This is an optimization exercise on Yosys and OpenROAD, whose aim is small area and a short achievable clock period, not a production implementation. In this exercise RTL edits were held to simulation tests only and were not proved equivalent to the original. Some runs may be left out. An edit can pass the tests and still lose a function that they never use. Power is estimated from default activity; no workload was simulated.

===== design/flow/constraint.sdc =====
create_clock -name core_clock -period 16.0 [get_ports {clk}]
set_input_delay 3.2000 -clock core_clock [delete_from_list [all_inputs] [get_ports {clk}]]
set_output_delay 3.2000 -clock core_clock [all_outputs]
set_load 0.01 [all_outputs]

===== design/flow/run.sh =====
#!/bin/bash
# synth_recipe.tcl (not shown) runs the flow's synth.tcl, then flattens the netlist and writes it again
# the make line also repeats each setting of config.mk as NAME=value (left out here)
make -C /OpenROAD-flow-scripts/flow DESIGN_CONFIG=/design/flow/config.mk WORK_HOME=/design/flow/orfs CLKGATE_MAP_FILE= SYNTH_SCRIPT=/design/flow/synth_recipe.tcl finish

===== design/flow/design.v =====
module mux_alu_srcA (
    input wire [31:0]PC,
    input wire [31:0]A,
    input wire [31:0]MDRout,
    input wire [1:0] sel,
    output reg [31:0] out
);
always @* begin
    case (sel)
        2'b00: out = PC;
        2'b01: out = A;
        2'b10: out = MDRout;
        default: out = 32'b0;
    endcase
end
endmodule
module mux_alu_srcB(
    input wire [31:0] B,
    input wire [31:0] instructionExtended,
    input wire [31:0] instructionExtendedShiftLeft2,
    input wire [31:0] A,
    input wire [2:0] sel,
    output reg [31:0] out
);
always @* begin
    case (sel)
        3'b000: out = B;
        3'b001: out = 32'd4;  
        3'b010: out = instructionExtended;
        3'b011: out = instructionExtendedShiftLeft2;
        3'b100: out = A;
        default: out = 32'b0;
    endcase
end
endmodule
module mux_except(
    input wire [1:0] sel,
    output reg [31:0] out
);
always @* begin
    case (sel)
    2'b00: out = 32'b00000000000000000000000011111101;  
    2'b01: out = 32'b00000000000000000000000011111110;  
    2'b10: out = 32'b00000000000000000000000011111111;  
        default: out = 32'b0;
    endcase
end
endmodule
module mux_iord (
    input wire [31:0] PC,
    input wire [31:0] AluOut,
    input wire [31:0] Except,
    input wire [31:0] A,
    input wire [31:0] B,
    input wire [2:0] sel,
    output reg [31:0] out
);
always @* begin
    case (sel)
        3'b000: out = PC;
        3'b001: out = AluOut;
        3'b010: out = Except;
        3'b011: out = A;
        3'b100: out = B;
        default: out = 32'b0;
    endcase
end
endmodule
module mux_mem_tomdr(
    input wire [31:0] Mem32,
    input wire [31:0] Mem16,
    input wire [31:0] Mem8,
    input wire [1:0] sel,
    output reg [31:0] out
);
always @* begin
    case (sel)
    2'b00: out = Mem32;
    2'b01: out = Mem16;
    2'b10: out = Mem8;
        default: out = 32'b0;
    endcase
end
endmodule
module mux_mem_toreg (
    input wire [31:0] AluOut,
    input wire [31:0] MDRout,
    input wire [31:0] Hiout,
    input wire [31:0] Loout,
    input wire [31:0] shiftRegOut,
    input wire [31:0] offsetShiftLeft16,
    input wire [3:0] sel,
    output reg [31:0] out
);
always @* begin
    case (sel)
        4'b0000: out = AluOut;
        4'b0001: out = MDRout;
        4'b0010: out = Hiout;
        4'b0011: out = Loout;
        4'b0100: out = 32'b00000000000000000000000011100011;  
        4'b0101: out = 32'b00000000000000000000000000000000;    
        4'b0110: out = 32'b00000000000000000000000000000001;    
        4'b0111: out = shiftRegOut;
        4'b1000: out = offsetShiftLeft16;
        default: out = 32'b0;
    endcase
end
endmodule
module mux_pc_src (
    input wire [31:0] AluOutDirect,
    input wire [31:0] AluOut,
    input wire [31:0] instructionShiftLeft2,
    input wire [31:0] MemSignExtend,
    input wire [31:0] EPCOut,
    input wire [2:0] sel,
    output reg [31:0] out
);
always @* begin
    case (sel)
        3'b000: out = AluOutDirect;
        3'b001: out = AluOut;
        3'b010: out = instructionShiftLeft2;
        3'b011: out = MemSignExtend;
        3'b100: out = EPCOut;
        default: out = 32'b0;
    endcase
end
endmodule
module mux_reg_dst (
    input wire [4:0] rt,
    input wire [15:0] immediate,
    input wire [1:0] sel,
    output reg [4:0] out 
);
always @* begin
    case (sel)
        2'b00: out = rt;
        2'b01: out = immediate[15:11];  
        2'b10: out = 5'b11101;  
        2'b11: out = 5'b11111;  
    endcase
end
endmodule
module mux_shift_src(
    input wire [15:0] immediate,
    input wire [31:0] B,
    input wire sel,
    output reg [31:0] out
);
always @* begin
    case (sel)
    1'b0: out = immediate[10:6];
    1'b1: out = B;
    endcase
end
endmodule
module mux_Hi_src(
    input wire [31:0] DIV_max,
    input wire [31:0] MULT_max,
    input wire sel,
    output reg [31:0] out
);
always @* begin
    case (sel)
    1'b0: out = DIV_max;
    1'b1: out = MULT_max;
    endcase
end
endmodule
module mux_Lo_src(
    input wire [31:0] DIV_min,
    input wire [31:0] MULT_min,
    input wire sel,
    output reg [31:0] out
);
always @* begin
    case (sel)
    1'b0: out = DIV_min;
    1'b1: out = MULT_min;
    endcase
end
endmodule
module combc(
    input wire [31:0] B,
    input wire [31:0] mem,
    input wire [1:0] sel,
    output reg[31:0] data_out
);
    always @* begin
        case (sel)
            2'b00: data_out = B; 
            2'b01: data_out = {mem[31:16],B[15:0]};
            2'b10: data_out = {mem[31:8],B[7:0]};
            default: data_out = 32'b0;
        endcase    
    end
endmodule
module control_unit(
    input wire clk,
    input wire reset,
    input wire OV,
    input wire NEG,
    input wire ZR,
    input wire EQ,
    input wire GT,
    input wire LT,
    input wire [5:0] OPCODE,
    input wire [5:0] FUNCT,
    output reg PC_write,
    output reg branch,
    output reg MEM_wr,
    output reg IR_write,
    output reg A_write,
    output reg B_write,
    output reg MDR_write,
    output reg ALUReg_write,
    output reg EPC_write,
    output reg Hi_write,
    output reg Lo_write,
    output reg REG_write,
    output reg less_than,
    output reg DIV_on,
    output reg MULT_on,
    output reg div_srcA,
    output reg div_srcB,
    output reg shift_src,
    output reg Hi_src,
    output reg Lo_src,
    output reg [1:0] reg_dst,
    output reg [1:0] except,
    output reg [1:0] MEM_toMDR,
    output reg [1:0] BtoC,
    output reg [1:0] ALU_srcA,
    output reg [2:0] IorD,
    output reg [2:0] ALU_srcB,
    output reg [2:0] ALU_OP,
    output reg [2:0] PC_src,
    output reg [2:0] regOP,
    output reg [3:0] MEM_toreg
);
    reg [6:0] STATE; 
    reg [6:0] COUNTER;
    reg [5:0] SHIFT_MODE;
    parameter ST_reset       = 7'd0;
    parameter ST_fetch0      = 7'd1;
    parameter ST_fetch1      = 7'd2;
    parameter ST_decode      = 7'd3;
    parameter ST_decode2     = 7'd15;
    parameter ST_noopcode    = 7'd4;
    parameter ST_overflow    = 7'd5;
    parameter ST_divzr       = 7'd6;
    parameter ST_except      = 7'd7;
    parameter ST_add         = 7'd8;
    parameter ST_sub         = 7'd9;
    parameter ST_and         = 7'd10;
    parameter ST_BREG_write  = 7'd11;
    parameter ST_BREG_write2 = 7'd12;
    parameter ST_BREG_write3 = 7'd60;
    parameter ST_BREG_write4 = 7'd61;  
    parameter ST_BREG_write5 = 7'd53;
    parameter ST_SLT         = 7'd41;
    parameter ST_SLTI        = 7'd42;
    parameter ST_SLL_SLLV    = 7'd43;
    parameter ST_SRA_SRAV    = 7'd44;
    parameter ST_SRL         = 7'd45;
    parameter ST_ShiftS      = 7'd46;
    parameter ST_ShiftImmediate = 7'd47;
    parameter ST_ShiftVariable  = 7'd48;
    parameter ST_Rte            = 7'd54;
    parameter ST_break          = 7'd55;
    parameter ST_mult           = 7'd56;
    parameter ST_mult2          = 7'd57;
    parameter ST_MFHI           = 7'd58;
    parameter ST_MFLO           = 7'd59;
    parameter ST_addi        = 7'd13;
    parameter ST_addiu       = 7'd14;
    parameter ST_lui         = 7'd22;
    parameter ST_beq         = 7'd23;
    parameter ST_bne         = 7'd24;
    parameter ST_ble         = 7'd25;
    parameter ST_bgt         = 7'd26; 
    parameter ST_load_adress = 7'd27; 
    parameter ST_MEM_read    = 7'd28;
    parameter ST_MEM_to      = 7'd29;  
    parameter ST_MEM_to_MDR1 = 7'd30;  
    parameter ST_MEM_to_MDR2 = 7'd31;  
    parameter ST_MEM_to_MDR3 = 7'd32; 
    parameter ST_REG_write   = 7'd33; 
    parameter ST_store1      = 7'd34;
    parameter ST_store2      = 7'd35;
    parameter ST_store3      = 7'd36;
    parameter ST_jump        = 7'd37;
    parameter ST_jal         = 7'd38;
    parameter ST_adress_store= 7'd39;
    parameter  ST_jr         = 7'd40;
    parameter ST_addm = 7'd49;
    parameter ST_addm2 = 7'd50;
    parameter ST_addm3 = 7'd51; 
    parameter ST_MEM_read_addm = 7'd52;
    parameter R_OPCODE    = 6'h0;
    parameter FUNCT_ADD   = 6'h20;
    parameter FUNCT_AND   = 6'h24;
    parameter FUNCT_DIV   = 6'h1a;
    parameter FUNCT_MULT  = 6'h18;
    parameter FUNCT_JR    = 6'h8;
    parameter FUNCT_MFHI  = 6'h10;
    parameter FUNCT_MFLO  = 6'h12;
    parameter FUNCT_SLL   = 6'h0;
    parameter FUNCT_SLLV  = 6'h4;
    parameter FUNCT_SLT   = 6'h2a;
    parameter FUNCT_SRA   = 6'h3;
    parameter FUNCT_SRAV  = 6'h7;
    parameter FUNCT_SRL   = 6'h2;
    parameter FUNCT_SUB   = 6'h22;
    parameter FUNCT_BREAK = 6'hd;
    parameter FUNCT_RTE   = 6'h13;
    parameter FUNCT_DIVM  = 6'h5;
    parameter ADDI   = 6'h8;
    parameter ADDIU  = 6'h9;
    parameter BEQ    = 6'h4;
    parameter BNE    = 6'h5;
    parameter BLE    = 6'h6;
    parameter BGT    = 6'h7;
    parameter ADDM   = 6'h1;
    parameter LB     = 6'h20;
    parameter LH     = 6'h21;
    parameter LUI    = 6'hf;
    parameter LW     = 6'h23;
    parameter SB     = 6'h28;
    parameter SH     = 6'h29;
    parameter SLTI   = 6'ha;
    parameter SW     = 6'h2b;
    parameter J = 6'h2; 
    parameter JAL = 6'h3; 
    reg  PC_write_c;
    reg  branch_c;
    reg  MEM_wr_c;
    reg  IR_write_c;
    reg  A_write_c;
    reg  B_write_c;
    reg  MDR_write_c;
    reg  ALUReg_write_c;
    reg  EPC_write_c;
    reg  Hi_write_c;
    reg  Lo_write_c;
    reg  REG_write_c;
    reg  less_than_c;
    reg  DIV_on_c;
    reg  MULT_on_c;
    reg  div_srcA_c;
    reg  div_srcB_c;
    reg  shift_src_c;
    reg  Hi_src_c;
    reg  Lo_src_c;
    reg [1:0] reg_dst_c;
    reg [1:0] except_c;
    reg [1:0] MEM_toMDR_c;
    reg [1:0] BtoC_c;
    reg [1:0] ALU_srcA_c;
    reg [2:0] IorD_c;
    reg [2:0] ALU_srcB_c;
    reg [2:0] ALU_OP_c;
    reg [2:0] PC_src_c;
    reg [2:0] regOP_c;
    reg [3:0] MEM_toreg_c;
always @(posedge clk) begin
    PC_write_c     = 1'b0;
    branch_c       = 1'b0;
    MEM_wr_c       = 1'b0;
    IR_write_c     = 1'b0;
    A_write_c      = 1'b0;
    B_write_c      = 1'b0;
    MDR_write_c    = 1'b0;
    ALUReg_write_c = 1'b0;
    EPC_write_c    = 1'b0;
    REG_write_c    = 1'b0;
    Hi_write_c     = 1'b0;
    Lo_write_c     = 1'b0;
    less_than_c    = 1'b0;
    shift_src_c    = 1'b0;
    DIV_on_c       = 1'b0;
    MULT_on_c      = 1'b0;
    div_srcA_c     = 1'b0;
    div_srcB_c     = 1'b0;
    Hi_src_c       = 1'b0;
    Lo_src_c       = 1'b0;
    except_c       = 2'b00; 
    MEM_toMDR_c    = 2'b00;
    BtoC_c         = 2'b00;
    ALU_srcA_c     = 2'b00;
    reg_dst_c      = 2'b00; 
    IorD_c         = 3'b000;
    ALU_srcB_c     = 3'b000;
    ALU_OP_c       = 3'b000;
    PC_src_c       = 3'b000;
    regOP_c        = 3'b000;
    MEM_toreg_c    = 4'b0000;
    if (reset == 1'b1) begin
        STATE = ST_fetch0;
        PC_write_c     = 1'b0;
        branch_c       = 1'b0;
        MEM_wr_c       = 1'b0;
        IR_write_c     = 1'b0;
        A_write_c      = 1'b0;
        B_write_c      = 1'b0;
        MDR_write_c    = 1'b0;
        ALUReg_write_c = 1'b0;
        EPC_write_c    = 1'b0;
        Hi_write_c     = 1'b0;
        Lo_write_c     = 1'b0;
        less_than_c    = 1'b0;
        DIV_on_c       = 1'b0;
        MULT_on_c      = 1'b0;
        div_srcA_c     = 1'b0;
        div_srcB_c     = 1'b0;
        shift_src_c    = 1'b0;
        Hi_src_c       = 1'b0;
        Lo_src_c       = 1'b0;
        except_c       = 2'b00; 
        MEM_toMDR_c    = 2'b00;
        BtoC_c         = 2'b00;
        ALU_srcA_c     = 2'b00;
        IorD_c         = 3'b000;
        ALU_srcB_c     = 3'b000;
        ALU_OP_c       = 3'b000;
        PC_src_c       = 3'b000;
        regOP_c        = 3'b000;
        COUNTER = 7'b0000000;
        reg_dst_c      = 2'b10; 
        REG_write_c    = 1'b1;
        MEM_toreg_c    = 4'b0100;
    end 
    else begin
        case (STATE)
            ST_fetch0: begin
                PC_write_c     = 1'b0;
                branch_c       = 1'b0;
                IR_write_c     = 1'b0;
                A_write_c      = 1'b0;
                B_write_c      = 1'b0;
                MDR_write_c    = 1'b0;
                MEM_wr_c       = 1'b0;   
                ALUReg_write_c = 1'b0;
                EPC_write_c    = 1'b0;
                Hi_write_c     = 1'b0;
                Lo_write_c     = 1'b0;
                REG_write_c    = 1'b0;
                less_than_c    = 1'b0;
                DIV_on_c       = 1'b0;
                MULT_on_c      = 1'b0;
                div_srcA_c     = 1'b0;
                div_srcB_c     = 1'b0;
                shift_src_c    = 1'b0;
                Hi_src_c       = 1'b0;
                Lo_src_c       = 1'b0;
                reg_dst_c      = 2'b00;
                except_c       = 2'b00; 
                MEM_toMDR_c    = 2'b00;
                shift_src_c    = 2'b00;
                BtoC_c         = 2'b00;
                ALU_srcA_c     = 2'b00;   
                IorD_c         = 3'b000;  
                ALU_srcB_c     = 3'b001;  
                ALU_OP_c       = 3'b001;  
                PC_src_c       = 3'b000;
                regOP_c        = 3'b000;
                MEM_toreg_c    = 4'b0000;
                COUNTER = COUNTER + 1;
                if (COUNTER == 7'd2) begin  
                    STATE = ST_fetch1;
                end
                else begin
                    STATE = ST_fetch0;
                end
            end
            ST_fetch1:begin  
                STATE = ST_decode;      
                PC_write_c     = 1'b1;     
                branch_c       = 1'b0;
                MEM_wr_c       = 1'b0;
                IR_write_c     = 1'b1;     
                A_write_c      = 1'b0;
                B_write_c      = 1'b0;
                MDR_write_c    = 1'b0;
                ALUReg_write_c = 1'b0;
                EPC_write_c    = 1'b0;
                Hi_write_c     = 1'b0;
                Lo_write_c     = 1'b0;
                REG_write_c    = 1'b0;
                less_than_c    = 1'b0;
                DIV_on_c       = 1'b0;
                MULT_on_c      = 1'b0;
                div_srcA_c     = 1'b0;
                div_srcB_c     = 1'b0;
                shift_src_c    = 1'b0;
                Hi_src_c       = 1'b0;
                Lo_src_c       = 1'b0;
                reg_dst_c      = 2'b00;
                except_c       = 2'b00; 
                MEM_toMDR_c    = 2'b00;
                shift_src_c    = 2'b00;
                BtoC_c         = 2'b00;
                ALU_srcA_c     = 2'b00;
                IorD_c         = 3'b000;
                ALU_srcB_c     = 3'b001;
                ALU_OP_c       = 3'b001;
                PC_src_c       = 3'b000;  
                regOP_c        = 3'b000;
                MEM_toreg_c    = 4'b0000;
                COUNTER      = COUNTER + 1;
            end
            ST_decode:begin    
                STATE        = ST_decode2;   
                PC_write_c     = 1'b0;
                branch_c       = 1'b0;
                MEM_wr_c       = 1'b0;
                IR_write_c     = 1'b0;
                A_write_c      = 1'b1;  
                B_write_c      = 1'b1;  
                MDR_write_c    = 1'b0;
                ALUReg_write_c = 1'b1;
                EPC_write_c    = 1'b0;
                Hi_write_c     = 1'b0;
                Lo_write_c     = 1'b0;
                REG_write_c    = 1'b0;
                less_than_c    = 1'b0;
                DIV_on_c       = 1'b0;
                MULT_on_c      = 1'b0;
                div_srcA_c     = 1'b0;
                div_srcB_c     = 1'b0;
                shift_src_c    = 1'b0;
                Hi_src_c       = 1'b0;
                Lo_src_c       = 1'b0;
                reg_dst_c      = 2'b00;
                except_c       = 2'b00; 
                MEM_toMDR_c    = 2'b00;
                shift_src_c    = 2'b00;
                BtoC_c         = 2'b00;
                ALU_srcA_c     = 2'b00;   
                IorD_c         = 3'b000; 
                ALU_srcB_c     = 3'b001;  
                ALU_OP_c       = 3'b001;  
                PC_src_c       = 3'b000;
                regOP_c        = 3'b000;
                MEM_toreg_c    = 4'b0000;
                COUNTER = COUNTER + 1;
            end
            ST_add:begin
                STATE = ST_BREG_write;
                ALU_srcA_c = 2'b01;
                ALU_srcB_c = 3'b000;
                ALU_OP_c = 3'b001;
                ALUReg_write_c = 1'b1;
                COUNTER = COUNTER + 1;   
            end
            ST_and:begin
                STATE = ST_BREG_write;
                ALU_srcA_c = 2'b01;
                ALU_srcB_c = 3'b000;
                ALU_OP_c = 3'b011;
                ALUReg_write_c = 1'b1;
                COUNTER = COUNTER + 1;   
            end
            ST_sub:begin
                STATE = ST_BREG_write;
                ALU_srcA_c = 2'b01;
                ALU_srcB_c = 3'b000;
                ALU_OP_c = 3'b010;
                ALUReg_write_c = 1'b1;
                COUNTER = COUNTER + 1;   
            end
            ST_addm:begin
                STATE = ST_MEM_read_addm;
                ALU_srcA_c = 2'b01;
                ALU_srcB_c = 3'b010;
                ALU_OP_c = 3'b001;
                ALUReg_write_c = 1;
                COUNTER = COUNTER + 1;  
            end 
            ST_MEM_read_addm:begin
                IorD_c = 3'b001;
                MEM_wr_c = 0;
                COUNTER = COUNTER + 1;
                if (COUNTER == 7'd3) begin
                    STATE = ST_addm2;
                end else begin
                    STATE = ST_MEM_read_addm;
                end
            end
            ST_addm2:begin
                STATE = ST_addm3;
                MEM_toMDR_c = 2'b00;
                MDR_write_c = 1;
                COUNTER = COUNTER + 1;
            end
            ST_addm3:begin
                STATE = ST_BREG_write2;
                ALU_srcA_c = 2'b10;
                ALU_srcB_c = 3'b000;
                ALU_OP_c = 3'b001;
                ALUReg_write_c = 1;
                COUNTER = COUNTER + 1;
            end
            ST_mult:begin
                if (COUNTER > 7'd32) begin
                    STATE = ST_mult2;
                end else begin
                    STATE = ST_mult;
                    COUNTER = COUNTER + 1;
                end
                MULT_on_c = 1;
            end
            ST_mult2:begin
                STATE = ST_fetch0;
                MULT_on_c = 0;
                Hi_write_c = 1;
                Lo_write_c = 1;
                Hi_src_c = 1;  
                Lo_src_c = 1;
                COUNTER = 0;
            end
            ST_MFHI:begin
                STATE = ST_fetch0;
                MEM_toreg_c = 4'b0010;
                reg_dst_c = 2'b00;
                REG_write_c = 1;
                COUNTER = 0;
            end
            ST_MFLO:begin
                STATE = ST_fetch0;
                MEM_toreg_c = 4'b0011;
                reg_dst_c = 2'b00;
                REG_write_c = 1;
                COUNTER = 0;
            end
            ST_load_adress: begin   
                STATE = ST_MEM_read; 
                ALU_srcA_c = 2'b01;
                ALU_srcB_c = 3'b010;
                ALU_OP_c   = 3'b001;
                ALUReg_write_c = 1;
                COUNTER  = COUNTER + 1;  
                if (OPCODE == SW) begin
                    STATE = ST_store1;
                end else begin
                    STATE = ST_MEM_read;
                end
            end
            ST_MEM_read: begin  
                IorD_c = 3'b001;
                MEM_wr_c = 0;
                COUNTER = COUNTER + 1;
                if (COUNTER == 7'd3) begin
                    if (OPCODE == LW) begin
                    STATE = ST_MEM_to_MDR1; 
                    end else if (OPCODE == LH) begin
                        STATE = ST_MEM_to_MDR2;
                    end else if (OPCODE == LB) begin
                        STATE = ST_MEM_to_MDR3;
                    end else if (OPCODE == SH) begin
                        STATE = ST_store2;
                    end else if (OPCODE == SB)begin
                        STATE = ST_store3;
                    end else if (OPCODE == ADDM) begin
                        STATE = ST_addm2;
                    end
                end else begin  
                    STATE = ST_MEM_read;
                end
            end
            ST_MEM_to_MDR1: begin  
                STATE = ST_REG_write;
                MEM_toMDR_c = 2'b00;
                MDR_write_c = 1;
            end
            ST_MEM_to_MDR2: begin  
                STATE = ST_REG_write;
                MEM_toMDR_c = 2'b01;
                MDR_write_c = 1;
            end
            ST_MEM_to_MDR3: begin  
                STATE = ST_REG_write;
                MEM_toMDR_c = 2'b10;
                MDR_write_c = 1;
            end
            ST_REG_write: begin  
                STATE = ST_fetch0;
                COUNTER = 7'b0000000;
                MEM_toreg_c = 4'b0001;
                reg_dst_c = 2'b00;
                REG_write_c = 1;
                COUNTER = 7'd0;
            end
            ST_store1: begin  
                STATE = ST_fetch0;
                COUNTER = 7'b0000000;
                BtoC_c = 2'b00;
                IorD_c = 3'b001;
                MEM_wr_c = 1;
                COUNTER = 7'd0;
            end
            ST_store2: begin  
                STATE = ST_fetch0;
                COUNTER = 7'b0000000;
                BtoC_c = 2'b01;
                IorD_c = 3'b001;
                MEM_wr_c = 1;
                COUNTER = 7'd0;
            end
            ST_store3: begin  
                STATE = ST_fetch0;
                COUNTER = 7'b0000000;
                BtoC_c = 2'b10;
                IorD_c = 3'b001;
                MEM_wr_c = 1;
                COUNTER = 7'd0;
            end
            ST_jump: begin
                STATE = ST_fetch0;
                COUNTER = 7'b0000000;
                PC_write_c = 1;
                branch_c = 1;
                PC_src_c = 3'b010;
            end
            ST_jal: begin  
                STATE = ST_adress_store;
                ALU_srcA_c = 2'b00;
                ALU_OP_c = 3'b000;
                ALUReg_write_c = 1'b1;
                COUNTER = COUNTER + 1;
            end
            ST_adress_store: begin  
                STATE = ST_fetch0;
                COUNTER = 7'b0000000;
                MEM_toreg_c = 4'b0000;
                reg_dst_c = 2'b11;
                REG_write_c = 1;
                PC_src_c = 3'b010;
                PC_write_c = 1;
                branch_c = 1;
                COUNTER = 7'd0;
            end
            ST_jr: begin
                STATE = ST_fetch0;
                COUNTER = 7'b0000000;
                ALU_srcA_c = 2'b01;
                ALU_OP_c = 3'b000;
                PC_src_c = 3'b000;
                branch_c = 1;
                PC_write_c = 1;
                COUNTER = 7'd0;
            end
            ST_beq: begin
                ALU_srcA_c = 2'b01;
                ALU_srcB_c = 3'b000;
                ALU_OP_c = 3'b111;
                if (COUNTER == 7'd5) begin
                    STATE = ST_beq;
                    COUNTER = COUNTER + 1;
                end else begin
                    STATE = ST_fetch0;
                    COUNTER = 7'd0;
                end
                if (EQ == 1) begin
                    PC_src_c = 3'b001;
                    PC_write_c = 1;
                end
            end
            ST_bne: begin
                ALU_srcA_c = 2'b01;
                ALU_srcB_c = 3'b000;
                ALU_OP_c = 3'b111;
                if (COUNTER == 7'd5) begin
                    STATE = ST_bne;
                    COUNTER = COUNTER + 1;
                end else begin
                    STATE = ST_fetch0;
                    COUNTER = 7'd0;
                end
                if (EQ == 0) begin
                    PC_src_c = 3'b001;
                    PC_write_c = 1;
                end
            end
            ST_bgt: begin
                ALU_srcA_c = 2'b01;
                ALU_srcB_c = 3'b000;
                ALU_OP_c = 3'b111;
                if (COUNTER == 7'd5) begin
                    STATE = ST_bgt;
                    COUNTER = COUNTER + 1;
                end else begin
                    STATE = ST_fetch0;
                    COUNTER = 7'd0;
                end
                if (GT == 1) begin
                    PC_src_c = 3'b001;
                    PC_write_c = 1;
                end
            end
            ST_ble: begin
                ALU_srcA_c = 2'b01;
                ALU_srcB_c = 3'b000;
                ALU_OP_c = 3'b111;
                if (COUNTER == 7'd5) begin
                    STATE = ST_ble;
                    COUNTER = COUNTER + 1;
                end else begin
                    STATE = ST_fetch0;
                    COUNTER = 7'd0;
                end
                if (GT == 0) begin
                    PC_src_c = 3'b001;
                    PC_write_c = 1;
                end
            end
            ST_BREG_write:begin
                if (OV) begin 
                    STATE = ST_overflow;
                    COUNTER = COUNTER + 1;   
                end
                else begin
                    STATE = ST_fetch0;
                    COUNTER = 7'b0000000;
                    REG_write_c = 1'b1;
                    reg_dst_c = 2'b01;
                    MEM_toreg_c = 4'b0000;
                end
            end
            ST_BREG_write2:begin
                if(OV) begin
                    STATE = ST_overflow;     
                    COUNTER = COUNTER + 1;
                end
                else begin
                        STATE = ST_fetch0;
                        COUNTER = 7'b0000000;
                        REG_write_c = 1'b1;
                        MEM_toreg_c = 4'b0000;
                        reg_dst_c = 2'b00;
                    end
            end
            ST_SLT:begin
                STATE = ST_BREG_write4;
                ALU_srcA_c = 2'b01;
                ALU_srcB_c = 3'b000;
            end
            ST_SLTI:begin
                STATE = ST_BREG_write5;
                ALU_srcA_c = 2'b01;
                ALU_srcB_c = 3'b010;
            end
            ST_ShiftImmediate:begin
                STATE = SHIFT_MODE;
                ALU_srcB_c = 3'b000;
                shift_src_c = 1'b0;
                regOP_c = 3'b001;
            end
            ST_ShiftVariable:begin
                STATE = SHIFT_MODE;
                ALU_srcB_c = 3'b100;
                shift_src_c = 1'b1;
                regOP_c = 3'b001;
            end
            ST_SLL_SLLV:begin
                STATE = ST_ShiftS;
                regOP_c = 3'b010;
            end
            ST_SRL:begin
                STATE = ST_ShiftS;
                regOP_c = 3'b011;
            end
            ST_SRA_SRAV:begin
                STATE = ST_ShiftS;
                regOP_c = 3'b100;
            end
            ST_ShiftS:begin
                STATE = ST_fetch0;
                MEM_toreg_c = 4'b0111;
                reg_dst_c = 2'b01;
                REG_write_c = 1'b1;
                COUNTER = 0;
            end
            ST_BREG_write3:begin
                STATE = ST_fetch0;
                COUNTER = 7'b0000000;
                REG_write_c = 1'b1;
                MEM_toreg_c = 4'b0000;
                reg_dst_c = 2'b01;
           end
            ST_BREG_write4:begin
                if (LT == 1) begin
                    STATE = ST_fetch0;
                    ALU_OP_c = 3'b111;
                    MEM_toreg_c = 4'b0110;
                    reg_dst_c = 2'b01;
                    REG_write_c = 1'b1;
                end
                else begin
                    STATE = ST_fetch0;
                    ALU_OP_c = 3'b111;
                    MEM_toreg_c = 4'b0101;
                    reg_dst_c = 2'b01;
                    REG_write_c = 1'b1;
                end
                COUNTER = 0; 
            end
            ST_BREG_write5:begin
                if (LT == 1) begin
                    STATE = ST_fetch0;
                    ALU_OP_c = 3'b111;
                    MEM_toreg_c = 4'b0110;
                    reg_dst_c = 2'b00;
                    REG_write_c = 1'b1;
                end
                else begin
                    STATE = ST_fetch0;
                    ALU_OP_c = 3'b111;
                    MEM_toreg_c = 4'b0101;
                    reg_dst_c = 2'b00;
                    REG_write_c = 1'b1;
                end
                COUNTER = 0;
            end
            ST_Rte:begin
                STATE = ST_fetch0;
                COUNTER = 7'b0000000;
                PC_src_c = 3'b100;
                PC_write_c = 1;
            end 
            ST_noopcode:begin
                except_c = 2'b00;
                IorD_c = 3'b010;
                MEM_wr_c = 1'b0;
                ALU_srcA_c = 2'b00;
                ALU_srcB_c = 3'b001;
                ALU_OP_c = 3'b010;
                COUNTER = COUNTER + 1;
                if (COUNTER == 7'd1) begin
                    STATE = ST_except;
                end
                else begin  
                    STATE = ST_noopcode;
                end
            end
            ST_overflow:begin
                except_c = 2'b01;
                IorD_c = 3'b010;
                MEM_wr_c = 1'b0;
                ALU_srcA_c = 2'b00;
                ALU_srcB_c = 3'b001;
                ALU_OP_c = 3'b010;
                COUNTER = COUNTER + 1;  
                if (COUNTER == 7'd4) begin
                    STATE = ST_except;
                end
                else begin   
                    STATE = ST_overflow;
                end
            end
            ST_divzr:begin
                except_c = 2'b10;
                IorD_c = 3'b010;
                MEM_wr_c = 1'b0;
                ALU_srcA_c = 2'b00;
                ALU_srcB_c = 3'b001;
                ALU_OP_c = 3'b010;
                COUNTER = COUNTER + 1;
                if (COUNTER == 7'b0001000) begin
                    STATE = ST_except;
                end
                else begin
                    STATE = ST_divzr;
                end
            end
            ST_except:begin
                STATE = ST_fetch0;
                EPC_write_c = 1'b1;
                PC_src_c  = 3'b011;
                PC_write_c = 1'b1;
                COUNTER = 7'b0000000;
            end
            ST_addi:begin
                STATE = ST_BREG_write2; 
                ALU_srcA_c = 2'b01;
                ALU_srcB_c = 3'b010;
                ALU_OP_c = 3'b001;
                ALUReg_write_c = 1'b1;
                COUNTER = COUNTER + 1;
            end
            ST_addiu:begin
                STATE = ST_BREG_write3;
                ALU_srcA_c = 2'b01;
                ALU_srcB_c = 3'b010;
                ALU_OP_c = 3'b001;
                ALUReg_write_c = 1'b1;
                COUNTER = COUNTER + 1;
            end
            ST_lui:begin
              STATE = ST_fetch0;
              COUNTER = 7'b0000000;
              MEM_toreg_c = 4'b1000;
              reg_dst_c = 2'b00;
              REG_write_c = 1'b1;
            end
            ST_break:begin
                STATE = ST_fetch0;
                COUNTER = 7'b0000000;
                ALU_srcA_c = 2'b00;
                ALU_srcB_c = 3'b001;
                ALU_OP_c = 3'b010;
                PC_src_c = 3'b000;
                PC_write_c = 1'b1;
            end
        ST_decode2: begin
            case(OPCODE)
                R_OPCODE:begin
                    case(FUNCT)
                        FUNCT_ADD:begin
                            STATE = ST_add;
                            COUNTER = 7'b0000000;
                        end
                        FUNCT_AND:begin
                            STATE = ST_and;
                            COUNTER = 7'b0000000;
                        end
                        FUNCT_DIV:begin
                        end
                        FUNCT_MULT:begin
                            STATE = ST_mult;
                            COUNTER = 7'b0000000;
                        end
                        FUNCT_JR:begin
                            STATE = ST_jr;
                            COUNTER = 7'b0000000;
                        end
                        FUNCT_MFHI:begin
                            STATE = ST_MFHI;
                            COUNTER = 7'b0000000; 
                        end
                        FUNCT_MFLO:begin
                            STATE = ST_MFLO;
                            COUNTER = 7'b0000000;
                        end
                        FUNCT_SLL:begin
                            STATE = ST_ShiftImmediate;
                            SHIFT_MODE = ST_SLL_SLLV;
                            COUNTER = 7'b0000000;
                        end
                        FUNCT_SLLV:begin
                            STATE = ST_ShiftVariable;
                            SHIFT_MODE = ST_SLL_SLLV;
                            COUNTER = 7'b0000000;
                        end
                        FUNCT_SLT:begin
                            STATE = ST_SLT;
                        end
                        FUNCT_SRA:begin
                            STATE = ST_ShiftImmediate;
                            SHIFT_MODE = ST_SRA_SRAV;
                            COUNTER = 7'b0000000;
                        end
                        FUNCT_SRAV:begin
                            STATE = ST_ShiftVariable;
                            SHIFT_MODE = ST_SRA_SRAV;
                            COUNTER = 7'b0000000;
                        end
                        FUNCT_SRL:begin
                            STATE = ST_ShiftImmediate;
                            SHIFT_MODE = ST_SRL;
                            COUNTER = 7'b0000000;
                        end
                        FUNCT_SUB:begin
                            STATE = ST_sub;
                            COUNTER = 7'b0000000;
                        end
                        FUNCT_BREAK:begin
                            STATE = ST_break;
                            COUNTER = 7'b0000000;
                        end
                        FUNCT_RTE:begin
                            STATE = ST_Rte;
                            COUNTER = 7'b0000000;
                        end
                        FUNCT_DIVM:begin
                        end
                    endcase 
                end
                ADDI:begin
                    STATE = ST_addi;
                    COUNTER = 7'b0000000;
                end
                ADDIU:begin
                    STATE = ST_addiu;
                    COUNTER = 7'b0000000;
                end
                BEQ:begin
                    STATE = ST_beq;
                    COUNTER = COUNTER + 1;
                end
                BNE:begin
                    STATE = ST_bne;
                    COUNTER = COUNTER + 1;
                end
                BLE:begin
                    STATE = ST_ble;
                    COUNTER = COUNTER + 1;
                end
                BGT:begin
                    STATE = ST_bgt;
                    COUNTER = COUNTER + 1;
                end
                ADDM:begin
                    STATE = ST_addm;
                    COUNTER = 7'b0000000;
                end
                LB:begin
                   STATE = ST_load_adress;
                   COUNTER = 7'b0000000; 
                end
                LH:begin
                    STATE = ST_load_adress;
                    COUNTER = 7'b0000000;
                end
                LUI:begin
                    STATE = ST_lui;
                    COUNTER = 7'b0000000;
                end
                LW:begin
                    STATE = ST_load_adress;
                    COUNTER = 7'b0000000;
                end
                SB:begin
                    STATE = ST_load_adress;
                    COUNTER = 7'b0000000;
                end
                SH:begin
                    STATE = ST_load_adress;
                    COUNTER = 7'b0000000;
                end
                SLTI:begin
                    STATE = ST_SLTI;
                    COUNTER = COUNTER + 1;
                end
                SW:begin
                    STATE = ST_load_adress;
                    COUNTER = 7'b0000000;
                end
                J:begin
                    STATE = ST_jump;
                    COUNTER = 7'b0000000;
                end
                JAL:begin
                    STATE = ST_jal;
                    COUNTER = 7'b0000000;           
                end
                default:begin
                    STATE = ST_noopcode;
                    COUNTER = 7'b0000000; 
                end
            endcase
        end
        endcase
    end
    PC_write <= PC_write_c;
    branch <= branch_c;
    MEM_wr <= MEM_wr_c;
    IR_write <= IR_write_c;
    A_write <= A_write_c;
    B_write <= B_write_c;
    MDR_write <= MDR_write_c;
    ALUReg_write <= ALUReg_write_c;
    EPC_write <= EPC_write_c;
    Hi_write <= Hi_write_c;
    Lo_write <= Lo_write_c;
    REG_write <= REG_write_c;
    less_than <= less_than_c;
    DIV_on <= DIV_on_c;
    MULT_on <= MULT_on_c;
    div_srcA <= div_srcA_c;
    div_srcB <= div_srcB_c;
    shift_src <= shift_src_c;
    Hi_src <= Hi_src_c;
    Lo_src <= Lo_src_c;
    reg_dst <= reg_dst_c;
    except <= except_c;
    MEM_toMDR <= MEM_toMDR_c;
    BtoC <= BtoC_c;
    ALU_srcA <= ALU_srcA_c;
    IorD <= IorD_c;
    ALU_srcB <= ALU_srcB_c;
    ALU_OP <= ALU_OP_c;
    PC_src <= PC_src_c;
    regOP <= regOP_c;
    MEM_toreg <= MEM_toreg_c;
end
endmodule
module multiplier(
    input wire clk,
    input wire reset,
    input wire mult_on,
    input wire [31:0] A,
    input wire [31:0] B,
    output wire [31:0] min,
    output wire [31:0] max
);
    reg signed [63:0] produto;
    reg [31:0] B_negativo;
    reg B_sig;
    integer contador;
    reg [2:0] state;  
    reg signed [63:0] produto_n;
    reg [31:0] B_negativo_n;
    reg B_sig_n;
    integer contador_n;
    reg [2:0] state_n;
    wire mult_done;
    assign mult_done = (state == 3);
    always @*
    begin
        begin
            produto_n = produto;
            B_negativo_n = B_negativo;
            B_sig_n = B_sig;
            contador_n = contador;
            state_n = state;
            case (state_n)
                0: begin  
                    if (mult_on)
                        state_n = 1;
                end
                1: begin  
                    B_negativo_n = (~B + 32'd1);
                    B_sig_n = 1'b0;
                    produto_n = 64'b0;
                    contador_n = 0;
                    state_n = 2;
                end
                2: begin  
                    if (contador_n < 32)
                    begin
                        if ({A[contador_n], B_sig_n} == 2'b10)
                            produto_n[63:32] = produto_n[63:32] + B_negativo_n;
                        else if ({A[contador_n], B_sig_n} == 2'b01)
                            produto_n[63:32] = produto_n[63:32] + B;
                        produto_n = produto_n >>> 1;
                        B_sig_n = A[contador_n];
                        contador_n = contador_n + 1;
                    end
                    else
                        state_n = 3;
                end
                3: begin  
                    if (B == 32'h8000_0000)
                        produto_n = (~produto_n + 32'd1);
                    state_n = 0;  
                end
                default: state_n = 0;
            endcase
        end
    end
    always @(posedge clk or posedge reset)
    begin
        if (reset == 1)
        begin
            produto <= 64'b0;
            B_negativo <= 32'b0;
            contador <= 0;
            B_sig <= 0;
            state <= 0;
        end
        else
        begin
            produto <= produto_n;
            B_negativo <= B_negativo_n;
            B_sig <= B_sig_n;
            contador <= contador_n;
            state <= state_n;
        end
    end
    assign max = produto[63:32];
    assign min = produto[31:0];
endmodule
module shift_jump(
    input wire[25:0] data_in,
    input wire[31:0] PC,
    output wire[31:0] data_out
);
    wire [27:0]data_in_shift;
    assign data_in_shift = data_in << 2;
    assign data_out = {PC[31:28], data_in_shift};
endmodule
module shift_left2(
    input wire[31:0]data_in,
    output wire[31:0]data_out
);
    assign data_out = data_in << 2;
endmodule
module shift_left16(
    input wire [15:0] data_in,
    output wire [31:0] data_out
);
    assign data_out = data_in << 16;
endmodule
module sign_extend8to32(
    input wire[31:0] in,
    output wire[31:0] out
);
assign out = {{24{in[7]}},in[7:0]};
endmodule
module sign_extend8to32_mem(
    input wire [7:0]in,
    output wire [31:0]out
);
    assign out = {{24{in[7]}},in};
endmodule
module sign_extend16to32(
    input wire [15:0]in,
    output wire [31:0]out
);
    assign out = {{16{in[15]}},in};
endmodule
module Registrador (
    input  wire        Clk,
    input  wire        Reset,
    input  wire        Load,
    input  wire [31:0] Entrada,
    output reg  [31:0] Saida
);
    always @(posedge Clk or posedge Reset) begin
        if (Reset)
            Saida <= 32'b0;
        else if (Load)
            Saida <= Entrada;
    end
endmodule
module Instr_Reg (
    input  wire        Clk,
    input  wire        Reset,
    input  wire        Load_ir,
    input  wire [31:0] Entrada,
    output reg  [5:0]  Instr31_26,
    output reg  [4:0]  Instr25_21,
    output reg  [4:0]  Instr20_16,
    output reg  [15:0] Instr15_0
);
    always @(posedge Clk or posedge Reset) begin
        if (Reset) begin
            Instr31_26 <= 6'b0;
            Instr25_21 <= 5'b0;
            Instr20_16 <= 5'b0;
            Instr15_0  <= 16'b0;
        end else if (Load_ir) begin
            Instr31_26 <= Entrada[31:26];
            Instr25_21 <= Entrada[25:21];
            Instr20_16 <= Entrada[20:16];
            Instr15_0  <= Entrada[15:0];
        end
    end
endmodule
module Banco_reg (
    input  wire        Clk,
    input  wire        Reset,
    input  wire        RegWrite,
    input  wire [4:0]  ReadReg1,
    input  wire [4:0]  ReadReg2,
    input  wire [4:0]  WriteReg,
    input  wire [31:0] WriteData,
    output wire [31:0] ReadData1,
    output wire [31:0] ReadData2
);
    reg [31:0] Cluster [0:31];
    integer i;
    assign ReadData1 = Cluster[ReadReg1];
    assign ReadData2 = Cluster[ReadReg2];
    always @(posedge Clk or posedge Reset) begin
        if (Reset) begin
            for (i = 0; i < 32; i = i + 1)
                Cluster[i] <= 32'b0;
        end else if (RegWrite) begin
            Cluster[WriteReg] <= WriteData;
        end
    end
endmodule
module RegDesloc (
    input  wire        Clk,
    input  wire        Reset,
    input  wire [2:0]  Shift,
    input  wire [4:0]  N,
    input  wire [31:0] Entrada,
    output wire [31:0] Saida
);
    reg [31:0] temp;
    reg [4:0]  n_shift;
    assign Saida = temp;
    always @(posedge Clk or posedge Reset) begin
        if (Reset) begin
            temp <= 32'b0;
        end else begin
            case (Shift)
                3'b001: temp <= Entrada;
                3'b010: temp <= temp << n_shift;
                3'b011: temp <= temp >> n_shift;
                3'b100: temp <= $signed(temp) >>> n_shift;
                3'b101: temp <= (temp >> n_shift) | (temp << (6'd32 - {1'b0, n_shift}));
                3'b110: temp <= (temp << n_shift) | (temp >> (6'd32 - {1'b0, n_shift}));
                default: temp <= temp;
            endcase
        end
    end
    always @(posedge Clk) begin
        if (Shift == 3'b001)
            n_shift <= N;
    end
endmodule
module ula32 (
    input  wire [31:0] A,
    input  wire [31:0] B,
    input  wire [2:0]  Seletor,
    output wire [31:0] S,
    output wire        Overflow,
    output wire        Negativo,
    output wire        z,
    output wire        Igual,
    output wire        Maior,
    output wire        Menor
);
    reg  [31:0] s_temp;
    reg  [31:0] novo_B;
    wire [31:0] soma_temp;
    wire [31:0] carry_temp;
    wire        igual_temp;
    wire        overflow_temp;
    always @* begin
        case (Seletor)
            3'b000: s_temp = A;
            3'b001: s_temp = soma_temp;
            3'b010: s_temp = soma_temp;
            3'b011: s_temp = A & B;
            3'b110: s_temp = A ^ B;
            3'b101: s_temp = ~A;
            3'b100: s_temp = soma_temp;
            default: s_temp = 32'b0;
        endcase
    end
    always @* begin
        case (Seletor)
            3'b001: novo_B = B;
            3'b100: novo_B = 32'd1;
            default: novo_B = ~B;
        endcase
    end
    genvar g;
    generate
        for (g = 0; g < 32; g = g + 1) begin : rc
            wire cin;
            if (g == 0) begin : c0
                assign cin = Seletor[1];
            end else begin : cn
                assign cin = carry_temp[g-1];
            end
            assign soma_temp[g]  = A[g] ^ novo_B[g] ^ cin;
            assign carry_temp[g] = (cin & (A[g] | novo_B[g])) | (A[g] & novo_B[g]);
        end
    endgenerate
    assign S             = s_temp;
    assign Negativo      = s_temp[31];
    assign z             = (s_temp == 32'b0);
    assign overflow_temp = carry_temp[31] ^ carry_temp[30];
    assign Overflow      = overflow_temp;
    assign igual_temp    = (soma_temp == 32'b0) ? ~overflow_temp : 1'b0;
    assign Igual         = igual_temp;
    assign Maior         = ((~soma_temp[31] & ~overflow_temp) | (overflow_temp & ~A[31])) & ~igual_temp;
    assign Menor         = (soma_temp[31] & ~overflow_temp) | (overflow_temp & A[31]);
endmodule
module cpu (
    input wire clk,
    input wire reset,
    output wire [31:0] mem_addr,
    output wire        mem_wr,
    output wire [31:0] mem_wdata,
    input  wire [31:0] mem_rdata
);
    wire PC_write;
    wire MEM_wr;
    wire IR_write;
    wire A_write;
    wire B_write;
    wire MDR_write;
    wire ALUReg_write;
    wire EPC_write;
    wire Hi_write;
    wire Lo_write;
    wire REG_write;
    wire less_than;
    wire DIV_on;
    wire MULT_on;
    wire div_srcA;
    wire div_srcB;
    wire shift_src;
    wire Hi_src;
    wire Lo_src;
    wire [1:0] reg_dst;
    wire [1:0] except;
    wire [1:0] MEM_toMDR;
    wire [1:0] BtoC;
    wire [1:0] ALU_srcA;
    wire [2:0] IorD;
    wire [2:0] ALU_srcB;
    wire [2:0] ALU_OP;
    wire [2:0] PC_src;
    wire [2:0] regOP;
    wire [3:0] MEM_toreg;
    wire[5:0] OPCODE; 
    wire[4:0] RS; 
    wire[4:0] RT; 
    wire[5:0] FUNCT;  
    wire[15:0] IMMEDIATE; 
    wire[25:0] OFFSET;
    wire [31:0] PC_in;
    wire [31:0] PC_out;
    wire [31:0] MEM_address;
    wire [31:0] MEM_out;
    wire [31:0] BREG_to_A;
    wire [31:0] BREG_to_B;
    wire [31:0] BREG_write_data;
    wire [4:0] BREG_write_reg;
    wire [31:0] A_out;
    wire [31:0] B_out;
    wire [31:0] SXTND8TO32_MEM_out;
    wire [31:0] SXTND8TO32_EXC_out;
    wire [31:0] SXTND16TO32_IMMEDIATE_out;
    wire [31:0] SXTND16TO32_MEM_out;
    wire [31:0] ALU_A_in;
    wire [31:0] ALU_srcB_out;
    wire [31:0] ALU_out;
    wire [31:0] SL2_IMMEDIATE_out;
    wire [31:0] SL16_out;
    wire [31:0] SJ_out;
    wire [31:0] _out;
    wire [31:0] MDR_in;
    wire [31:0] ALUReg_out;
    wire [31:0] MDR_out;
    wire [31:0] Hi_in;
    wire [31:0] Hi_out;
    wire [31:0] Lo_in;
    wire [31:0] Lo_out;
    wire [4:0] N;
    wire [31:0] REGSHIFT_out;
    wire [31:0] except_out;
    wire [31:0] DIV_min;
    wire [31:0] DIV_max;
    wire [31:0] MULT_min;
    wire [31:0] MULT_max;
    wire [31:0] C_out;
    wire [31:0] EPC_out;
    wire [31:0] PC_src_out;
    wire [4:0] REG_write_in;
    wire OV;
    wire ZR;
    wire NEG;
    wire EQ;
    wire LT;
    wire GT;
    Registrador PC(
      clk,
      reset,
      PC_write,
      PC_src_out,
      PC_out
    );
    Registrador A(
      clk,
      reset,
      A_write,
      BREG_to_A,
      A_out
    );
    Registrador B(
      clk,
      reset,
      B_write,
      BREG_to_B,
      B_out
    );
    Registrador ALUReg(
      clk,
      reset,
      ALUReg_write,
      ALU_out,
      ALUReg_out
    );
    Registrador EPC(
      clk,
      reset,
      EPC_write,
      ALU_out,
      EPC_out
    );
    Registrador MDR(
      clk,
      reset,
      MDR_write,
      MDR_in,
      MDR_out
    );
    Registrador Hi(
      clk,
      reset,
      Hi_write,
      Hi_in,
      Hi_out
    );
    Registrador Lo(
      clk,
      reset,
      Lo_write,
      Lo_in,
      Lo_out
    );
    mux_alu_srcA M_ALU_SRCA(
      PC_out,
      A_out,
      MDR_out,
      ALU_srcA,
      ALU_A_in
    );
    mux_alu_srcB M_ALU_SRCB(
      B_out,
      SXTND16TO32_IMMEDIATE_out,
      SL2_IMMEDIATE_out,
      A_out,
      ALU_srcB,
      ALU_srcB_out  
    );
    mux_except M_EXCEPT(
      except,
      except_out
    );
    mux_iord M_IORD(
      PC_out,
      ALUReg_out,
      except_out,
      A_out,
      B_out,
      IorD,
      MEM_address
    );
    mux_mem_tomdr M_MEM_TOMDR(
      MEM_out,
      SXTND16TO32_MEM_out,
      SXTND8TO32_MEM_out,
      MEM_toMDR,
      MDR_in
    );
    mux_mem_toreg M_MEM_TOREG(
      ALUReg_out,
      MDR_out,
      Hi_out,
      Lo_out,
      REGSHIFT_out,
      SL16_out,
      MEM_toreg,
      BREG_write_data
    );
    mux_pc_src M_PC_SRC(
      ALU_out,
      ALUReg_out,
      SJ_out,
      SXTND8TO32_EXC_out,
      EPC_out,
      PC_src,
      PC_src_out
    );
    mux_reg_dst M_REG_DST(
      RT,
      IMMEDIATE,
      reg_dst,
      BREG_write_reg
    );
    mux_shift_src M_SHIFT_SRC(
      IMMEDIATE,
      B_out,
      shift_src,
      N
    );
    mux_Hi_src M_HI_SRC(
      DIV_max,
      MULT_max,
      Hi_src,
      Hi_in
    );
    mux_Lo_src M_LO_SRC(
      DIV_min,
      MULT_min,
      Lo_src,
      Lo_in
    );
    shift_left2 SL2_IMMEDIATE(
      SXTND16TO32_IMMEDIATE_out,
      SL2_IMMEDIATE_out
    );
    shift_left16 SL16(
      IMMEDIATE,
      SL16_out
    );
    assign OFFSET = {RS,RT,IMMEDIATE};
    shift_jump SJ(
      OFFSET,
      PC_out,
      SJ_out
    );
    sign_extend8to32  SXTND8TO32_EXC(
      MEM_out,
      SXTND8TO32_EXC_out
    );
    sign_extend8to32_mem SXTND8TO32_MEM(
      MEM_out[7:0],   
      SXTND8TO32_MEM_out
    );
    sign_extend16to32 SXTND16TO32_IMMEDIATE(
      IMMEDIATE,
      SXTND16TO32_IMMEDIATE_out
    );
    sign_extend16to32 SXTND16TO32_MEM(
      MEM_out[15:0],  
      SXTND16TO32_MEM_out
    );
    assign mem_addr  = MEM_address;
    assign mem_wr    = MEM_wr;
    assign mem_wdata = C_out;
    assign MEM_out   = mem_rdata;
    Instr_Reg IR(
      clk,
      reset,
      IR_write,
      MEM_out,
      OPCODE,
      RS,
      RT,
      IMMEDIATE
    );
    Banco_reg BREG(
      clk,
      reset,
      REG_write,
      RS,
      RT,
      BREG_write_reg,
      BREG_write_data,
      BREG_to_A,
      BREG_to_B
    );
    ula32 ALU(
      ALU_A_in,
      ALU_srcB_out,
      ALU_OP,
      ALU_out,
      OV,
      NEG,
      ZR,
      EQ,
      GT,
      LT
    );
    RegDesloc REGSHIFT(
      clk,
      reset,
      regOP,
      N,
      ALU_srcB_out,
      REGSHIFT_out  
    );
    combc C(
      B_out,
      MEM_out,
      BtoC,
      C_out
    );
    assign DIV_min = 32'b0;
    assign DIV_max = 32'b0;
    multiplier MULT(
      clk,
      reset,
      MULT_on,
      A_out,
      B_out,
      MULT_min,
      MULT_max
    );
    assign FUNCT = IMMEDIATE[5:0];
    control_unit CTRL(
      .clk(clk),
      .reset(reset),
      .OV(OV),
      .ZR(ZR),
      .NEG(NEG),
      .EQ(EQ),
      .GT(GT),
      .LT(LT),
      .OPCODE(OPCODE),
      .FUNCT(FUNCT),
      .PC_write(PC_write),
      .MEM_wr(MEM_wr),
      .IR_write(IR_write),
      .A_write(A_write),
      .B_write(B_write),
      .MDR_write(MDR_write),
      .ALUReg_write(ALUReg_write),
      .EPC_write(EPC_write),
      .Hi_write(Hi_write),
      .Lo_write(Lo_write),
      .REG_write(REG_write),
      .less_than(less_than),
      .DIV_on(DIV_on),
      .MULT_on(MULT_on),
      .div_srcA(div_srcA),
      .div_srcB(div_srcB),
      .shift_src(shift_src),
      .Hi_src(Hi_src),
      .Lo_src(Lo_src),
      .reg_dst(reg_dst),
      .except(except),
      .MEM_toMDR(MEM_toMDR),
      .BtoC(BtoC),
      .ALU_srcA(ALU_srcA),
      .IorD(IorD),
      .ALU_srcB(ALU_srcB),
      .ALU_OP(ALU_OP),
      .PC_src(PC_src),
      .regOP(regOP),
      .MEM_toreg(MEM_toreg)
);
endmodule

===== design/flow/config.mk =====
export PLATFORM = sky130hd
export DESIGN_NAME = cpu
export DESIGN_NICKNAME = cpu
export VERILOG_FILES = /design/flow/design.v
export SDC_FILE = /design/flow/constraint.sdc
export NUM_CORES = 4
export LEC_CHECK = 0
export CAP_MARGIN = 20
export CORE_MARGIN = 2
export CORE_UTILIZATION = 40
export SLEW_MARGIN = 20

Run 1, register map, names as in the netlist:
Scale: 1 px per um. Other sequential cells in the stronger grey, the rest of the logic in the fainter grey.
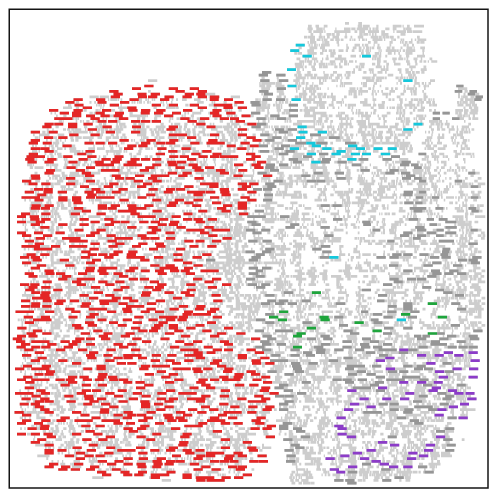
legend:
  purple:
    netlist_name: MULT.produto
    placed_flops: 64
    where: lower right
  green:
    netlist_name: IR.Instr15_0
    placed_flops: 16
  red:
    netlist_name: BREG.Cluster
    placed_flops: 1024
  cyan:
    netlist_name: REGSHIFT.temp
    placed_flops: 32
not coloured: 398
P_seq: 6.62 mW
Seq/total area: 0.381
Storage cell area: 0.0382 sq mm
Post-Route Utilization: 0.451

Run 1, met2 routing:
Scale: 1 px per um.
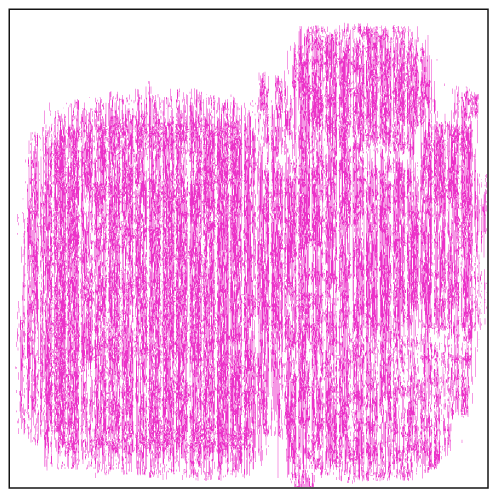
longest straight run: 188 um
share of all routed wire: 40%
nets with wire on the layer: 7978
met2 Track Usage GR: 0.559
drt total wl: 473000 um

==> flow_summary_export.csv, run 1 <==
group,metric,value,unit
outcome,outcome,"no timing/DRC/antenna violations",
min_path,worstHoldPathCells,1,
cells_and_area,area_delta_synth_final,12.1,%
routing,vias,92000,
routing,drtPass1Iterations,10,
logic_synthesis,yosysSeqAreaShare,0.426,
timing,tns,0,ns
logic_synthesis,synth-seq-cells,1534,
floorplan,die_w,477,um
grt,grt_pass1_vias,84600,
run,cap_violations,0,
logic_synthesis,netlist_area,0.0896,sq mm
timing,tightest_slew,1.33,ns
setup_path,worstPathArrival,16.10,ns
setup_path,startpoint_type,"register",
setup_path,r2r_start,"CTRL.ALU_srcB[1]",
cells_and_area,drive_above_1_share,0.103,
setup_path,path_common_cell,"fa_1",
placed_design,place_ws,0.989,ns
clock_tree,root_buffer,"clkbuf_16",
cells_and_area,n_fill_cell,21500,
power_and_ir_drop,ir_worst_vdd,0.130,mV
setup_path,worst-endpoint-required,16.72,ns
routing,drc,0,
clock_tree,post_cts_buffers,0,
power_and_ir_drop,finalPower,20.1,mW
clock_tree,clk_path_buf_depth,3,
clock_tree,cts.sinks,1534,
power_and_ir_drop,power_density,200,mW/mm^2
placed_design,dp_hpwl,296000,um
timing,min_period_over_period,0.962,
setup_path,startpoint,"CTRL.ALU_srcB[1]",
logic_synthesis,syn_inst,10300,
routing,avgViaCountPerCell,7.02,
timing,drv_slew,0,
timing,clock_skew,0.112,ns
logic_synthesis,syn_area_per_cell,8.67,sq um
grt,gr-total-overflow,0,
grt,antenna_found_initial,53,
clock_tree,cts_buffers,172,
grt,grt_max_degree,171,
cells_and_area,multi_input_area,0.0481,sq mm
floorplan,start_util,0.402,
Run 1, signal metal coverage by tile:
24 x 24 tiles, from dark purple (low) to yellow (high), scaled to the fullest tile. Values are wire area over tile area, all layers added.
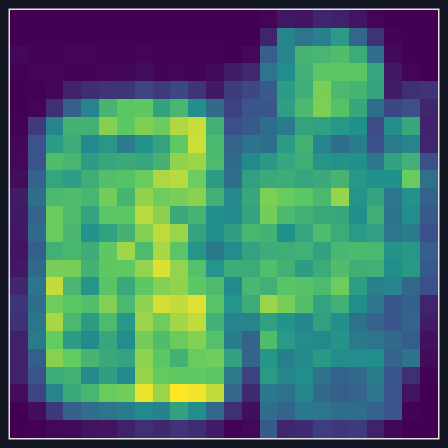
densest ninth of the die: centre
fullest tile: 0.90
nearly empty tiles: 14%
mean over tiles: 0.39
emptiest ninth of the die: upper left
tiles over half the peak: 46%
gr usage total: 0.400
wire length per cell: 36.1 um

Run 1, wires at chosen ports, followed through buffers:
Scale: 1 px per um.
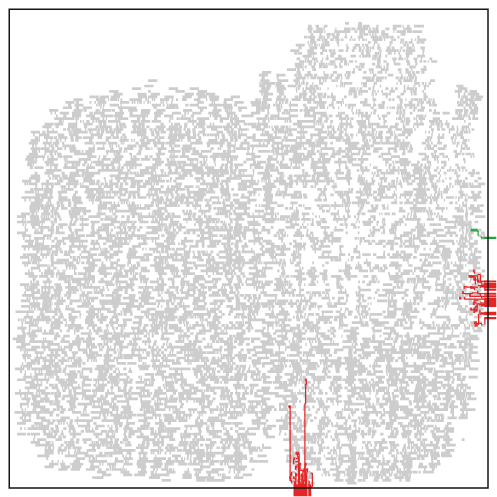
legend:
  red:
    port: mem_wdata
    direction: output
    end_cells: 32
    buffers: 32
    wire: 767 um
  green:
    port: mem_wr
    direction: output
    end_cells: 1
    buffers: 1
    wire: 12.2 um
# port buffers: 98
# IOs: 99

-- run 1: cell usage after synthesis (all sizes together), types with 48 or more instances --
| master | n | share of area |
|---|---|---|
| nor3 | 142 | 0.0082 |
| nand4 | 163 | 0.011 |
| nand2 | 1404 | 0.059 |
| dfxtp | 51 | 0.011 |
| a221oi | 554 | 0.054 |
| buf | 100 | 0.0047 |
| dfrtp | 1475 | 0.41 |
| a22o | 482 | 0.047 |
| nor2 | 983 | 0.041 |
| o21ai | 1201 | 0.067 |
| mux2 | 177 | 0.022 |
| a211oi | 48 | 0.0040 |
| o211ai | 50 | 0.0042 |
| a21oi | 849 | 0.047 |
| nand3 | 94 | 0.0054 |
| inv | 249 | 0.010 |
| xnor2 | 69 | 0.0068 |
| ha | 111 | 0.016 |
| o22ai | 106 | 0.0074 |
| a22oi | 66 | 0.0055 |
| clkbuf | 846 | 0.035 |
| o221ai | 87 | 0.0086 |
| mux2i | 296 | 0.033 |
-- run 1: cells in the final DEF, fill, tap and decap left out, types with 107 or more instances in the layout --
master     count
a21oi_1      849
a221oi_1     531
a22o_1       482
buf_4        297
clkbuf_16    172
dfrtp_1     1475
ha_1         107
inv_1        244
mux2_2       177
mux2i_1      296
nand2_1     1380
nand4_1      163
nor2_1       914
nor3_1       133
o21ai_0     1182
-- run 1: worst max-delay path: cells and delay by family (launching register included) --
family                     cells  cell delay (ns)
muxes                          2             0.36
buffers and inverters          5             0.87
and+or+nand+nor                5             1.44
xor gates and xnor gates       1             0.14
adders and majority gates     31            11.73
DFF                            1             0.39
AOI/OAI and AO/OA              3             0.29
-- run 1: flip-flops by register name, indices dropped and copies added, names as in the netlist, 6 cells and up --
name             count
A.Saida             32
MDR.Saida           32
PC.Saida            32
EPC.Saida           32
BREG.Cluster      1024
REGSHIFT.temp       32
Hi.Saida            32
IR.Instr31_26        6
B.Saida             32
ALUReg.Saida        32
Lo.Saida            32
IR.Instr15_0        16
CTRL.COUNTER         7
MULT.contador       32
MULT.produto        64
CTRL.STATE           6
MULT.B_negativo     32
-- run 1: layout make-up --
| cell class | count | share of cell area |
|---|---|---|
| multi-input cells | 7602 | 0.480 |
| clock buffers | 234 | 0.0486 |
| diodes | 25 | 0.000623 |
| inverters | 252 | 0.00946 |
| well taps | 2975 | 0.0371 |
| flip-flops and latches | 1534 | 0.381 |
| clock inverters | 75 | 0.0106 |
| repair buffers | 404 | 0.0336 |
-- run 1: per-stage QoR --
stage,area (sq um),utilization,std cells
after detailed placement,94300,0.424,12800
after global placement,94300,0.424,12800
after global routing,100000,0.451,13100
after CTS,100000,0.450,13100
after floorplan,89600,-,10300
final,100000,0.451,13100
-- run 1: worst paths after layout --
check	endpoint	slack [ns]
worst max-delay path	CTRL.COUNTER[2]	0.61
worst min-delay path	MULT.contador[14]	0.51
worst max register to register	CTRL.COUNTER[2]	0.61
worst min register to register	MULT.contador[14]	0.51
max in group asynchronous	BREG.Cluster[4][21]	9.09
min in group asynchronous	ALUReg.Saida[4]	3.15
-- run 1: metal layers --
layer  global-route usage  vias up  share of wire
met5              0.00651        -         0.0015
met4                0.282       46          0.091
met3                0.162     2459           0.15
met2                0.559     7889           0.40
met1                0.499    44300           0.36
li1                     -    37300              -
-- run 1: power by group --
group / switching (mW) / internal (mW)
logic: 6.19 / 3.07
clock network: 1.84 / 2.40
registers: 1.56 / 5.06
total: 9.58 / 10.5
-- run 1: logic make-up (layout without fill, tap and decap cells) --
logic type	after synthesis	count (layout)	synth area share
DFF	1534	1534	0.426
xor gates and xnor gates	108	108	0.0106
and+or+nand+nor	3083	3083	0.148
adders and majority gates	169	169	0.0259
other	0	25	0
muxes	518	518	0.0667
AOI/OAI and AO/OA	3724	3724	0.272
buffers and inverters	1198	965	0.0507
Run 1, finished layout with every layer on:
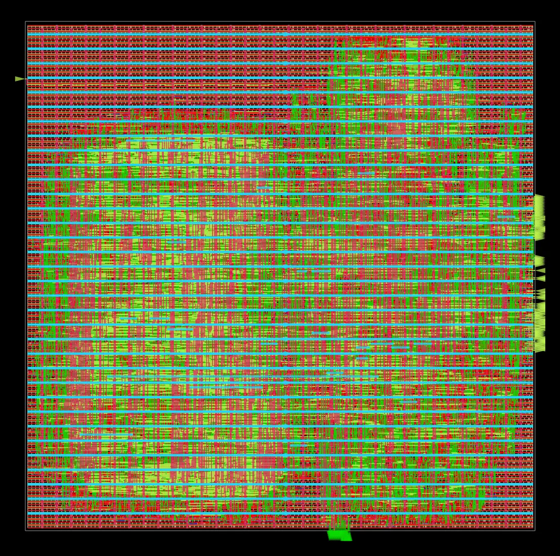

## Run 2: files that changed since run 1, shown whole
==> design/flow/design.v <==
module control_unit(
    input wire clk,
    input wire reset,
    input wire OV,
    input wire NEG,
    input wire ZR,
    input wire EQ,
    input wire GT,
    input wire LT,
    input wire [5:0] OPCODE,
    input wire [5:0] FUNCT,
    output reg PC_write,
    output reg branch,
    output reg MEM_wr,
    output reg IR_write,
    output reg A_write,
    output reg B_write,
    output reg MDR_write,
    output reg ALUReg_write,
    output reg EPC_write,
    output reg Hi_write,
    output reg Lo_write,
    output reg REG_write,
    output reg less_than,
    output reg DIV_on,
    output reg MULT_on,
    output reg div_srcA,
    output reg div_srcB,
    output reg shift_src,
    output reg Hi_src,
    output reg Lo_src,
    output reg [1:0] reg_dst,
    output reg [1:0] except,
    output reg [1:0] MEM_toMDR,
    output reg [1:0] BtoC,
    output reg [1:0] ALU_srcA,
    output reg [2:0] IorD,
    output reg [2:0] ALU_srcB,
    output reg [2:0] ALU_OP,
    output reg [2:0] PC_src,
    output reg [2:0] regOP,
    output reg [3:0] MEM_toreg,
    output reg loadA,      
    output reg minit,      
    output reg mstep,      
    output reg wsel_hi,    
    output reg wsel_mid    
);
    reg [6:0] STATE; 
    reg [6:0] COUNTER;
    reg [5:0] SHIFT_MODE;
    parameter ST_reset       = 7'd0;
    parameter ST_fetch0      = 7'd1;
    parameter ST_fetch1      = 7'd2;
    parameter ST_decode      = 7'd3;
    parameter ST_decode2     = 7'd15;
    parameter ST_noopcode    = 7'd4;
    parameter ST_overflow    = 7'd5;
    parameter ST_divzr       = 7'd6;
    parameter ST_except      = 7'd7;
    parameter ST_add         = 7'd8;
    parameter ST_sub         = 7'd9;
    parameter ST_and         = 7'd10;
    parameter ST_BREG_write  = 7'd11;
    parameter ST_BREG_write2 = 7'd12;
    parameter ST_BREG_write3 = 7'd60;
    parameter ST_BREG_write4 = 7'd61;  
    parameter ST_BREG_write5 = 7'd53;
    parameter ST_SLT         = 7'd41;
    parameter ST_SLTI        = 7'd42;
    parameter ST_SLL_SLLV    = 7'd43;
    parameter ST_SRA_SRAV    = 7'd44;
    parameter ST_SRL         = 7'd45;
    parameter ST_ShiftS      = 7'd46;
    parameter ST_ShiftImmediate = 7'd47;
    parameter ST_ShiftVariable  = 7'd48;
    parameter ST_Rte            = 7'd54;
    parameter ST_break          = 7'd55;
    parameter ST_mult           = 7'd56;
    parameter ST_mult2          = 7'd57;
    parameter ST_MFHI           = 7'd58;
    parameter ST_MFLO           = 7'd59;
    parameter ST_addi        = 7'd13;
    parameter ST_addiu       = 7'd14;
    parameter ST_lui         = 7'd22;
    parameter ST_beq         = 7'd23;
    parameter ST_bne         = 7'd24;
    parameter ST_ble         = 7'd25;
    parameter ST_bgt         = 7'd26; 
    parameter ST_load_adress = 7'd27; 
    parameter ST_MEM_read    = 7'd28;
    parameter ST_MEM_to      = 7'd29;  
    parameter ST_MEM_to_MDR1 = 7'd30;  
    parameter ST_MEM_to_MDR2 = 7'd31;  
    parameter ST_MEM_to_MDR3 = 7'd32; 
    parameter ST_REG_write   = 7'd33; 
    parameter ST_store1      = 7'd34;
    parameter ST_store2      = 7'd35;
    parameter ST_store3      = 7'd36;
    parameter ST_jump        = 7'd37;
    parameter ST_jal         = 7'd38;
    parameter ST_adress_store= 7'd39;
    parameter  ST_jr         = 7'd40;
    parameter ST_addm = 7'd49;
    parameter ST_addm2 = 7'd50;
    parameter ST_addm3 = 7'd51; 
    parameter ST_MEM_read_addm = 7'd52;
    parameter R_OPCODE    = 6'h0;
    parameter FUNCT_ADD   = 6'h20;
    parameter FUNCT_AND   = 6'h24;
    parameter FUNCT_DIV   = 6'h1a;
    parameter FUNCT_MULT  = 6'h18;
    parameter FUNCT_JR    = 6'h8;
    parameter FUNCT_MFHI  = 6'h10;
    parameter FUNCT_MFLO  = 6'h12;
    parameter FUNCT_SLL   = 6'h0;
    parameter FUNCT_SLLV  = 6'h4;
    parameter FUNCT_SLT   = 6'h2a;
    parameter FUNCT_SRA   = 6'h3;
    parameter FUNCT_SRAV  = 6'h7;
    parameter FUNCT_SRL   = 6'h2;
    parameter FUNCT_SUB   = 6'h22;
    parameter FUNCT_BREAK = 6'hd;
    parameter FUNCT_RTE   = 6'h13;
    parameter FUNCT_DIVM  = 6'h5;
    parameter ADDI   = 6'h8;
    parameter ADDIU  = 6'h9;
    parameter BEQ    = 6'h4;
    parameter BNE    = 6'h5;
    parameter BLE    = 6'h6;
    parameter BGT    = 6'h7;
    parameter ADDM   = 6'h1;
    parameter LB     = 6'h20;
    parameter LH     = 6'h21;
    parameter LUI    = 6'hf;
    parameter LW     = 6'h23;
    parameter SB     = 6'h28;
    parameter SH     = 6'h29;
    parameter SLTI   = 6'ha;
    parameter SW     = 6'h2b;
    parameter J = 6'h2; 
    parameter JAL = 6'h3; 
    reg  PC_write_c;
    reg  branch_c;
    reg  MEM_wr_c;
    reg  IR_write_c;
    reg  A_write_c;
    reg  B_write_c;
    reg  MDR_write_c;
    reg  ALUReg_write_c;
    reg  EPC_write_c;
    reg  Hi_write_c;
    reg  Lo_write_c;
    reg  REG_write_c;
    reg  less_than_c;
    reg  DIV_on_c;
    reg  MULT_on_c;
    reg  div_srcA_c;
    reg  div_srcB_c;
    reg  shift_src_c;
    reg  Hi_src_c;
    reg  Lo_src_c;
    reg [1:0] reg_dst_c;
    reg [1:0] except_c;
    reg [1:0] MEM_toMDR_c;
    reg [1:0] BtoC_c;
    reg [1:0] ALU_srcA_c;
    reg [2:0] IorD_c;
    reg [2:0] ALU_srcB_c;
    reg [2:0] ALU_OP_c;
    reg [2:0] PC_src_c;
    reg [2:0] regOP_c;
    reg [3:0] MEM_toreg_c;
    reg loadA_c, minit_c, mstep_c;
always @(posedge clk) begin
    loadA_c = (STATE == ST_decode2) && !reset;
    minit_c = (STATE == ST_mult) && (COUNTER == 7'd1) && !reset;
    mstep_c = (STATE == ST_mult) && (COUNTER >= 7'd2) && (COUNTER <= 7'd33) && !reset;
    PC_write_c     = 1'b0;
    branch_c       = 1'b0;
    MEM_wr_c       = 1'b0;
    IR_write_c     = 1'b0;
    A_write_c      = 1'b0;
    B_write_c      = 1'b0;
    MDR_write_c    = 1'b0;
    ALUReg_write_c = 1'b0;
    EPC_write_c    = 1'b0;
    REG_write_c    = 1'b0;
    Hi_write_c     = 1'b0;
    Lo_write_c     = 1'b0;
    less_than_c    = 1'b0;
    shift_src_c    = 1'b0;
    DIV_on_c       = 1'b0;
    MULT_on_c      = 1'b0;
    div_srcA_c     = 1'b0;
    div_srcB_c     = 1'b0;
    Hi_src_c       = 1'b0;
    Lo_src_c       = 1'b0;
    except_c       = 2'b00; 
    MEM_toMDR_c    = 2'b00;
    BtoC_c         = 2'b00;
    ALU_srcA_c     = 2'b00;
    reg_dst_c      = 2'b00; 
    IorD_c         = 3'b000;
    ALU_srcB_c     = 3'b000;
    ALU_OP_c       = 3'b000;
    PC_src_c       = 3'b000;
    regOP_c        = 3'b000;
    MEM_toreg_c    = 4'b0000;
    if (reset == 1'b1) begin
        STATE = ST_fetch0;
        PC_write_c     = 1'b0;
        branch_c       = 1'b0;
        MEM_wr_c       = 1'b0;
        IR_write_c     = 1'b0;
        A_write_c      = 1'b0;
        B_write_c      = 1'b0;
        MDR_write_c    = 1'b0;
        ALUReg_write_c = 1'b0;
        EPC_write_c    = 1'b0;
        Hi_write_c     = 1'b0;
        Lo_write_c     = 1'b0;
        less_than_c    = 1'b0;
        DIV_on_c       = 1'b0;
        MULT_on_c      = 1'b0;
        div_srcA_c     = 1'b0;
        div_srcB_c     = 1'b0;
        shift_src_c    = 1'b0;
        Hi_src_c       = 1'b0;
        Lo_src_c       = 1'b0;
        except_c       = 2'b00; 
        MEM_toMDR_c    = 2'b00;
        BtoC_c         = 2'b00;
        ALU_srcA_c     = 2'b00;
        IorD_c         = 3'b000;
        ALU_srcB_c     = 3'b000;
        ALU_OP_c       = 3'b000;
        PC_src_c       = 3'b000;
        regOP_c        = 3'b000;
        COUNTER = 7'b0000000;
        reg_dst_c      = 2'b10; 
        REG_write_c    = 1'b1;
        MEM_toreg_c    = 4'b0100;
    end 
    else begin
        case (STATE)
            ST_fetch0: begin
                PC_write_c     = 1'b0;
                branch_c       = 1'b0;
                IR_write_c     = 1'b0;
                A_write_c      = 1'b0;
                B_write_c      = 1'b0;
                MDR_write_c    = 1'b0;
                MEM_wr_c       = 1'b0;   
                ALUReg_write_c = 1'b0;
                EPC_write_c    = 1'b0;
                Hi_write_c     = 1'b0;
                Lo_write_c     = 1'b0;
                REG_write_c    = 1'b0;
                less_than_c    = 1'b0;
                DIV_on_c       = 1'b0;
                MULT_on_c      = 1'b0;
                div_srcA_c     = 1'b0;
                div_srcB_c     = 1'b0;
                shift_src_c    = 1'b0;
                Hi_src_c       = 1'b0;
                Lo_src_c       = 1'b0;
                reg_dst_c      = 2'b00;
                except_c       = 2'b00; 
                MEM_toMDR_c    = 2'b00;
                shift_src_c    = 2'b00;
                BtoC_c         = 2'b00;
                ALU_srcA_c     = 2'b00;   
                IorD_c         = 3'b000;  
                ALU_srcB_c     = 3'b001;  
                ALU_OP_c       = 3'b001;  
                PC_src_c       = 3'b000;
                regOP_c        = 3'b000;
                MEM_toreg_c    = 4'b0000;
                COUNTER = COUNTER + 1;
                if (COUNTER == 7'd2) begin  
                    STATE = ST_fetch1;
                end
                else begin
                    STATE = ST_fetch0;
                end
            end
            ST_fetch1:begin  
                STATE = ST_decode;      
                PC_write_c     = 1'b1;     
                branch_c       = 1'b0;
                MEM_wr_c       = 1'b0;
                IR_write_c     = 1'b1;     
                A_write_c      = 1'b0;
                B_write_c      = 1'b0;
                MDR_write_c    = 1'b0;
                ALUReg_write_c = 1'b0;
                EPC_write_c    = 1'b0;
                Hi_write_c     = 1'b0;
                Lo_write_c     = 1'b0;
                REG_write_c    = 1'b0;
                less_than_c    = 1'b0;
                DIV_on_c       = 1'b0;
                MULT_on_c      = 1'b0;
                div_srcA_c     = 1'b0;
                div_srcB_c     = 1'b0;
                shift_src_c    = 1'b0;
                Hi_src_c       = 1'b0;
                Lo_src_c       = 1'b0;
                reg_dst_c      = 2'b00;
                except_c       = 2'b00; 
                MEM_toMDR_c    = 2'b00;
                shift_src_c    = 2'b00;
                BtoC_c         = 2'b00;
                ALU_srcA_c     = 2'b00;
                IorD_c         = 3'b000;
                ALU_srcB_c     = 3'b001;
                ALU_OP_c       = 3'b001;
                PC_src_c       = 3'b000;  
                regOP_c        = 3'b000;
                MEM_toreg_c    = 4'b0000;
                COUNTER      = COUNTER + 1;
            end
            ST_decode:begin    
                STATE        = ST_decode2;   
                PC_write_c     = 1'b0;
                branch_c       = 1'b0;
                MEM_wr_c       = 1'b0;
                IR_write_c     = 1'b0;
                A_write_c      = 1'b1;  
                B_write_c      = 1'b1;  
                MDR_write_c    = 1'b0;
                ALUReg_write_c = 1'b1;
                EPC_write_c    = 1'b0;
                Hi_write_c     = 1'b0;
                Lo_write_c     = 1'b0;
                REG_write_c    = 1'b0;
                less_than_c    = 1'b0;
                DIV_on_c       = 1'b0;
                MULT_on_c      = 1'b0;
                div_srcA_c     = 1'b0;
                div_srcB_c     = 1'b0;
                shift_src_c    = 1'b0;
                Hi_src_c       = 1'b0;
                Lo_src_c       = 1'b0;
                reg_dst_c      = 2'b00;
                except_c       = 2'b00; 
                MEM_toMDR_c    = 2'b00;
                shift_src_c    = 2'b00;
                BtoC_c         = 2'b00;
                ALU_srcA_c     = 2'b00;   
                IorD_c         = 3'b000; 
                ALU_srcB_c     = 3'b001;  
                ALU_OP_c       = 3'b001;  
                PC_src_c       = 3'b000;
                regOP_c        = 3'b000;
                MEM_toreg_c    = 4'b0000;
                COUNTER = COUNTER + 1;
            end
            ST_add:begin
                STATE = ST_BREG_write;
                ALU_srcA_c = 2'b01;
                ALU_srcB_c = 3'b000;
                ALU_OP_c = 3'b001;
                ALUReg_write_c = 1'b1;
                COUNTER = COUNTER + 1;   
            end
            ST_and:begin
                STATE = ST_BREG_write;
                ALU_srcA_c = 2'b01;
                ALU_srcB_c = 3'b000;
                ALU_OP_c = 3'b011;
                ALUReg_write_c = 1'b1;
                COUNTER = COUNTER + 1;   
            end
            ST_sub:begin
                STATE = ST_BREG_write;
                ALU_srcA_c = 2'b01;
                ALU_srcB_c = 3'b000;
                ALU_OP_c = 3'b010;
                ALUReg_write_c = 1'b1;
                COUNTER = COUNTER + 1;   
            end
            ST_addm:begin
                STATE = ST_MEM_read_addm;
                ALU_srcA_c = 2'b01;
                ALU_srcB_c = 3'b010;
                ALU_OP_c = 3'b001;
                ALUReg_write_c = 1;
                COUNTER = COUNTER + 1;  
            end 
            ST_MEM_read_addm:begin
                IorD_c = 3'b001;
                MEM_wr_c = 0;
                COUNTER = COUNTER + 1;
                if (COUNTER == 7'd3) begin
                    STATE = ST_addm2;
                end else begin
                    STATE = ST_MEM_read_addm;
                end
            end
            ST_addm2:begin
                STATE = ST_addm3;
                MEM_toMDR_c = 2'b00;
                MDR_write_c = 1;
                COUNTER = COUNTER + 1;
            end
            ST_addm3:begin
                STATE = ST_BREG_write2;
                ALU_srcA_c = 2'b10;
                ALU_srcB_c = 3'b000;
                ALU_OP_c = 3'b001;
                ALUReg_write_c = 1;
                COUNTER = COUNTER + 1;
            end
            ST_mult:begin
                if (COUNTER > 7'd32) begin
                    STATE = ST_mult2;
                end else begin
                    STATE = ST_mult;
                    COUNTER = COUNTER + 1;
                end
                MULT_on_c = 1;
            end
            ST_mult2:begin
                STATE = ST_fetch0;
                MULT_on_c = 0;
                Hi_write_c = 1;
                Lo_write_c = 1;
                Hi_src_c = 1;  
                Lo_src_c = 1;
                COUNTER = 0;
            end
            ST_MFHI:begin
                STATE = ST_fetch0;
                MEM_toreg_c = 4'b0010;
                reg_dst_c = 2'b00;
                REG_write_c = 1;
                COUNTER = 0;
            end
            ST_MFLO:begin
                STATE = ST_fetch0;
                MEM_toreg_c = 4'b0011;
                reg_dst_c = 2'b00;
                REG_write_c = 1;
                COUNTER = 0;
            end
            ST_load_adress: begin   
                STATE = ST_MEM_read; 
                ALU_srcA_c = 2'b01;
                ALU_srcB_c = 3'b010;
                ALU_OP_c   = 3'b001;
                ALUReg_write_c = 1;
                COUNTER  = COUNTER + 1;  
                if (OPCODE == SW) begin
                    STATE = ST_store1;
                end else begin
                    STATE = ST_MEM_read;
                end
            end
            ST_MEM_read: begin  
                IorD_c = 3'b001;
                MEM_wr_c = 0;
                COUNTER = COUNTER + 1;
                if (COUNTER == 7'd3) begin
                    if (OPCODE == LW) begin
                    STATE = ST_MEM_to_MDR1; 
                    end else if (OPCODE == LH) begin
                        STATE = ST_MEM_to_MDR2;
                    end else if (OPCODE == LB) begin
                        STATE = ST_MEM_to_MDR3;
                    end else if (OPCODE == SH) begin
                        STATE = ST_store2;
                    end else if (OPCODE == SB)begin
                        STATE = ST_store3;
                    end else if (OPCODE == ADDM) begin
                        STATE = ST_addm2;
                    end
                end else begin  
                    STATE = ST_MEM_read;
                end
            end
            ST_MEM_to_MDR1: begin  
                STATE = ST_REG_write;
                MEM_toMDR_c = 2'b00;
                MDR_write_c = 1;
            end
            ST_MEM_to_MDR2: begin  
                STATE = ST_REG_write;
                MEM_toMDR_c = 2'b01;
                MDR_write_c = 1;
            end
            ST_MEM_to_MDR3: begin  
                STATE = ST_REG_write;
                MEM_toMDR_c = 2'b10;
                MDR_write_c = 1;
            end
            ST_REG_write: begin  
                STATE = ST_fetch0;
                COUNTER = 7'b0000000;
                MEM_toreg_c = 4'b0001;
                reg_dst_c = 2'b00;
                REG_write_c = 1;
                COUNTER = 7'd0;
            end
            ST_store1: begin  
                STATE = ST_fetch0;
                COUNTER = 7'b0000000;
                BtoC_c = 2'b00;
                IorD_c = 3'b001;
                MEM_wr_c = 1;
                COUNTER = 7'd0;
            end
            ST_store2: begin  
                STATE = ST_fetch0;
                COUNTER = 7'b0000000;
                BtoC_c = 2'b01;
                IorD_c = 3'b001;
                MEM_wr_c = 1;
                COUNTER = 7'd0;
            end
            ST_store3: begin  
                STATE = ST_fetch0;
                COUNTER = 7'b0000000;
                BtoC_c = 2'b10;
                IorD_c = 3'b001;
                MEM_wr_c = 1;
                COUNTER = 7'd0;
            end
            ST_jump: begin
                STATE = ST_fetch0;
                COUNTER = 7'b0000000;
                PC_write_c = 1;
                branch_c = 1;
                PC_src_c = 3'b010;
            end
            ST_jal: begin  
                STATE = ST_adress_store;
                ALU_srcA_c = 2'b00;
                ALU_OP_c = 3'b000;
                ALUReg_write_c = 1'b1;
                COUNTER = COUNTER + 1;
            end
            ST_adress_store: begin  
                STATE = ST_fetch0;
                COUNTER = 7'b0000000;
                MEM_toreg_c = 4'b0000;
                reg_dst_c = 2'b11;
                REG_write_c = 1;
                PC_src_c = 3'b010;
                PC_write_c = 1;
                branch_c = 1;
                COUNTER = 7'd0;
            end
            ST_jr: begin
                STATE = ST_fetch0;
                COUNTER = 7'b0000000;
                ALU_srcA_c = 2'b01;
                ALU_OP_c = 3'b000;
                PC_src_c = 3'b000;
                branch_c = 1;
                PC_write_c = 1;
                COUNTER = 7'd0;
            end
            ST_beq: begin
                ALU_srcA_c = 2'b01;
                ALU_srcB_c = 3'b000;
                ALU_OP_c = 3'b111;
                if (COUNTER == 7'd5) begin
                    STATE = ST_beq;
                    COUNTER = COUNTER + 1;
                end else begin
                    STATE = ST_fetch0;
                    COUNTER = 7'd0;
                end
                if (EQ == 1) begin
                    PC_src_c = 3'b001;
                    PC_write_c = 1;
                end
            end
            ST_bne: begin
                ALU_srcA_c = 2'b01;
                ALU_srcB_c = 3'b000;
                ALU_OP_c = 3'b111;
                if (COUNTER == 7'd5) begin
                    STATE = ST_bne;
                    COUNTER = COUNTER + 1;
                end else begin
                    STATE = ST_fetch0;
                    COUNTER = 7'd0;
                end
                if (EQ == 0) begin
                    PC_src_c = 3'b001;
                    PC_write_c = 1;
                end
            end
            ST_bgt: begin
                ALU_srcA_c = 2'b01;
                ALU_srcB_c = 3'b000;
                ALU_OP_c = 3'b111;
                if (COUNTER == 7'd5) begin
                    STATE = ST_bgt;
                    COUNTER = COUNTER + 1;
                end else begin
                    STATE = ST_fetch0;
                    COUNTER = 7'd0;
                end
                if (GT == 1) begin
                    PC_src_c = 3'b001;
                    PC_write_c = 1;
                end
            end
            ST_ble: begin
                ALU_srcA_c = 2'b01;
                ALU_srcB_c = 3'b000;
                ALU_OP_c = 3'b111;
                if (COUNTER == 7'd5) begin
                    STATE = ST_ble;
                    COUNTER = COUNTER + 1;
                end else begin
                    STATE = ST_fetch0;
                    COUNTER = 7'd0;
                end
                if (GT == 0) begin
                    PC_src_c = 3'b001;
                    PC_write_c = 1;
                end
            end
            ST_BREG_write:begin
                if (OV) begin 
                    STATE = ST_overflow;
                    COUNTER = COUNTER + 1;   
                end
                else begin
                    STATE = ST_fetch0;
                    COUNTER = 7'b0000000;
                    REG_write_c = 1'b1;
                    reg_dst_c = 2'b01;
                    MEM_toreg_c = 4'b0000;
                end
            end
            ST_BREG_write2:begin
                if(OV) begin
                    STATE = ST_overflow;     
                    COUNTER = COUNTER + 1;
                end
                else begin
                        STATE = ST_fetch0;
                        COUNTER = 7'b0000000;
                        REG_write_c = 1'b1;
                        MEM_toreg_c = 4'b0000;
                        reg_dst_c = 2'b00;
                    end
            end
            ST_SLT:begin
                STATE = ST_BREG_write4;
                ALU_srcA_c = 2'b01;
                ALU_srcB_c = 3'b000;
            end
            ST_SLTI:begin
                STATE = ST_BREG_write5;
                ALU_srcA_c = 2'b01;
                ALU_srcB_c = 3'b010;
            end
            ST_ShiftImmediate:begin
                STATE = SHIFT_MODE;
                ALU_srcB_c = 3'b000;
                shift_src_c = 1'b0;
                regOP_c = 3'b001;
            end
            ST_ShiftVariable:begin
                STATE = SHIFT_MODE;
                ALU_srcB_c = 3'b100;
                shift_src_c = 1'b1;
                regOP_c = 3'b001;
            end
            ST_SLL_SLLV:begin
                STATE = ST_ShiftS;
                regOP_c = 3'b010;
            end
            ST_SRL:begin
                STATE = ST_ShiftS;
                regOP_c = 3'b011;
            end
            ST_SRA_SRAV:begin
                STATE = ST_ShiftS;
                regOP_c = 3'b100;
            end
            ST_ShiftS:begin
                STATE = ST_fetch0;
                MEM_toreg_c = 4'b0111;
                reg_dst_c = 2'b01;
                REG_write_c = 1'b1;
                COUNTER = 0;
            end
            ST_BREG_write3:begin
                STATE = ST_fetch0;
                COUNTER = 7'b0000000;
                REG_write_c = 1'b1;
                MEM_toreg_c = 4'b0000;
                reg_dst_c = 2'b01;
           end
            ST_BREG_write4:begin
                if (LT == 1) begin
                    STATE = ST_fetch0;
                    ALU_OP_c = 3'b111;
                    MEM_toreg_c = 4'b0110;
                    reg_dst_c = 2'b01;
                    REG_write_c = 1'b1;
                end
                else begin
                    STATE = ST_fetch0;
                    ALU_OP_c = 3'b111;
                    MEM_toreg_c = 4'b0101;
                    reg_dst_c = 2'b01;
                    REG_write_c = 1'b1;
                end
                COUNTER = 0; 
            end
            ST_BREG_write5:begin
                if (LT == 1) begin
                    STATE = ST_fetch0;
                    ALU_OP_c = 3'b111;
                    MEM_toreg_c = 4'b0110;
                    reg_dst_c = 2'b00;
                    REG_write_c = 1'b1;
                end
                else begin
                    STATE = ST_fetch0;
                    ALU_OP_c = 3'b111;
                    MEM_toreg_c = 4'b0101;
                    reg_dst_c = 2'b00;
                    REG_write_c = 1'b1;
                end
                COUNTER = 0;
            end
            ST_Rte:begin
                STATE = ST_fetch0;
                COUNTER = 7'b0000000;
                PC_src_c = 3'b100;
                PC_write_c = 1;
            end 
            ST_noopcode:begin
                except_c = 2'b00;
                IorD_c = 3'b010;
                MEM_wr_c = 1'b0;
                ALU_srcA_c = 2'b00;
                ALU_srcB_c = 3'b001;
                ALU_OP_c = 3'b010;
                COUNTER = COUNTER + 1;
                if (COUNTER == 7'd1) begin
                    STATE = ST_except;
                end
                else begin  
                    STATE = ST_noopcode;
                end
            end
            ST_overflow:begin
                except_c = 2'b01;
                IorD_c = 3'b010;
                MEM_wr_c = 1'b0;
                ALU_srcA_c = 2'b00;
                ALU_srcB_c = 3'b001;
                ALU_OP_c = 3'b010;
                COUNTER = COUNTER + 1;  
                if (COUNTER == 7'd4) begin
                    STATE = ST_except;
                end
                else begin   
                    STATE = ST_overflow;
                end
            end
            ST_divzr:begin
                except_c = 2'b10;
                IorD_c = 3'b010;
                MEM_wr_c = 1'b0;
                ALU_srcA_c = 2'b00;
                ALU_srcB_c = 3'b001;
                ALU_OP_c = 3'b010;
                COUNTER = COUNTER + 1;
                if (COUNTER == 7'b0001000) begin
                    STATE = ST_except;
                end
                else begin
                    STATE = ST_divzr;
                end
            end
            ST_except:begin
                STATE = ST_fetch0;
                EPC_write_c = 1'b1;
                PC_src_c  = 3'b011;
                PC_write_c = 1'b1;
                COUNTER = 7'b0000000;
            end
            ST_addi:begin
                STATE = ST_BREG_write2; 
                ALU_srcA_c = 2'b01;
                ALU_srcB_c = 3'b010;
                ALU_OP_c = 3'b001;
                ALUReg_write_c = 1'b1;
                COUNTER = COUNTER + 1;
            end
            ST_addiu:begin
                STATE = ST_BREG_write3;
                ALU_srcA_c = 2'b01;
                ALU_srcB_c = 3'b010;
                ALU_OP_c = 3'b001;
                ALUReg_write_c = 1'b1;
                COUNTER = COUNTER + 1;
            end
            ST_lui:begin
              STATE = ST_fetch0;
              COUNTER = 7'b0000000;
              MEM_toreg_c = 4'b1000;
              reg_dst_c = 2'b00;
              REG_write_c = 1'b1;
            end
            ST_break:begin
                STATE = ST_fetch0;
                COUNTER = 7'b0000000;
                ALU_srcA_c = 2'b00;
                ALU_srcB_c = 3'b001;
                ALU_OP_c = 3'b010;
                PC_src_c = 3'b000;
                PC_write_c = 1'b1;
            end
        ST_decode2: begin
            case(OPCODE)
                R_OPCODE:begin
                    case(FUNCT)
                        FUNCT_ADD:begin
                            STATE = ST_add;
                            COUNTER = 7'b0000000;
                        end
                        FUNCT_AND:begin
                            STATE = ST_and;
                            COUNTER = 7'b0000000;
                        end
                        FUNCT_DIV:begin
                        end
                        FUNCT_MULT:begin
                            STATE = ST_mult;
                            COUNTER = 7'b0000000;
                        end
                        FUNCT_JR:begin
                            STATE = ST_jr;
                            COUNTER = 7'b0000000;
                        end
                        FUNCT_MFHI:begin
                            STATE = ST_MFHI;
                            COUNTER = 7'b0000000; 
                        end
                        FUNCT_MFLO:begin
                            STATE = ST_MFLO;
                            COUNTER = 7'b0000000;
                        end
                        FUNCT_SLL:begin
                            STATE = ST_ShiftImmediate;
                            SHIFT_MODE = ST_SLL_SLLV;
                            COUNTER = 7'b0000000;
                        end
                        FUNCT_SLLV:begin
                            STATE = ST_ShiftVariable;
                            SHIFT_MODE = ST_SLL_SLLV;
                            COUNTER = 7'b0000000;
                        end
                        FUNCT_SLT:begin
                            STATE = ST_SLT;
                        end
                        FUNCT_SRA:begin
                            STATE = ST_ShiftImmediate;
                            SHIFT_MODE = ST_SRA_SRAV;
                            COUNTER = 7'b0000000;
                        end
                        FUNCT_SRAV:begin
                            STATE = ST_ShiftVariable;
                            SHIFT_MODE = ST_SRA_SRAV;
                            COUNTER = 7'b0000000;
                        end
                        FUNCT_SRL:begin
                            STATE = ST_ShiftImmediate;
                            SHIFT_MODE = ST_SRL;
                            COUNTER = 7'b0000000;
                        end
                        FUNCT_SUB:begin
                            STATE = ST_sub;
                            COUNTER = 7'b0000000;
                        end
                        FUNCT_BREAK:begin
                            STATE = ST_break;
                            COUNTER = 7'b0000000;
                        end
                        FUNCT_RTE:begin
                            STATE = ST_Rte;
                            COUNTER = 7'b0000000;
                        end
                        FUNCT_DIVM:begin
                        end
                    endcase 
                end
                ADDI:begin
                    STATE = ST_addi;
                    COUNTER = 7'b0000000;
                end
                ADDIU:begin
                    STATE = ST_addiu;
                    COUNTER = 7'b0000000;
                end
                BEQ:begin
                    STATE = ST_beq;
                    COUNTER = COUNTER + 1;
                end
                BNE:begin
                    STATE = ST_bne;
                    COUNTER = COUNTER + 1;
                end
                BLE:begin
                    STATE = ST_ble;
                    COUNTER = COUNTER + 1;
                end
                BGT:begin
                    STATE = ST_bgt;
                    COUNTER = COUNTER + 1;
                end
                ADDM:begin
                    STATE = ST_addm;
                    COUNTER = 7'b0000000;
                end
                LB:begin
                   STATE = ST_load_adress;
                   COUNTER = 7'b0000000; 
                end
                LH:begin
                    STATE = ST_load_adress;
                    COUNTER = 7'b0000000;
                end
                LUI:begin
                    STATE = ST_lui;
                    COUNTER = 7'b0000000;
                end
                LW:begin
                    STATE = ST_load_adress;
                    COUNTER = 7'b0000000;
                end
                SB:begin
                    STATE = ST_load_adress;
                    COUNTER = 7'b0000000;
                end
                SH:begin
                    STATE = ST_load_adress;
                    COUNTER = 7'b0000000;
                end
                SLTI:begin
                    STATE = ST_SLTI;
                    COUNTER = COUNTER + 1;
                end
                SW:begin
                    STATE = ST_load_adress;
                    COUNTER = 7'b0000000;
                end
                J:begin
                    STATE = ST_jump;
                    COUNTER = 7'b0000000;
                end
                JAL:begin
                    STATE = ST_jal;
                    COUNTER = 7'b0000000;           
                end
                default:begin
                    STATE = ST_noopcode;
                    COUNTER = 7'b0000000; 
                end
            endcase
        end
        endcase
    end
    PC_write <= PC_write_c;
    branch <= branch_c;
    MEM_wr <= MEM_wr_c;
    IR_write <= IR_write_c;
    A_write <= A_write_c;
    B_write <= B_write_c;
    MDR_write <= MDR_write_c;
    ALUReg_write <= ALUReg_write_c;
    EPC_write <= EPC_write_c;
    Hi_write <= Hi_write_c;
    Lo_write <= Lo_write_c;
    REG_write <= REG_write_c;
    less_than <= less_than_c;
    DIV_on <= DIV_on_c;
    MULT_on <= MULT_on_c;
    div_srcA <= div_srcA_c;
    div_srcB <= div_srcB_c;
    shift_src <= shift_src_c;
    Hi_src <= Hi_src_c;
    Lo_src <= Lo_src_c;
    reg_dst <= reg_dst_c;
    except <= except_c;
    MEM_toMDR <= MEM_toMDR_c;
    BtoC <= BtoC_c;
    ALU_srcA <= ALU_srcA_c;
    IorD <= IorD_c;
    ALU_srcB <= ALU_srcB_c;
    ALU_OP <= ALU_OP_c;
    PC_src <= PC_src_c;
    regOP <= regOP_c;
    MEM_toreg <= MEM_toreg_c;
    loadA <= loadA_c;
    minit <= minit_c;
    mstep <= mstep_c;
    wsel_hi <= (BtoC_c == 2'b01) || (BtoC_c == 2'b10);
    wsel_mid <= (BtoC_c == 2'b10);
end
endmodule
module cpu (
    input wire clk,
    input wire reset,
    output wire [31:0] mem_addr,
    output wire        mem_wr,
    output wire [31:0] mem_wdata,
    input  wire [31:0] mem_rdata
);
    wire PC_write, MEM_wr, IR_write, A_write, B_write, MDR_write, ALUReg_write;
    wire EPC_write, Hi_write, Lo_write, REG_write, less_than, DIV_on, MULT_on;
    wire div_srcA, div_srcB, shift_src, Hi_src, Lo_src;
    wire [1:0] reg_dst, except, MEM_toMDR, BtoC, ALU_srcA;
    wire [2:0] IorD, ALU_srcB, ALU_OP, PC_src, regOP;
    wire [3:0] MEM_toreg;
    wire loadA, minit, mstep, wsel_hi, wsel_mid;
    wire OV, ZR, NEG, EQ, GT, LT;
    reg [31:0] PC, IR, A, B, ALUOut, EPC, Hi, Lo;
    reg        q;
    wire [5:0]  OPCODE = IR[31:26];
    wire [5:0]  FUNCT  = IR[5:0];
    wire [4:0]  RS     = IR[25:21];
    wire [4:0]  RT     = IR[20:16];
    wire [4:0]  RD     = IR[15:11];
    wire [15:0] IMM    = IR[15:0];
    wire [31:0] IMM_SX = {{16{IMM[15]}}, IMM};
    reg [31:0] rf [0:31];
    reg [31:0] valid;
    wire [4:0]  raddr = B_write ? RT : RS;
    wire [31:0] rdata = valid[raddr] ? rf[raddr] : 32'b0;
    reg  [4:0]  waddr;
    always @* begin
        case (reg_dst)
            2'b00: waddr = RT;
            2'b01: waddr = RD;
            2'b10: waddr = 5'd29;
            default: waddr = 5'd31;
        endcase
    end
    wire        sh_var = FUNCT[2];
    wire [31:0] sh_in  = sh_var ? A : B;
    wire [4:0]  sh_n   = sh_var ? B[4:0] : IMM[10:6];
    reg  [31:0] sh_out;
    always @* begin
        case (FUNCT[1:0])
            2'b00:   sh_out = sh_in << sh_n;
            2'b10:   sh_out = sh_in >> sh_n;
            default: sh_out = $signed(sh_in) >>> sh_n;
        endcase
    end
    reg [31:0] wdata;
    always @* begin
        case (MEM_toreg)
            4'b0000: wdata = ALUOut;
            4'b0001: wdata = A;           
            4'b0010: wdata = Hi;
            4'b0011: wdata = Lo;
            4'b0100: wdata = 32'd227;
            4'b0110: wdata = 32'd1;
            4'b0111: wdata = sh_out;
            4'b1000: wdata = {IMM, 16'b0};
            default: wdata = 32'b0;
        endcase
    end
    always @(posedge clk) begin
        if (REG_write)
            rf[waddr] <= wdata;
    end
    always @(posedge clk or posedge reset) begin
        if (reset)
            valid <= 32'b0;
        else if (REG_write)
            valid[waddr] <= 1'b1;
    end
    wire [31:0] alu_a = mstep ? Hi : (ALU_srcA == 2'b00 ? PC : A);
    reg  [31:0] alu_b;
    always @* begin
        case (ALU_srcB)
            3'b001:  alu_b = 32'd4;
            3'b010:  alu_b = IMM_SX;
            default: alu_b = B;
        endcase
    end
    wire [2:0] op = mstep ? ({Lo[0], q} == 2'b10 ? 3'b010 :
                             {Lo[0], q} == 2'b01 ? 3'b001 : 3'b000) : ALU_OP;
    wire [31:0] nb   = (op == 3'b001) ? alu_b : ~alu_b;
    wire [32:0] sum  = {1'b0, alu_a} + {1'b0, nb} + {32'b0, op[1]};
    wire [31:0] soma = sum[31:0];
    wire        c31  = soma[31] ^ alu_a[31] ^ nb[31];
    wire        ov   = sum[32] ^ c31;
    reg  [31:0] alu_s;
    always @* begin
        case (op)
            3'b000:  alu_s = alu_a;
            3'b011:  alu_s = alu_a & alu_b;
            default: alu_s = soma;
        endcase
    end
    assign OV  = ov;
    assign EQ  = (soma == 32'b0) & ~ov;
    assign LT  = (soma[31] & ~ov) | (ov & alu_a[31]);
    assign GT  = ((~soma[31] & ~ov) | (ov & ~alu_a[31])) & ~EQ;
    assign ZR  = 1'b0;
    assign NEG = 1'b0;
    always @(posedge clk) begin
        if (IR_write)
            IR <= mem_rdata;
    end
    reg [31:0] mdr_in;
    always @* begin
        case (MEM_toMDR)
            2'b01:   mdr_in = {{16{mem_rdata[15]}}, mem_rdata[15:0]};
            2'b10:   mdr_in = {{24{mem_rdata[7]}}, mem_rdata[7:0]};
            default: mdr_in = mem_rdata;
        endcase
    end
    always @(posedge clk) begin
        if (loadA)
            A <= rdata;
        else if (MDR_write)
            A <= mdr_in;
    end
    always @(posedge clk or posedge reset) begin
        if (reset)
            B <= 32'b0;
        else if (B_write)
            B <= rdata;
    end
    always @(posedge clk) begin
        if (ALUReg_write)
            ALUOut <= alu_s;
    end
    always @(posedge clk or posedge reset) begin
        if (reset)
            EPC <= 32'b0;
        else if (EPC_write)
            EPC <= PC;
    end
    reg [31:0] pc_in;
    always @* begin
        case (PC_src)
            3'b001:  pc_in = ALUOut;
            3'b010:  pc_in = {PC[31:28], IR[25:0], 2'b00};
            3'b011:  pc_in = {{24{mem_rdata[7]}}, mem_rdata[7:0]};
            3'b100:  pc_in = EPC;
            default: pc_in = alu_s;
        endcase
    end
    always @(posedge clk or posedge reset) begin
        if (reset)
            PC <= 32'b0;
        else if (PC_write)
            PC <= pc_in;
    end
    always @(posedge clk or posedge reset) begin
        if (reset) begin
            Hi <= 32'b0;
            Lo <= 32'b0;
            q  <= 1'b0;
        end else if (minit) begin
            Hi <= 32'b0;
            Lo <= A;
            q  <= 1'b0;
        end else if (mstep) begin
            Hi <= {alu_s[31], alu_s[31:1]};
            Lo <= {alu_s[0], Lo[31:1]};
            q  <= Lo[0];
        end
    end
    assign mem_addr  = (IorD == 3'b001) ? ALUOut :
                       (IorD == 3'b010) ? {30'd63, except == 2'b00 ? 2'b01 : 2'b10} :
                       PC;
    assign mem_wr    = MEM_wr;
    assign mem_wdata = {wsel_hi ? mem_rdata[31:16] : B[31:16],
                        wsel_mid ? mem_rdata[15:8] : B[15:8],
                        B[7:0]};
    control_unit CTRL(
      .clk(clk),
      .reset(reset),
      .OV(OV),
      .ZR(ZR),
      .NEG(NEG),
      .EQ(EQ),
      .GT(GT),
      .LT(LT),
      .OPCODE(OPCODE),
      .FUNCT(FUNCT),
      .PC_write(PC_write),
      .MEM_wr(MEM_wr),
      .IR_write(IR_write),
      .A_write(A_write),
      .B_write(B_write),
      .MDR_write(MDR_write),
      .ALUReg_write(ALUReg_write),
      .EPC_write(EPC_write),
      .Hi_write(Hi_write),
      .Lo_write(Lo_write),
      .REG_write(REG_write),
      .less_than(less_than),
      .DIV_on(DIV_on),
      .MULT_on(MULT_on),
      .div_srcA(div_srcA),
      .div_srcB(div_srcB),
      .shift_src(shift_src),
      .Hi_src(Hi_src),
      .Lo_src(Lo_src),
      .reg_dst(reg_dst),
      .except(except),
      .MEM_toMDR(MEM_toMDR),
      .BtoC(BtoC),
      .ALU_srcA(ALU_srcA),
      .IorD(IorD),
      .ALU_srcB(ALU_srcB),
      .ALU_OP(ALU_OP),
      .PC_src(PC_src),
      .regOP(regOP),
      .MEM_toreg(MEM_toreg),
      .loadA(loadA),
      .minit(minit),
      .mstep(mstep),
      .wsel_hi(wsel_hi),
      .wsel_mid(wsel_mid)
    );
endmodule
Run 2, finished layout with every layer on:
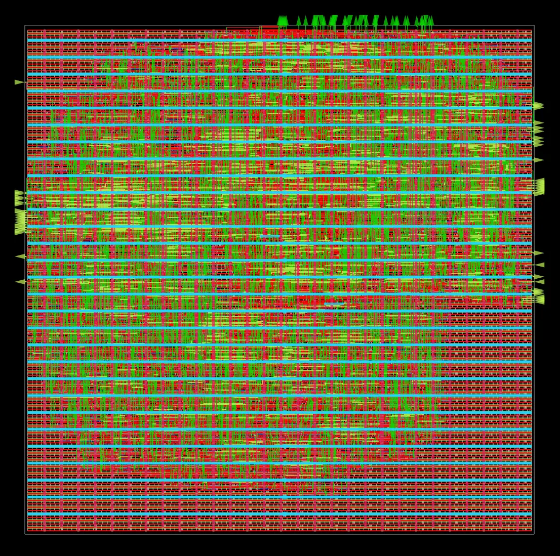
post-route insts no fill: 7312
Die Wd: 409 um
die area: 0.167 sq mm
Post-Route Utilization: 0.456

Run 2, met2 routing:
Scale: 1.5 px per um.
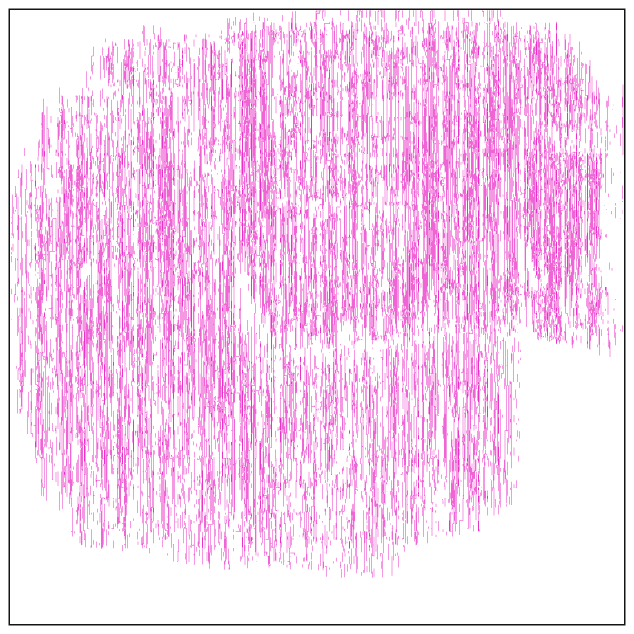
drt total wl: 224000 um
Via Count: 45.6k
met2 Track Usage GR: 0.396

==> run 2 against run 1 <==
Final area shrank 26%. Flip-flop and latch count shrank 170. Core utilization grew 0.53 points. Combinational power shrank about 50%. Via count shrank 50%. Synthesized cell count shrank 52%. Global-route usage shrank 14 points. Worst hold slack lost 0.044 ns. Clock power shrank 23%.
==> flow_summary_export.csv, run 2 <==
group,metric,value,unit
outcome,outcome,"no timing/DRC/antenna violations",
clock_tree,post_cts_buffers,0,
logic_synthesis,synthMostInstantiatedCell,"edfxtp_1",
logic_synthesis,synth-seq-cells,1364,
cells_and_area,register_area,0.0395,sq mm
grt,antenna_found_initial,8,
timing,min_period_over_period,0.505,
routing,drtPass1Iterations,8,
cells_and_area,drive_above_1_share,0.172,
grt,grt_pass1_vias,43300,
cells_and_area,multi_input_area,0.0250,sq mm
routing,avgViaCountPerCell,6.24,
setup_path,startpoint_type,"input port",
clock_tree,cts_buffers,145,
logic_synthesis,synth.area.top_cells,"edfxtp_1 (51%), mux4_2 (10%), dfrtp_1 (7.3%), nand2_1 (3.4%), mux2i_1 (2.7%)",
run,cap_violations,0,
logic_synthesis,netlist_area,0.0657,sq mm
setup_path,worst-endpoint-required,12.80,ns
cells_and_area,largest_reg_flops,1024,
grt,gr-total-overflow,0,
grt,grt_max_degree,134,
logic_synthesis,synth_top_area_share,0.513,
power_and_ir_drop,ir_worst_vdd,0.189,mV
logic_synthesis,syn_inst,5005,
clock_tree,clk_path_buf_depth,3,
logic_synthesis,yosysSeqAreaShare,0.601,
logic_synthesis,synth_commonest_cells,"edfxtp_1 (1123), nand2_1 (600), nor2_1 (337)",
Run 2, wires at chosen ports, followed through buffers:
Scale: 1 px per um.
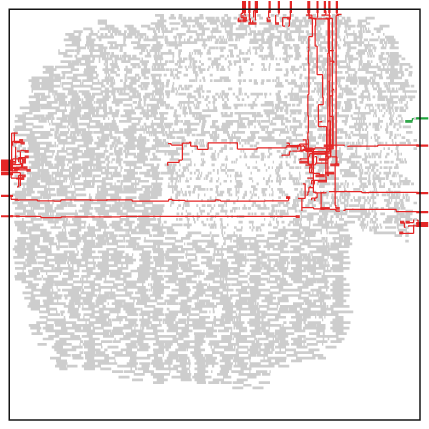
legend:
  red:
    port: mem_wdata
    direction: output
    end_cells: 32
    buffers: 33
    wire: 3290 um
  green:
    port: mem_wr
    direction: output
    end_cells: 1
    buffers: 1
    wire: 5.70 um

Run 2, signal metal coverage by tile:
Scale: 1 px per um. 20 x 20 tiles, from dark purple (low) to yellow (high), scaled to the fullest tile. Values are wire area over tile area, all layers added.
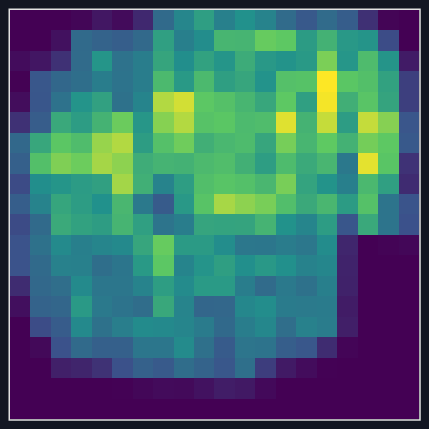
gr usage total: 0.263
wire length per cell: 30.7 um

-- run 2: changes by cell type after synthesis, moves of 435 or more --
| cell | delta |
|---|---|
| a21oi_1 | -587 |
| a221oi_1 | -518 |
| a22o_1 | -435 |
| clkbuf_1 | -580 |
| dfrtp_1 | -1283 |
| edfxtp_1 | +1115 |
| nand2_1 | -803 |
| nor2_1 | -646 |
| o21ai_0 | -931 |
-- run 2: kinds of logic after synthesis --
family	share of synthesized area
AO/OA/AOI/OAI	0.110
XOR/XNOR	0.0111
adder cells (fa/ha/maj)	0.00899
buffers and inverters	0.0274
flip-flops	0.601
multiplexers	0.152
AND/OR/NAND/NOR	0.0893
-- run 2: critical path, stage by stage --
cell	delay (ns)
clkdlybuf4s50_1	0.65
mux2_2	0.41
clkdlybuf4s50_1	0.61
-- run 2: cell type report --
class | count | share of cell area
multi-input combinational | 3179 | 0.336
clock buffer | 198 | 0.0523
timing repair buffer | 242 | 0.0291
sequential | 1364 | 0.531
inverter | 92 | 0.00474
clock inverter | 62 | 0.00944
tap | 2175 | 0.0366
-- run 2: metrics by stage --
stage	instance area, sq um	total power, mW	worst slack [ns]	hold WS [ns]	std cells
5_1_grt	74400	13.0	7.91	0.484	7312
3_3_place_gp	69700	9.13	7.98	0.453	7049
6_report	74400	12.5	7.92	0.464	7312
4_1_cts	74300	12.4	7.97	0.472	7309
2_1_floorplan	65700	7.49	7.28	0.436	5005
3_5_place_dp	69700	9.14	7.98	0.457	7049
-- run 2: final timing paths --
| check | slack, ns | to | cells after the start | from |
|---|---|---|---|---|
| setup / recovery | 7.92 | mem_wdata[30] | 3 | mem_rdata[30] |
| hold / removal | 0.46 | valid[29] | 1 | valid[29] |
| setup reg to reg | 9.88 | CTRL.PC_src[0] | 18 | CTRL.mstep |
| hold reg to reg | 0.46 | valid[29] | 1 | valid[29] |
| max in group asynchronous | 10.85 | EPC[26] | 5 | reset |
| min in group asynchronous | 3.08 | B[30] | 3 | reset |
-- run 2: layer usage --
layer | share of wire | up-vias | GRT usage
met4 | 0.033 | 4 | 0.0836
met1 | 0.43 | 23500 | 0.387
li1 | - | 19400 | -
met3 | 0.091 | 345 | 0.0463
met5 | 0.00012 | - | 0
met2 | 0.45 | 2387 | 0.396
-- run 2: power by group --
group / internal, mW / switching [mW] / total, mW
clock network: 1.82 / 1.44 / 3.26
logic: 1.63 / 3.02 / 4.65
registers: 4.29 / 0.293 / 4.58
total: 7.74 / 4.75 / 12.5
Run 2, register map, names as in the netlist:
Scale: 1.5 px per um. Other sequential cells in the stronger grey, the rest of the logic in the fainter grey.
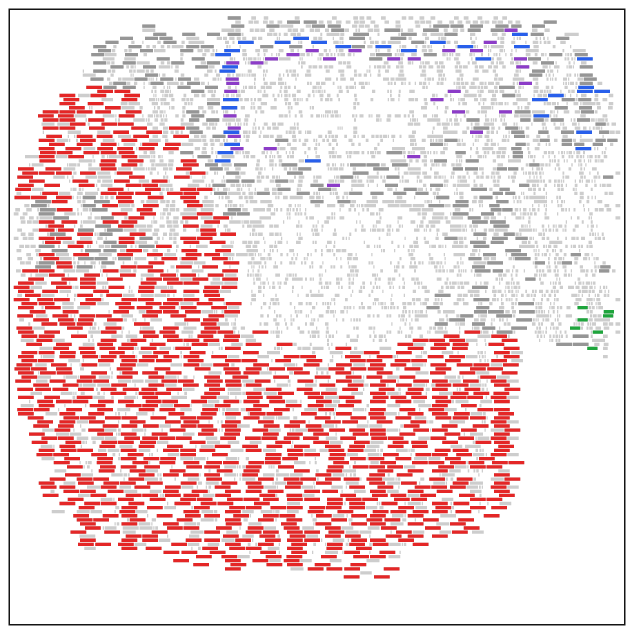

==> run 3: changes to the inputs <==
--- a/design/flow/design.v
+++ b/design/flow/design.v
@@ -1032,2 +1032,3 @@
     reg        q;
+    reg        epc_valid, hl_valid;
     wire [5:0]  OPCODE = IR[31:26];
@@ -1042,3 +1043,13 @@
     wire [4:0]  raddr = B_write ? RT : RS;
-    wire [31:0] rdata = valid[raddr] ? rf[raddr] : 32'b0;
+    wire [7:0]  rsel = 8'b1 << raddr[2:0];
+    reg  [31:0] rgrp [0:3];
+    integer gi, gj;
+    always @* begin
+        for (gi = 0; gi < 4; gi = gi + 1) begin
+            rgrp[gi] = 32'b0;
+            for (gj = 0; gj < 8; gj = gj + 1)
+                rgrp[gi] = rgrp[gi] | (rf[gi*8+gj] & {32{rsel[gj]}});
+        end
+    end
+    wire [31:0] rdata = valid[raddr] ? rgrp[raddr[4:3]] : 32'b0;
     reg  [4:0]  waddr;
@@ -1068,4 +1079,4 @@
             4'b0001: wdata = A;           
-            4'b0010: wdata = Hi;
-            4'b0011: wdata = Lo;
+            4'b0010: wdata = hl_valid ? Hi : 32'b0;
+            4'b0011: wdata = hl_valid ? Lo : 32'b0;
             4'b0100: wdata = 32'd227;
@@ -1077,5 +1088,7 @@
     end
+    integer wi;
     always @(posedge clk) begin
-        if (REG_write)
-            rf[waddr] <= wdata;
+        for (wi = 0; wi < 32; wi = wi + 1)
+            if (REG_write && waddr == wi)
+                rf[wi] <= wdata;
     end
@@ -1145,8 +1158,17 @@
     end
-    always @(posedge clk or posedge reset) begin
-        if (reset)
-            EPC <= 32'b0;
-        else if (EPC_write)
+    always @(posedge clk) begin
+        if (EPC_write)
             EPC <= PC;
     end
+    always @(posedge clk or posedge reset) begin
+        if (reset) begin
+            epc_valid <= 1'b0;
+            hl_valid  <= 1'b0;
+        end else begin
+            if (EPC_write)
+                epc_valid <= 1'b1;
+            if (minit)
+                hl_valid <= 1'b1;
+        end
+    end
     reg [31:0] pc_in;
@@ -1157,3 +1179,3 @@
             3'b011:  pc_in = {{24{mem_rdata[7]}}, mem_rdata[7:0]};
-            3'b100:  pc_in = EPC;
+            3'b100:  pc_in = epc_valid ? EPC : 32'b0;
             default: pc_in = alu_s;
@@ -1167,8 +1189,4 @@
     end
-    always @(posedge clk or posedge reset) begin
-        if (reset) begin
-            Hi <= 32'b0;
-            Lo <= 32'b0;
-            q  <= 1'b0;
-        end else if (minit) begin
+    always @(posedge clk) begin
+        if (minit) begin
             Hi <= 32'b0;
==> design/flow/flow/run.sh (new file) <==
#!/bin/bash
# Layout flow: the standard synthesis, then the standard ORFS steps with
#  - fast buffers on the ports (buf_4 instead of the default delay-cell pick),
#  - timing repair free to change cell footprints and aiming below the 16 ns clock,
#  - smaller clock-tree buffers.
set -euo pipefail
cd "$(dirname "$0")/.."
bash standard.sh synth > flow_synth.log 2>&1
bash standard.sh \
  "BUFFER_PORTS_ARGS=-buffer_cell sky130_fd_sc_hd__buf_4" \
  MATCH_CELL_FOOTPRINT=0 \
  SETUP_SLACK_MARGIN=9.2 \
  CORE_UTILIZATION=55 \
  "CTS_BUF_LIST=sky130_fd_sc_hd__clkbuf_8" \
  CTS_CLUSTER_SIZE=24 \
  finish > flow_layout.log 2>&1
==> design/flow/standard.sh (new file) <==
#!/bin/bash
# synth_recipe.tcl (not shown) runs the flow's synth.tcl, then flattens the netlist and writes it again
# the make line also repeats each setting of config.mk as NAME=value (left out here)
make -C /OpenROAD-flow-scripts/flow DESIGN_CONFIG=/design/flow/config.mk WORK_HOME=/design/flow/orfs CLKGATE_MAP_FILE= SYNTH_SCRIPT=/design/flow/synth_recipe.tcl "${@:-finish}"
removed: design/flow/run.sh
Run 3, register map, names as in the netlist:
Scale: 1.5 px per um. Other sequential cells in the stronger grey, the rest of the logic in the fainter grey.
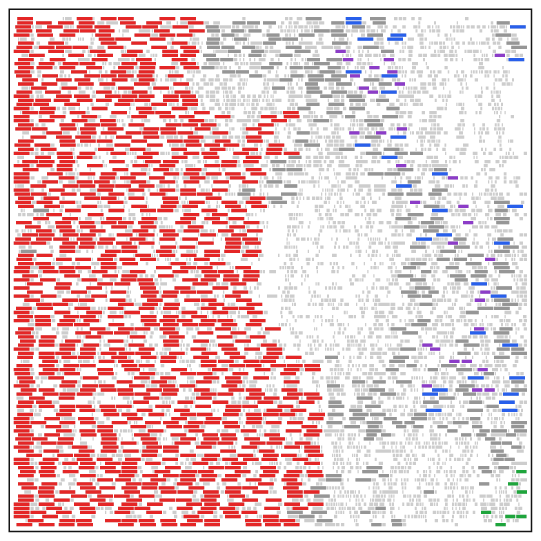
P_seq: 4.40 mW
Storage cell area: 0.0397 sq mm
Post-Route Utilization: 0.618
Seq/total area: 0.552

Run 3, finished layout with every layer on:
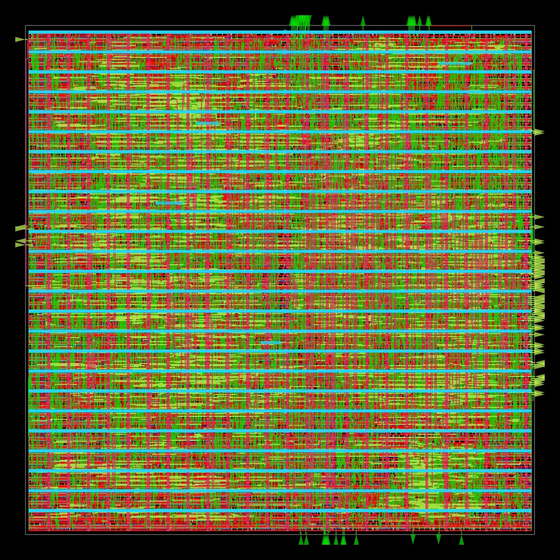
final instance area: 0.0720 sq mm
FP Rows: 125
Die Wd: 347 um
post-route insts no fill: 7222

==> run 3 against run 2 <==
Clock skew grew 0.0055 ns. Power shrank 6.5%. Area after synthesis shrank 1.4%. Count of clock-buffer cells in the layout grew 22. Critical endpoint unchanged. Clock power shrank 13%. Setup slack gained 1.2 ns. Sequential power shrank 4%. Still clean.
==> flow_summary_export.csv, run 3 <==
group,metric,value,unit
outcome,outcome,"no timing/DRC/antenna violations",
grt,grt_pass1_vias,47700,
logic_synthesis,synth.area.top_cells,"edfxtp_1 (55%), dfrtp_1 (3.8%), nand2_1 (3.4%), a21oi_1 (3.3%), mux2i_1 (3.1%)",
logic_synthesis,syn_inst,5449,
min_path,worstHoldPathCells,1,
min_path,hold_start,"valid[14]",
setup_path,reg2reg_slack,9.95,ns
cells_and_area,drive_above_1_share,0.145,
timing,fin_ws,9.12,ns
setup_path,r2r_start,"CTRL.mstep",
timing,min_period_over_period,0.430,
logic_synthesis,yosysSeqAreaShare,0.613,
timing,hold_slack,0.456,ns
min_path,hold_end,"valid[14]",
placed_design,placed_area,0.0676,sq mm
floorplan,design.die.area,0.121,sq mm
power_and_ir_drop,finalPower,11.7,mW
grt,antenna_found_initial,8,
grt,grt_max_degree,87,
cells_and_area,largest_reg_flops,1024,
logic_synthesis,synth_commonest_cells,"edfxtp_1 (1187), nand2_1 (581), a21oi_1 (428)",
clock_tree,clk_path_buf_depth,3,
logic_synthesis,synthMostInstantiatedCell,"edfxtp_1",
placed_design,placed_cells,6816,
setup_path,worst-endpoint-required,12.80,ns
run,cap_violations,0,
routing,dr_wl_met2,111000,um
routing,avgViaCountPerCell,7.01,
routing,top_signal_layer_used,"met5",
power_and_ir_drop,ir_worst_vdd,0.133,mV
placed_design,place_ws,8.86,ns
setup_path,r2r-end,"CTRL.COUNTER[0]",
logic_synthesis,synth-seq-cells,1366,
grt,gr-total-overflow,0,
logic_synthesis,netlist_area,0.0648,sq mm
routing,m1WireLength,91000,um
Run 3, wires at chosen ports, followed through buffers:
Scale: 1.5 px per um.
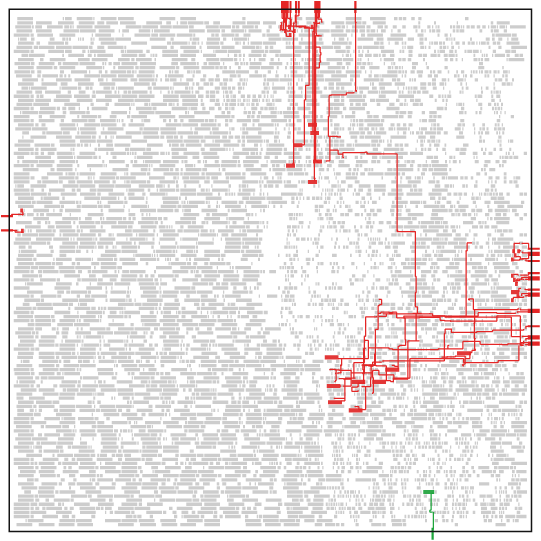
legend:
  red:
    port: mem_wdata
    direction: output
    end_cells: 32
    buffers: 33
    wire: 2590 um
  green:
    port: mem_wr
    direction: output
    end_cells: 1
    buffers: 1
    wire: 29.8 um

Run 3, signal metal coverage by tile:
Scale: 1 px per um. 35 x 35 tiles, from dark purple (low) to yellow (high), scaled to the fullest tile. Values are wire area over tile area, all layers added.
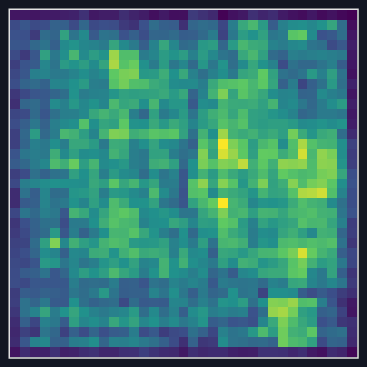
fullest tile: 0.78
nearly empty tiles: 0.20%
mean over tiles: 0.36
tiles over half the peak: 40%
Via Count: 50.7k
wire length per cell: 33.9 um
drt total wl: 245000 um
gr usage total: 0.400

run 3: cell types whose count changed in the layout (fill, tap and decap cells not counted), moves of 94 or more:
cell,change
a21oi_1,+165
a22oi_1,+223
buf_4,+114
clkbuf_16,-147
clkbuf_8,+216
clkdlybuf4s50_1,-98
dfrtp_1,-94
mux4_2,-266
run 3: how the worst max path moves through the flow:
| stage | depth (start not counted) | endpoint | from |
|---|---|---|---|
| 2_1_floorplan | 1 | mem_wdata[11] | mem_rdata[11] |
| 3_3_place_gp | 4 | mem_wdata[30] | mem_rdata[30] |
| 3_5_place_dp | 4 | mem_wdata[30] | mem_rdata[30] |
| 4_1_cts | 3 | mem_wdata[11] | mem_rdata[11] |
| 5_1_grt | 3 | mem_wdata[11] | mem_rdata[11] |
| 6_report | 4 | mem_wdata[30] | mem_rdata[30] |
run 3: report_power, final:
group	leakage [nW]	internal, mW	total, mW	switching, mW
logic	9.93	1.42	4.43	3.00
clock network	2.37	1.41	2.85	1.44
registers	12.7	4.20	4.40	0.198
total	25.0	7.03	11.7	4.65
run 3: critical path: stages:
cell	delay, ns
buf_8	0.12
nand2_2	0.07
o21ai_4	0.14
buf_6	0.14
run 3: cells by family after synthesis:
| group | Yosys count | synth area share |
|---|---|---|
| AOI/OAI and AO/OA | 1781 | 0.185 |
| xor gates and xnor gates | 67 | 0.00906 |
| adders and majority gates | 49 | 0.00970 |
| buffers and inverters | 523 | 0.0323 |
| DFF | 1366 | 0.613 |
| muxes | 328 | 0.0578 |
| and+or+nand+nor | 1335 | 0.0928 |
run 3: routing by layer:
layer | vias to the layer above | track usage
li1 | 21300 | -
met3 | 671 | 0.0847
met5 | - | 0
met4 | 8 | 0.221
met2 | 3612 | 0.620
met1 | 25000 | 0.529
run 3: repair_timing:
action	in CTS	in global routing
gates resized for setup	69	5
pin swaps	0	0
setup buffers	4	0
setup endpoints to repair	24	21
run 3: cell type report:
cell class	count	area [sq um]
timing repair buffer	275	2230
antenna	4	10.0
fill	9213	44500
inverter	98	370
multi-input combinational	3560	23700
clock buffer	220	3030
sequential	1366	39700
clock inverter	175	1070
tap	1524	1910
Run 3, met2 routing:
Scale: 1.5 px per um.
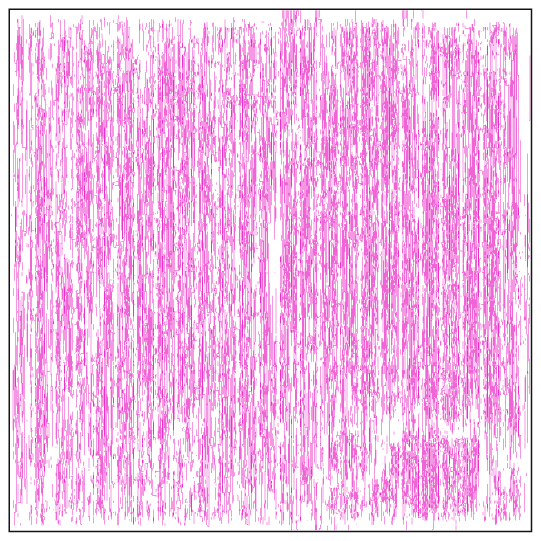

==> run 4: changes to the inputs <==
--- a/design/flow/design.v
+++ b/design/flow/design.v
@@ -1063,12 +1063,19 @@
     end
-    wire        sh_var = FUNCT[2];
-    wire [31:0] sh_in  = sh_var ? A : B;
-    wire [4:0]  sh_n   = sh_var ? B[4:0] : IMM[10:6];
-    reg  [31:0] sh_out;
+    wire        sh_var  = FUNCT[2];
+    wire [31:0] sh_in   = sh_var ? A : B;
+    wire [4:0]  sh_n    = sh_var ? B[4:0] : IMM[10:6];
+    wire        sh_left = ~FUNCT[1];
+    wire        sh_fill = FUNCT[0] & sh_in[31];
+    reg  [31:0] sh_rin, sh_out;
+    wire [31:0] sh_r;
+    integer si;
     always @* begin
-        case (FUNCT[1:0])
-            2'b00:   sh_out = sh_in << sh_n;
-            2'b10:   sh_out = sh_in >> sh_n;
-            default: sh_out = $signed(sh_in) >>> sh_n;
-        endcase
+        for (si = 0; si < 32; si = si + 1)
+            sh_rin[si] = sh_left ? sh_in[31-si] : sh_in[si];
+    end
+    wire [63:0] sh_ext = {{32{sh_fill}}, sh_rin};
+    assign sh_r = sh_ext >> sh_n;
+    always @* begin
+        for (si = 0; si < 32; si = si + 1)
+            sh_out[si] = sh_left ? sh_r[31-si] : sh_r[si];
     end
--- a/design/flow/flow/run.sh
+++ b/design/flow/flow/run.sh
@@ -4,3 +4,3 @@
 #  - timing repair free to change cell footprints and aiming below the 16 ns clock,
-#  - smaller clock-tree buffers.
+#  - a clock tree of clkbuf_8 leaf buffers driving up to 16 flip-flops, no dummy loads.
 set -euo pipefail
@@ -13,4 +13,3 @@
   CORE_UTILIZATION=55 \
-  "CTS_BUF_LIST=sky130_fd_sc_hd__clkbuf_8" \
-  CTS_CLUSTER_SIZE=24 \
+  "CTS_ARGS=-sink_clustering_enable -repair_clock_nets -sink_clustering_size 16 -sink_clustering_max_diameter 70 -buf_list sky130_fd_sc_hd__clkbuf_8 -dont_use_dummy_load" \
   finish > flow_layout.log 2>&1
Run 4, met2 routing:
Scale: 1.5 px per um.
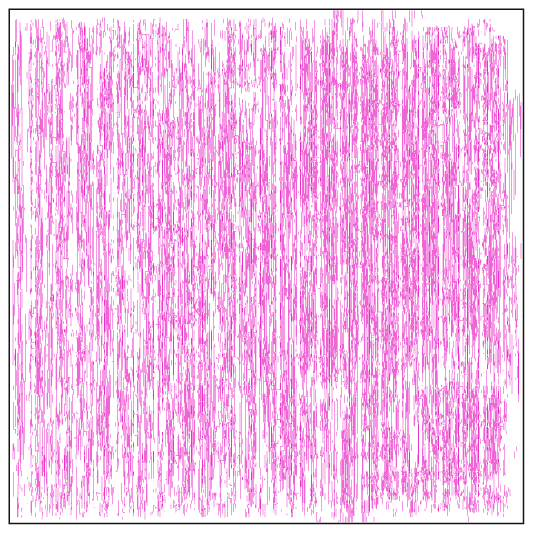
share of all routed wire: 45%
main direction: vertical
Via Count: 46.6k
drt total wl: 227000 um
met2 Track Usage GR: 0.592

Run 4, register map, names as in the netlist:
Scale: 1.5 px per um. Other sequential cells in the stronger grey, the rest of the logic in the fainter grey.
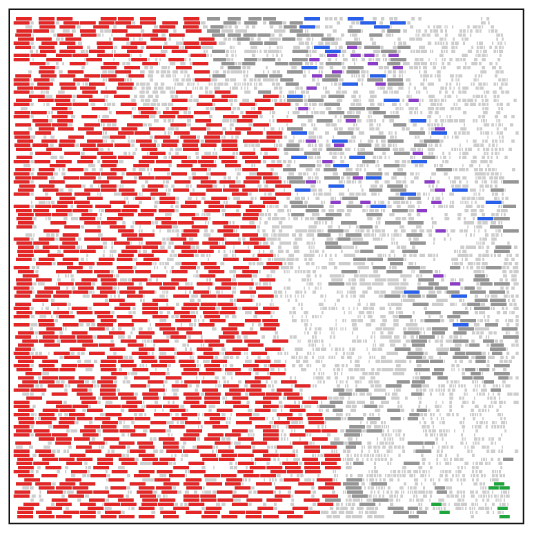
Seq/total area: 0.587
Post-Route Utilization: 0.600
P_seq: 4.43 mW

Run 4, signal metal coverage by tile:
Scale: 1 px per um. 34 x 34 tiles, from dark purple (low) to yellow (high), scaled to the fullest tile. Values are wire area over tile area, all layers added.
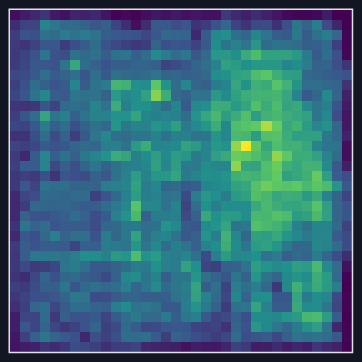
mean over tiles: 0.34
densest ninth of the die: middle right
fullest tile: 0.90
tiles over half the peak: 22%
nearly empty tiles: 1.6%
gr usage total: 0.383
wire length per cell: 34.4 um

Run 4, wires at chosen ports, followed through buffers:
Scale: 1.5 px per um.
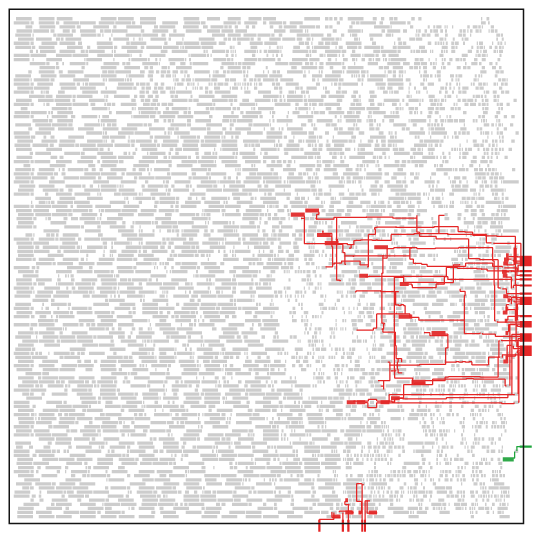
legend:
  green:
    port: mem_wr
    direction: output
    end_cells: 1
    buffers: 1
    wire: 11.7 um
  red:
    port: mem_wdata
    direction: output
    end_cells: 32
    buffers: 32
    wire: 2880 um

==> run 4 against run 3 <==
Critical endpoint is now mem_wdata[12]. Count of clock-buffer cells in the layout shrank 115. Critical path type unchanged. Core utilization shrank 1.9 points. Final cell count shrank 8.4%. Flip-flop and latch count is the same. Maximum frequency grew 0.19%. Synthesized cell count shrank 6.2%. Area after synthesis shrank 3.1%. Final area shrank 6.1%. Die area shrank 3.1%. Power shrank 9.1%. Largest cell class unchanged. Clock skew grew 0.055 ns. Sequential share of layout area grew 3.6 points.
==> flow_summary_export.csv, run 4 <==
group,metric,value,unit
logic_synthesis,synth_top_area_share,0.568,
logic_synthesis,synth-async-reset-ratio,0.0717,
setup_path,crit_path_cell_trace,"buf_6 -> mux2_4 -> buf_6",
clock_tree,worstSkewPairLatency,0.87,ns
power_and_ir_drop,combPwrFrac,0.423,
floorplan,design.die.area,0.117,sq mm
logic_synthesis,synth_commonest_cells,"edfxtp_1 (1187), nand2_1 (574), a21oi_1 (383)",
power_and_ir_drop,finalPower,10.6,mW
cells_and_area,drive_above_1_share,0.136,
floorplan,die_w,342,um
grt,grt_pass1_vias,42800,
routing,drtIter0Drc,7056,
clock_tree,clk_path_buf_depth,3,
logic_synthesis,synthMostInstantiatedCell,"edfxtp_1",
logic_synthesis,syn_inst,5110,
setup_path,reg2reg_slack,9.78,ns
timing,tightest_slew,1.23,ns
grt,grt_max_degree,77,
logic_synthesis,netlist_area,0.0627,sq mm
logic_synthesis,synth_top_area_cell,"edfxtp_1",
cells_and_area,final_cell_count_no_fill,6614,
setup_path,max_stage_delay,0.25,ns
cells_and_area,largest_reg_flops,1024,
placed_design,placed_cells,6494,
run,cap_violations,0,
setup_path,crit_slowest_cell,"mux2_4",
power_and_ir_drop,switching_share,0.413,
grt,antenna_found_initial,6,
timing,rsz0062_at_grt,"yes",
timing,tns,0,ns
power_and_ir_drop,ir_worst_vdd,0.197,mV
setup_path,worstPathMaxFanout,2,
logic_synthesis,synth.area.top_cells,"edfxtp_1 (57%), dfrtp_1 (3.9%), a22oi_1 (3.5%), nand2_1 (3.4%), a21oi_1 (3.1%)",
logic_synthesis,yosysSeqAreaShare,0.633,
clock_tree,hold_buffers,0,
power_and_ir_drop,seqPwrFrac,0.417,
outcome,outcome,"no timing/DRC/antenna violations",
setup_path,crit_buf_inv,2,
clock_tree,tritoncts,"yes",
power_and_ir_drop,switchingPower,4.39,mW
timing,hold_slack,0.465,ns
power_and_ir_drop,clkPwrFrac,0.159,
floorplan,rows,123,
grt,gr-total-overflow,0,
routing,avgViaCountPerCell,7.05,
setup_path,worst-endpoint-required,12.80,ns
timing,drv_slew,0,
floorplan,core-area,0.113,sq mm
placed_design,portBuffers,98,
power_and_ir_drop,intPower,6.23,mW
setup_path,crit_family,"multiplexers",
timing,min_period_over_period,0.429,
setup_path,path_common_cell,"buf_6",
logic_synthesis,synth-seq-cells,1366,
==> run 4: cell count changes in the layout (fill, tap and decap cells not counted), sizes merged, moves of 31 or more <==
| cell | delta |
|---|---|
| clkbuf | -115 |
| inv | -87 |
| clkinv | -77 |
| a211oi | -50 |
| a21oi | -48 |
| mux2i | -46 |
| a222oi | -43 |
| o22ai | -34 |
| o21ai | -33 |
| a22oi | +31 |
==> run 4: repair_timing <==
action / 4_1_cts / 5_1_grt
gates cloned: 0 / 0
gates resized for setup: 60 / 33
pin swaps: 0 / 0
hold endpoints to repair: 0 / 0
buffers inserted: 5 / 3
setup endpoints to repair: 19 / 24
==> run 4: through the flow <==
stage	setup WS, ns	util	area (sq um)
finish	9.13	0.600	67700
global route	9.11	0.600	67600
CTS	9.13	0.598	67500
detailed placement	8.89	0.583	65800
global placement	8.89	0.583	65800
floorplan	9.32	-	62700
==> run 4: cell type report <==
cell class | instances | area, sq um
Antenna cell | 6 | 15.0
Clock buffer | 105 | 1450
Fill cell | 9083 | 45200
Inverter | 97 | 367
Multi-Input combinational cell | 3273 | 22100
Sequential cell | 1366 | 39700
Tap cell | 1500 | 1880
Timing Repair Buffer | 267 | 2140
==> run 4: worst paths after layout <==
path	startpoint	end	depth (start not counted)
max in group asynchronous	reset	valid[21]	3
min in group asynchronous	reset	B[30]	2
worst max-delay path	mem_rdata[12]	mem_wdata[12]	3
worst min register to register	valid[18]	valid[18]	1
worst max register to register	CTRL.mstep	CTRL.COUNTER[1]	16
worst min-delay path	valid[18]	valid[18]	1
==> run 4: per-layer routing <==
layer / vias up / part of all wire / track usage
li1: 19600 / - / -
met1: 23400 / 0.38 / 0.527
met2: 3054 / 0.45 / 0.592
met3: 536 / 0.11 / 0.0660
met4: 6 / 0.059 / 0.194
met5: - / 0.00018 / 0
==> run 4: logic make-up after synthesis <==
| kind of cell | after synthesis | share of synthesized area |
|---|---|---|
| compound gates | 1581 | 0.169 |
| fa+ha+maj | 49 | 0.0100 |
| mux | 313 | 0.0610 |
| simple gates | 1260 | 0.0887 |
| xor+xnor | 70 | 0.00977 |
| flops | 1366 | 0.633 |
| buf+inv | 471 | 0.0288 |
==> run 4: power groups by stage <==
| stage | sequential (mW) | combinational, mW | clock, mW |
|---|---|---|---|
| global placement | 4.49 | 4.32 | 0 |
| CTS | 4.42 | 4.35 | 1.70 |
| finish | 4.43 | 4.49 | 1.69 |
| global route | 4.43 | 4.75 | 1.81 |
| floorplan | 4.38 | 2.75 | 0 |
| detailed placement | 4.50 | 4.30 | 0 |
Run 4, finished layout with every layer on:
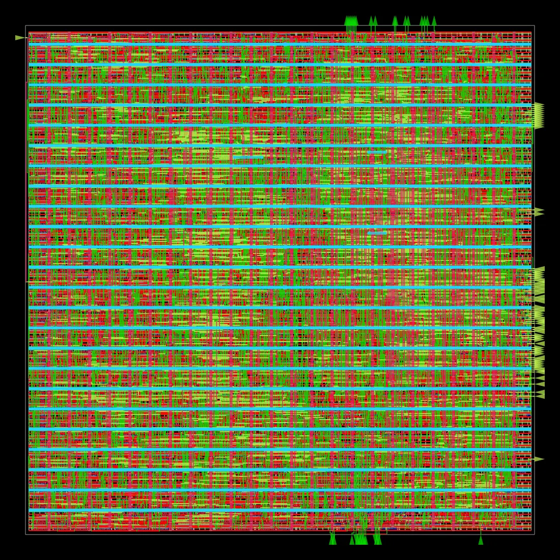

==> run 5: changes to the inputs <==
--- a/design/flow/design.v
+++ b/design/flow/design.v
@@ -11,40 +11,40 @@
     input wire [5:0] FUNCT,
-    output reg PC_write,
-    output reg branch,
-    output reg MEM_wr,
-    output reg IR_write,
-    output reg A_write,
-    output reg B_write,
-    output reg MDR_write,
-    output reg ALUReg_write,
-    output reg EPC_write,
-    output reg Hi_write,
-    output reg Lo_write,
-    output reg REG_write,
-    output reg less_than,
-    output reg DIV_on,
-    output reg MULT_on,
-    output reg div_srcA,
-    output reg div_srcB,
-    output reg shift_src,
-    output reg Hi_src,
-    output reg Lo_src,
-    output reg [1:0] reg_dst,
-    output reg [1:0] except,
-    output reg [1:0] MEM_toMDR,
-    output reg [1:0] BtoC,
-    output reg [1:0] ALU_srcA,
-    output reg [2:0] IorD,
-    output reg [2:0] ALU_srcB,
-    output reg [2:0] ALU_OP,
-    output reg [2:0] PC_src,
-    output reg [2:0] regOP,
-    output reg [3:0] MEM_toreg,
-    output reg loadA,      
-    output reg minit,      
-    output reg mstep,      
-    output reg wsel_hi,    
-    output reg wsel_mid    
+    output wire PC_write,
+    output wire branch,
+    output wire MEM_wr,
+    output wire IR_write,
+    output wire A_write,
+    output wire B_write,
+    output wire MDR_write,
+    output wire ALUReg_write,
+    output wire EPC_write,
+    output wire Hi_write,
+    output wire Lo_write,
+    output wire REG_write,
+    output wire less_than,
+    output wire DIV_on,
+    output wire MULT_on,
+    output wire div_srcA,
+    output wire div_srcB,
+    output wire shift_src,
+    output wire Hi_src,
+    output wire Lo_src,
+    output wire [1:0] reg_dst,
+    output wire [1:0] except,
+    output wire [1:0] MEM_toMDR,
+    output wire [1:0] BtoC,
+    output wire [1:0] ALU_srcA,
+    output wire [2:0] IorD,
+    output wire [2:0] ALU_srcB,
+    output wire [2:0] ALU_OP,
+    output wire [2:0] PC_src,
+    output wire [2:0] regOP,
+    output wire [3:0] MEM_toreg,
+    output wire loadA,      
+    output wire minit,      
+    output wire mstep       
 );
-    reg [6:0] STATE; 
+    reg [6:0] STATE_p, COUNTER_p;
+    reg       OV_p, EQ_p, GT_p, LT_p, reset_p;
+    reg [6:0] STATE;
     reg [6:0] COUNTER;
@@ -174,6 +174,10 @@
     reg loadA_c, minit_c, mstep_c;
-always @(posedge clk) begin
-    loadA_c = (STATE == ST_decode2) && !reset;
-    minit_c = (STATE == ST_mult) && (COUNTER == 7'd1) && !reset;
-    mstep_c = (STATE == ST_mult) && (COUNTER >= 7'd2) && (COUNTER <= 7'd33) && !reset;
+always @* begin
+    STATE   = STATE_p;
+    COUNTER = COUNTER_p;
+    SHIFT_MODE = (FUNCT[1:0] == 2'b00) ? ST_SLL_SLLV :
+                 (FUNCT[1:0] == 2'b11) ? ST_SRA_SRAV : ST_SRL;
+    loadA_c = (STATE == ST_decode2) && !reset_p;
+    minit_c = (STATE == ST_mult) && (COUNTER == 7'd1) && !reset_p;
+    mstep_c = (STATE == ST_mult) && (COUNTER >= 7'd2) && (COUNTER <= 7'd33) && !reset_p;
     PC_write_c     = 1'b0;
@@ -209,3 +213,3 @@
     MEM_toreg_c    = 4'b0000;
-    if (reset == 1'b1) begin
+    if (reset_p == 1'b1) begin
         STATE = ST_fetch0;
@@ -575,3 +579,3 @@
                 end
-                if (EQ == 1) begin
+                if (EQ_p == 1) begin
                     PC_src_c = 3'b001;
@@ -591,3 +595,3 @@
                 end
-                if (EQ == 0) begin
+                if (EQ_p == 0) begin
                     PC_src_c = 3'b001;
@@ -607,3 +611,3 @@
                 end
-                if (GT == 1) begin
+                if (GT_p == 1) begin
                     PC_src_c = 3'b001;
@@ -623,3 +627,3 @@
                 end
-                if (GT == 0) begin
+                if (GT_p == 0) begin
                     PC_src_c = 3'b001;
@@ -629,3 +633,3 @@
             ST_BREG_write:begin
-                if (OV) begin 
+                if (OV_p) begin 
                     STATE = ST_overflow;
@@ -642,3 +646,3 @@
             ST_BREG_write2:begin
-                if(OV) begin
+                if(OV_p) begin
                     STATE = ST_overflow;     
@@ -703,3 +707,3 @@
             ST_BREG_write4:begin
-                if (LT == 1) begin
+                if (LT_p == 1) begin
                     STATE = ST_fetch0;
@@ -720,3 +724,3 @@
             ST_BREG_write5:begin
-                if (LT == 1) begin
+                if (LT_p == 1) begin
                     STATE = ST_fetch0;
@@ -858,3 +862,2 @@
                             STATE = ST_ShiftImmediate;
-                            SHIFT_MODE = ST_SLL_SLLV;
                             COUNTER = 7'b0000000;
@@ -863,3 +866,2 @@
                             STATE = ST_ShiftVariable;
-                            SHIFT_MODE = ST_SLL_SLLV;
                             COUNTER = 7'b0000000;
@@ -871,3 +873,2 @@
                             STATE = ST_ShiftImmediate;
-                            SHIFT_MODE = ST_SRA_SRAV;
                             COUNTER = 7'b0000000;
@@ -876,3 +877,2 @@
                             STATE = ST_ShiftVariable;
-                            SHIFT_MODE = ST_SRA_SRAV;
                             COUNTER = 7'b0000000;
@@ -881,3 +881,2 @@
                             STATE = ST_ShiftImmediate;
-                            SHIFT_MODE = ST_SRL;
                             COUNTER = 7'b0000000;
@@ -976,39 +975,205 @@
     end
-    PC_write <= PC_write_c;
-    branch <= branch_c;
-    MEM_wr <= MEM_wr_c;
-    IR_write <= IR_write_c;
-    A_write <= A_write_c;
-    B_write <= B_write_c;
-    MDR_write <= MDR_write_c;
-    ALUReg_write <= ALUReg_write_c;
-    EPC_write <= EPC_write_c;
-    Hi_write <= Hi_write_c;
-    Lo_write <= Lo_write_c;
-    REG_write <= REG_write_c;
-    less_than <= less_than_c;
-    DIV_on <= DIV_on_c;
-    MULT_on <= MULT_on_c;
-    div_srcA <= div_srcA_c;
-    div_srcB <= div_srcB_c;
-    shift_src <= shift_src_c;
-    Hi_src <= Hi_src_c;
-    Lo_src <= Lo_src_c;
-    reg_dst <= reg_dst_c;
-    except <= except_c;
-    MEM_toMDR <= MEM_toMDR_c;
-    BtoC <= BtoC_c;
-    ALU_srcA <= ALU_srcA_c;
-    IorD <= IorD_c;
-    ALU_srcB <= ALU_srcB_c;
-    ALU_OP <= ALU_OP_c;
-    PC_src <= PC_src_c;
-    regOP <= regOP_c;
-    MEM_toreg <= MEM_toreg_c;
-    loadA <= loadA_c;
-    minit <= minit_c;
-    mstep <= mstep_c;
-    wsel_hi <= (BtoC_c == 2'b01) || (BtoC_c == 2'b10);
-    wsel_mid <= (BtoC_c == 2'b10);
 end
+    always @(posedge clk) begin
+        STATE_p   <= STATE;
+        COUNTER_p <= COUNTER;
+        OV_p      <= OV;
+        EQ_p      <= EQ;
+        GT_p      <= GT;
+        LT_p      <= LT;
+        reset_p   <= reset;
+    end
+    reg        g_PC_write, g_MEM_wr, g_IR_write, g_B_write, g_MDR_write;
+    reg        g_ALUReg_write, g_EPC_write, g_REG_write;
+    reg [1:0]  g_reg_dst, g_BtoC, g_ALU_srcA;
+    reg [2:0]  g_IorD, g_ALU_srcB, g_ALU_OP, g_PC_src;
+    reg [3:0]  g_MEM_toreg;
+    always @* begin
+        g_PC_write     = 1'b0;
+        g_MEM_wr       = 1'b0;
+        g_IR_write     = 1'b0;
+        g_B_write      = 1'b0;
+        g_MDR_write    = 1'b0;
+        g_ALUReg_write = 1'b0;
+        g_EPC_write    = 1'b0;
+        g_REG_write    = 1'b0;
+        g_reg_dst      = 2'b00;
+        g_BtoC         = 2'b00;
+        g_ALU_srcA     = 2'b01;
+        g_IorD         = 3'b000;
+        g_ALU_srcB     = 3'b000;
+        g_ALU_OP       = 3'b001;
+        g_PC_src       = 3'b000;
+        g_MEM_toreg    = 4'b0000;
+        if (reset_p) begin
+            g_REG_write = 1'b1;
+            g_reg_dst   = 2'b10;
+            g_MEM_toreg = 4'b0100;
+        end else begin
+            case (STATE_p)
+                ST_fetch1: begin
+                    g_PC_write = 1'b1;
+                    g_IR_write = 1'b1;
+                    g_ALU_srcA = 2'b00;
+                    g_ALU_srcB = 3'b001;
+                end
+                ST_decode: begin
+                    g_B_write      = 1'b1;
+                    g_ALUReg_write = 1'b1;
+                    g_ALU_srcA     = 2'b00;
+                    g_ALU_srcB     = 3'b001;
+                end
+                ST_decode2: begin
+                    g_ALU_srcA = 2'b00;
+                    g_ALU_OP   = 3'b000;
+                end
+                ST_add, ST_sub, ST_and: begin
+                    g_ALUReg_write = 1'b1;
+                    g_ALU_OP = FUNCT[2] ? 3'b011 : FUNCT[1] ? 3'b010 : 3'b001;
+                end
+                ST_addm, ST_load_adress, ST_addi, ST_addiu: begin
+                    g_ALUReg_write = 1'b1;
+                    g_ALU_srcB     = 3'b010;
+                end
+                ST_addm3: begin
+                    g_ALUReg_write = 1'b1;
+                end
+                ST_MEM_read_addm, ST_MEM_read: begin
+                    g_IorD = 3'b001;
+                end
+                ST_addm2, ST_MEM_to_MDR1, ST_MEM_to_MDR2, ST_MEM_to_MDR3: begin
+                    g_MDR_write = 1'b1;
+                end
+                ST_MFHI: begin
+                    g_REG_write = 1'b1;
+                    g_MEM_toreg = 4'b0010;
+                end
+                ST_MFLO: begin
+                    g_REG_write = 1'b1;
+                    g_MEM_toreg = 4'b0011;
+                end
+                ST_REG_write: begin
+                    g_REG_write = 1'b1;
+                    g_MEM_toreg = 4'b0001;
+                end
+                ST_store1: begin
+                    g_IorD   = 3'b001;
+                    g_MEM_wr = 1'b1;
+                end
+                ST_store2: begin
+                    g_IorD   = 3'b001;
+                    g_MEM_wr = 1'b1;
+                    g_BtoC   = 2'b01;
+                end
+                ST_store3: begin
+                    g_IorD   = 3'b001;
+                    g_MEM_wr = 1'b1;
+                    g_BtoC   = 2'b10;
+                end
+                ST_jump: begin
+                    g_PC_write = 1'b1;
+                    g_PC_src   = 3'b010;
+                end
+                ST_jal: begin
+                    g_ALUReg_write = 1'b1;
+                    g_ALU_srcA     = 2'b00;
+                    g_ALU_OP       = 3'b000;
+                end
+                ST_adress_store: begin
+                    g_REG_write = 1'b1;
+                    g_reg_dst   = 2'b11;
+                    g_PC_write  = 1'b1;
+                    g_PC_src    = 3'b010;
+                end
+                ST_jr: begin
+                    g_PC_write = 1'b1;
+                    g_ALU_OP   = 3'b000;
+                end
+                ST_beq, ST_bne, ST_bgt, ST_ble: begin
+                    g_ALU_OP   = 3'b111;
+                    g_PC_src   = 3'b001;
+                    g_PC_write = (STATE_p == ST_beq) ?  EQ_p :
+                                 (STATE_p == ST_bne) ? ~EQ_p :
+                                 (STATE_p == ST_bgt) ?  GT_p : ~GT_p;
+                end
+                ST_BREG_write: begin
+                    g_REG_write = ~OV_p;
+                    g_reg_dst   = 2'b01;
+                end
+                ST_BREG_write2: begin
+                    g_REG_write = ~OV_p;
+                end
+                ST_SLT: begin
+                    g_ALU_OP = 3'b000;
+                end
+                ST_SLTI: begin
+                    g_ALU_srcB = 3'b010;
+                    g_ALU_OP   = 3'b000;
+                end
+                ST_ShiftS: begin
+                    g_REG_write = 1'b1;
+                    g_MEM_toreg = 4'b0111;
+                    g_reg_dst   = 2'b01;
+                end
+                ST_BREG_write3: begin
+                    g_REG_write = 1'b1;
+                    g_reg_dst   = 2'b01;
+                end
+                ST_BREG_write4, ST_BREG_write5: begin
+                    g_REG_write = 1'b1;
+                    g_MEM_toreg = LT_p ? 4'b0110 : 4'b0101;
+                    g_reg_dst   = (STATE_p == ST_BREG_write4) ? 2'b01 : 2'b00;
+                end
+                ST_Rte: begin
+                    g_PC_write = 1'b1;
+                    g_PC_src   = 3'b100;
+                end
+                ST_noopcode, ST_overflow: begin
+                    g_IorD = 3'b010;
+                end
+                ST_except: begin
+                    g_EPC_write = 1'b1;
+                    g_PC_write  = 1'b1;
+                    g_PC_src    = 3'b011;
+                end
+                ST_lui: begin
+                    g_REG_write = 1'b1;
+                    g_MEM_toreg = 4'b1000;
+                end
+                ST_break: begin
+                    g_PC_write = 1'b1;
+                    g_ALU_srcA = 2'b00;
+                    g_ALU_srcB = 3'b001;
+                    g_ALU_OP   = 3'b010;
+                end
+                default: begin
+                end
+            endcase
+        end
+    end
+    assign PC_write     = g_PC_write;
+    assign MEM_wr       = g_MEM_wr;
+    assign IR_write     = g_IR_write;
+    assign B_write      = g_B_write;
+    assign MDR_write    = g_MDR_write;
+    assign ALUReg_write = g_ALUReg_write;
+    assign EPC_write    = g_EPC_write;
+    assign REG_write    = g_REG_write;
+    assign reg_dst      = g_reg_dst;
+    assign except       = {1'b0, STATE_p[0]};    
+    assign MEM_toMDR    = (OPCODE[5] & ~OPCODE[1]) ? {~OPCODE[0], OPCODE[0]} : 2'b00;
+    assign BtoC         = g_BtoC;
+    assign ALU_srcA     = g_ALU_srcA;
+    assign IorD         = g_IorD;
+    assign ALU_srcB     = g_ALU_srcB;
+    assign ALU_OP       = g_ALU_OP;
+    assign PC_src       = g_PC_src;
+    assign MEM_toreg    = g_MEM_toreg;
+    assign A_write = 1'b0; assign branch = 1'b0; assign Hi_write = 1'b0; assign Lo_write = 1'b0;
+    assign less_than = 1'b0; assign DIV_on = 1'b0; assign MULT_on = 1'b0; assign div_srcA = 1'b0;
+    assign div_srcB = 1'b0; assign shift_src = 1'b0; assign Hi_src = 1'b0; assign Lo_src = 1'b0;
+    assign regOP = 3'b000;
+    assign loadA = loadA_c;
+    assign minit = minit_c;
+    assign mstep = mstep_c;
 endmodule
@@ -1028,3 +1193,5 @@
     wire [3:0] MEM_toreg;
-    wire loadA, minit, mstep, wsel_hi, wsel_mid;
+    wire loadA, minit, mstep;
+    wire wsel_hi  = (BtoC == 2'b01) || (BtoC == 2'b10);
+    wire wsel_mid = (BtoC == 2'b10);
     wire OV, ZR, NEG, EQ, GT, LT;
@@ -1043,13 +1210,14 @@
     wire [4:0]  raddr = B_write ? RT : RS;
-    wire [7:0]  rsel = 8'b1 << raddr[2:0];
-    reg  [31:0] rgrp [0:3];
-    integer gi, gj;
-    always @* begin
-        for (gi = 0; gi < 4; gi = gi + 1) begin
-            rgrp[gi] = 32'b0;
-            for (gj = 0; gj < 8; gj = gj + 1)
-                rgrp[gi] = rgrp[gi] | (rf[gi*8+gj] & {32{rsel[gj]}});
+    wire [31:0] rsel = (32'b1 << raddr) & valid;
+    wire [31:0] rdata;
+    genvar rb, rk;
+    generate
+        for (rb = 0; rb < 32; rb = rb + 1) begin : rd_bit
+            wire [31:0] col;
+            for (rk = 0; rk < 32; rk = rk + 1) begin : rd_reg
+                assign col[rk] = rf[rk][rb];
+            end
+            rf_read_bit u_rd (.d(col), .sel(rsel), .y(rdata[rb]));
         end
-    end
-    wire [31:0] rdata = valid[raddr] ? rgrp[raddr[4:3]] : 32'b0;
+    endgenerate
     reg  [4:0]  waddr;
@@ -1063,20 +1231,4 @@
     end
-    wire        sh_var  = FUNCT[2];
-    wire [31:0] sh_in   = sh_var ? A : B;
-    wire [4:0]  sh_n    = sh_var ? B[4:0] : IMM[10:6];
-    wire        sh_left = ~FUNCT[1];
-    wire        sh_fill = FUNCT[0] & sh_in[31];
-    reg  [31:0] sh_rin, sh_out;
-    wire [31:0] sh_r;
-    integer si;
-    always @* begin
-        for (si = 0; si < 32; si = si + 1)
-            sh_rin[si] = sh_left ? sh_in[31-si] : sh_in[si];
-    end
-    wire [63:0] sh_ext = {{32{sh_fill}}, sh_rin};
-    assign sh_r = sh_ext >> sh_n;
-    always @* begin
-        for (si = 0; si < 32; si = si + 1)
-            sh_out[si] = sh_left ? sh_r[31-si] : sh_r[si];
-    end
+    wire [31:0] sh_out;
+    shifter u_sh (.A(A), .B(B), .FUNCT(FUNCT), .SHAMT(IMM[10:6]), .Y(sh_out));
     reg [31:0] wdata;
@@ -1118,19 +1270,4 @@
                              {Lo[0], q} == 2'b01 ? 3'b001 : 3'b000) : ALU_OP;
-    wire [31:0] nb   = (op == 3'b001) ? alu_b : ~alu_b;
-    wire [32:0] sum  = {1'b0, alu_a} + {1'b0, nb} + {32'b0, op[1]};
-    wire [31:0] soma = sum[31:0];
-    wire        c31  = soma[31] ^ alu_a[31] ^ nb[31];
-    wire        ov   = sum[32] ^ c31;
-    reg  [31:0] alu_s;
-    always @* begin
-        case (op)
-            3'b000:  alu_s = alu_a;
-            3'b011:  alu_s = alu_a & alu_b;
-            default: alu_s = soma;
-        endcase
-    end
-    assign OV  = ov;
-    assign EQ  = (soma == 32'b0) & ~ov;
-    assign LT  = (soma[31] & ~ov) | (ov & alu_a[31]);
-    assign GT  = ((~soma[31] & ~ov) | (ov & ~alu_a[31])) & ~EQ;
+    wire [31:0] alu_s;
+    alu32 u_alu (.a(alu_a), .b(alu_b), .op(op), .s(alu_s), .ov(OV), .eq(EQ), .lt(LT), .gt(GT));
     assign ZR  = 1'b0;
@@ -1211,5 +1348,13 @@
     assign mem_wr    = MEM_wr;
-    assign mem_wdata = {wsel_hi ? mem_rdata[31:16] : B[31:16],
-                        wsel_mid ? mem_rdata[15:8] : B[15:8],
-                        B[7:0]};
+    wire [31:8] wsel = {{16{wsel_hi}}, {8{wsel_mid}}};
+    wire [31:8] wb_n = ~(B[31:8] & ~wsel);
+    wire [31:8] wm_n;
+    genvar wdi;
+    generate
+        for (wdi = 8; wdi < 32; wdi = wdi + 1) begin : wd_bit
+            nand2 u_m (.a(mem_rdata[wdi]), .b(wsel[wdi]), .y(wm_n[wdi]));
+            nand2 u_o (.a(wm_n[wdi]), .b(wb_n[wdi]), .y(mem_wdata[wdi]));
+        end
+    endgenerate
+    assign mem_wdata[7:0] = B[7:0];
     control_unit CTRL(
@@ -1257,6 +1402,94 @@
       .minit(minit),
-      .mstep(mstep),
-      .wsel_hi(wsel_hi),
-      .wsel_mid(wsel_mid)
+      .mstep(mstep)
     );
 endmodule
+module rf_read_bit (
+    input  wire [31:0] d,
+    input  wire [31:0] sel,
+    output wire        y
+);
+    wire [10:0] t;
+    genvar k;
+    generate
+        for (k = 0; k < 10; k = k + 1) begin : grp
+            aoi222 u_aoi (.a0(d[3*k]),   .b0(sel[3*k]),
+                          .a1(d[3*k+1]), .b1(sel[3*k+1]),
+                          .a2(d[3*k+2]), .b2(sel[3*k+2]), .y(t[k]));
+        end
+    endgenerate
+    assign t[10] = ~((d[30] & sel[30]) | (d[31] & sel[31]));
+    assign y = ~&t;
+endmodule
+module aoi222 (
+    input  wire a0, b0, a1, b1, a2, b2,
+    output wire y
+);
+    assign y = ~((a0 & b0) | (a1 & b1) | (a2 & b2));
+endmodule
+module shifter (
+    input  wire [31:0] A,
+    input  wire [31:0] B,
+    input  wire [5:0]  FUNCT,
+    input  wire [4:0]  SHAMT,
+    output wire [31:0] Y
+);
+    wire        var_  = FUNCT[2];
+    wire        left  = ~FUNCT[1];
+    wire [4:0]  n     = var_ ? B[4:0] : SHAMT;
+    wire        fill  = FUNCT[0] & (var_ ? A[31] : B[31]);
+    wire [31:0] s0, s1, s2, s3, s4, s5, s6;
+    genvar i;
+    generate
+        for (i = 0; i < 32; i = i + 1) begin : st
+            mux2i m0 (.a(B[i]),    .b(A[i]),      .s(var_), .y(s0[i]));
+            mux2i m1 (.a(s0[i]),   .b(s0[31-i]),  .s(left), .y(s1[i]));
+            mux2i m2 (.a(s1[i]),   .b(i + 1  < 32 ? s1[(i+1)  % 32] :  fill), .s(n[0]), .y(s2[i]));
+            mux2i m3 (.a(s2[i]),   .b(i + 2  < 32 ? s2[(i+2)  % 32] : ~fill), .s(n[1]), .y(s3[i]));
+            mux2i m4 (.a(s3[i]),   .b(i + 4  < 32 ? s3[(i+4)  % 32] :  fill), .s(n[2]), .y(s4[i]));
+            mux2i m5 (.a(s4[i]),   .b(i + 8  < 32 ? s4[(i+8)  % 32] : ~fill), .s(n[3]), .y(s5[i]));
+            mux2i m6 (.a(s5[i]),   .b(i + 16 < 32 ? s5[(i+16) % 32] :  fill), .s(n[4]), .y(s6[i]));
+            mux2i m7 (.a(s6[i]),   .b(s6[31-i]),  .s(left), .y(Y[i]));
+        end
+    endgenerate
+endmodule
+module mux2i (
+    input  wire a,
+    input  wire b,
+    input  wire s,
+    output wire y
+);
+    assign y = ~(s ? b : a);
+endmodule
+module alu32 (
+    input  wire [31:0] a,
+    input  wire [31:0] b,
+    input  wire [2:0]  op,
+    output reg  [31:0] s,
+    output wire        ov,
+    output wire        eq,
+    output wire        lt,
+    output wire        gt
+);
+    wire [31:0] nb   = (op == 3'b001) ? b : ~b;
+    wire [32:0] sum  = {1'b0, a} + {1'b0, nb} + {32'b0, op[1]};
+    wire [31:0] soma = sum[31:0];
+    wire        c31  = soma[31] ^ a[31] ^ nb[31];
+    assign ov = sum[32] ^ c31;
+    always @* begin
+        case (op)
+            3'b000:  s = a;
+            3'b011:  s = a & b;
+            default: s = soma;
+        endcase
+    end
+    assign eq = (soma == 32'b0) & ~ov;
+    assign lt = (soma[31] & ~ov) | (ov & a[31]);
+    assign gt = ((~soma[31] & ~ov) | (ov & ~a[31])) & ~eq;
+endmodule
+module nand2 (
+    input  wire a,
+    input  wire b,
+    output wire y
+);
+    assign y = ~(a & b);
+endmodule
==> design/flow/flow/run.sh (replaced) <==
#!/bin/bash
# Layout flow: the standard synthesis, then the standard ORFS steps with
#  - small plain buffers on the ports (buf_2 instead of the default delay-cell pick; timing repair sizes the critical ones),
#  - timing repair free to change cell footprints and aiming below the 16 ns clock,
#  - a clock tree of clkbuf_8 leaf buffers driving up to 16 flip-flops, no dummy loads.
set -euo pipefail
cd "$(dirname "$0")/.."
bash standard.sh synth > flow_synth.log 2>&1
bash standard.sh \
  "BUFFER_PORTS_ARGS=-buffer_cell sky130_fd_sc_hd__buf_2" \
  MATCH_CELL_FOOTPRINT=0 \
  SETUP_SLACK_MARGIN=9.4 \
  "CTS_ARGS=-sink_clustering_enable -repair_clock_nets -sink_clustering_size 16 -sink_clustering_max_diameter 70 -buf_list sky130_fd_sc_hd__clkbuf_8 -dont_use_dummy_load" \
  finish > flow_layout.log 2>&1
--- a/design/flow/config.mk
+++ b/design/flow/config.mk
@@ -9,3 +9,4 @@
 export CORE_MARGIN = 2
-export CORE_UTILIZATION = 40
+export CORE_UTILIZATION = 55
 export SLEW_MARGIN = 20
+export SYNTH_HIERARCHICAL = 1
Run 5, finished layout with every layer on:
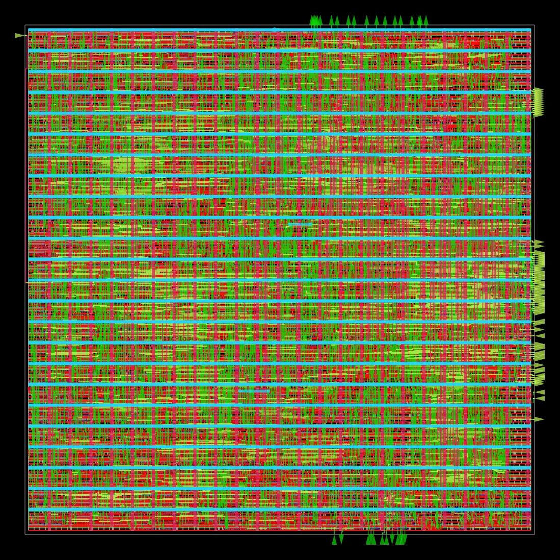
FP Rows: 120
drt total wl: 212000 um
Die Wd: 332 um
die area: 0.110 sq mm
Post-Route Utilization: 0.604

Run 5, met2 routing:
Scale: 1.5 px per um.
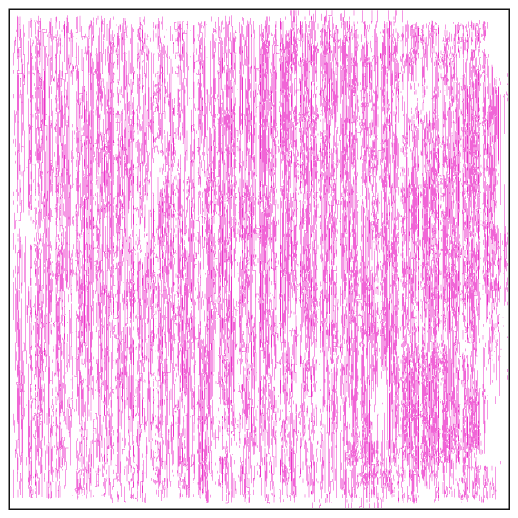
wire length on this layer: 96.2 mm
longest straight run: 169 um
nets with wire on the layer: 3793
main direction: vertical
share of all routed wire: 45%
Via Count: 41.7k
met2 Track Usage GR: 0.579

==> run 5 against run 4 <==
Count of clock-buffer cells in the layout is 3 lower. Core utilization is 0.43 points higher. Non-clock buffer count is 9 higher. Wire length is 6.9% lower. Setup slack better by 0.11 ns. Still clean. Area after synthesis is 5.6% lower.
==> flow_summary_export.csv, run 5 <==
group,metric,value,unit
outcome,outcome,"no timing/DRC/antenna violations",
power_and_ir_drop,seqPwrFrac,0.525,
cells_and_area,largest_reg_flops,1024,
grt,grt_max_degree,67,
power_and_ir_drop,combPwrFrac,0.272,
grt,grt_pass1_vias,38700,
power_and_ir_drop,ir_worst_vdd,0.0848,mV
power_and_ir_drop,switching_share,0.335,
grt,gr-total-overflow,0,
cells_and_area,drive_above_1_share,0.156,
setup_path,worstPathMaxFanout,2,
cells_and_area,final_common_cell,"edfxtp_1",
routing,drtPass1Iterations,13,
setup_path,worst-endpoint-required,12.80,ns
cells_and_area,multi_input_area,0.0198,sq mm
clock_tree,clk_path_buf_depth,3,
clock_tree,cts.sinks,1332,
routing,avgViaCountPerCell,7.24,
run,cap_violations,0,
clock_tree,worstSkewPairLatency,0.82,ns
clock_tree,tritoncts,"yes",
timing,drv_slew,0,
cells_and_area,layout_common_cells,"edfxtp_1 (1184), a222oi_1 (339), mux2i_1 (327)",
setup_path,worstPathArrival,3.56,ns
grt,antenna_found_initial,9,
clock_tree,cts_buffers,102,
logic_synthesis,netlist_area,0.0593,sq mm
timing,setup_viol,0,
timing,rsz0062_at_grt,"yes",
logic_synthesis,syn_inst,4157,
power_and_ir_drop,clkPwrFrac,0.202,
setup_path,end_kind,"output port",
routing,ant_nets,0,
min_path,hp-class,"reg -> reg",
power_and_ir_drop,switchingPower,2.67,mW
power_and_ir_drop,intPower,5.29,mW
routing,drc,0,
floorplan,core-area,0.107,sq mm
power_and_ir_drop,p_leak,22.0,nW
placed_design,portBuffers,98,
clock_tree,htree_levels,3,
timing,tns,0,ns
floorplan,pin_count,99,
cells_and_area,n_fill_cell,8238,
floorplan,start_util,0.554,
timing,tightest_slew,1.22,ns
routing,drtIter0Drc,6753,
timing,min_period_over_period,0.423,
Run 5, signal metal coverage by tile:
Scale: 1 px per um. 33 x 33 tiles, from dark purple (low) to yellow (high), scaled to the fullest tile. Values are wire area over tile area, all layers added.
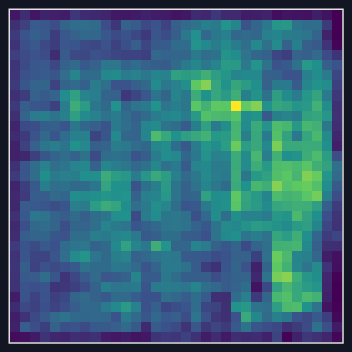
mean over tiles: 0.33
densest ninth of the die: middle right
nearly empty tiles: 0.90%
wire length per cell: 36.8 um
gr usage total: 0.375

Run 5, register map, names as in the netlist:
Scale: 1.5 px per um. Other sequential cells in the stronger grey, the rest of the logic in the fainter grey.
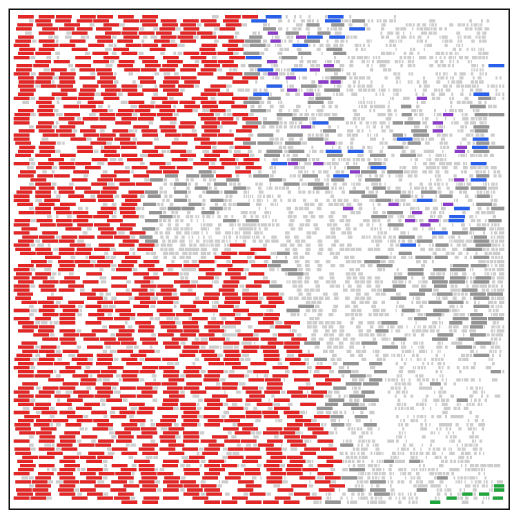
legend:
  red:
    netlist_name: rf
    placed_flops: 1024
  blue:
    netlist_name: ALUOut
    placed_flops: 32
  green:
    netlist_name: CTRL.COUNTER_p
    placed_flops: 7
    where: lower right
  purple:
    netlist_name: Hi
    placed_flops: 31
not coloured: 238
Storage cell area: 0.0390 sq mm
Seq/total area: 0.604
P_seq: 4.18 mW

run 5: cell type report:
type                    instances  area share
well taps                    1403      0.0272
inverters                      60     0.00378
repair buffers                276      0.0364
flip-flops and latches       1332       0.604
diodes                          8    0.000310
multi-input cells            2572       0.306
clock buffers                 102      0.0217
run 5: final timing paths:
check	cells past startpoint	slack, ns	to	start
max in group asynchronous	3	12.09	valid[9]	reset
setup reg to reg	22	9.64	CTRL.GT_p	CTRL.STATE_p[3]
min in group asynchronous	2	2.53	B[6]	reset
hold reg to reg	1	0.46	valid[0]	valid[0]
hold / removal	1	0.46	valid[0]	valid[0]
setup / recovery	4	9.24	mem_wdata[26]	mem_rdata[26]
run 5: repair_timing:
action,CTS,global route
hold buffers,0,0
pin swaps,15,5
endpoints found under the setup margin,74,83
gates cloned,2,1
gates resized for setup,112,35
setup buffers,30,9
run 5: worst max-delay path: stages:
cell and delay [ns]:
buf_8 0.11, nand2_4 0.05, nand2_4 0.07, buf_6 0.13
run 5: power by group through the flow:
stage	registers, mW	clock network, mW	logic [mW]
after floorplan	4.14	0	1.30
after global placement	4.25	0	2.05
after detailed placement	4.25	0	2.04
after CTS	4.17	1.63	2.09
after global routing	4.19	1.74	2.27
final	4.18	1.61	2.17
run 5: layer usage:
metal	vias to the layer above	global-route usage	part of all wire	routed length, um
met5	-	0	0.00015	32
met1	21000	0.516	0.38	81000
met2	2741	0.579	0.45	96200
met4	4	0.191	0.059	12400
li1	17500	-	-	-
met3	455	0.0639	0.10	22100
run 5: through the flow:
stage | setup WS (ns) | hold WS, ns | power (mW) | std cells | area [sq um]
2_1_floorplan | 9.45 | 0.428 | 5.44 | 4160 | 59300
5_1_grt | 9.22 | 0.479 | 8.20 | 5746 | 64600
3_3_place_gp | 8.88 | 0.444 | 6.29 | 5592 | 62000
3_5_place_dp | 9.02 | 0.448 | 6.28 | 5596 | 62100
6_report | 9.24 | 0.464 | 7.96 | 5753 | 64600
4_1_cts | 9.24 | 0.465 | 7.89 | 5730 | 64200
Run 5, wires at chosen ports, followed through buffers:
Scale: 1.5 px per um.
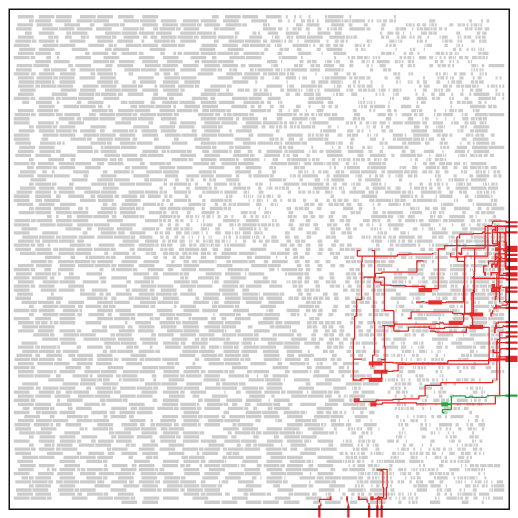

==> run 6: a larger rewrite; changed files in full <==
==> design/flow/design.v <==
module control_unit(
    input wire clk,
    input wire reset,
    input wire OV,
    input wire EQ,
    input wire GT,
    input wire LT,
    input wire [5:0] OPCODE,
    input wire [5:0] FUNCT,
    output reg        PC_write,
    output reg        MEM_wr,
    output reg        IR_write,
    output reg        B_write,
    output reg        MDR_write,
    output reg        ALUReg_write,
    output reg        EPC_write,
    output reg        REG_write,
    output reg  [1:0] reg_dst,
    output wire [1:0] except,
    output wire [1:0] MEM_toMDR,
    output reg  [1:0] BtoC,
    output reg  [1:0] ALU_srcA,
    output reg  [2:0] IorD,
    output reg  [2:0] ALU_srcB,
    output reg  [2:0] ALU_OP,
    output reg  [2:0] PC_src,
    output reg  [3:0] MEM_toreg,
    output wire       loadA,      
    output wire       minit,      
    output wire       mstep       
);
    localparam [5:0]
        F0A   = 6'd0,    
        F0B   = 6'd1,    
        F1    = 6'd2,    
        DEC   = 6'd3,    
        DEC2  = 6'd4,    
        RALU  = 6'd5,    
        BW    = 6'd6,    
        SLTX  = 6'd7,    
        BW45  = 6'd8,    
        SH1   = 6'd9,    
        SH2   = 6'd10,   
        SHS   = 6'd11,   
        RTE   = 6'd12,   
        BRK   = 6'd13,   
        MULT  = 6'd14,   
        MULT2 = 6'd15,   
        MF    = 6'd16,   
        IMM   = 6'd17,   
        LUI   = 6'd18,   
        BRA   = 6'd19,   
        BRB   = 6'd20,   
        MRA   = 6'd21,   
        MRB   = 6'd22,   
        MDR   = 6'd23,   
        REGW  = 6'd24,   
        STORE = 6'd25,   
        JUMP  = 6'd26,   
        JAL   = 6'd27,   
        JADDR = 6'd28,   
        JR    = 6'd29,   
        ADDM2 = 6'd30,   
        ADDM3 = 6'd31,   
        NOOP  = 6'd32,   
        OVF   = 6'd33,   
        EXC   = 6'd34;   
    wire r_type   = (OPCODE == 6'h00);
    wire op_addm  = (OPCODE == 6'h01);
    wire op_addiu = (OPCODE == 6'h09);
    reg [5:0] S;
    reg [6:0] K;
    reg       OV_p, EQ_p, GT_p, LT_p, reset_p;
    reg [5:0] state;
    reg [6:0] count;
    always @* begin
        state = F0A;
        count = 7'd0;
        if (!reset_p) begin
            case (S)
                F0A:   state = F0B;
                F0B:   state = F1;
                F1:    state = DEC;
                DEC:   state = DEC2;
                DEC2: begin
                    case (OPCODE)
                        6'h00: begin
                            case (FUNCT)
                                6'h20, 6'h22, 6'h24:               state = RALU;
                                6'h18:                             state = MULT;
                                6'h08:                             state = JR;
                                6'h10, 6'h12:                      state = MF;
                                6'h00, 6'h02, 6'h03, 6'h04, 6'h07: state = SH1;
                                6'h2a:                             state = SLTX;
                                6'h0d:                             state = BRK;
                                6'h13:                             state = RTE;
                                default:                           state = DEC2;
                            endcase
                        end
                        6'h08, 6'h09, 6'h01,
                        6'h20, 6'h21, 6'h23, 6'h28, 6'h29, 6'h2b: state = IMM;
                        6'h04, 6'h05, 6'h06, 6'h07:               state = BRA;
                        6'h0f:                                    state = LUI;
                        6'h0a:                                    state = SLTX;
                        6'h02:                                    state = JUMP;
                        6'h03:                                    state = JAL;
                        default:                                  state = NOOP;
                    endcase
                end
                RALU:  state = BW;
                IMM: begin
                    if (OPCODE == 6'h2b)
                        state = STORE;
                    else if (OPCODE[5:1] == 5'b00100)
                        state = BW;
                    else
                        state = MRA;
                end
                MRA:   state = MRB;
                MRB: begin
                    if (op_addm)
                        state = ADDM2;
                    else if (OPCODE[3])
                        state = STORE;
                    else
                        state = MDR;
                end
                MDR:   state = REGW;
                ADDM2: state = ADDM3;
                ADDM3: state = BW;
                BW: begin
                    if (OV_p && !op_addiu) begin
                        state = OVF;
                        count = op_addm ? 7'd6 : 7'd2;
                    end
                end
                OVF: begin
                    count = K + 7'd1;
                    state = (count == 7'd4) ? EXC : OVF;
                end
                NOOP:  state = EXC;
                SLTX:  state = BW45;
                SH1:   state = SH2;
                SH2:   state = SHS;
                MULT: begin
                    if (K > 7'd32) begin
                        state = MULT2;
                    end else begin
                        state = MULT;
                        count = K + 7'd1;
                    end
                end
                JAL:   state = JADDR;
                BRA:   state = BRB;
                default: state = F0A;
            endcase
        end
    end
    always @(posedge clk) begin
        S       <= state;
        K       <= count;
        OV_p    <= OV;
        EQ_p    <= EQ;
        GT_p    <= GT;
        LT_p    <= LT;
        reset_p <= reset;
    end
    wire br_take = OPCODE[1] ? (GT_p ^ ~OPCODE[0]) : (EQ_p ^ OPCODE[0]);
    always @* begin
        PC_write     = 1'b0;
        MEM_wr       = 1'b0;
        IR_write     = 1'b0;
        B_write      = 1'b0;
        MDR_write    = 1'b0;
        ALUReg_write = 1'b0;
        EPC_write    = 1'b0;
        REG_write    = 1'b0;
        reg_dst      = 2'b00;
        BtoC         = 2'b00;
        ALU_srcA     = 2'b01;
        IorD         = 3'b000;
        ALU_srcB     = 3'b000;
        ALU_OP       = 3'b001;
        PC_src       = 3'b000;
        MEM_toreg    = 4'b0000;
        if (reset_p) begin
            REG_write = 1'b1;
            reg_dst   = 2'b10;
            MEM_toreg = 4'b0100;
        end else begin
            case (S)
                F1: begin
                    PC_write = 1'b1;
                    IR_write = 1'b1;
                    ALU_srcA = 2'b00;
                    ALU_srcB = 3'b001;
                end
                DEC: begin
                    B_write      = 1'b1;
                    ALUReg_write = 1'b1;
                    ALU_srcA     = 2'b00;
                    ALU_srcB     = 3'b001;
                end
                DEC2: begin
                    ALU_srcA = 2'b00;
                    ALU_OP   = 3'b000;
                end
                RALU: begin
                    ALUReg_write = 1'b1;
                    ALU_OP = FUNCT[2] ? 3'b011 : FUNCT[1] ? 3'b010 : 3'b001;
                end
                IMM: begin
                    ALUReg_write = 1'b1;
                    ALU_srcB     = 3'b010;
                end
                ADDM3: begin
                    ALUReg_write = 1'b1;
                end
                MRA, MRB: begin
                    IorD = 3'b001;
                end
                ADDM2, MDR: begin
                    MDR_write = 1'b1;
                end
                MF: begin
                    REG_write = 1'b1;
                    MEM_toreg = FUNCT[1] ? 4'b0011 : 4'b0010;
                end
                REGW: begin
                    REG_write = 1'b1;
                    MEM_toreg = 4'b0001;
                end
                STORE: begin
                    IorD   = 3'b001;
                    MEM_wr = 1'b1;
                    BtoC   = OPCODE[1] ? 2'b00 : OPCODE[0] ? 2'b01 : 2'b10;
                end
                JUMP: begin
                    PC_write = 1'b1;
                    PC_src   = 3'b010;
                end
                JAL: begin
                    ALUReg_write = 1'b1;
                    ALU_srcA     = 2'b00;
                    ALU_OP       = 3'b000;
                end
                JADDR: begin
                    REG_write = 1'b1;
                    reg_dst   = 2'b11;
                    PC_write  = 1'b1;
                    PC_src    = 3'b010;
                end
                JR: begin
                    PC_write = 1'b1;
                    ALU_OP   = 3'b000;
                end
                BRA, BRB: begin
                    ALU_OP   = 3'b111;
                    PC_src   = 3'b001;
                    PC_write = br_take;
                end
                BW: begin
                    REG_write = ~OV_p | op_addiu;
                    reg_dst   = {1'b0, ~(OPCODE[3] ^ OPCODE[0])};
                end
                SLTX: begin
                    ALU_srcB = r_type ? 3'b000 : 3'b010;
                    ALU_OP   = 3'b000;
                end
                BW45: begin
                    REG_write = 1'b1;
                    MEM_toreg = LT_p ? 4'b0110 : 4'b0101;
                    reg_dst   = {1'b0, r_type};
                end
                SHS: begin
                    REG_write = 1'b1;
                    MEM_toreg = 4'b0111;
                    reg_dst   = 2'b01;
                end
                RTE: begin
                    PC_write = 1'b1;
                    PC_src   = 3'b100;
                end
                NOOP, OVF: begin
                    IorD = 3'b010;
                end
                EXC: begin
                    EPC_write = 1'b1;
                    PC_write  = 1'b1;
                    PC_src    = 3'b011;
                end
                LUI: begin
                    REG_write = 1'b1;
                    MEM_toreg = 4'b1000;
                end
                BRK: begin
                    PC_write = 1'b1;
                    ALU_srcA = 2'b00;
                    ALU_srcB = 3'b001;
                    ALU_OP   = 3'b010;
                end
                default: begin
                end
            endcase
        end
    end
    assign except    = {1'b0, S == OVF};             
    assign MEM_toMDR = (OPCODE[5] & ~OPCODE[1]) ? {~OPCODE[0], OPCODE[0]} : 2'b00;
    assign loadA     = (S == DEC2) && !reset_p;
    assign minit     = (S == MULT) && (K == 7'd1) && !reset_p;
    assign mstep     = (S == MULT) && (K >= 7'd2) && (K <= 7'd33) && !reset_p;
endmodule
module cpu (
    input wire clk,
    input wire reset,
    output wire [31:0] mem_addr,
    output wire        mem_wr,
    output wire [31:0] mem_wdata,
    input  wire [31:0] mem_rdata
);
    wire PC_write, MEM_wr, IR_write, B_write, MDR_write, ALUReg_write;
    wire EPC_write, REG_write;
    wire [1:0] reg_dst, except, MEM_toMDR, BtoC, ALU_srcA;
    wire [2:0] IorD, ALU_srcB, ALU_OP, PC_src;
    wire [3:0] MEM_toreg;
    wire loadA, minit, mstep;
    wire wsel_hi  = (BtoC == 2'b01) || (BtoC == 2'b10);
    wire wsel_mid = (BtoC == 2'b10);
    wire OV, EQ, GT, LT;
    reg [31:0] PC, IR, A, B, ALUOut, EPC, Hi, Lo;
    reg        q;
    reg        epc_valid, hl_valid;
    wire [5:0]  OPCODE = IR[31:26];
    wire [5:0]  FUNCT  = IR[5:0];
    wire [4:0]  RS     = IR[25:21];
    wire [4:0]  RT     = IR[20:16];
    wire [4:0]  RD     = IR[15:11];
    wire [15:0] IMM    = IR[15:0];
    wire [31:0] IMM_SX = {{16{IMM[15]}}, IMM};
    reg [31:0] valid;
    reg [1:0]  phase;
    always @(posedge clk)
        phase <= phase + 2'd1;
    wire        imm_shift = (OPCODE == 6'h00) && (FUNCT[5:2] == 4'b0000);
    wire [4:0]  raddr = (B_write || imm_shift) ? RT : RS;
    wire [1:0]  rpos = raddr[1:0] + phase;
    wire [31:0] rsel = (32'b1 << {raddr[4:2], rpos}) & {32{valid[raddr]}};
    wire [31:0] rf [0:31];      
    wire [31:0] rdata;
    genvar rb, rk;
    generate
        for (rb = 0; rb < 32; rb = rb + 1) begin : rd_bit
            wire [31:0] col;
            for (rk = 0; rk < 32; rk = rk + 1) begin : rd_reg
                assign col[rk] = rf[rk][rb];
            end
            rf_read_bit u_rd (.d(col), .sel(rsel), .y(rdata[rb]));
        end
    endgenerate
    reg  [4:0]  waddr;
    always @* begin
        case (reg_dst)
            2'b00: waddr = RT;
            2'b01: waddr = RD;
            2'b10: waddr = 5'd29;
            default: waddr = 5'd31;
        endcase
    end
    wire [31:0] sh_out;
    wire [31:0] sh_out_n;
    shifter u_sh (.A(A), .B(B[4:0]), .FUNCT(FUNCT), .SHAMT(IMM[10:6]), .Y_n(sh_out_n));
    assign sh_out = ~sh_out_n;
    reg        wp;
    reg [4:0]  wp_addr;
    reg [3:0]  wp_sel;
    wire [4:0] w_addr = wp ? wp_addr : waddr;
    wire [3:0] w_sel  = wp ? wp_sel : MEM_toreg;
    wire       w_req  = wp | REG_write;
    wire       w_now  = w_req && ((w_addr[1:0] + phase + 2'd1) == 2'd0);
    always @(posedge clk or posedge reset) begin
        if (reset)
            wp <= 1'b0;
        else
            wp <= w_req && !w_now;
    end
    always @(posedge clk) begin
        if (!wp) begin
            wp_addr <= waddr;
            wp_sel  <= MEM_toreg;
        end
    end
    reg [31:0] wdata;
    always @* begin
        case (w_sel)
            4'b0000: wdata = ALUOut;
            4'b0001: wdata = A;           
            4'b0010: wdata = hl_valid ? Hi : 32'b0;
            4'b0011: wdata = hl_valid ? Lo : 32'b0;
            4'b0100: wdata = 32'd227;
            4'b0110: wdata = 32'd1;
            4'b0111: wdata = sh_out;
            4'b1000: wdata = {IMM, 16'b0};
            default: wdata = 32'b0;
        endcase
    end
    genvar rg;
    generate
        for (rg = 0; rg < 8; rg = rg + 1) begin : ring
            reg [31:0] p0, p1, p2, p3;
            always @(posedge clk) begin
                p0 <= (w_now && w_addr[4:2] == rg) ? wdata : p3;
                p1 <= p0;
                p2 <= p1;
                p3 <= p2;
            end
            assign rf[4*rg]   = p0;
            assign rf[4*rg+1] = p1;
            assign rf[4*rg+2] = p2;
            assign rf[4*rg+3] = p3;
        end
    endgenerate
    always @(posedge clk or posedge reset) begin
        if (reset)
            valid <= 32'b0;
        else if (REG_write)
            valid[waddr] <= 1'b1;
    end
    wire [31:0] alu_a = mstep ? Hi : (ALU_srcA == 2'b00 ? PC : A);
    reg  [31:0] alu_b;
    always @* begin
        case (ALU_srcB)
            3'b001:  alu_b = 32'd4;
            3'b010:  alu_b = IMM_SX;
            default: alu_b = B;
        endcase
    end
    wire [2:0] op = mstep ? ({Lo[0], q} == 2'b10 ? 3'b010 :
                             {Lo[0], q} == 2'b01 ? 3'b001 : 3'b000) : ALU_OP;
    wire [31:0] alu_s;
    alu32 u_alu (.a(alu_a), .b(alu_b), .op(op), .s(alu_s), .ov(OV), .eq(EQ), .lt(LT), .gt(GT));
    always @(posedge clk) begin
        if (IR_write)
            IR <= mem_rdata;
    end
    reg [31:0] mdr_in;
    always @* begin
        case (MEM_toMDR)
            2'b01:   mdr_in = {{16{mem_rdata[15]}}, mem_rdata[15:0]};
            2'b10:   mdr_in = {{24{mem_rdata[7]}}, mem_rdata[7:0]};
            default: mdr_in = mem_rdata;
        endcase
    end
    always @(posedge clk) begin
        if (loadA)
            A <= rdata;
        else if (MDR_write)
            A <= mdr_in;
    end
    always @(posedge clk or posedge reset) begin
        if (reset)
            B <= 32'b0;
        else if (B_write)
            B <= rdata;
    end
    always @(posedge clk or posedge reset) begin
        if (reset)
            ALUOut <= 32'b0;
        else if (ALUReg_write)
            ALUOut <= alu_s;
    end
    always @(posedge clk) begin
        if (EPC_write)
            EPC <= PC;
    end
    always @(posedge clk or posedge reset) begin
        if (reset) begin
            epc_valid <= 1'b0;
            hl_valid  <= 1'b0;
        end else begin
            if (EPC_write)
                epc_valid <= 1'b1;
            if (minit)
                hl_valid <= 1'b1;
        end
    end
    reg [31:0] pc_in;
    always @* begin
        case (PC_src)
            3'b001:  pc_in = ALUOut;
            3'b010:  pc_in = {PC[31:28], IR[25:0], 2'b00};
            3'b011:  pc_in = {{24{mem_rdata[7]}}, mem_rdata[7:0]};
            3'b100:  pc_in = epc_valid ? EPC : 32'b0;
            default: pc_in = alu_s;
        endcase
    end
    always @(posedge clk or posedge reset) begin
        if (reset)
            PC <= 32'b0;
        else if (PC_write)
            PC <= pc_in;
    end
    always @(posedge clk) begin
        if (minit) begin
            Hi <= 32'b0;
            Lo <= A;
            q  <= 1'b0;
        end else if (mstep) begin
            Hi <= {alu_s[31], alu_s[31:1]};
            Lo <= {alu_s[0], Lo[31:1]};
            q  <= Lo[0];
        end
    end
    assign mem_addr  = (IorD == 3'b001) ? ALUOut :
                       (IorD == 3'b010) ? {30'd63, except == 2'b00 ? 2'b01 : 2'b10} :
                       PC;
    assign mem_wr    = MEM_wr;
    wire [31:8] wsel = {{16{wsel_hi}}, {8{wsel_mid}}};
    wire [31:8] wb_n = ~(B[31:8] & ~wsel);
    wire [31:8] wm_n;
    genvar wdi;
    generate
        for (wdi = 8; wdi < 32; wdi = wdi + 1) begin : wd_bit
            nand2 u_m (.a(mem_rdata[wdi]), .b(wsel[wdi]), .y(wm_n[wdi]));
            nand2 u_o (.a(wm_n[wdi]), .b(wb_n[wdi]), .y(mem_wdata[wdi]));
        end
    endgenerate
    assign mem_wdata[7:0] = B[7:0];
    control_unit CTRL(
      .clk(clk),
      .reset(reset),
      .OV(OV),
      .EQ(EQ),
      .GT(GT),
      .LT(LT),
      .OPCODE(OPCODE),
      .FUNCT(FUNCT),
      .PC_write(PC_write),
      .MEM_wr(MEM_wr),
      .IR_write(IR_write),
      .B_write(B_write),
      .MDR_write(MDR_write),
      .ALUReg_write(ALUReg_write),
      .EPC_write(EPC_write),
      .REG_write(REG_write),
      .reg_dst(reg_dst),
      .except(except),
      .MEM_toMDR(MEM_toMDR),
      .BtoC(BtoC),
      .ALU_srcA(ALU_srcA),
      .IorD(IorD),
      .ALU_srcB(ALU_srcB),
      .ALU_OP(ALU_OP),
      .PC_src(PC_src),
      .MEM_toreg(MEM_toreg),
      .loadA(loadA),
      .minit(minit),
      .mstep(mstep)
    );
endmodule
module rf_read_bit (
    input  wire [31:0] d,
    input  wire [31:0] sel,
    output wire        y
);
    wire [10:0] t;
    genvar k;
    generate
        for (k = 0; k < 10; k = k + 1) begin : grp
            aoi222 u_aoi (.a0(d[3*k]),   .b0(sel[3*k]),
                          .a1(d[3*k+1]), .b1(sel[3*k+1]),
                          .a2(d[3*k+2]), .b2(sel[3*k+2]), .y(t[k]));
        end
    endgenerate
    assign t[10] = ~((d[30] & sel[30]) | (d[31] & sel[31]));
    assign y = ~&t;
endmodule
module aoi222 (
    input  wire a0, b0, a1, b1, a2, b2,
    output wire y
);
    assign y = ~((a0 & b0) | (a1 & b1) | (a2 & b2));
endmodule
module shifter (
    input  wire [31:0] A,
    input  wire [4:0]  B,
    input  wire [5:0]  FUNCT,
    input  wire [4:0]  SHAMT,
    output wire [31:0] Y_n
);
    wire        left  = ~FUNCT[1];
    wire [4:0]  n     = FUNCT[2] ? B : SHAMT;
    wire        fill  = ~(FUNCT[0] & A[31]);     
    wire [31:0] s1, s2, s3, s4, s5, s6;
    genvar i;
    generate
        for (i = 0; i < 32; i = i + 1) begin : st
            mux2i m1 (.a(A[i]),    .b(A[31-i]),   .s(left), .y(s1[i]));
            mux2i m2 (.a(s1[i]),   .b(i + 1  < 32 ? s1[(i+1)  % 32] :  fill), .s(n[0]), .y(s2[i]));
            mux2i m3 (.a(s2[i]),   .b(i + 2  < 32 ? s2[(i+2)  % 32] : ~fill), .s(n[1]), .y(s3[i]));
            mux2i m4 (.a(s3[i]),   .b(i + 4  < 32 ? s3[(i+4)  % 32] :  fill), .s(n[2]), .y(s4[i]));
            mux2i m5 (.a(s4[i]),   .b(i + 8  < 32 ? s4[(i+8)  % 32] : ~fill), .s(n[3]), .y(s5[i]));
            mux2i m6 (.a(s5[i]),   .b(i + 16 < 32 ? s5[(i+16) % 32] :  fill), .s(n[4]), .y(s6[i]));
            mux2i m7 (.a(s6[i]),   .b(s6[31-i]),  .s(left), .y(Y_n[i]));
        end
    endgenerate
endmodule
module mux2i (
    input  wire a,
    input  wire b,
    input  wire s,
    output wire y
);
    assign y = ~(s ? b : a);
endmodule
module alu32 (
    input  wire [31:0] a,
    input  wire [31:0] b,
    input  wire [2:0]  op,
    output reg  [31:0] s,
    output wire        ov,
    output wire        eq,
    output wire        lt,
    output wire        gt
);
    wire [31:0] nb   = (op == 3'b001) ? b : ~b;
    wire [32:0] sum  = {1'b0, a} + {1'b0, nb} + {32'b0, op[1]};
    wire [31:0] soma = sum[31:0];
    wire        c31  = soma[31] ^ a[31] ^ nb[31];
    assign ov = sum[32] ^ c31;
    always @* begin
        case (op)
            3'b000:  s = a;
            3'b011:  s = a & b;
            default: s = soma;
        endcase
    end
    assign eq = (soma == 32'b0) & ~ov;
    assign lt = (soma[31] & ~ov) | (ov & a[31]);
    assign gt = ((~soma[31] & ~ov) | (ov & ~a[31])) & ~eq;
endmodule
module nand2 (
    input  wire a,
    input  wire b,
    output wire y
);
    assign y = ~(a & b);
endmodule
==> design/flow/flow/run.sh <==
#!/bin/bash
# Layout flow: the standard synthesis, then the standard ORFS steps with
#  - small plain buffers on the ports (buf_2 instead of the default delay-cell pick; timing repair sizes the critical ones),
#  - timing repair free to change cell footprints and aiming below the 16 ns clock,
#  - a clock tree of clkbuf_8 leaf buffers driving up to 14 flip-flops, no dummy loads.
set -euo pipefail
cd "$(dirname "$0")/.."
bash standard.sh synth > flow_synth.log 2>&1
bash standard.sh \
  "BUFFER_PORTS_ARGS=-buffer_cell sky130_fd_sc_hd__buf_2" \
  MATCH_CELL_FOOTPRINT=0 \
  SETUP_SLACK_MARGIN=9.4 \
  "CTS_ARGS=-sink_clustering_enable -repair_clock_nets -sink_clustering_size 14 -sink_clustering_max_diameter 70 -buf_list sky130_fd_sc_hd__clkbuf_8 -dont_use_dummy_load" \
  finish > flow_layout.log 2>&1
Run 6, wires at chosen ports, followed through buffers:
Scale: 1.5 px per um.
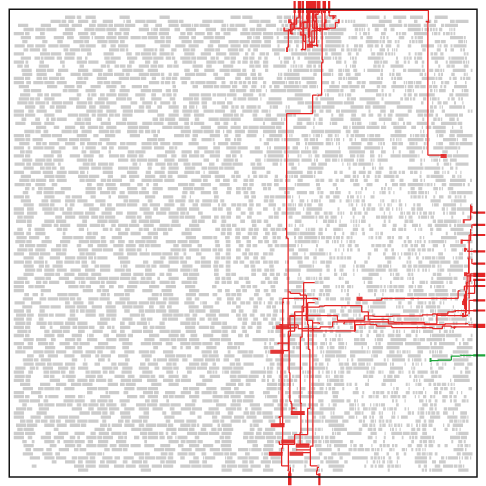
legend:
  green:
    port: mem_wr
    direction: output
    end_cells: 1
    buffers: 1
    wire: 32.2 um
  red:
    port: mem_wdata
    direction: output
    end_cells: 32
    buffers: 32
    wire: 2450 um

Run 6, finished layout with every layer on:
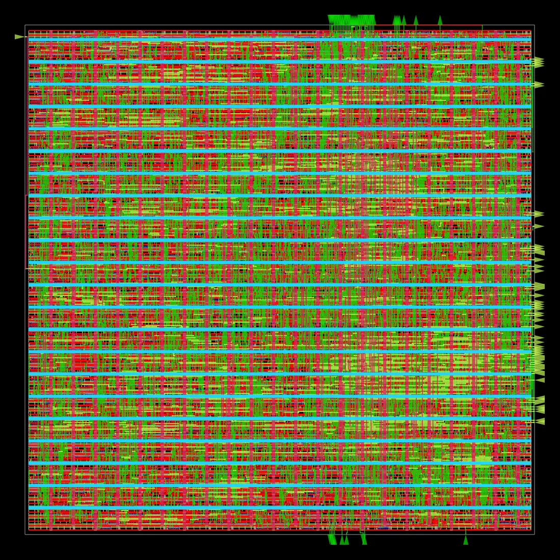
final instance area: 0.0564 sq mm
Die Wd: 311 um

==> run 6 against run 5 <==
Sequential share of layout area decreased by 9.2 points. Critical endpoint is now mem_wdata[21]. Sequential power grew 8.9%. Global-route usage decreased by 2.1 points. Worst hold slack got worse by 0.15 ns. Largest cell class unchanged.
==> flow_summary_export.csv, run 6 <==
group,metric,value,unit
outcome,outcome,"no timing/DRC/antenna violations",
power_and_ir_drop,finalPower,8.45,mW
cells_and_area,n_fill_cell,7789,
logic_synthesis,netlist_area,0.0518,sq mm
clock_tree,clk_path_buf_depth,3,
grt,grt_pass1_vias,37600,
routing,drc,0,
floorplan,design.die.area,0.0966,sq mm
power_and_ir_drop,ir_worst_vdd,0.103,mV
timing,hold_violations,0,
timing,hold_slack,0.312,ns
routing,drtIter0Drc,5496,
timing,min_period_over_period,0.423,
setup_path,r2r_start,"CTRL.S[1]",
timing,rsz0062_at_grt,"yes",
clock_tree,hold_buffers,0,
cells_and_area,multi_input_area,0.0223,sq mm
setup_path,reg2reg_slack,9.64,ns
routing,avgViaCountPerCell,6.76,
setup_path,r2r-end,"CTRL.EQ_p",
grt,grt_max_degree,65,
placed_design,placed_cells,5669,
cells_and_area,drive_above_1_share,0.194,
cells_and_area,register_area,0.0289,sq mm
placed_design,place_ws,8.64,ns
power_and_ir_drop,p_leak,21.7,nW
setup_path,path_common_cell,"nand2_4",
min_path,hp-class,"reg -> reg",
timing,fin_ws,9.24,ns
cells_and_area,layout_common_cells,"dfxtp_1 (1081), mux2_2 (360), a222oi_1 (343)",
logic_synthesis,syn_inst,4412,
timing,drv_slew,0,
cells_and_area,final_cell_count_no_fill,5816,
timing,tns,0,ns
placed_design,dp_hpwl,114000,um
clock_tree,tritoncts,"yes",
grt,antenna_found_initial,6,
setup_path,worstPathMaxFanout,2,
timing,tightest_slew,1.22,ns
setup_path,max_stage_delay,0.13,ns
setup_path,startpoint,"mem_rdata[21]",
routing,wl_per_cell,30.5,um
setup_path,end_kind,"output port",
routing,ant_nets,0,
setup_path,worst-endpoint-required,12.80,ns
clock_tree,htree_levels,3,
setup_path,crit_slowest_cell,"buf_6",
clock_tree,cts.sinks,1344,
cells_and_area,final_common_cell,"dfxtp_1",
floorplan,rows,112,
setup_path,setup.worst_path.end,"mem_wdata[21]",
timing,setup_viol,0,
placed_design,portBuffers,98,
cells_and_area,utilization,0.604,
floorplan,pin_count,99,
placed_design,placed_area,0.0540,sq mm
setup_path,crit_path_cell_trace,"buf_12 -> nand2_4 -> nand2_4 -> buf_6",
grt,track_usage,0.355,
setup_path,worstPathArrival,3.56,ns
Run 6, met2 routing:
Scale: 2 px per um.
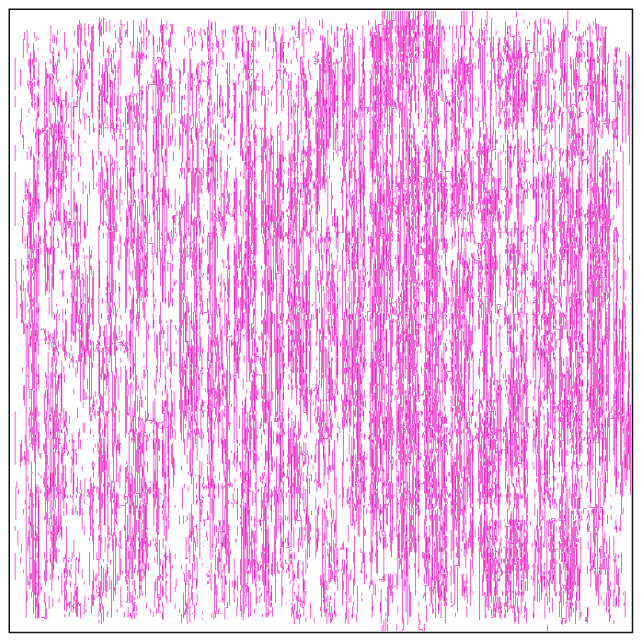
main direction: vertical
share of all routed wire: 44%
longest straight run: 146 um
nets with wire on the layer: 4104
wire length on this layer: 78.7 mm
drt total wl: 178000 um
Via Count: 39.3k
met2 Track Usage GR: 0.549

Run 6, M1 wires:
Scale: 1.5 px per um.
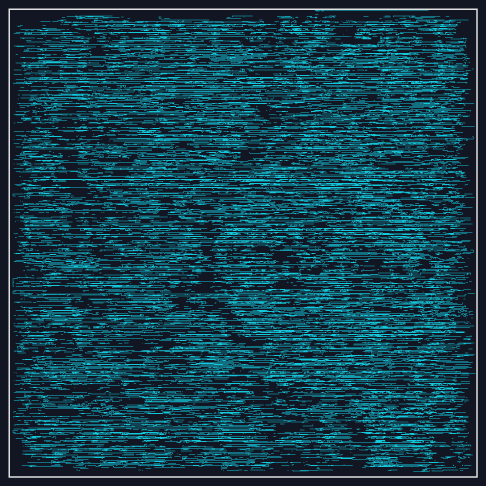
share of all routed wire: 41%
main direction: horizontal
wire length on this layer: 73.3 mm
longest straight run: 91.5 um
GR Util met1: 0.480

run 6: per-module statistics from Yosys, one instance, submodules excluded:
module / times used / flops+latches / cells
control_unit: 1 / 18 / 332
cpu: 1 / 1326 / 2909
shifter: 1 / 0 / 8
nand2: 48 / 0 / 1
aoi222: 320 / 0 / 1
rf_read_bit: 32 / 0 / 5
alu32: 1 / 0 / 411
mux2i: 224 / 0 / 1
run 6: area by class of cell:
class | count | share of cell area
inverter | 90 | 0.00615
clock buffer | 110 | 0.0269
multi-input combinational | 2787 | 0.395
antenna | 7 | 0.000311
tap | 1254 | 0.0278
sequential | 1344 | 0.512
timing repair buffer | 224 | 0.0317
run 6: cell families (layout without fill, tap and decap cells):
family	count (synthesis)	after routing	share of synthesized area
buf+inv	284	424	0.0245
xor+xnor	88	88	0.0150
compound gates	1070	1070	0.158
mux	721	721	0.149
flops	1344	1344	0.557
simple gates	857	857	0.0843
fa+ha+maj	47	47	0.0116
other cells	1	11	0.0000724
run 6: worst min path at each step:
stage	endpoint	slack [ns]	cells after the start
4_1_cts	ring[2].p2[20]	0.30	0
2_1_floorplan	ring[0].p1[0]	0.33	0
6_report	ring[2].p2[20]	0.31	0
3_5_place_dp	ring[4].p3[29]	0.34	0
5_1_grt	ring[2].p2[20]	0.31	0
3_3_place_gp	ring[2].p2[21]	0.33	0
run 6: layer usage:
metal | share of wire | GRT usage | vias up
li1 | - | - | 17200
met4 | 0.048 | 0.161 | 0
met1 | 0.41 | 0.480 | 19600
met5 | 0 | 0 | -
met3 | 0.095 | 0.0726 | 429
met2 | 0.44 | 0.549 | 2118
run 6: power by group:
part	total, mW	switching (mW)	internal (mW)	leakage [nW]
Combinational	2.24	1.43	0.807	9.34
Sequential	4.55	0.464	4.08	11.6
Clock	1.67	1.06	0.610	0.791
run 6: critical path: cells and delay by family:
kind          cells  cell delay [ns]
buf+inv           2             0.25
simple gates      2             0.12
run 6: repair_timing:
action	CTS	global route
gates cloned	0	1
resized for setup	109	30
endpoints found under the setup margin	89	58
pin swaps	20	3
buffers inserted	23	3
Run 6, signal metal coverage by tile:
Scale: 1 px per um. 31 x 31 tiles, from dark purple (low) to yellow (high), scaled to the fullest tile. Values are wire area over tile area, all layers added.
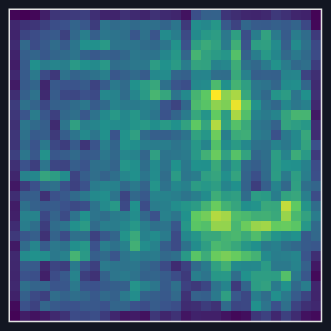

==> run 7: changes to the inputs <==
--- a/design/flow/design.v
+++ b/design/flow/design.v
@@ -339,3 +339,3 @@
     wire [31:0] IMM_SX = {{16{IMM[15]}}, IMM};
-    reg [31:0] valid;
+    wire [31:0] valid;         
     reg [1:0]  phase;
@@ -346,3 +346,3 @@
     wire [1:0]  rpos = raddr[1:0] + phase;
-    wire [31:0] rsel = (32'b1 << {raddr[4:2], rpos}) & {32{valid[raddr]}};
+    wire [31:0] rsel = (32'b1 << {raddr[4:2], rpos}) & valid;
     wire [31:0] rf [0:31];      
@@ -408,5 +408,12 @@
         for (rg = 0; rg < 8; rg = rg + 1) begin : ring
-            reg [31:0] p0, p1, p2, p3;
+            reg  [31:0] p0, p1, p2, p3;
+            wire        wr   = w_now && (w_addr[4:2] == rg);
+            wire        wr_n = ~wr;
+            wire [31:0] p0_in;
+            genvar rb2;
+            for (rb2 = 0; rb2 < 32; rb2 = rb2 + 1) begin : in_bit
+                ao22 u_in (.a0(wdata[rb2]), .b0(wr), .a1(p3[rb2]), .b1(wr_n), .y(p0_in[rb2]));
+            end
             always @(posedge clk) begin
-                p0 <= (w_now && w_addr[4:2] == rg) ? wdata : p3;
+                p0 <= p0_in;
                 p1 <= p0;
@@ -415,2 +422,20 @@
             end
+            reg v0, v1, v2, v3;
+            always @(posedge clk or posedge reset) begin
+                if (reset) begin
+                    v0 <= 1'b0;
+                    v1 <= 1'b0;
+                    v2 <= 1'b0;
+                    v3 <= 1'b0;
+                end else begin
+                    v0 <= wr | v3;
+                    v1 <= v0;
+                    v2 <= v1;
+                    v3 <= v2;
+                end
+            end
+            assign valid[4*rg]   = v0;
+            assign valid[4*rg+1] = v1;
+            assign valid[4*rg+2] = v2;
+            assign valid[4*rg+3] = v3;
             assign rf[4*rg]   = p0;
@@ -421,8 +446,2 @@
     endgenerate
-    always @(posedge clk or posedge reset) begin
-        if (reset)
-            valid <= 32'b0;
-        else if (REG_write)
-            valid[waddr] <= 1'b1;
-    end
     wire [31:0] alu_a = mstep ? Hi : (ALU_srcA == 2'b00 ? PC : A);
@@ -440,6 +459,6 @@
     alu32 u_alu (.a(alu_a), .b(alu_b), .op(op), .s(alu_s), .ov(OV), .eq(EQ), .lt(LT), .gt(GT));
-    always @(posedge clk) begin
-        if (IR_write)
-            IR <= mem_rdata;
-    end
+    wire [31:0] IR_d;
+    hold_mux u_ir_h (.d(mem_rdata), .q(IR), .en(IR_write), .y(IR_d));
+    always @(posedge clk)
+        IR <= IR_d;
     reg [31:0] mdr_in;
@@ -452,8 +471,8 @@
     end
-    always @(posedge clk) begin
-        if (loadA)
-            A <= rdata;
-        else if (MDR_write)
-            A <= mdr_in;
-    end
+    wire [31:0] A_d;
+    hold_mux u_a_h (.d(loadA ? rdata : mdr_in), .q(A), .en(loadA | MDR_write), .y(A_d));
+    always @(posedge clk)
+        A <= A_d;
+    wire [31:0] B_d;
+    hold_mux u_b_h (.d(rdata), .q(B), .en(B_write), .y(B_d));
     always @(posedge clk or posedge reset) begin
@@ -461,5 +480,7 @@
             B <= 32'b0;
-        else if (B_write)
-            B <= rdata;
+        else
+            B <= B_d;
     end
+    wire [31:0] ALUOut_d;
+    hold_mux u_alo_h (.d(alu_s), .q(ALUOut), .en(ALUReg_write), .y(ALUOut_d));
     always @(posedge clk or posedge reset) begin
@@ -467,9 +488,9 @@
             ALUOut <= 32'b0;
-        else if (ALUReg_write)
-            ALUOut <= alu_s;
-    end
-    always @(posedge clk) begin
-        if (EPC_write)
-            EPC <= PC;
+        else
+            ALUOut <= ALUOut_d;
     end
+    wire [31:0] EPC_d;
+    hold_mux u_epc_h (.d(PC), .q(EPC), .en(EPC_write), .y(EPC_d));
+    always @(posedge clk)
+        EPC <= EPC_d;
     always @(posedge clk or posedge reset) begin
@@ -495,2 +516,4 @@
     end
+    wire [31:0] PC_d;
+    hold_mux u_pc_h (.d(pc_in), .q(PC), .en(PC_write), .y(PC_d));
     always @(posedge clk or posedge reset) begin
@@ -498,15 +521,15 @@
             PC <= 32'b0;
-        else if (PC_write)
-            PC <= pc_in;
+        else
+            PC <= PC_d;
     end
+    wire [31:0] Hi_d, Lo_d;
+    hold_mux u_hi_h (.d(minit ? 32'b0 : {alu_s[31], alu_s[31:1]}), .q(Hi), .en(minit | mstep), .y(Hi_d));
+    hold_mux u_lo_h (.d(minit ? A : {alu_s[0], Lo[31:1]}), .q(Lo), .en(minit | mstep), .y(Lo_d));
     always @(posedge clk) begin
-        if (minit) begin
-            Hi <= 32'b0;
-            Lo <= A;
-            q  <= 1'b0;
-        end else if (mstep) begin
-            Hi <= {alu_s[31], alu_s[31:1]};
-            Lo <= {alu_s[0], Lo[31:1]};
-            q  <= Lo[0];
-        end
+        Hi <= Hi_d;
+        Lo <= Lo_d;
+        if (minit)
+            q <= 1'b0;
+        else if (mstep)
+            q <= Lo[0];
     end
@@ -647 +670,21 @@
 endmodule
+module ao22 (
+    input  wire a0, b0, a1, b1,
+    output wire y
+);
+    assign y = (a0 & b0) | (a1 & b1);
+endmodule
+module hold_mux (
+    input  wire [31:0] d,
+    input  wire [31:0] q,
+    input  wire        en,
+    output wire [31:0] y
+);
+    wire en_n = ~en;
+    genvar i;
+    generate
+        for (i = 0; i < 32; i = i + 1) begin : b
+            ao22 u (.a0(d[i]), .b0(en), .a1(q[i]), .b1(en_n), .y(y[i]));
+        end
+    endgenerate
+endmodule
--- a/design/flow/flow/run.sh
+++ b/design/flow/flow/run.sh
@@ -11,3 +11,3 @@
   MATCH_CELL_FOOTPRINT=0 \
-  SETUP_SLACK_MARGIN=9.4 \
+  SETUP_SLACK_MARGIN=9.3 \
   "CTS_ARGS=-sink_clustering_enable -repair_clock_nets -sink_clustering_size 14 -sink_clustering_max_diameter 70 -buf_list sky130_fd_sc_hd__clkbuf_8 -dont_use_dummy_load" \
Run 7, signal metal coverage by tile:
Scale: 1 px per um. 30 x 30 tiles, from dark purple (low) to yellow (high), scaled to the fullest tile. Values are wire area over tile area, all layers added.
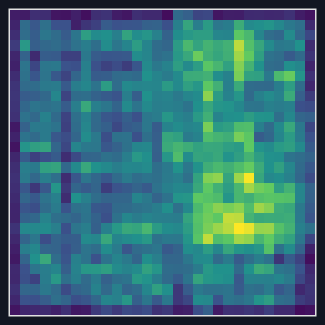
wire length per cell: 32.4 um
drt total wl: 184000 um

Run 7, met2 routing:
Scale: 2 px per um.
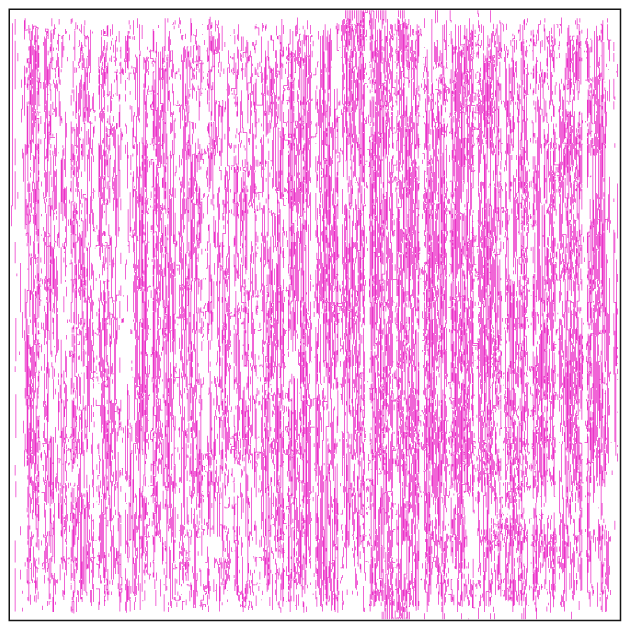
met2 Track Usage GR: 0.597
Via Count: 40.3k

Run 7, wires at chosen ports, followed through buffers:
Scale: 1.5 px per um.
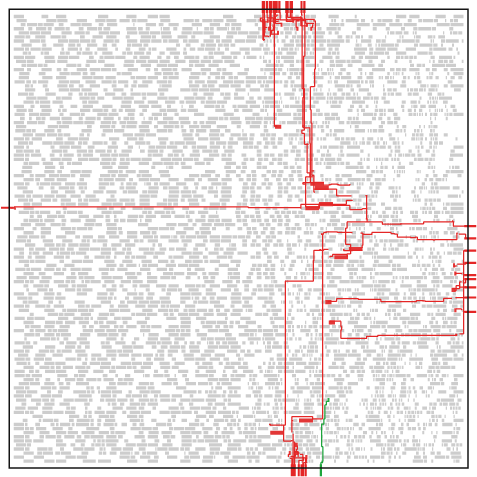
legend:
  red:
    port: mem_wdata
    direction: output
    end_cells: 32
    buffers: 32
    wire: 2130 um
  green:
    port: mem_wr
    direction: output
    end_cells: 1
    buffers: 1
    wire: 51.1 um

Run 7, finished layout with every layer on:
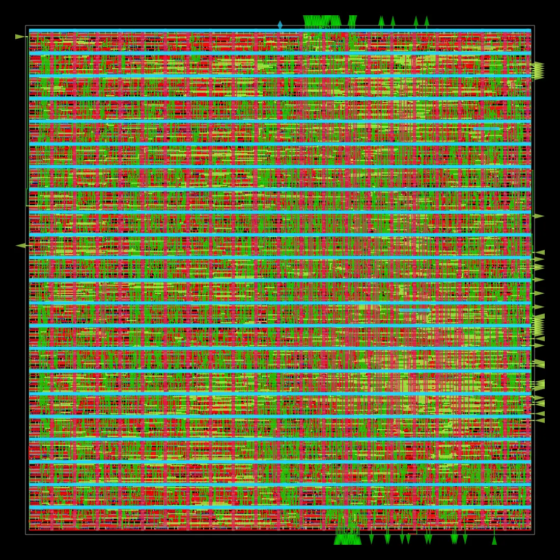
Die Wd: 305 um
die height: 305 um
FP Rows: 110
final instance area: 0.0542 sq mm

==> run 7 against run 6 <==
Still clean. Sequential power decreased by 2%. Setup slack worse by 0.023 ns. First-iteration DRC count grew 6.6%. Wire length up 3.7%. Non-clock buffer count shrank 9. Largest cell class unchanged. Largest power group unchanged. Highest routed layer is now met5.
==> flow_summary_export.csv, run 7 <==
group,metric,value,unit
logic_synthesis,syn_inst,4339,
clock_tree,htree_levels,3,
timing,rsz0062_at_grt,"yes",
cells_and_area,register_area,0.0276,sq mm
timing,min_period_over_period,0.424,
placed_design,portBuffers,98,
power_and_ir_drop,ir_worst_vdd,0.0974,mV
grt,antenna_found_initial,5,
outcome,outcome,"no timing/DRC/antenna violations",
setup_path,worstPathArrival,3.59,ns
cells_and_area,drive_above_1_share,0.127,
timing,fin_ws,9.21,ns
cells_and_area,n_fill_cell,7504,
clock_tree,hold_buffers,0,
timing,setup_viol,0,
logic_synthesis,synth_top_family_by_area,"compound AO/OA/AOI/OAI gates",
routing,ant_nets,0,
setup_path,worstPathMaxFanout,2,
clock_tree,clk_path_buf_depth,3,
logic_synthesis,synthAdderAreaFrac,0.0114,
logic_synthesis,synth_compound_area_frac,0.247,
logic_synthesis,synth-xor-area-share,0.0145,
timing,drv_slew,0,
cells_and_area,utilization,0.603,
cells_and_area,final_cell_count_no_fill,5690,
power_and_ir_drop,finalPower,9.25,mW
cells_and_area,multi_input_area,0.0217,sq mm
min_path,hp-class,"reg -> reg",
timing,tns,0,ns
logic_synthesis,yosys.area_share.simple,0.0844,
setup_path,worst-endpoint-required,12.80,ns
placed_design,place_ws,8.98,ns
clock_tree,tritoncts,"yes",
logic_synthesis,synthMuxAreaShare,0.0690,
grt,track_usage,0.382,
timing,hold_slack,0.309,ns
run 7: critical path, stage by stage:
cell     delay [ns]
buf_12         0.11
nand2_4        0.06
nand2_4        0.08
buf_6          0.14
run 7: cell type report:
class                   instances  area share
diodes                          6    0.000277
clock buffers                 110      0.0279
inverters                      72     0.00517
multi-input cells            2766       0.400
flip-flops and latches       1345       0.509
well taps                    1176      0.0271
repair buffers                215      0.0307
run 7: what timing repair did:
| action | 4_1_cts | 5_1_grt |
|---|---|---|
| pin swaps | 16 | 12 |
| gates cloned | 1 | 0 |
| setup buffers | 13 | 12 |
| setup endpoints to repair | 63 | 103 |
| resized for setup | 65 | 47 |
run 7: final timing paths:
kind / from / endpoint / slack [ns] / cells after the start
max in group asynchronous: reset / ring[0].v3 / 12.06 / 3
setup reg to reg: CTRL.S[1] / CTRL.GT_p / 9.72 / 21
hold / removal: ring[0].p1[30] / ring[0].p2[30] / 0.31 / 0
setup / recovery: mem_rdata[31] / mem_wdata[31] / 9.21 / 4
hold reg to reg: ring[0].p1[30] / ring[0].p2[30] / 0.31 / 0
min in group asynchronous: reset / ALUOut[30] / 2.56 / 2
run 7: Yosys stat by module, one instance, submodules excluded:
module,cells,times used
alu32,414,1
cpu,2284,1
rf_read_bit,5,32
control_unit,361,1
ao22,1,512
hold_mux,1,8
shifter,8,1
mux2i,1,224
aoi222,1,320
nand2,1,48
run 7: where the power goes:
part | internal (mW) | total, mW | leakage, nW | switching, mW
combinational | 1.09 | 3.09 | 9.08 | 2.00
sequential | 3.91 | 4.48 | 11.6 | 0.571
clock | 0.610 | 1.68 | 0.791 | 1.07
run 7: kinds of logic (layout without fill, tap and decap cells):
family,Yosys count,in the layout
multiplexers,328,328
adder cells (fa/ha/maj),44,44
other,1,10
XOR/XNOR,80,80
AO/OA/AOI/OAI,1509,1509
AND/OR/NAND/NOR,800,801
buffers and inverters,232,397
flip-flops,1345,1345
run 7: layer usage:
metal / global-route usage / vias to the layer above / share of wire
li1: - / 17400 / -
met3: 0.0736 / 505 / 0.091
met1: 0.499 / 20100 / 0.40
met4: 0.213 / 4 / 0.061
met2: 0.597 / 2309 / 0.44
met5: 0 / - / 0.00016
Run 7, M1 wires:
Scale: 1.5 px per um.
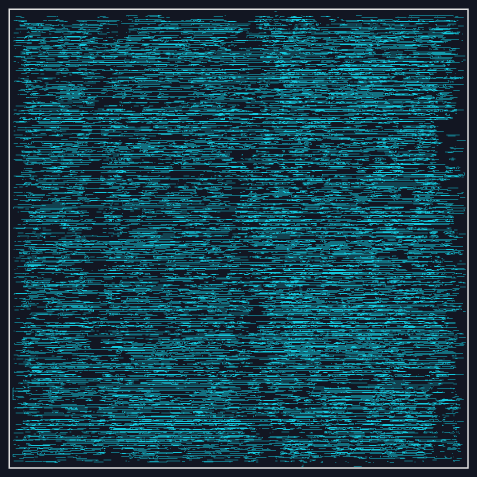

==> run 8: changes to the inputs <==
--- a/design/flow/design.v
+++ b/design/flow/design.v
@@ -341,4 +341,8 @@
     reg [1:0]  phase;
-    always @(posedge clk)
-        phase <= phase + 2'd1;
+    always @(posedge clk or posedge reset) begin
+        if (reset)
+            phase <= 2'd0;
+        else
+            phase <= phase + 2'd1;
+    end
     wire        imm_shift = (OPCODE == 6'h00) && (FUNCT[5:2] == 4'b0000);
@@ -369,5 +373,3 @@
     wire [31:0] sh_out;
-    wire [31:0] sh_out_n;
-    shifter u_sh (.A(A), .B(B[4:0]), .FUNCT(FUNCT), .SHAMT(IMM[10:6]), .Y_n(sh_out_n));
-    assign sh_out = ~sh_out_n;
+    shifter u_sh (.A(A), .B(B[4:0]), .FUNCT(FUNCT), .SHAMT(IMM[10:6]), .Y(sh_out));
     reg        wp;
@@ -391,16 +393,24 @@
     end
-    reg [31:0] wdata;
-    always @* begin
-        case (w_sel)
-            4'b0000: wdata = ALUOut;
-            4'b0001: wdata = A;           
-            4'b0010: wdata = hl_valid ? Hi : 32'b0;
-            4'b0011: wdata = hl_valid ? Lo : 32'b0;
-            4'b0100: wdata = 32'd227;
-            4'b0110: wdata = 32'd1;
-            4'b0111: wdata = sh_out;
-            4'b1000: wdata = {IMM, 16'b0};
-            default: wdata = 32'b0;
-        endcase
-    end
+    wire ws_alu = (w_sel == 4'b0000);
+    wire ws_a   = (w_sel == 4'b0001);
+    wire ws_hi  = (w_sel == 4'b0010) & hl_valid;
+    wire ws_lo  = (w_sel == 4'b0011) & hl_valid;
+    wire ws_227 = (w_sel == 4'b0100);
+    wire ws_one = (w_sel == 4'b0110);
+    wire ws_sh  = (w_sel == 4'b0111);
+    wire ws_lui = (w_sel == 4'b1000);
+    wire [31:0] wconst = {24'b0, {3{ws_227}}, 3'b000, ws_227, ws_227 | ws_one};
+    wire [31:0] wdata;
+    genvar wb;
+    generate
+        for (wb = 0; wb < 32; wb = wb + 1) begin : wd
+            wire t0, t1;
+            aoi222 u_t0 (.a0(ALUOut[wb]), .b0(ws_alu), .a1(A[wb]), .b1(ws_a),
+                         .a2(Hi[wb]), .b2(ws_hi), .y(t0));
+            aoi222 u_t1 (.a0(Lo[wb]), .b0(ws_lo), .a1(sh_out[wb]), .b1(ws_sh),
+                         .a2(wb >= 16 ? IMM[wb % 16] : wconst[wb]),
+                         .b2(wb >= 16 ? ws_lui : 1'b1), .y(t1));
+            nand2 u_o (.a(t0), .b(t1), .y(wdata[wb]));
+        end
+    endgenerate
     genvar rg;
@@ -610,5 +620,6 @@
     input  wire [4:0]  SHAMT,
-    output wire [31:0] Y_n
+    output wire [31:0] Y
 );
     wire        left  = ~FUNCT[1];
+    wire        right = FUNCT[1];
     wire [4:0]  n     = FUNCT[2] ? B : SHAMT;
@@ -625,3 +636,3 @@
             mux2i m6 (.a(s5[i]),   .b(i + 16 < 32 ? s5[(i+16) % 32] :  fill), .s(n[4]), .y(s6[i]));
-            mux2i m7 (.a(s6[i]),   .b(s6[31-i]),  .s(left), .y(Y_n[i]));
+            ao22 m7 (.a0(s6[i]), .b0(right), .a1(s6[31-i]), .b1(left), .y(Y[i]));
         end
@@ -648,3 +659,4 @@
     wire [31:0] nb   = (op == 3'b001) ? b : ~b;
-    wire [32:0] sum  = {1'b0, a} + {1'b0, nb} + {32'b0, op[1]};
+    wire [32:0] sum;
+    add32 u_add (.a(a), .b(nb), .cin(op[1]), .s(sum));
     wire [31:0] soma = sum[31:0];
@@ -659,3 +671,13 @@
     end
-    assign eq = (soma == 32'b0) & ~ov;
+    wire [7:0] z4;
+    wire [1:0] z16;
+    genvar zi;
+    generate
+        for (zi = 0; zi < 8; zi = zi + 1) begin : zq
+            nor4 u_z (.a(soma[4*zi]), .b(soma[4*zi+1]), .c(soma[4*zi+2]), .d(soma[4*zi+3]), .y(z4[zi]));
+        end
+    endgenerate
+    nand4 u_z16a (.a(z4[0]), .b(z4[1]), .c(z4[2]), .d(z4[3]), .y(z16[0]));
+    nand4 u_z16b (.a(z4[4]), .b(z4[5]), .c(z4[6]), .d(z4[7]), .y(z16[1]));
+    assign eq = ~(z16[0] | z16[1] | ov);
     assign lt = (soma[31] & ~ov) | (ov & a[31]);
@@ -690 +712,40 @@
 endmodule
+module add32 (
+    input  wire [31:0] a,
+    input  wire [31:0] b,
+    input  wire        cin,
+    output wire [32:0] s
+);
+    wire [31:0] p = a ^ b;
+    wire [31:0] g0 = (a & b) | {31'b0, p[0] & cin};
+    reg  [31:0] G, P;
+    integer l, i, j;
+    always @* begin
+        G = g0;
+        P = p;
+        for (l = 0; l < 5; l = l + 1) begin
+            for (i = 31; i >= 0; i = i - 1) begin
+                if ((i >> l) & 1) begin
+                    j = ((i >> l) << l) - 1;
+                    G[i] = G[i] | (P[i] & G[j]);
+                    P[i] = P[i] & P[j];
+                end
+            end
+        end
+    end
+    assign s[0] = p[0] ^ cin;
+    assign s[31:1] = p[31:1] ^ G[30:0];
+    assign s[32] = G[31];
+endmodule
+module nor4 (
+    input  wire a, b, c, d,
+    output wire y
+);
+    assign y = ~(a | b | c | d);
+endmodule
+module nand4 (
+    input  wire a, b, c, d,
+    output wire y
+);
+    assign y = ~(a & b & c & d);
+endmodule
Run 8, M1 wires:
Scale: 1.5 px per um.
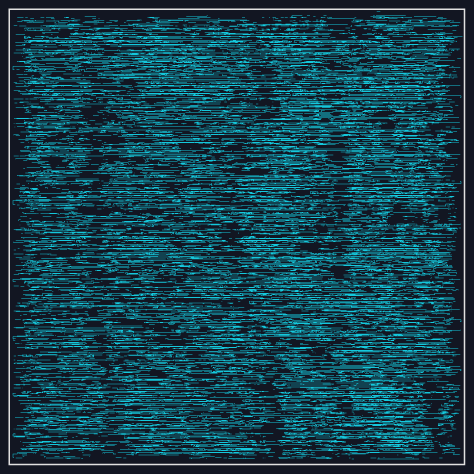
share of all routed wire: 41%
wire length on this layer: 70.9 mm
GR Util met1: 0.486
drt total wl: 175000 um

Run 8, finished layout with every layer on:
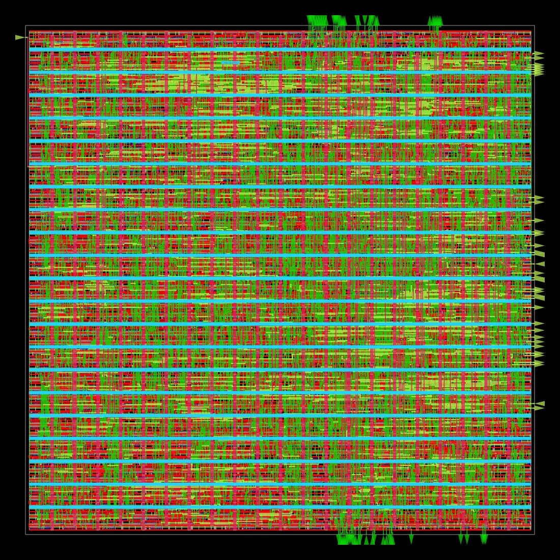
Post-Route Utilization: 0.608
die area: 0.0915 sq mm

Run 8, met2 routing:
Scale: 2 px per um.
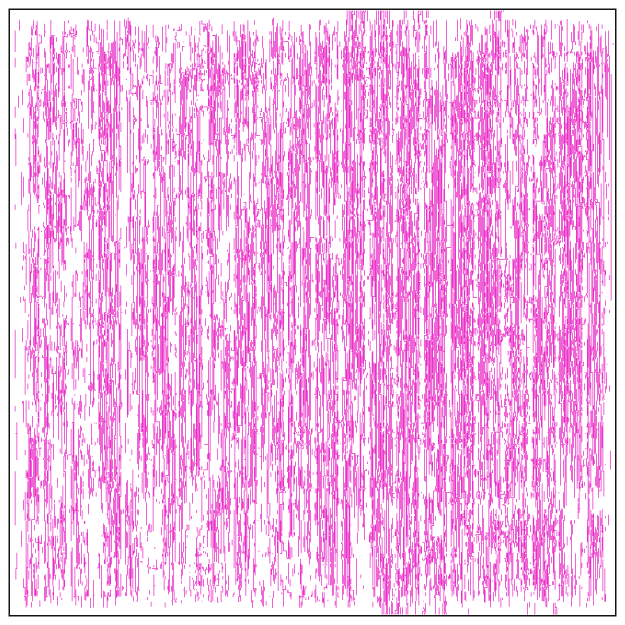
nets with wire on the layer: 3884
wire length on this layer: 79.6 mm
longest straight run: 113 um
share of all routed wire: 46%
met2 Track Usage GR: 0.587
Via Count: 39.3k

Run 8, wires at chosen ports, followed through buffers:
Scale: 1.5 px per um.
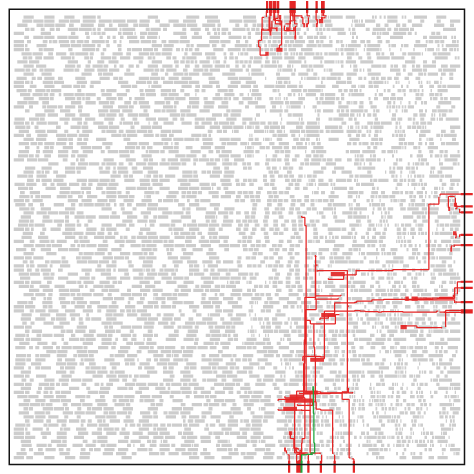
legend:
  red:
    port: mem_wdata
    direction: output
    end_cells: 32
    buffers: 32
    wire: 1830 um
  green:
    port: mem_wr
    direction: output
    end_cells: 1
    buffers: 1
    wire: 59.3 um

==> run 8 against run 7 <==
Flip-flop and latch count unchanged. Global-route usage is 1.3 points lower. Via count fell by 2.6%. Critical path depth is the same. Non-clock buffer count fell by 6. Final area shrank 0.81%. Wire length decreased by 5.2%. Count of clock-buffer cells in the layout unchanged. Clock power is essentially flat. Die area decreased by 1.5%.
==> flow_summary_export.csv, run 8 <==
group,metric,value,unit
timing,tns,0,ns
placed_design,portBuffers,98,
timing,rsz0062_at_grt,"yes",
cells_and_area,n_fill_cell,7314,
routing,wl_per_cell,31.6,um
routing,ant_nets,0,
floorplan,die_h,303,um
setup_path,worst-endpoint-required,12.80,ns
placed_design,place_ws,8.60,ns
outcome,outcome,"no timing/DRC/antenna violations",
clock_tree,hold_buffers,0,
grt,track_usage,0.369,
power_and_ir_drop,finalPower,9.74,mW
timing,setup_viol,0,
cells_and_area,final_cell_count_no_fill,5526,
floorplan,rows,109,
grt,antenna_found_initial,4,
logic_synthesis,yosys.area_share.simple,0.0796,
setup_path,crit_slowest_cell,"buf_12",
setup_path,crit_family,"buffers and inverters",
cells_and_area,drive_above_1_share,0.136,
min_path,worstHoldPathCells,0,
min_path,hp-class,"reg -> reg",
timing,drv_slew,0,
timing,min_period_over_period,0.423,
setup_path,worstPathMaxFanout,3,
cells_and_area,multi_input_area,0.0211,sq mm
setup_path,path_common_cell,"nand2_4",
setup_path,worstPathArrival,3.56,ns
cells_and_area,register_area,0.0276,sq mm
run 8: changes by cell type in the layout (fill, tap and decap cells not counted), sizes merged, moves of 32 or more:
cell / before / now
mux2i: 268 / 236
a21oi: 186 / 120
a22o: 584 / 617
nor2: 156 / 99
o211ai: 41 / 4
a222oi: 345 / 411
run 8: kinds of logic after synthesis:
group / after synthesis
AOI/OAI and AO/OA: 1457
xor gates and xnor gates: 74
adders and majority gates: 47
buffers and inverters: 208
DFF: 1345
muxes: 296
other: 3
and+or+nand+nor: 706
run 8: per-layer routing:
metal,GRT usage,vias up,share of wire
met3,0.0755,395,0.094
met2,0.587,2093,0.46
li1,-,17000,-
met5,0,-,0.000052
met4,0.164,2,0.044
met1,0.486,19800,0.41
run 8: stage by stage:
stage	instance area, sq um	hold slack [ns]
finish	53800	0.288
global route	53800	0.288
CTS	53400	0.290
detailed placement	51300	0.336
global placement	51300	0.332
floorplan	49100	0.330
run 8: timing repair:
| action | CTS | global route |
|---|---|---|
| gates resized for setup | 115 | 46 |
| pin swaps | 20 | 13 |
| endpoints found under the setup margin | 117 | 45 |
| hold endpoints to repair | 0 | 0 |
| buffers inserted | 28 | 9 |
| gates cloned | 2 | 1 |
run 8: power breakdown:
part | total (mW) | internal [mW] | switching, mW
logic | 3.15 | 1.20 | 1.95
registers | 4.92 | 4.21 | 0.710
clock network | 1.67 | 0.610 | 1.06
total | 9.74 | 6.02 | 3.72
run 8: final timing paths:
kind                                from       endpoint  slack [ns]
min                        ring[5].p0[4]  ring[5].p1[4]        0.29
min in group asynchronous          reset           B[4]        2.33
max                        mem_rdata[31]  mem_wdata[31]        9.24
max reg2reg                    CTRL.S[0]      CTRL.GT_p        9.40
min reg2reg                ring[5].p0[4]  ring[5].p1[4]        0.29
max in group asynchronous          reset     ALUOut[20]       11.53
run 8: modules after synthesis (local to each module, per instance), excerpt:
| module | cell area, sq um | cells |
|---|---|---|
| add32 | 1480 | 192 |
| alu32 | 1060 | 162 |
| aoi222 | 10.0 | 1 |
| control_unit | 2380 | 352 |
| cpu | 31900 | 2044 |
| hold_mux | 3.75 | 1 |
| mux2i | 10.0 | 1 |
| nand2 | 3.75 | 1 |
| nand4 | 6.26 | 1 |
| nor4 | 12.5 | 1 |
| rf_read_bit | 36.3 | 5 |
run 8: cell type report:
type                            count  area share
Timing Repair Buffer              209      0.0330
Clock buffer                      110      0.0282
Antenna cell                        6    0.000279
Multi-Input combinational cell   2611       0.392
Inverter                           80     0.00572
Tap cell                         1165      0.0271
Sequential cell                  1345       0.513
Run 8, signal metal coverage by tile:
Scale: 1 px per um. 30 x 30 tiles, from dark purple (low) to yellow (high), scaled to the fullest tile. Values are wire area over tile area, all layers added.
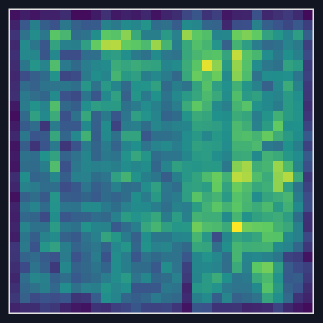

==> run 9: changes to the inputs <==
--- a/design/flow/flow/run.sh
+++ b/design/flow/flow/run.sh
@@ -2,3 +2,3 @@
 # Layout flow: the standard synthesis, then the standard ORFS steps with
-#  - small plain buffers on the ports (buf_2 instead of the default delay-cell pick; timing repair sizes the critical ones),
+#  - small plain buffers on the ports (buf_1 instead of the default delay-cell pick; timing repair sizes the critical ones),
 #  - timing repair free to change cell footprints and aiming below the 16 ns clock,
@@ -9,3 +9,3 @@
 bash standard.sh \
-  "BUFFER_PORTS_ARGS=-buffer_cell sky130_fd_sc_hd__buf_2" \
+  "BUFFER_PORTS_ARGS=-buffer_cell sky130_fd_sc_hd__buf_1" \
   MATCH_CELL_FOOTPRINT=0 \
--- a/design/flow/config.mk
+++ b/design/flow/config.mk
@@ -7,6 +7,6 @@
 export LEC_CHECK = 0
-export CAP_MARGIN = 20
+export CAP_MARGIN = 10
 export CORE_MARGIN = 2
 export CORE_UTILIZATION = 55
-export SLEW_MARGIN = 20
+export SLEW_MARGIN = 10
 export SYNTH_HIERARCHICAL = 1
Run 9, signal metal coverage by tile:
Scale: 1 px per um. 30 x 30 tiles, from dark purple (low) to yellow (high), scaled to the fullest tile. Values are wire area over tile area, all layers added.
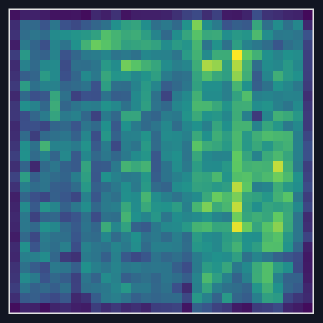
emptiest ninth of the die: lower left
densest ninth of the die: middle right
fullest tile: 0.78
tiles over half the peak: 29%
wire length per cell: 31.9 um
gr usage total: 0.371

Run 9, wires at chosen ports, followed through buffers:
Scale: 1.5 px per um.
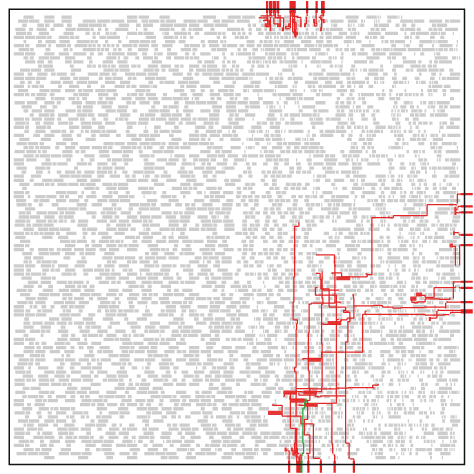
legend:
  red:
    port: mem_wdata
    direction: output
    end_cells: 32
    buffers: 32
    wire: 1850 um
  green:
    port: mem_wr
    direction: output
    end_cells: 1
    buffers: 1
    wire: 44.8 um

Run 9, met2 routing:
Scale: 2 px per um.
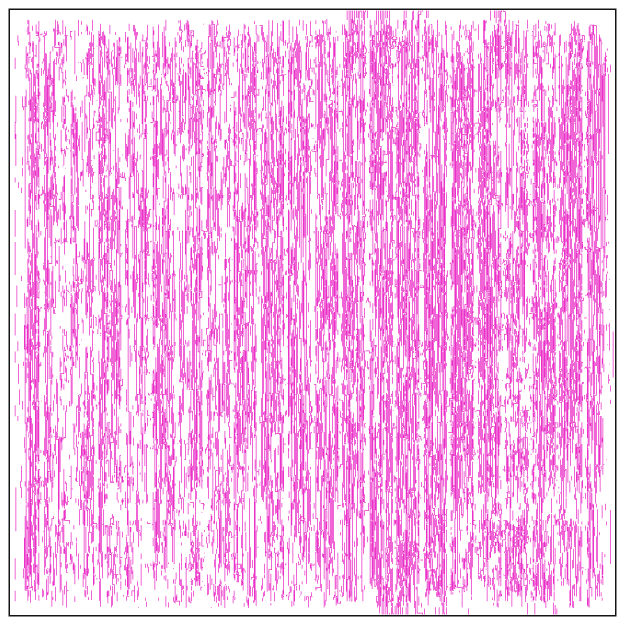
drt total wl: 176000 um
met2 Track Usage GR: 0.597
Via Count: 39.4k

Run 9, finished layout with every layer on:
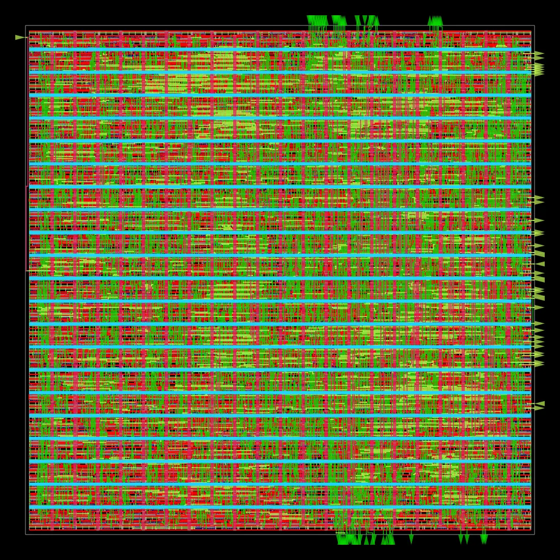
die height: 303 um
Die Wd: 303 um
Post-Route Utilization: 0.606

==> run 9 against run 8 <==
Still clean. Flip-flop and latch count unchanged. Worst hold slack got worse by 0.015 ns. Clock skew decreased by 0.0042 ns. Area after synthesis unchanged. Critical path depth unchanged. Register-to-register slack improved by 0.13 ns. Final cell count about the same. Core utilization decreased by 0.23 points. Maximum frequency decreased by 0.20%. Count of clock-buffer cells in the layout unchanged. Via count increased by 0.30%. Synthesized cell count unchanged. Largest cell class unchanged.
==> flow_summary_export.csv, run 9 <==
group,metric,value,unit
outcome,outcome,"no timing/DRC/antenna violations",
timing,tns,0,ns
logic_synthesis,yosysSeqAreaShare,0.563,
floorplan,start_util,0.555,
setup_path,worstPathMaxFanout,2,
setup_path,worst-endpoint-required,12.80,ns
timing,min_period_over_period,0.423,
floorplan,pin_count,99,
placed_design,portBuffers,98,
routing,ant_nets,0,
power_and_ir_drop,finalPower,9.75,mW
grt,antenna_found_initial,2,
logic_synthesis,yosys.area_share.simple,0.0796,
timing,setup_viol,0,
timing,drv_slew,0,
cells_and_area,fin_nets,4441,
timing,rsz0062_at_grt,"yes",
cells_and_area,n_fill_cell,7376,
logic_synthesis,synthMuxAreaShare,0.0623,
cells_and_area,drive_above_1_share,0.123,
placed_design,placed_area,0.0512,sq mm
cells_and_area,final_area,0.0536,sq mm
setup_path,worstPathArrival,3.57,ns
logic_synthesis,synthMostInstantiatedCell,"dfxtp_1",
floorplan,rows,109,
grt,grt_pass1_wl,253000,um
clock_tree,hold_buffers,0,
logic_synthesis,synth_edf_count,0,
[run 9: logic make-up (layout without fill, tap and decap cells)]
kind of cell,Yosys count,in the layout
compound gates,1457,1457
mux,296,296
fa+ha+maj,47,47
buf+inv,208,402
xor+xnor,74,74
simple gates,706,706
flops,1345,1345
other cells,3,35
[run 9: path summary, 6_finish.rpt]
kind | slack, ns | endpoint | cells after the start | from
max in group asynchronous | 12.57 | PC[22] | 3 | reset
setup / recovery | 9.23 | mem_wdata[11] | 4 | mem_rdata[11]
hold / removal | 0.27 | ring[0].p2[23] | 0 | ring[0].p1[23]
setup reg to reg | 9.53 | CTRL.GT_p | 26 | CTRL.S[0]
min in group asynchronous | 2.57 | B[0] | 3 | reset
hold reg to reg | 0.27 | ring[0].p2[23] | 0 | ring[0].p1[23]
[run 9: cell type report]
type,count,area [sq um],share of cell area
clock buffers,110,1510,0.0283
repair buffers,212,1650,0.0307
inverters,80,308,0.00575
diodes,4,10.0,0.000187
multi-input cells,2611,21000,0.393
well taps,1165,1460,0.0272
flip-flops and latches,1345,27600,0.515
[run 9: report_power, final]
part	total [mW]	internal (mW)	switching (mW)
clock network	1.67	0.610	1.06
logic	3.16	1.19	1.97
registers	4.92	4.21	0.710
total	9.75	6.01	3.74
[run 9: per-layer routing]
| layer | GRT usage | routed length [um] | vias up |
|---|---|---|---|
| met5 | 0 | 0 | - |
| met4 | 0.147 | 7750 | 0 |
| met3 | 0.0653 | 15700 | 398 |
| met2 | 0.597 | 80600 | 2171 |
| met1 | 0.496 | 72100 | 19800 |
| li1 | - | - | 17000 |
[run 9: modules after synthesis, one instance, submodules excluded, excerpt]
module / cell area (sq um) / copies in the design / flip-flops and latches / cells
control_unit: 2380 / 1 / 18 / 352
alu32: 1060 / 1 / 0 / 162
shifter: 70.1 / 1 / 0 / 8
nor4: 12.5 / 8 / 0 / 1
mux2i: 10.0 / 192 / 0 / 1
aoi222: 10.0 / 384 / 0 / 1
nand4: 6.26 / 2 / 0 / 1
nand2: 3.75 / 80 / 0 / 1
[run 9: critical path, cell delays in order]
cell and delay [ns]:
buf_6 0.09, nand2_2 0.07, nand2_1 0.07, buf_2 0.14
[run 9: repair_timing]
action                                  4_1_cts  5_1_grt
endpoints found under the setup margin      125       60
setup buffers                                27        7
resized for setup                           182       30
pin swaps                                    23        9
cloned                                        2        1
[run 9: stage by stage]
stage / cells / util / hold slack [ns]
finish: 5527 / 0.606 / 0.272
global route: 5526 / 0.606 / 0.269
CTS: 5515 / 0.604 / 0.267
detailed placement: 5376 / 0.580 / 0.335
global placement: 5376 / 0.580 / 0.332
floorplan: 4164 / - / 0.330
Run 9, M1 wires:
Scale: 1.5 px per um.
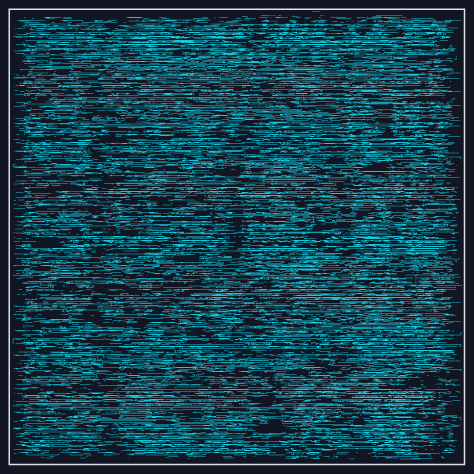

==> run 10: changes to the inputs <==
--- a/design/flow/flow/run.sh
+++ b/design/flow/flow/run.sh
@@ -4,3 +4,3 @@
 #  - timing repair free to change cell footprints and aiming below the 16 ns clock,
-#  - a clock tree of clkbuf_8 leaf buffers driving up to 14 flip-flops, no dummy loads.
+#  - a clock tree of clkbuf_8 leaf buffers driving up to 16 flip-flops, no dummy loads.
 set -euo pipefail
@@ -12,3 +12,3 @@
   SETUP_SLACK_MARGIN=9.3 \
-  "CTS_ARGS=-sink_clustering_enable -repair_clock_nets -sink_clustering_size 14 -sink_clustering_max_diameter 70 -buf_list sky130_fd_sc_hd__clkbuf_8 -dont_use_dummy_load" \
+  "CTS_ARGS=-sink_clustering_enable -repair_clock_nets -sink_clustering_size 16 -sink_clustering_max_diameter 70 -buf_list sky130_fd_sc_hd__clkbuf_8 -dont_use_dummy_load" \
   finish > flow_layout.log 2>&1
Run 10, M1 wires:
Scale: 1.5 px per um.
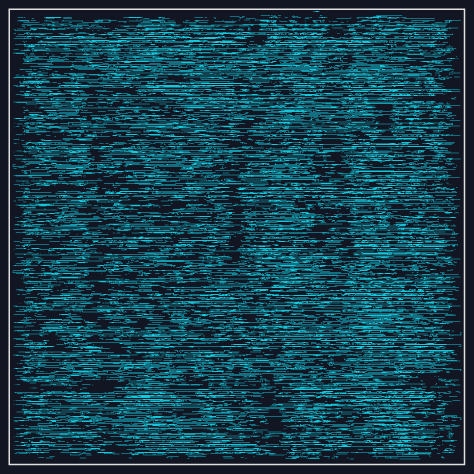
longest straight run: 104 um
share of all routed wire: 41%
wire length on this layer: 71.5 mm
main direction: horizontal
nets with wire on the layer: 4277
drt total wl: 176000 um
Via Count: 39.3k
GR Util met1: 0.498

Run 10, signal metal coverage by tile:
Scale: 1 px per um. 30 x 30 tiles, from dark purple (low) to yellow (high), scaled to the fullest tile. Values are wire area over tile area, all layers added.
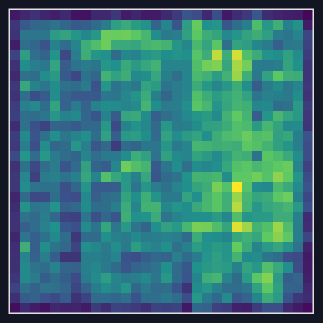
tiles over half the peak: 35%
mean over tiles: 0.32
fullest tile: 0.74
densest ninth of the die: middle right
emptiest ninth of the die: lower left
gr usage total: 0.371
wire length per cell: 31.9 um

Run 10, wires at chosen ports, followed through buffers:
Scale: 1.5 px per um.
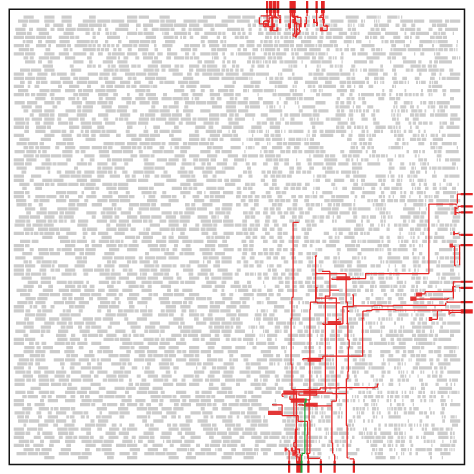
legend:
  red:
    port: mem_wdata
    direction: output
    end_cells: 32
    buffers: 32
    wire: 1830 um
  green:
    port: mem_wr
    direction: output
    end_cells: 1
    buffers: 1
    wire: 43.9 um

Run 10, met2 routing:
Scale: 2 px per um.
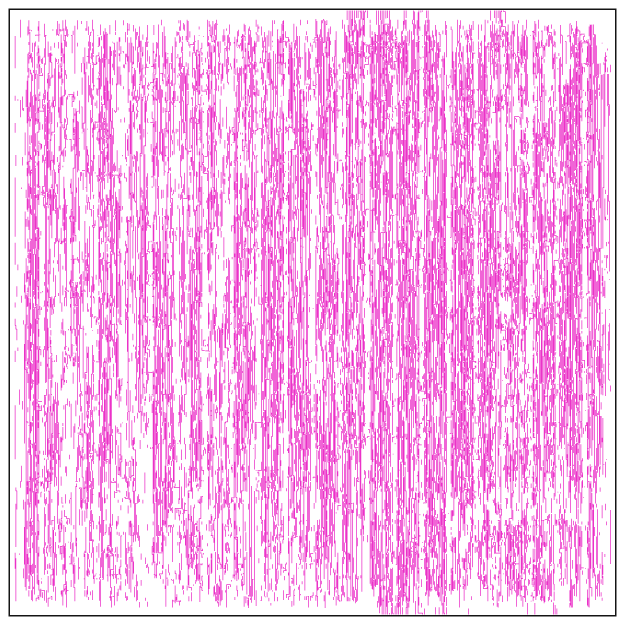
met2 Track Usage GR: 0.593

==> run 10 against run 9 <==
Worst hold slack got worse by 0.024 ns. Largest cell class unchanged. Critical path type unchanged. Global-route usage about the same. Count of clock-buffer cells in the layout is 10 lower.
==> flow_summary_export.csv, run 10 <==
group,metric,value,unit
setup_path,startpoint,"mem_rdata[11]",
logic_synthesis,synth_edf_count,0,
setup_path,r2r-end,"CTRL.GT_p",
setup_path,reg2reg_depth,26,
timing,rsz0062_at_grt,"yes",
setup_path,setup.worst_path.end,"mem_wdata[11]",
setup_path,worstPathMaxFanout,2,
min_path,worstHoldPathCells,0,
timing,tns,0,ns
cells_and_area,utilization,0.605,
floorplan,rows,109,
floorplan,start_util,0.555,
grt,antenna_found_initial,2,
routing,ant_nets,0,
setup_path,end_kind,"output port",
setup_path,crit_path_cell_trace,"buf_6 -> nand2_2 -> nand2_1 -> buf_2",
power_and_ir_drop,finalPower,9.68,mW
timing,slew_headroom,0.157,
setup_path,r2r_start,"CTRL.S[0]",
timing,drv_slew,0,
setup_path,max_stage_delay,0.14,ns
floorplan,die_w,303,um
setup_path,crit_slowest_cell,"buf_2",
setup_path,crit_buf_inv,2,
clock_tree,tritoncts,"yes",
floorplan,die_h,303,um
setup_path,reg2reg_slack,9.55,ns
logic_synthesis,yosysSeqAreaShare,0.563,
setup_path,worst-endpoint-required,12.80,ns
setup_path,worstPathArrival,3.56,ns
placed_design,portBuffers,98,
timing,setup_viol,0,
grt,grt_pass1_wl,253000,um
floorplan,pin_count,99,
outcome,outcome,"no timing/DRC/antenna violations",
setup_path,crit_family,"buffers and inverters",
cells_and_area,fin_nets,4432,
logic_synthesis,synthMostInstantiatedCell,"dfxtp_1",
-- run 10: changes by cell type in the layout (fill, tap and decap cells not counted), sizes merged --
cell and change:
buf +1, clkbuf -10, diode -1
-- run 10: per-layer routing --
layer  share of wire  routed length (um)  global-route usage  vias up
li1                -                   -                   -    17000
met1            0.41               71500               0.498    19800
met2            0.46               80500               0.593     2133
met3           0.093               16300              0.0676      399
met4           0.044                7730               0.151        2
met5        0.000074                  13                   0        -
-- run 10: cell families (layout without fill, tap and decap cells) --
kind of cell / after synthesis / count (layout) / synth area share
simple gates: 706 / 706 / 0.0796
other cells: 3 / 34 / 0.000230
compound gates: 1457 / 1457 / 0.250
flops: 1345 / 1345 / 0.563
mux: 296 / 296 / 0.0623
buf+inv: 208 / 393 / 0.0181
fa+ha+maj: 47 / 47 / 0.0129
xor+xnor: 74 / 74 / 0.0143
-- run 10: metrics by stage --
step | instances | hold WS [ns] | cell area, sq um
2_1_floorplan | 4164 | 0.330 | 49100
3_3_place_gp | 5376 | 0.332 | 51200
3_5_place_dp | 5376 | 0.335 | 51200
4_1_cts | 5506 | 0.246 | 53200
5_1_grt | 5516 | 0.254 | 53500
6_report | 5517 | 0.249 | 53500
-- run 10: final cells by class --
cell class / count / area, sq um
Antenna cell: 3 / 7.51
Fill cell: 7365 / 34900
Clock buffer: 100 / 1380
Multi-Input combinational cell: 2611 / 21100
Timing Repair Buffer: 213 / 1660
Tap cell: 1165 / 1460
Inverter: 80 / 308
Sequential cell: 1345 / 27600
-- run 10: worst min path at each step --
stage,slack [ns],from,end
3_5_place_dp,0.34,ring[3].p0[9],ring[3].p1[9]
6_report,0.25,ring[2].p0[23],ring[2].p1[23]
3_3_place_gp,0.33,ring[5].p1[9],ring[5].p2[9]
5_1_grt,0.25,ring[2].p0[23],ring[2].p1[23]
4_1_cts,0.25,ring[2].p0[23],ring[2].p1[23]
2_1_floorplan,0.33,ring[0].p0[0],ring[0].p1[0]
-- run 10: repair_timing --
item | 4_1_cts | 5_1_grt
gates cloned | 2 | 1
gates resized for setup | 180 | 40
setup buffers | 28 | 7
hold buffers | 0 | 0
endpoints found under the setup margin | 116 | 68
pin swaps | 23 | 8
-- run 10: Yosys stat by module (local to each module, per instance), excerpt --
| module | flip-flops and latches | cells | copies in the design | area, sq um |
|---|---|---|---|---|
| control_unit | 18 | 352 | 1 | 2380 |
| aoi222 | 0 | 1 | 384 | 10.0 |
| nand4 | 0 | 1 | 2 | 6.26 |
| nand2 | 0 | 1 | 80 | 3.75 |
| alu32 | 0 | 162 | 1 | 1060 |
| mux2i | 0 | 1 | 192 | 10.0 |
| shifter | 0 | 8 | 1 | 70.1 |
-- run 10: where the power goes --
part / switching [mW] / internal, mW
Clock: 1.05 / 0.558
Combinational: 1.97 / 1.19
Sequential: 0.709 / 4.21
Total: 3.73 / 5.96
Run 10, finished layout with every layer on:
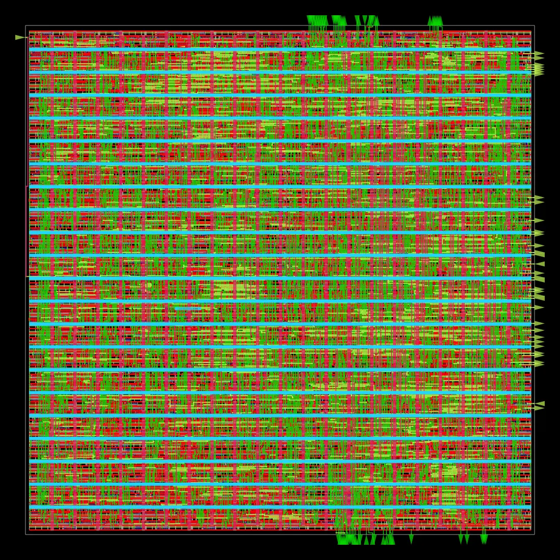

==> run 11: changes to the inputs <==
--- a/design/flow/design.v
+++ b/design/flow/design.v
@@ -482,3 +482,3 @@
     wire [31:0] A_d;
-    hold_mux u_a_h (.d(loadA ? rdata : mdr_in), .q(A), .en(loadA | MDR_write), .y(A_d));
+    sel_mux3 u_a_h (.d0(rdata), .s0(loadA), .d1(mdr_in), .s1(MDR_write), .q(A), .y(A_d));
     always @(posedge clk)
@@ -535,4 +535,10 @@
     wire [31:0] Hi_d, Lo_d;
-    hold_mux u_hi_h (.d(minit ? 32'b0 : {alu_s[31], alu_s[31:1]}), .q(Hi), .en(minit | mstep), .y(Hi_d));
-    hold_mux u_lo_h (.d(minit ? A : {alu_s[0], Lo[31:1]}), .q(Lo), .en(minit | mstep), .y(Lo_d));
+    wire        m_hold = ~(minit | mstep);
+    genvar mb;
+    generate
+        for (mb = 0; mb < 32; mb = mb + 1) begin : mh
+            ao22 u_hi (.a0(mb == 31 ? alu_s[31] : alu_s[mb+1]), .b0(mstep), .a1(Hi[mb]), .b1(m_hold), .y(Hi_d[mb]));
+        end
+    endgenerate
+    sel_mux3 u_lo_h (.d0(A), .s0(minit), .d1({alu_s[0], Lo[31:1]}), .s1(mstep), .q(Lo), .y(Lo_d));
     always @(posedge clk) begin
@@ -751 +757,23 @@
 endmodule
+module sel_mux3 (
+    input  wire [31:0] d0,
+    input  wire        s0,
+    input  wire [31:0] d1,
+    input  wire        s1,
+    input  wire [31:0] q,
+    output wire [31:0] y
+);
+    wire h = ~(s0 | s1);
+    genvar i;
+    generate
+        for (i = 0; i < 32; i = i + 1) begin : b
+            ao222 u (.a0(d0[i]), .b0(s0), .a1(d1[i]), .b1(s1), .a2(q[i]), .b2(h), .y(y[i]));
+        end
+    endgenerate
+endmodule
+module ao222 (
+    input  wire a0, b0, a1, b1, a2, b2,
+    output wire y
+);
+    assign y = (a0 & b0) | (a1 & b1) | (a2 & b2);
+endmodule
==> design/flow/flow/run.sh (replaced) <==
#!/bin/bash
# Layout flow: the standard synthesis, then the standard ORFS steps with
#  - small plain buffers on the ports (buf_2 instead of the default delay-cell pick; timing repair sizes the critical ones),
#  - timing repair free to change cell footprints and aiming below the 16 ns clock,
#  - a clock tree of clkbuf_8 leaf buffers driving up to 14 flip-flops, no dummy loads.
set -euo pipefail
cd "$(dirname "$0")/.."
bash standard.sh synth > flow_synth.log 2>&1
bash standard.sh \
  "BUFFER_PORTS_ARGS=-buffer_cell sky130_fd_sc_hd__buf_2" \
  MATCH_CELL_FOOTPRINT=0 \
  SETUP_SLACK_MARGIN=9.3 \
  "CTS_ARGS=-sink_clustering_enable -repair_clock_nets -sink_clustering_size 14 -sink_clustering_max_diameter 70 -buf_list sky130_fd_sc_hd__clkbuf_8 -dont_use_dummy_load" \
  finish > flow_layout.log 2>&1
--- a/design/flow/config.mk
+++ b/design/flow/config.mk
@@ -7,6 +7,6 @@
 export LEC_CHECK = 0
-export CAP_MARGIN = 10
+export CAP_MARGIN = 20
 export CORE_MARGIN = 2
 export CORE_UTILIZATION = 55
-export SLEW_MARGIN = 10
+export SLEW_MARGIN = 20
 export SYNTH_HIERARCHICAL = 1
Run 11, finished layout with every layer on:
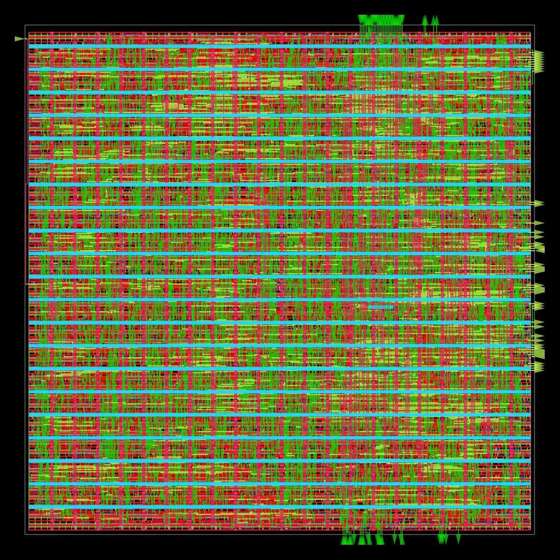
die area: 0.0905 sq mm
drt total wl: 175000 um

Run 11, M1 wires:
Scale: 1.5 px per um.
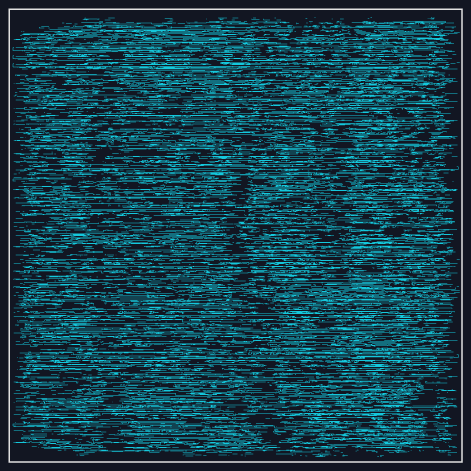
nets with wire on the layer: 4230
longest straight run: 96.6 um
wire length on this layer: 69.9 mm
Via Count: 39.1k
GR Util met1: 0.486

==> run 11 against run 10 <==
Still clean on timing, DRC and antenna. Maximum frequency decreased by 0.74%. Synthesized cell count is 1.7% lower. Register-to-register slack worse by 0.10 ns. Core utilization grew 0.91 points. Worst hold slack gained 0.033 ns. Flip-flop and latch count unchanged. Clock skew shrank 0.0017 ns. Final cell count decreased by 1.1%. Via count decreased by 0.50%. Setup slack lost 0.051 ns. Critical path type unchanged. Largest power group unchanged.
==> flow_summary_export.csv, run 11 <==
group,metric,value,unit
outcome,outcome,"no timing/DRC/antenna violations",
logic_synthesis,synth_compound_area_frac,0.252,
placed_design,portBuffers,98,
logic_synthesis,synth.area.top_cells,"dfxtp_1 (50%), a22o_1 (10%), a222oi_1 (9.8%), dfrtp_1 (6.9%), mux2i_1 (4.9%)",
placed_design,placed_cells,5300,
grt,grt_pass1_wl,252000,um
setup_path,worstPathArrival,3.61,ns
logic_synthesis,synthMuxAreaShare,0.0538,
setup_path,end_kind,"output port",
setup_path,worstPathMaxFanout,2,
logic_synthesis,synth_top_family_by_area,"compound AO/OA/AOI/OAI gates",
timing,drv_slew,0,
setup_path,worst-endpoint-required,12.80,ns
setup_path,startpoint_type,"input port",
cells_and_area,n_fill_cell,7183,
logic_synthesis,synth_top_area_cell,"dfxtp_1",
floorplan,start_util,0.557,
cells_and_area,final_cell_count_no_fill,5456,
power_and_ir_drop,clkPwrFrac,0.204,
floorplan,rows,108,
timing,slew_headroom,0.208,
power_and_ir_drop,switchingPower,2.83,mW
placed_design,placed_area,0.0509,sq mm
floorplan,pin_count,99,
logic_synthesis,synth-xor-area-share,0.0144,
power_and_ir_drop,combPwrFrac,0.248,
floorplan,die_h,301,um
routing,ant_nets,0,
grt,antenna_found_initial,3,
logic_synthesis,yosysSeqAreaShare,0.569,
power_and_ir_drop,switching_share,0.348,
power_and_ir_drop,seqPwrFrac,0.547,
power_and_ir_drop,finalPower,8.13,mW
logic_synthesis,synthAdderAreaFrac,0.0131,
logic_synthesis,synth_edf_count,0,
power_and_ir_drop,intPower,5.30,mW
cells_and_area,fin_nets,4379,
logic_synthesis,synthMostInstantiatedCell,"dfxtp_1",
timing,rsz0062_at_grt,"yes",
clock_tree,tritoncts,"yes",
cells_and_area,final_area,0.0534,sq mm
Run 11, wires at chosen ports, followed through buffers:
Scale: 1.5 px per um.
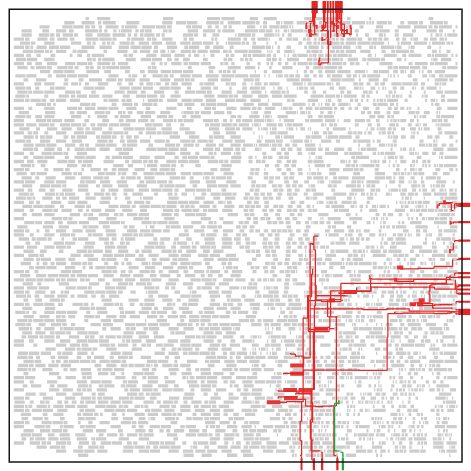
legend:
  green:
    port: mem_wr
    direction: output
    end_cells: 1
    buffers: 1
    wire: 44.8 um
  red:
    port: mem_wdata
    direction: output
    end_cells: 32
    buffers: 32
    wire: 1950 um

Run 11, signal metal coverage by tile:
Scale: 1 px per um. 30 x 30 tiles, from dark purple (low) to yellow (high), scaled to the fullest tile. Values are wire area over tile area, all layers added.
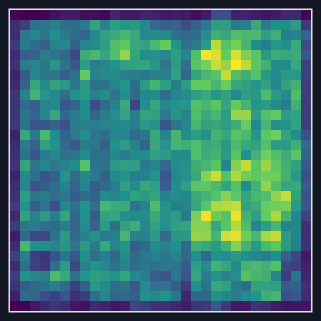
tiles over half the peak: 42%
fullest tile: 0.71
mean over tiles: 0.33
densest ninth of the die: middle right
wire length per cell: 32.0 um
gr usage total: 0.372

-- run 11: cell types whose count changed after synthesis, sizes merged, moves of 4 or more --
| cell | delta |
|---|---|
| nor4b | +7 |
| nand2 | -4 |
| nor2 | +5 |
| a21oi | -48 |
| a222oi | +62 |
| a22o | -66 |
| clkbuf | -7 |
| a21o | +23 |
| nor2b | -30 |
| inv | +39 |
| and3 | -7 |
| mux2 | -41 |
-- run 11: cell type report --
| class | instances | area (sq um) | share of cell area |
|---|---|---|---|
| clock buffers | 109 | 1500 | 0.0281 |
| flip-flops and latches | 1345 | 27600 | 0.516 |
| inverters | 119 | 454 | 0.00850 |
| diodes | 5 | 12.5 | 0.000234 |
| well taps | 1155 | 1450 | 0.0270 |
| repair buffers | 211 | 1800 | 0.0337 |
| multi-input cells | 2512 | 20600 | 0.386 |
-- run 11: power by group through the flow --
stage               Clock (mW)  Combinational, mW  Sequential, mW
finish                    1.66               2.02            4.45
global route              1.80               2.11            4.51
CTS                       1.68               1.93            4.43
detailed placement           0               1.91            4.49
global placement             0               1.91            4.48
floorplan                    0               1.30            4.30
-- run 11: logic make-up (layout without fill, tap and decap cells) --
logic type	after synthesis	count (layout)
compound gates	1428	1428
fa+ha+maj	47	47
flops	1345	1345
other cells	3	36
mux	257	257
simple gates	674	675
buf+inv	237	439
xor+xnor	74	74
-- run 11: path summary, 6_finish.rpt --
kind	slack (ns)	from	end	cells past startpoint
min in group asynchronous	2.64	reset	B[4]	3
max reg2reg	9.45	CTRL.S[3]	CTRL.GT_p	26
max	9.19	mem_rdata[13]	mem_wdata[13]	4
min reg2reg	0.28	ring[0].p0[12]	ring[0].p1[12]	0
max in group asynchronous	12.61	reset	wp	3
min	0.28	ring[0].p0[12]	ring[0].p1[12]	0
-- run 11: critical path, cell delays in order --
cell	delay (ns)
buf_8	0.10
nand2_2	0.07
nand2_1	0.09
buf_2	0.15
-- run 11: repair_timing --
action | 4_1_cts | 5_1_grt
endpoints found under the setup margin | 133 | 61
cloned | 3 | 2
gates resized for setup | 126 | 56
pin swaps | 29 | 14
hold buffers | 0 | 0
setup buffers | 22 | 15
-- run 11: routing by layer --
layer  track usage  routed length [um]  vias to the layer above
met5             0                  12                        -
met4         0.173                9430                        2
met3        0.0672               16100                      479
met2         0.599               79200                     2264
met1         0.486               69900                    19500
li1              -                   -                    16800
-- run 11: Yosys stat by module (local to each module, per instance), excerpt --
module | times used | flops+latches
ao222 | 64 | 0
nor4 | 8 | 0
mux2i | 192 | 0
cpu | 1 | 1327
nand2 | 80 | 0
hold_mux | 5 | 0
Run 11, met2 routing:
Scale: 2 px per um.
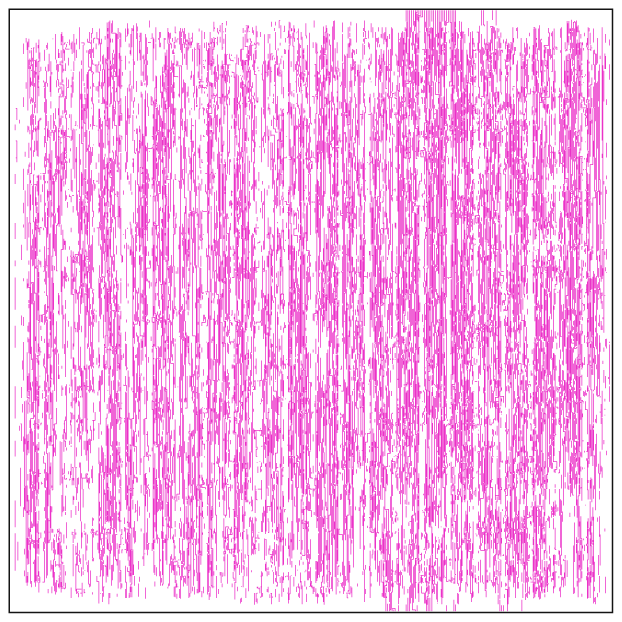

==> run 12: changes to the inputs <==
--- a/design/flow/design.v
+++ b/design/flow/design.v
@@ -516,14 +516,22 @@
     end
-    reg [31:0] pc_in;
-    always @* begin
-        case (PC_src)
-            3'b001:  pc_in = ALUOut;
-            3'b010:  pc_in = {PC[31:28], IR[25:0], 2'b00};
-            3'b011:  pc_in = {{24{mem_rdata[7]}}, mem_rdata[7:0]};
-            3'b100:  pc_in = epc_valid ? EPC : 32'b0;
-            default: pc_in = alu_s;
-        endcase
-    end
+    wire ps_aluout = PC_write & (PC_src == 3'b001);
+    wire ps_jmp    = PC_write & (PC_src == 3'b010);
+    wire ps_mem    = PC_write & (PC_src == 3'b011);
+    wire ps_epc    = PC_write & (PC_src == 3'b100) & epc_valid;
+    wire ps_alu    = PC_write & ~ps_aluout & ~ps_jmp & ~ps_mem & (PC_src != 3'b100);
+    wire ps_hold   = ~PC_write;
+    wire [31:0] pc_jmp = {PC[31:28], IR[25:0], 2'b00};
+    wire [31:0] pc_mem = {{24{mem_rdata[7]}}, mem_rdata[7:0]};
     wire [31:0] PC_d;
-    hold_mux u_pc_h (.d(pc_in), .q(PC), .en(PC_write), .y(PC_d));
+    genvar pb;
+    generate
+        for (pb = 0; pb < 32; pb = pb + 1) begin : pcb
+            wire t0, t1;
+            aoi222 u_t0 (.a0(alu_s[pb]), .b0(ps_alu), .a1(ALUOut[pb]), .b1(ps_aluout),
+                         .a2(pc_jmp[pb]), .b2(ps_jmp), .y(t0));
+            aoi222 u_t1 (.a0(pc_mem[pb]), .b0(ps_mem), .a1(EPC[pb]), .b1(ps_epc),
+                         .a2(PC[pb]), .b2(ps_hold), .y(t1));
+            nand2 u_o (.a(t0), .b(t1), .y(PC_d[pb]));
+        end
+    endgenerate
     always @(posedge clk or posedge reset) begin
==> design/flow/flow/run.sh (replaced) <==
#!/bin/bash
# Layout flow: the standard synthesis, then the standard ORFS steps with
#  - small plain buffers on the ports (buf_1 instead of the default delay-cell pick; timing repair sizes the critical ones),
#  - timing repair free to change cell footprints and aiming below the 16 ns clock,
#  - a clock tree of clkbuf_8 leaf buffers driving up to 16 flip-flops, no dummy loads.
set -euo pipefail
cd "$(dirname "$0")/.."
bash standard.sh synth > flow_synth.log 2>&1
bash standard.sh \
  "BUFFER_PORTS_ARGS=-buffer_cell sky130_fd_sc_hd__buf_1" \
  MATCH_CELL_FOOTPRINT=0 \
  SETUP_SLACK_MARGIN=9.3 \
  "CTS_ARGS=-sink_clustering_enable -repair_clock_nets -sink_clustering_size 16 -sink_clustering_max_diameter 70 -buf_list sky130_fd_sc_hd__clkbuf_8 -dont_use_dummy_load" \
  finish > flow_layout.log 2>&1
--- a/design/flow/config.mk
+++ b/design/flow/config.mk
@@ -7,6 +7,6 @@
 export LEC_CHECK = 0
-export CAP_MARGIN = 20
+export CAP_MARGIN = 10
 export CORE_MARGIN = 2
 export CORE_UTILIZATION = 55
-export SLEW_MARGIN = 20
+export SLEW_MARGIN = 10
 export SYNTH_HIERARCHICAL = 1
Run 12, met2 routing:
Scale: 2 px per um.
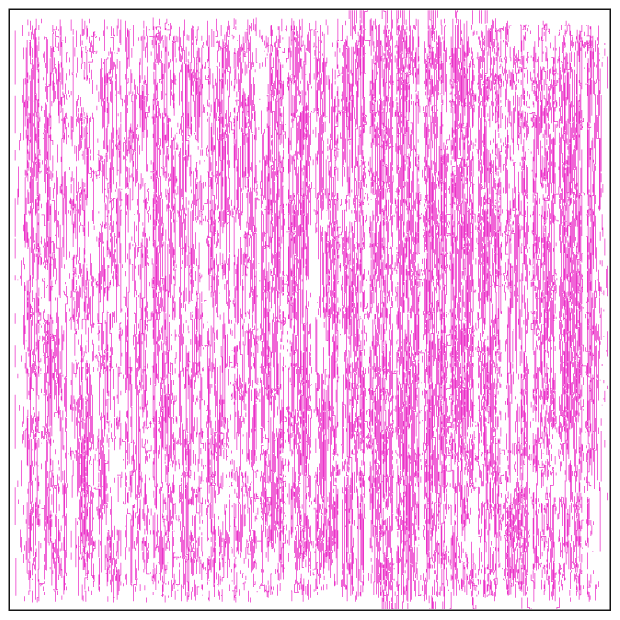
longest straight run: 125 um
wire length on this layer: 77.4 mm
Via Count: 38.5k
met2 Track Usage GR: 0.583
drt total wl: 172000 um

Run 12, wires at chosen ports, followed through buffers:
Scale: 1.5 px per um.
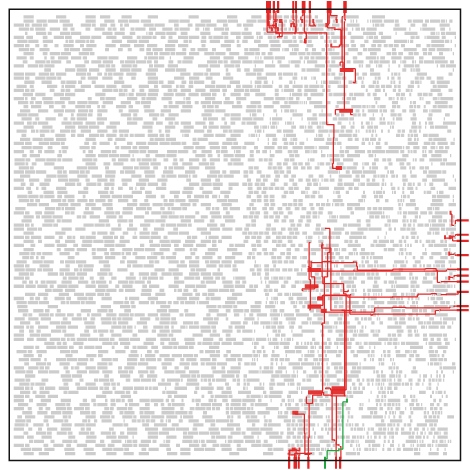
legend:
  red:
    port: mem_wdata
    direction: output
    end_cells: 32
    buffers: 32
    wire: 1830 um
  green:
    port: mem_wr
    direction: output
    end_cells: 1
    buffers: 1
    wire: 53.1 um

==> run 12 against run 11 <==
Largest power group unchanged. Clock power decreased by 5%. Power decreased by 8.0%. Core utilization decreased by 0.68 points. Final area decreased by 1.4%. Still clean on timing, DRC and antenna. Combinational power decreased by 19%. Critical path depth unchanged.
==> flow_summary_export.csv, run 12 <==
group,metric,value,unit
logic_synthesis,yosysSeqAreaShare,0.573,
outcome,outcome,"no timing/DRC/antenna violations",
routing,ant_nets,0,
timing,rsz0062_at_grt,"yes",
clock_tree,tritoncts,"yes",
grt,antenna_found_initial,2,
floorplan,rows,108,
grt,grt_pass1_wl,248000,um
setup_path,crit_buf_inv,2,
setup_path,max_stage_delay,0.13,ns
cells_and_area,multi_input_area,0.0202,sq mm
setup_path,path_common_cell,"nand2_4",
clock_tree,hold_buffers,0,
logic_synthesis,synth_edf_count,0,
setup_path,reg2reg_depth,28,
placed_design,gp_congestion,0.947,
timing,drv_slew,0,
logic_synthesis,synthMostInstantiatedCell,"dfxtp_1",
floorplan,start_util,0.555,
cells_and_area,n_fill_cell,7237,
setup_path,startpoint_type,"input port",
setup_path,end_kind,"output port",
setup_path,path_depth,4,
logic_synthesis,synth_top_area_cell,"dfxtp_1",
logic_synthesis,synth.area.top_cells,"dfxtp_1 (50%), a222oi_1 (11%), a22o_1 (9.4%), dfrtp_1 (6.9%), mux2i_1 (4.9%)",
cells_and_area,register_area,0.0276,sq mm
min_path,worstHoldPathCells,0,
cells_and_area,fin_nets,4305,
clock_tree,clk_pin_slew_worst_paths,0.10,ns
setup_path,crit_family,"buffers and inverters",
setup_path,worstPathArrival,3.59,ns
setup_path,worstPathMaxFanout,2,
floorplan,pin_count,99,
timing,slew_headroom,0.0808,
Run 12, finished layout with every layer on:
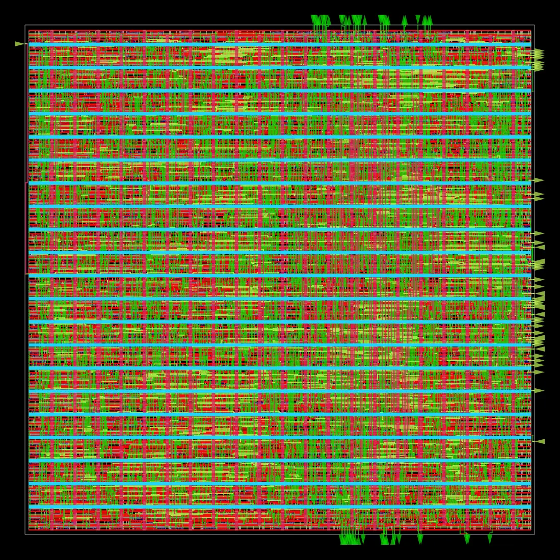
die area: 0.0899 sq mm
die height: 300 um
Die Wd: 300 um
Post-Route Utilization: 0.607

Run 12, signal metal coverage by tile:
Scale: 1 px per um. 30 x 30 tiles, from dark purple (low) to yellow (high), scaled to the fullest tile. Values are wire area over tile area, all layers added.
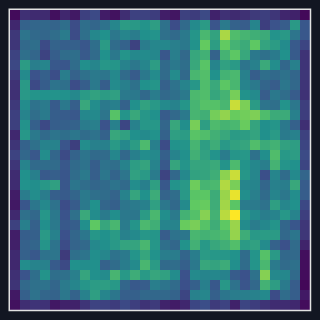
tiles over half the peak: 32%
nearly empty tiles: 0.10%
fullest tile: 0.77
mean over tiles: 0.32
wire length per cell: 32.0 um
gr usage total: 0.369

run 12: changes by cell type after synthesis, moves of 8 or more:
| cell | delta |
|---|---|
| nor2_1 | -38 |
| a222oi_1 | +39 |
| a21oi_1 | -29 |
| clkbuf_1 | -17 |
| nand2_1 | +24 |
| a22oi_1 | -9 |
| a22o_1 | -33 |
| buf_2 | -8 |
run 12: path summary, 6_finish.rpt:
path                                startpoint        endpoint  slack (ns)
worst max-delay path             mem_rdata[20]   mem_wdata[20]        9.21
worst min-delay path            ring[1].p2[24]  ring[1].p3[24]        0.31
worst max register to register       CTRL.S[1]       CTRL.GT_p        9.65
worst min register to register  ring[1].p2[24]  ring[1].p3[24]        0.31
max in group asynchronous                reset           B[15]       11.48
min in group asynchronous                reset      ring[2].v0        2.60
run 12: power by group:
group | switching, mW | internal, mW | total (mW)
registers | 0.399 | 3.87 | 4.27
logic | 1.07 | 0.555 | 1.63
clock network | 1.04 | 0.542 | 1.58
run 12: metrics by stage:
| step | cell area (sq um) | util | total power [mW] | instances |
|---|---|---|---|---|
| detailed placement | 50400 | 0.581 | 5.89 | 5239 |
| global placement | 50400 | 0.581 | 5.88 | 5239 |
| global route | 52700 | 0.607 | 7.74 | 5382 |
| finish | 52700 | 0.607 | 7.48 | 5382 |
| floorplan | 48300 | - | 5.20 | 4010 |
| CTS | 52500 | 0.605 | 7.44 | 5364 |
run 12: worst reg2reg max path: cells and delay by family (launching register included):
kind | cells | cell delay, ns
multiplexers | 1 | 0.29
XOR/XNOR | 1 | 0.09
flip-flops | 1 | 0.33
adder cells (fa/ha/maj) | 2 | 0.58
AO/OA/AOI/OAI | 7 | 1.77
buffers and inverters | 6 | 1.13
AND/OR/NAND/NOR | 11 | 2.11
run 12: metal layers:
metal  part of all wire  global-route usage  wire (um)  vias to the layer above
met1               0.41               0.492      70000                    19300
met2               0.45               0.583      77400                     2120
met5                  0                   0          0                        -
met3              0.094              0.0747      16300                      413
met4              0.050               0.163       8590                        0
li1                   -                   -          -                    16600
run 12: what timing repair did:
action / CTS / global route
pin swaps: 22 / 8
buffers inserted: 27 / 11
resized for setup: 202 / 33
endpoints found under the setup margin: 88 / 67
gates cloned: 1 / 2
run 12: cell families after synthesis:
family          synth area share
compound gates             0.250
flops                      0.573
simple gates              0.0756
mux                       0.0529
buf+inv                   0.0197
xor+xnor                  0.0147
fa+ha+maj                 0.0132
other cells             0.000234
run 12: per-module statistics from Yosys (local to each module, per instance), excerpt:
| module | cell area [sq um] | cells inside |
|---|---|---|
| control_unit | 2370 | 336 |
| alu32 | 1060 | 162 |
| shifter | 70.1 | 8 |
| rf_read_bit | 36.3 | 5 |
| ao222 | 13.8 | 2 |
| nor4 | 12.5 | 1 |
| mux2i | 10.0 | 1 |
| aoi222 | 10.0 | 1 |
| ao22 | 8.76 | 1 |
| nand4 | 6.26 | 1 |
| hold_mux | 3.75 | 1 |
| nand2 | 3.75 | 1 |
| sel_mux3 | 3.75 | 1 |
run 12: cell type report:
cell class              count  area share
diodes                      5    0.000238
clock buffers              97      0.0253
inverters                 117     0.00848
multi-input cells        2450       0.384
flip-flops and latches   1345       0.524
well taps                1155      0.0274
repair buffers            213      0.0309

static timing again, ports no longer ideal:
Ports are ideal in the flow. The routed layouts listed here were re-timed in OpenROAD.
Step 1 (the two cells are an assumption about what drives the block):
set clk [get_ports {clk}]
set_driving_cell -lib_cell sky130_fd_sc_hd__clkbuf_16 $clk
set_driving_cell -lib_cell sky130_fd_sc_hd__buf_2 [delete_from_list [all_inputs] $clk]
Step 2 adds t to the input delays and takes it off the output delays; t is the mean of the earliest and latest rising clock arrival at the registers after step 1. Input paths then give back, and output paths get back, about the clock's delay inside the block.
Slacks: no drivers / after step 1 / after step 2; pairs: no drivers / after step 1.
| run | shift t [ns] | slack for setup (ns) | worst setup path at the end |
|---|---|---|---|
| run 1 | 0.919 | 0.613 / 0.613 / 0.613 | register to register |
| run 2 | 0.843 | 7.918 / 7.895 / 7.895 | input to output |
| run 3 | 1.026 | 9.117 / 9.065 / 9.065 | input to output |
| run 4 | 0.880 | 9.129 / 9.092 / 9.092 | input to output |
| run 5 | 0.837 | 9.235 / 9.187 / 9.187 | input to output |
| run 6 | 0.830 | 9.236 / 9.183 / 9.183 | input to output |
| run 7 | 0.848 | 9.213 / 9.097 / 9.097 | input to output |
| run 8 | 0.831 | 9.239 / 9.174 / 9.174 | input to output |
| run 9 | 0.845 | 9.225 / 9.185 / 9.185 | input to output |
| run 10 | 0.803 | 9.244 / 9.198 / 9.198 | input to output |
| run 11 | 0.841 | 9.194 / 9.137 / 9.137 | input to output |
| run 12 | 0.823 | 9.213 / 9.169 / 9.169 | input to output |
After both steps setup and hold are still met in every run listed. The setup slack of run 7, which loses most, moves by -0.116 ns with the drivers and by -0.116 ns with both steps.
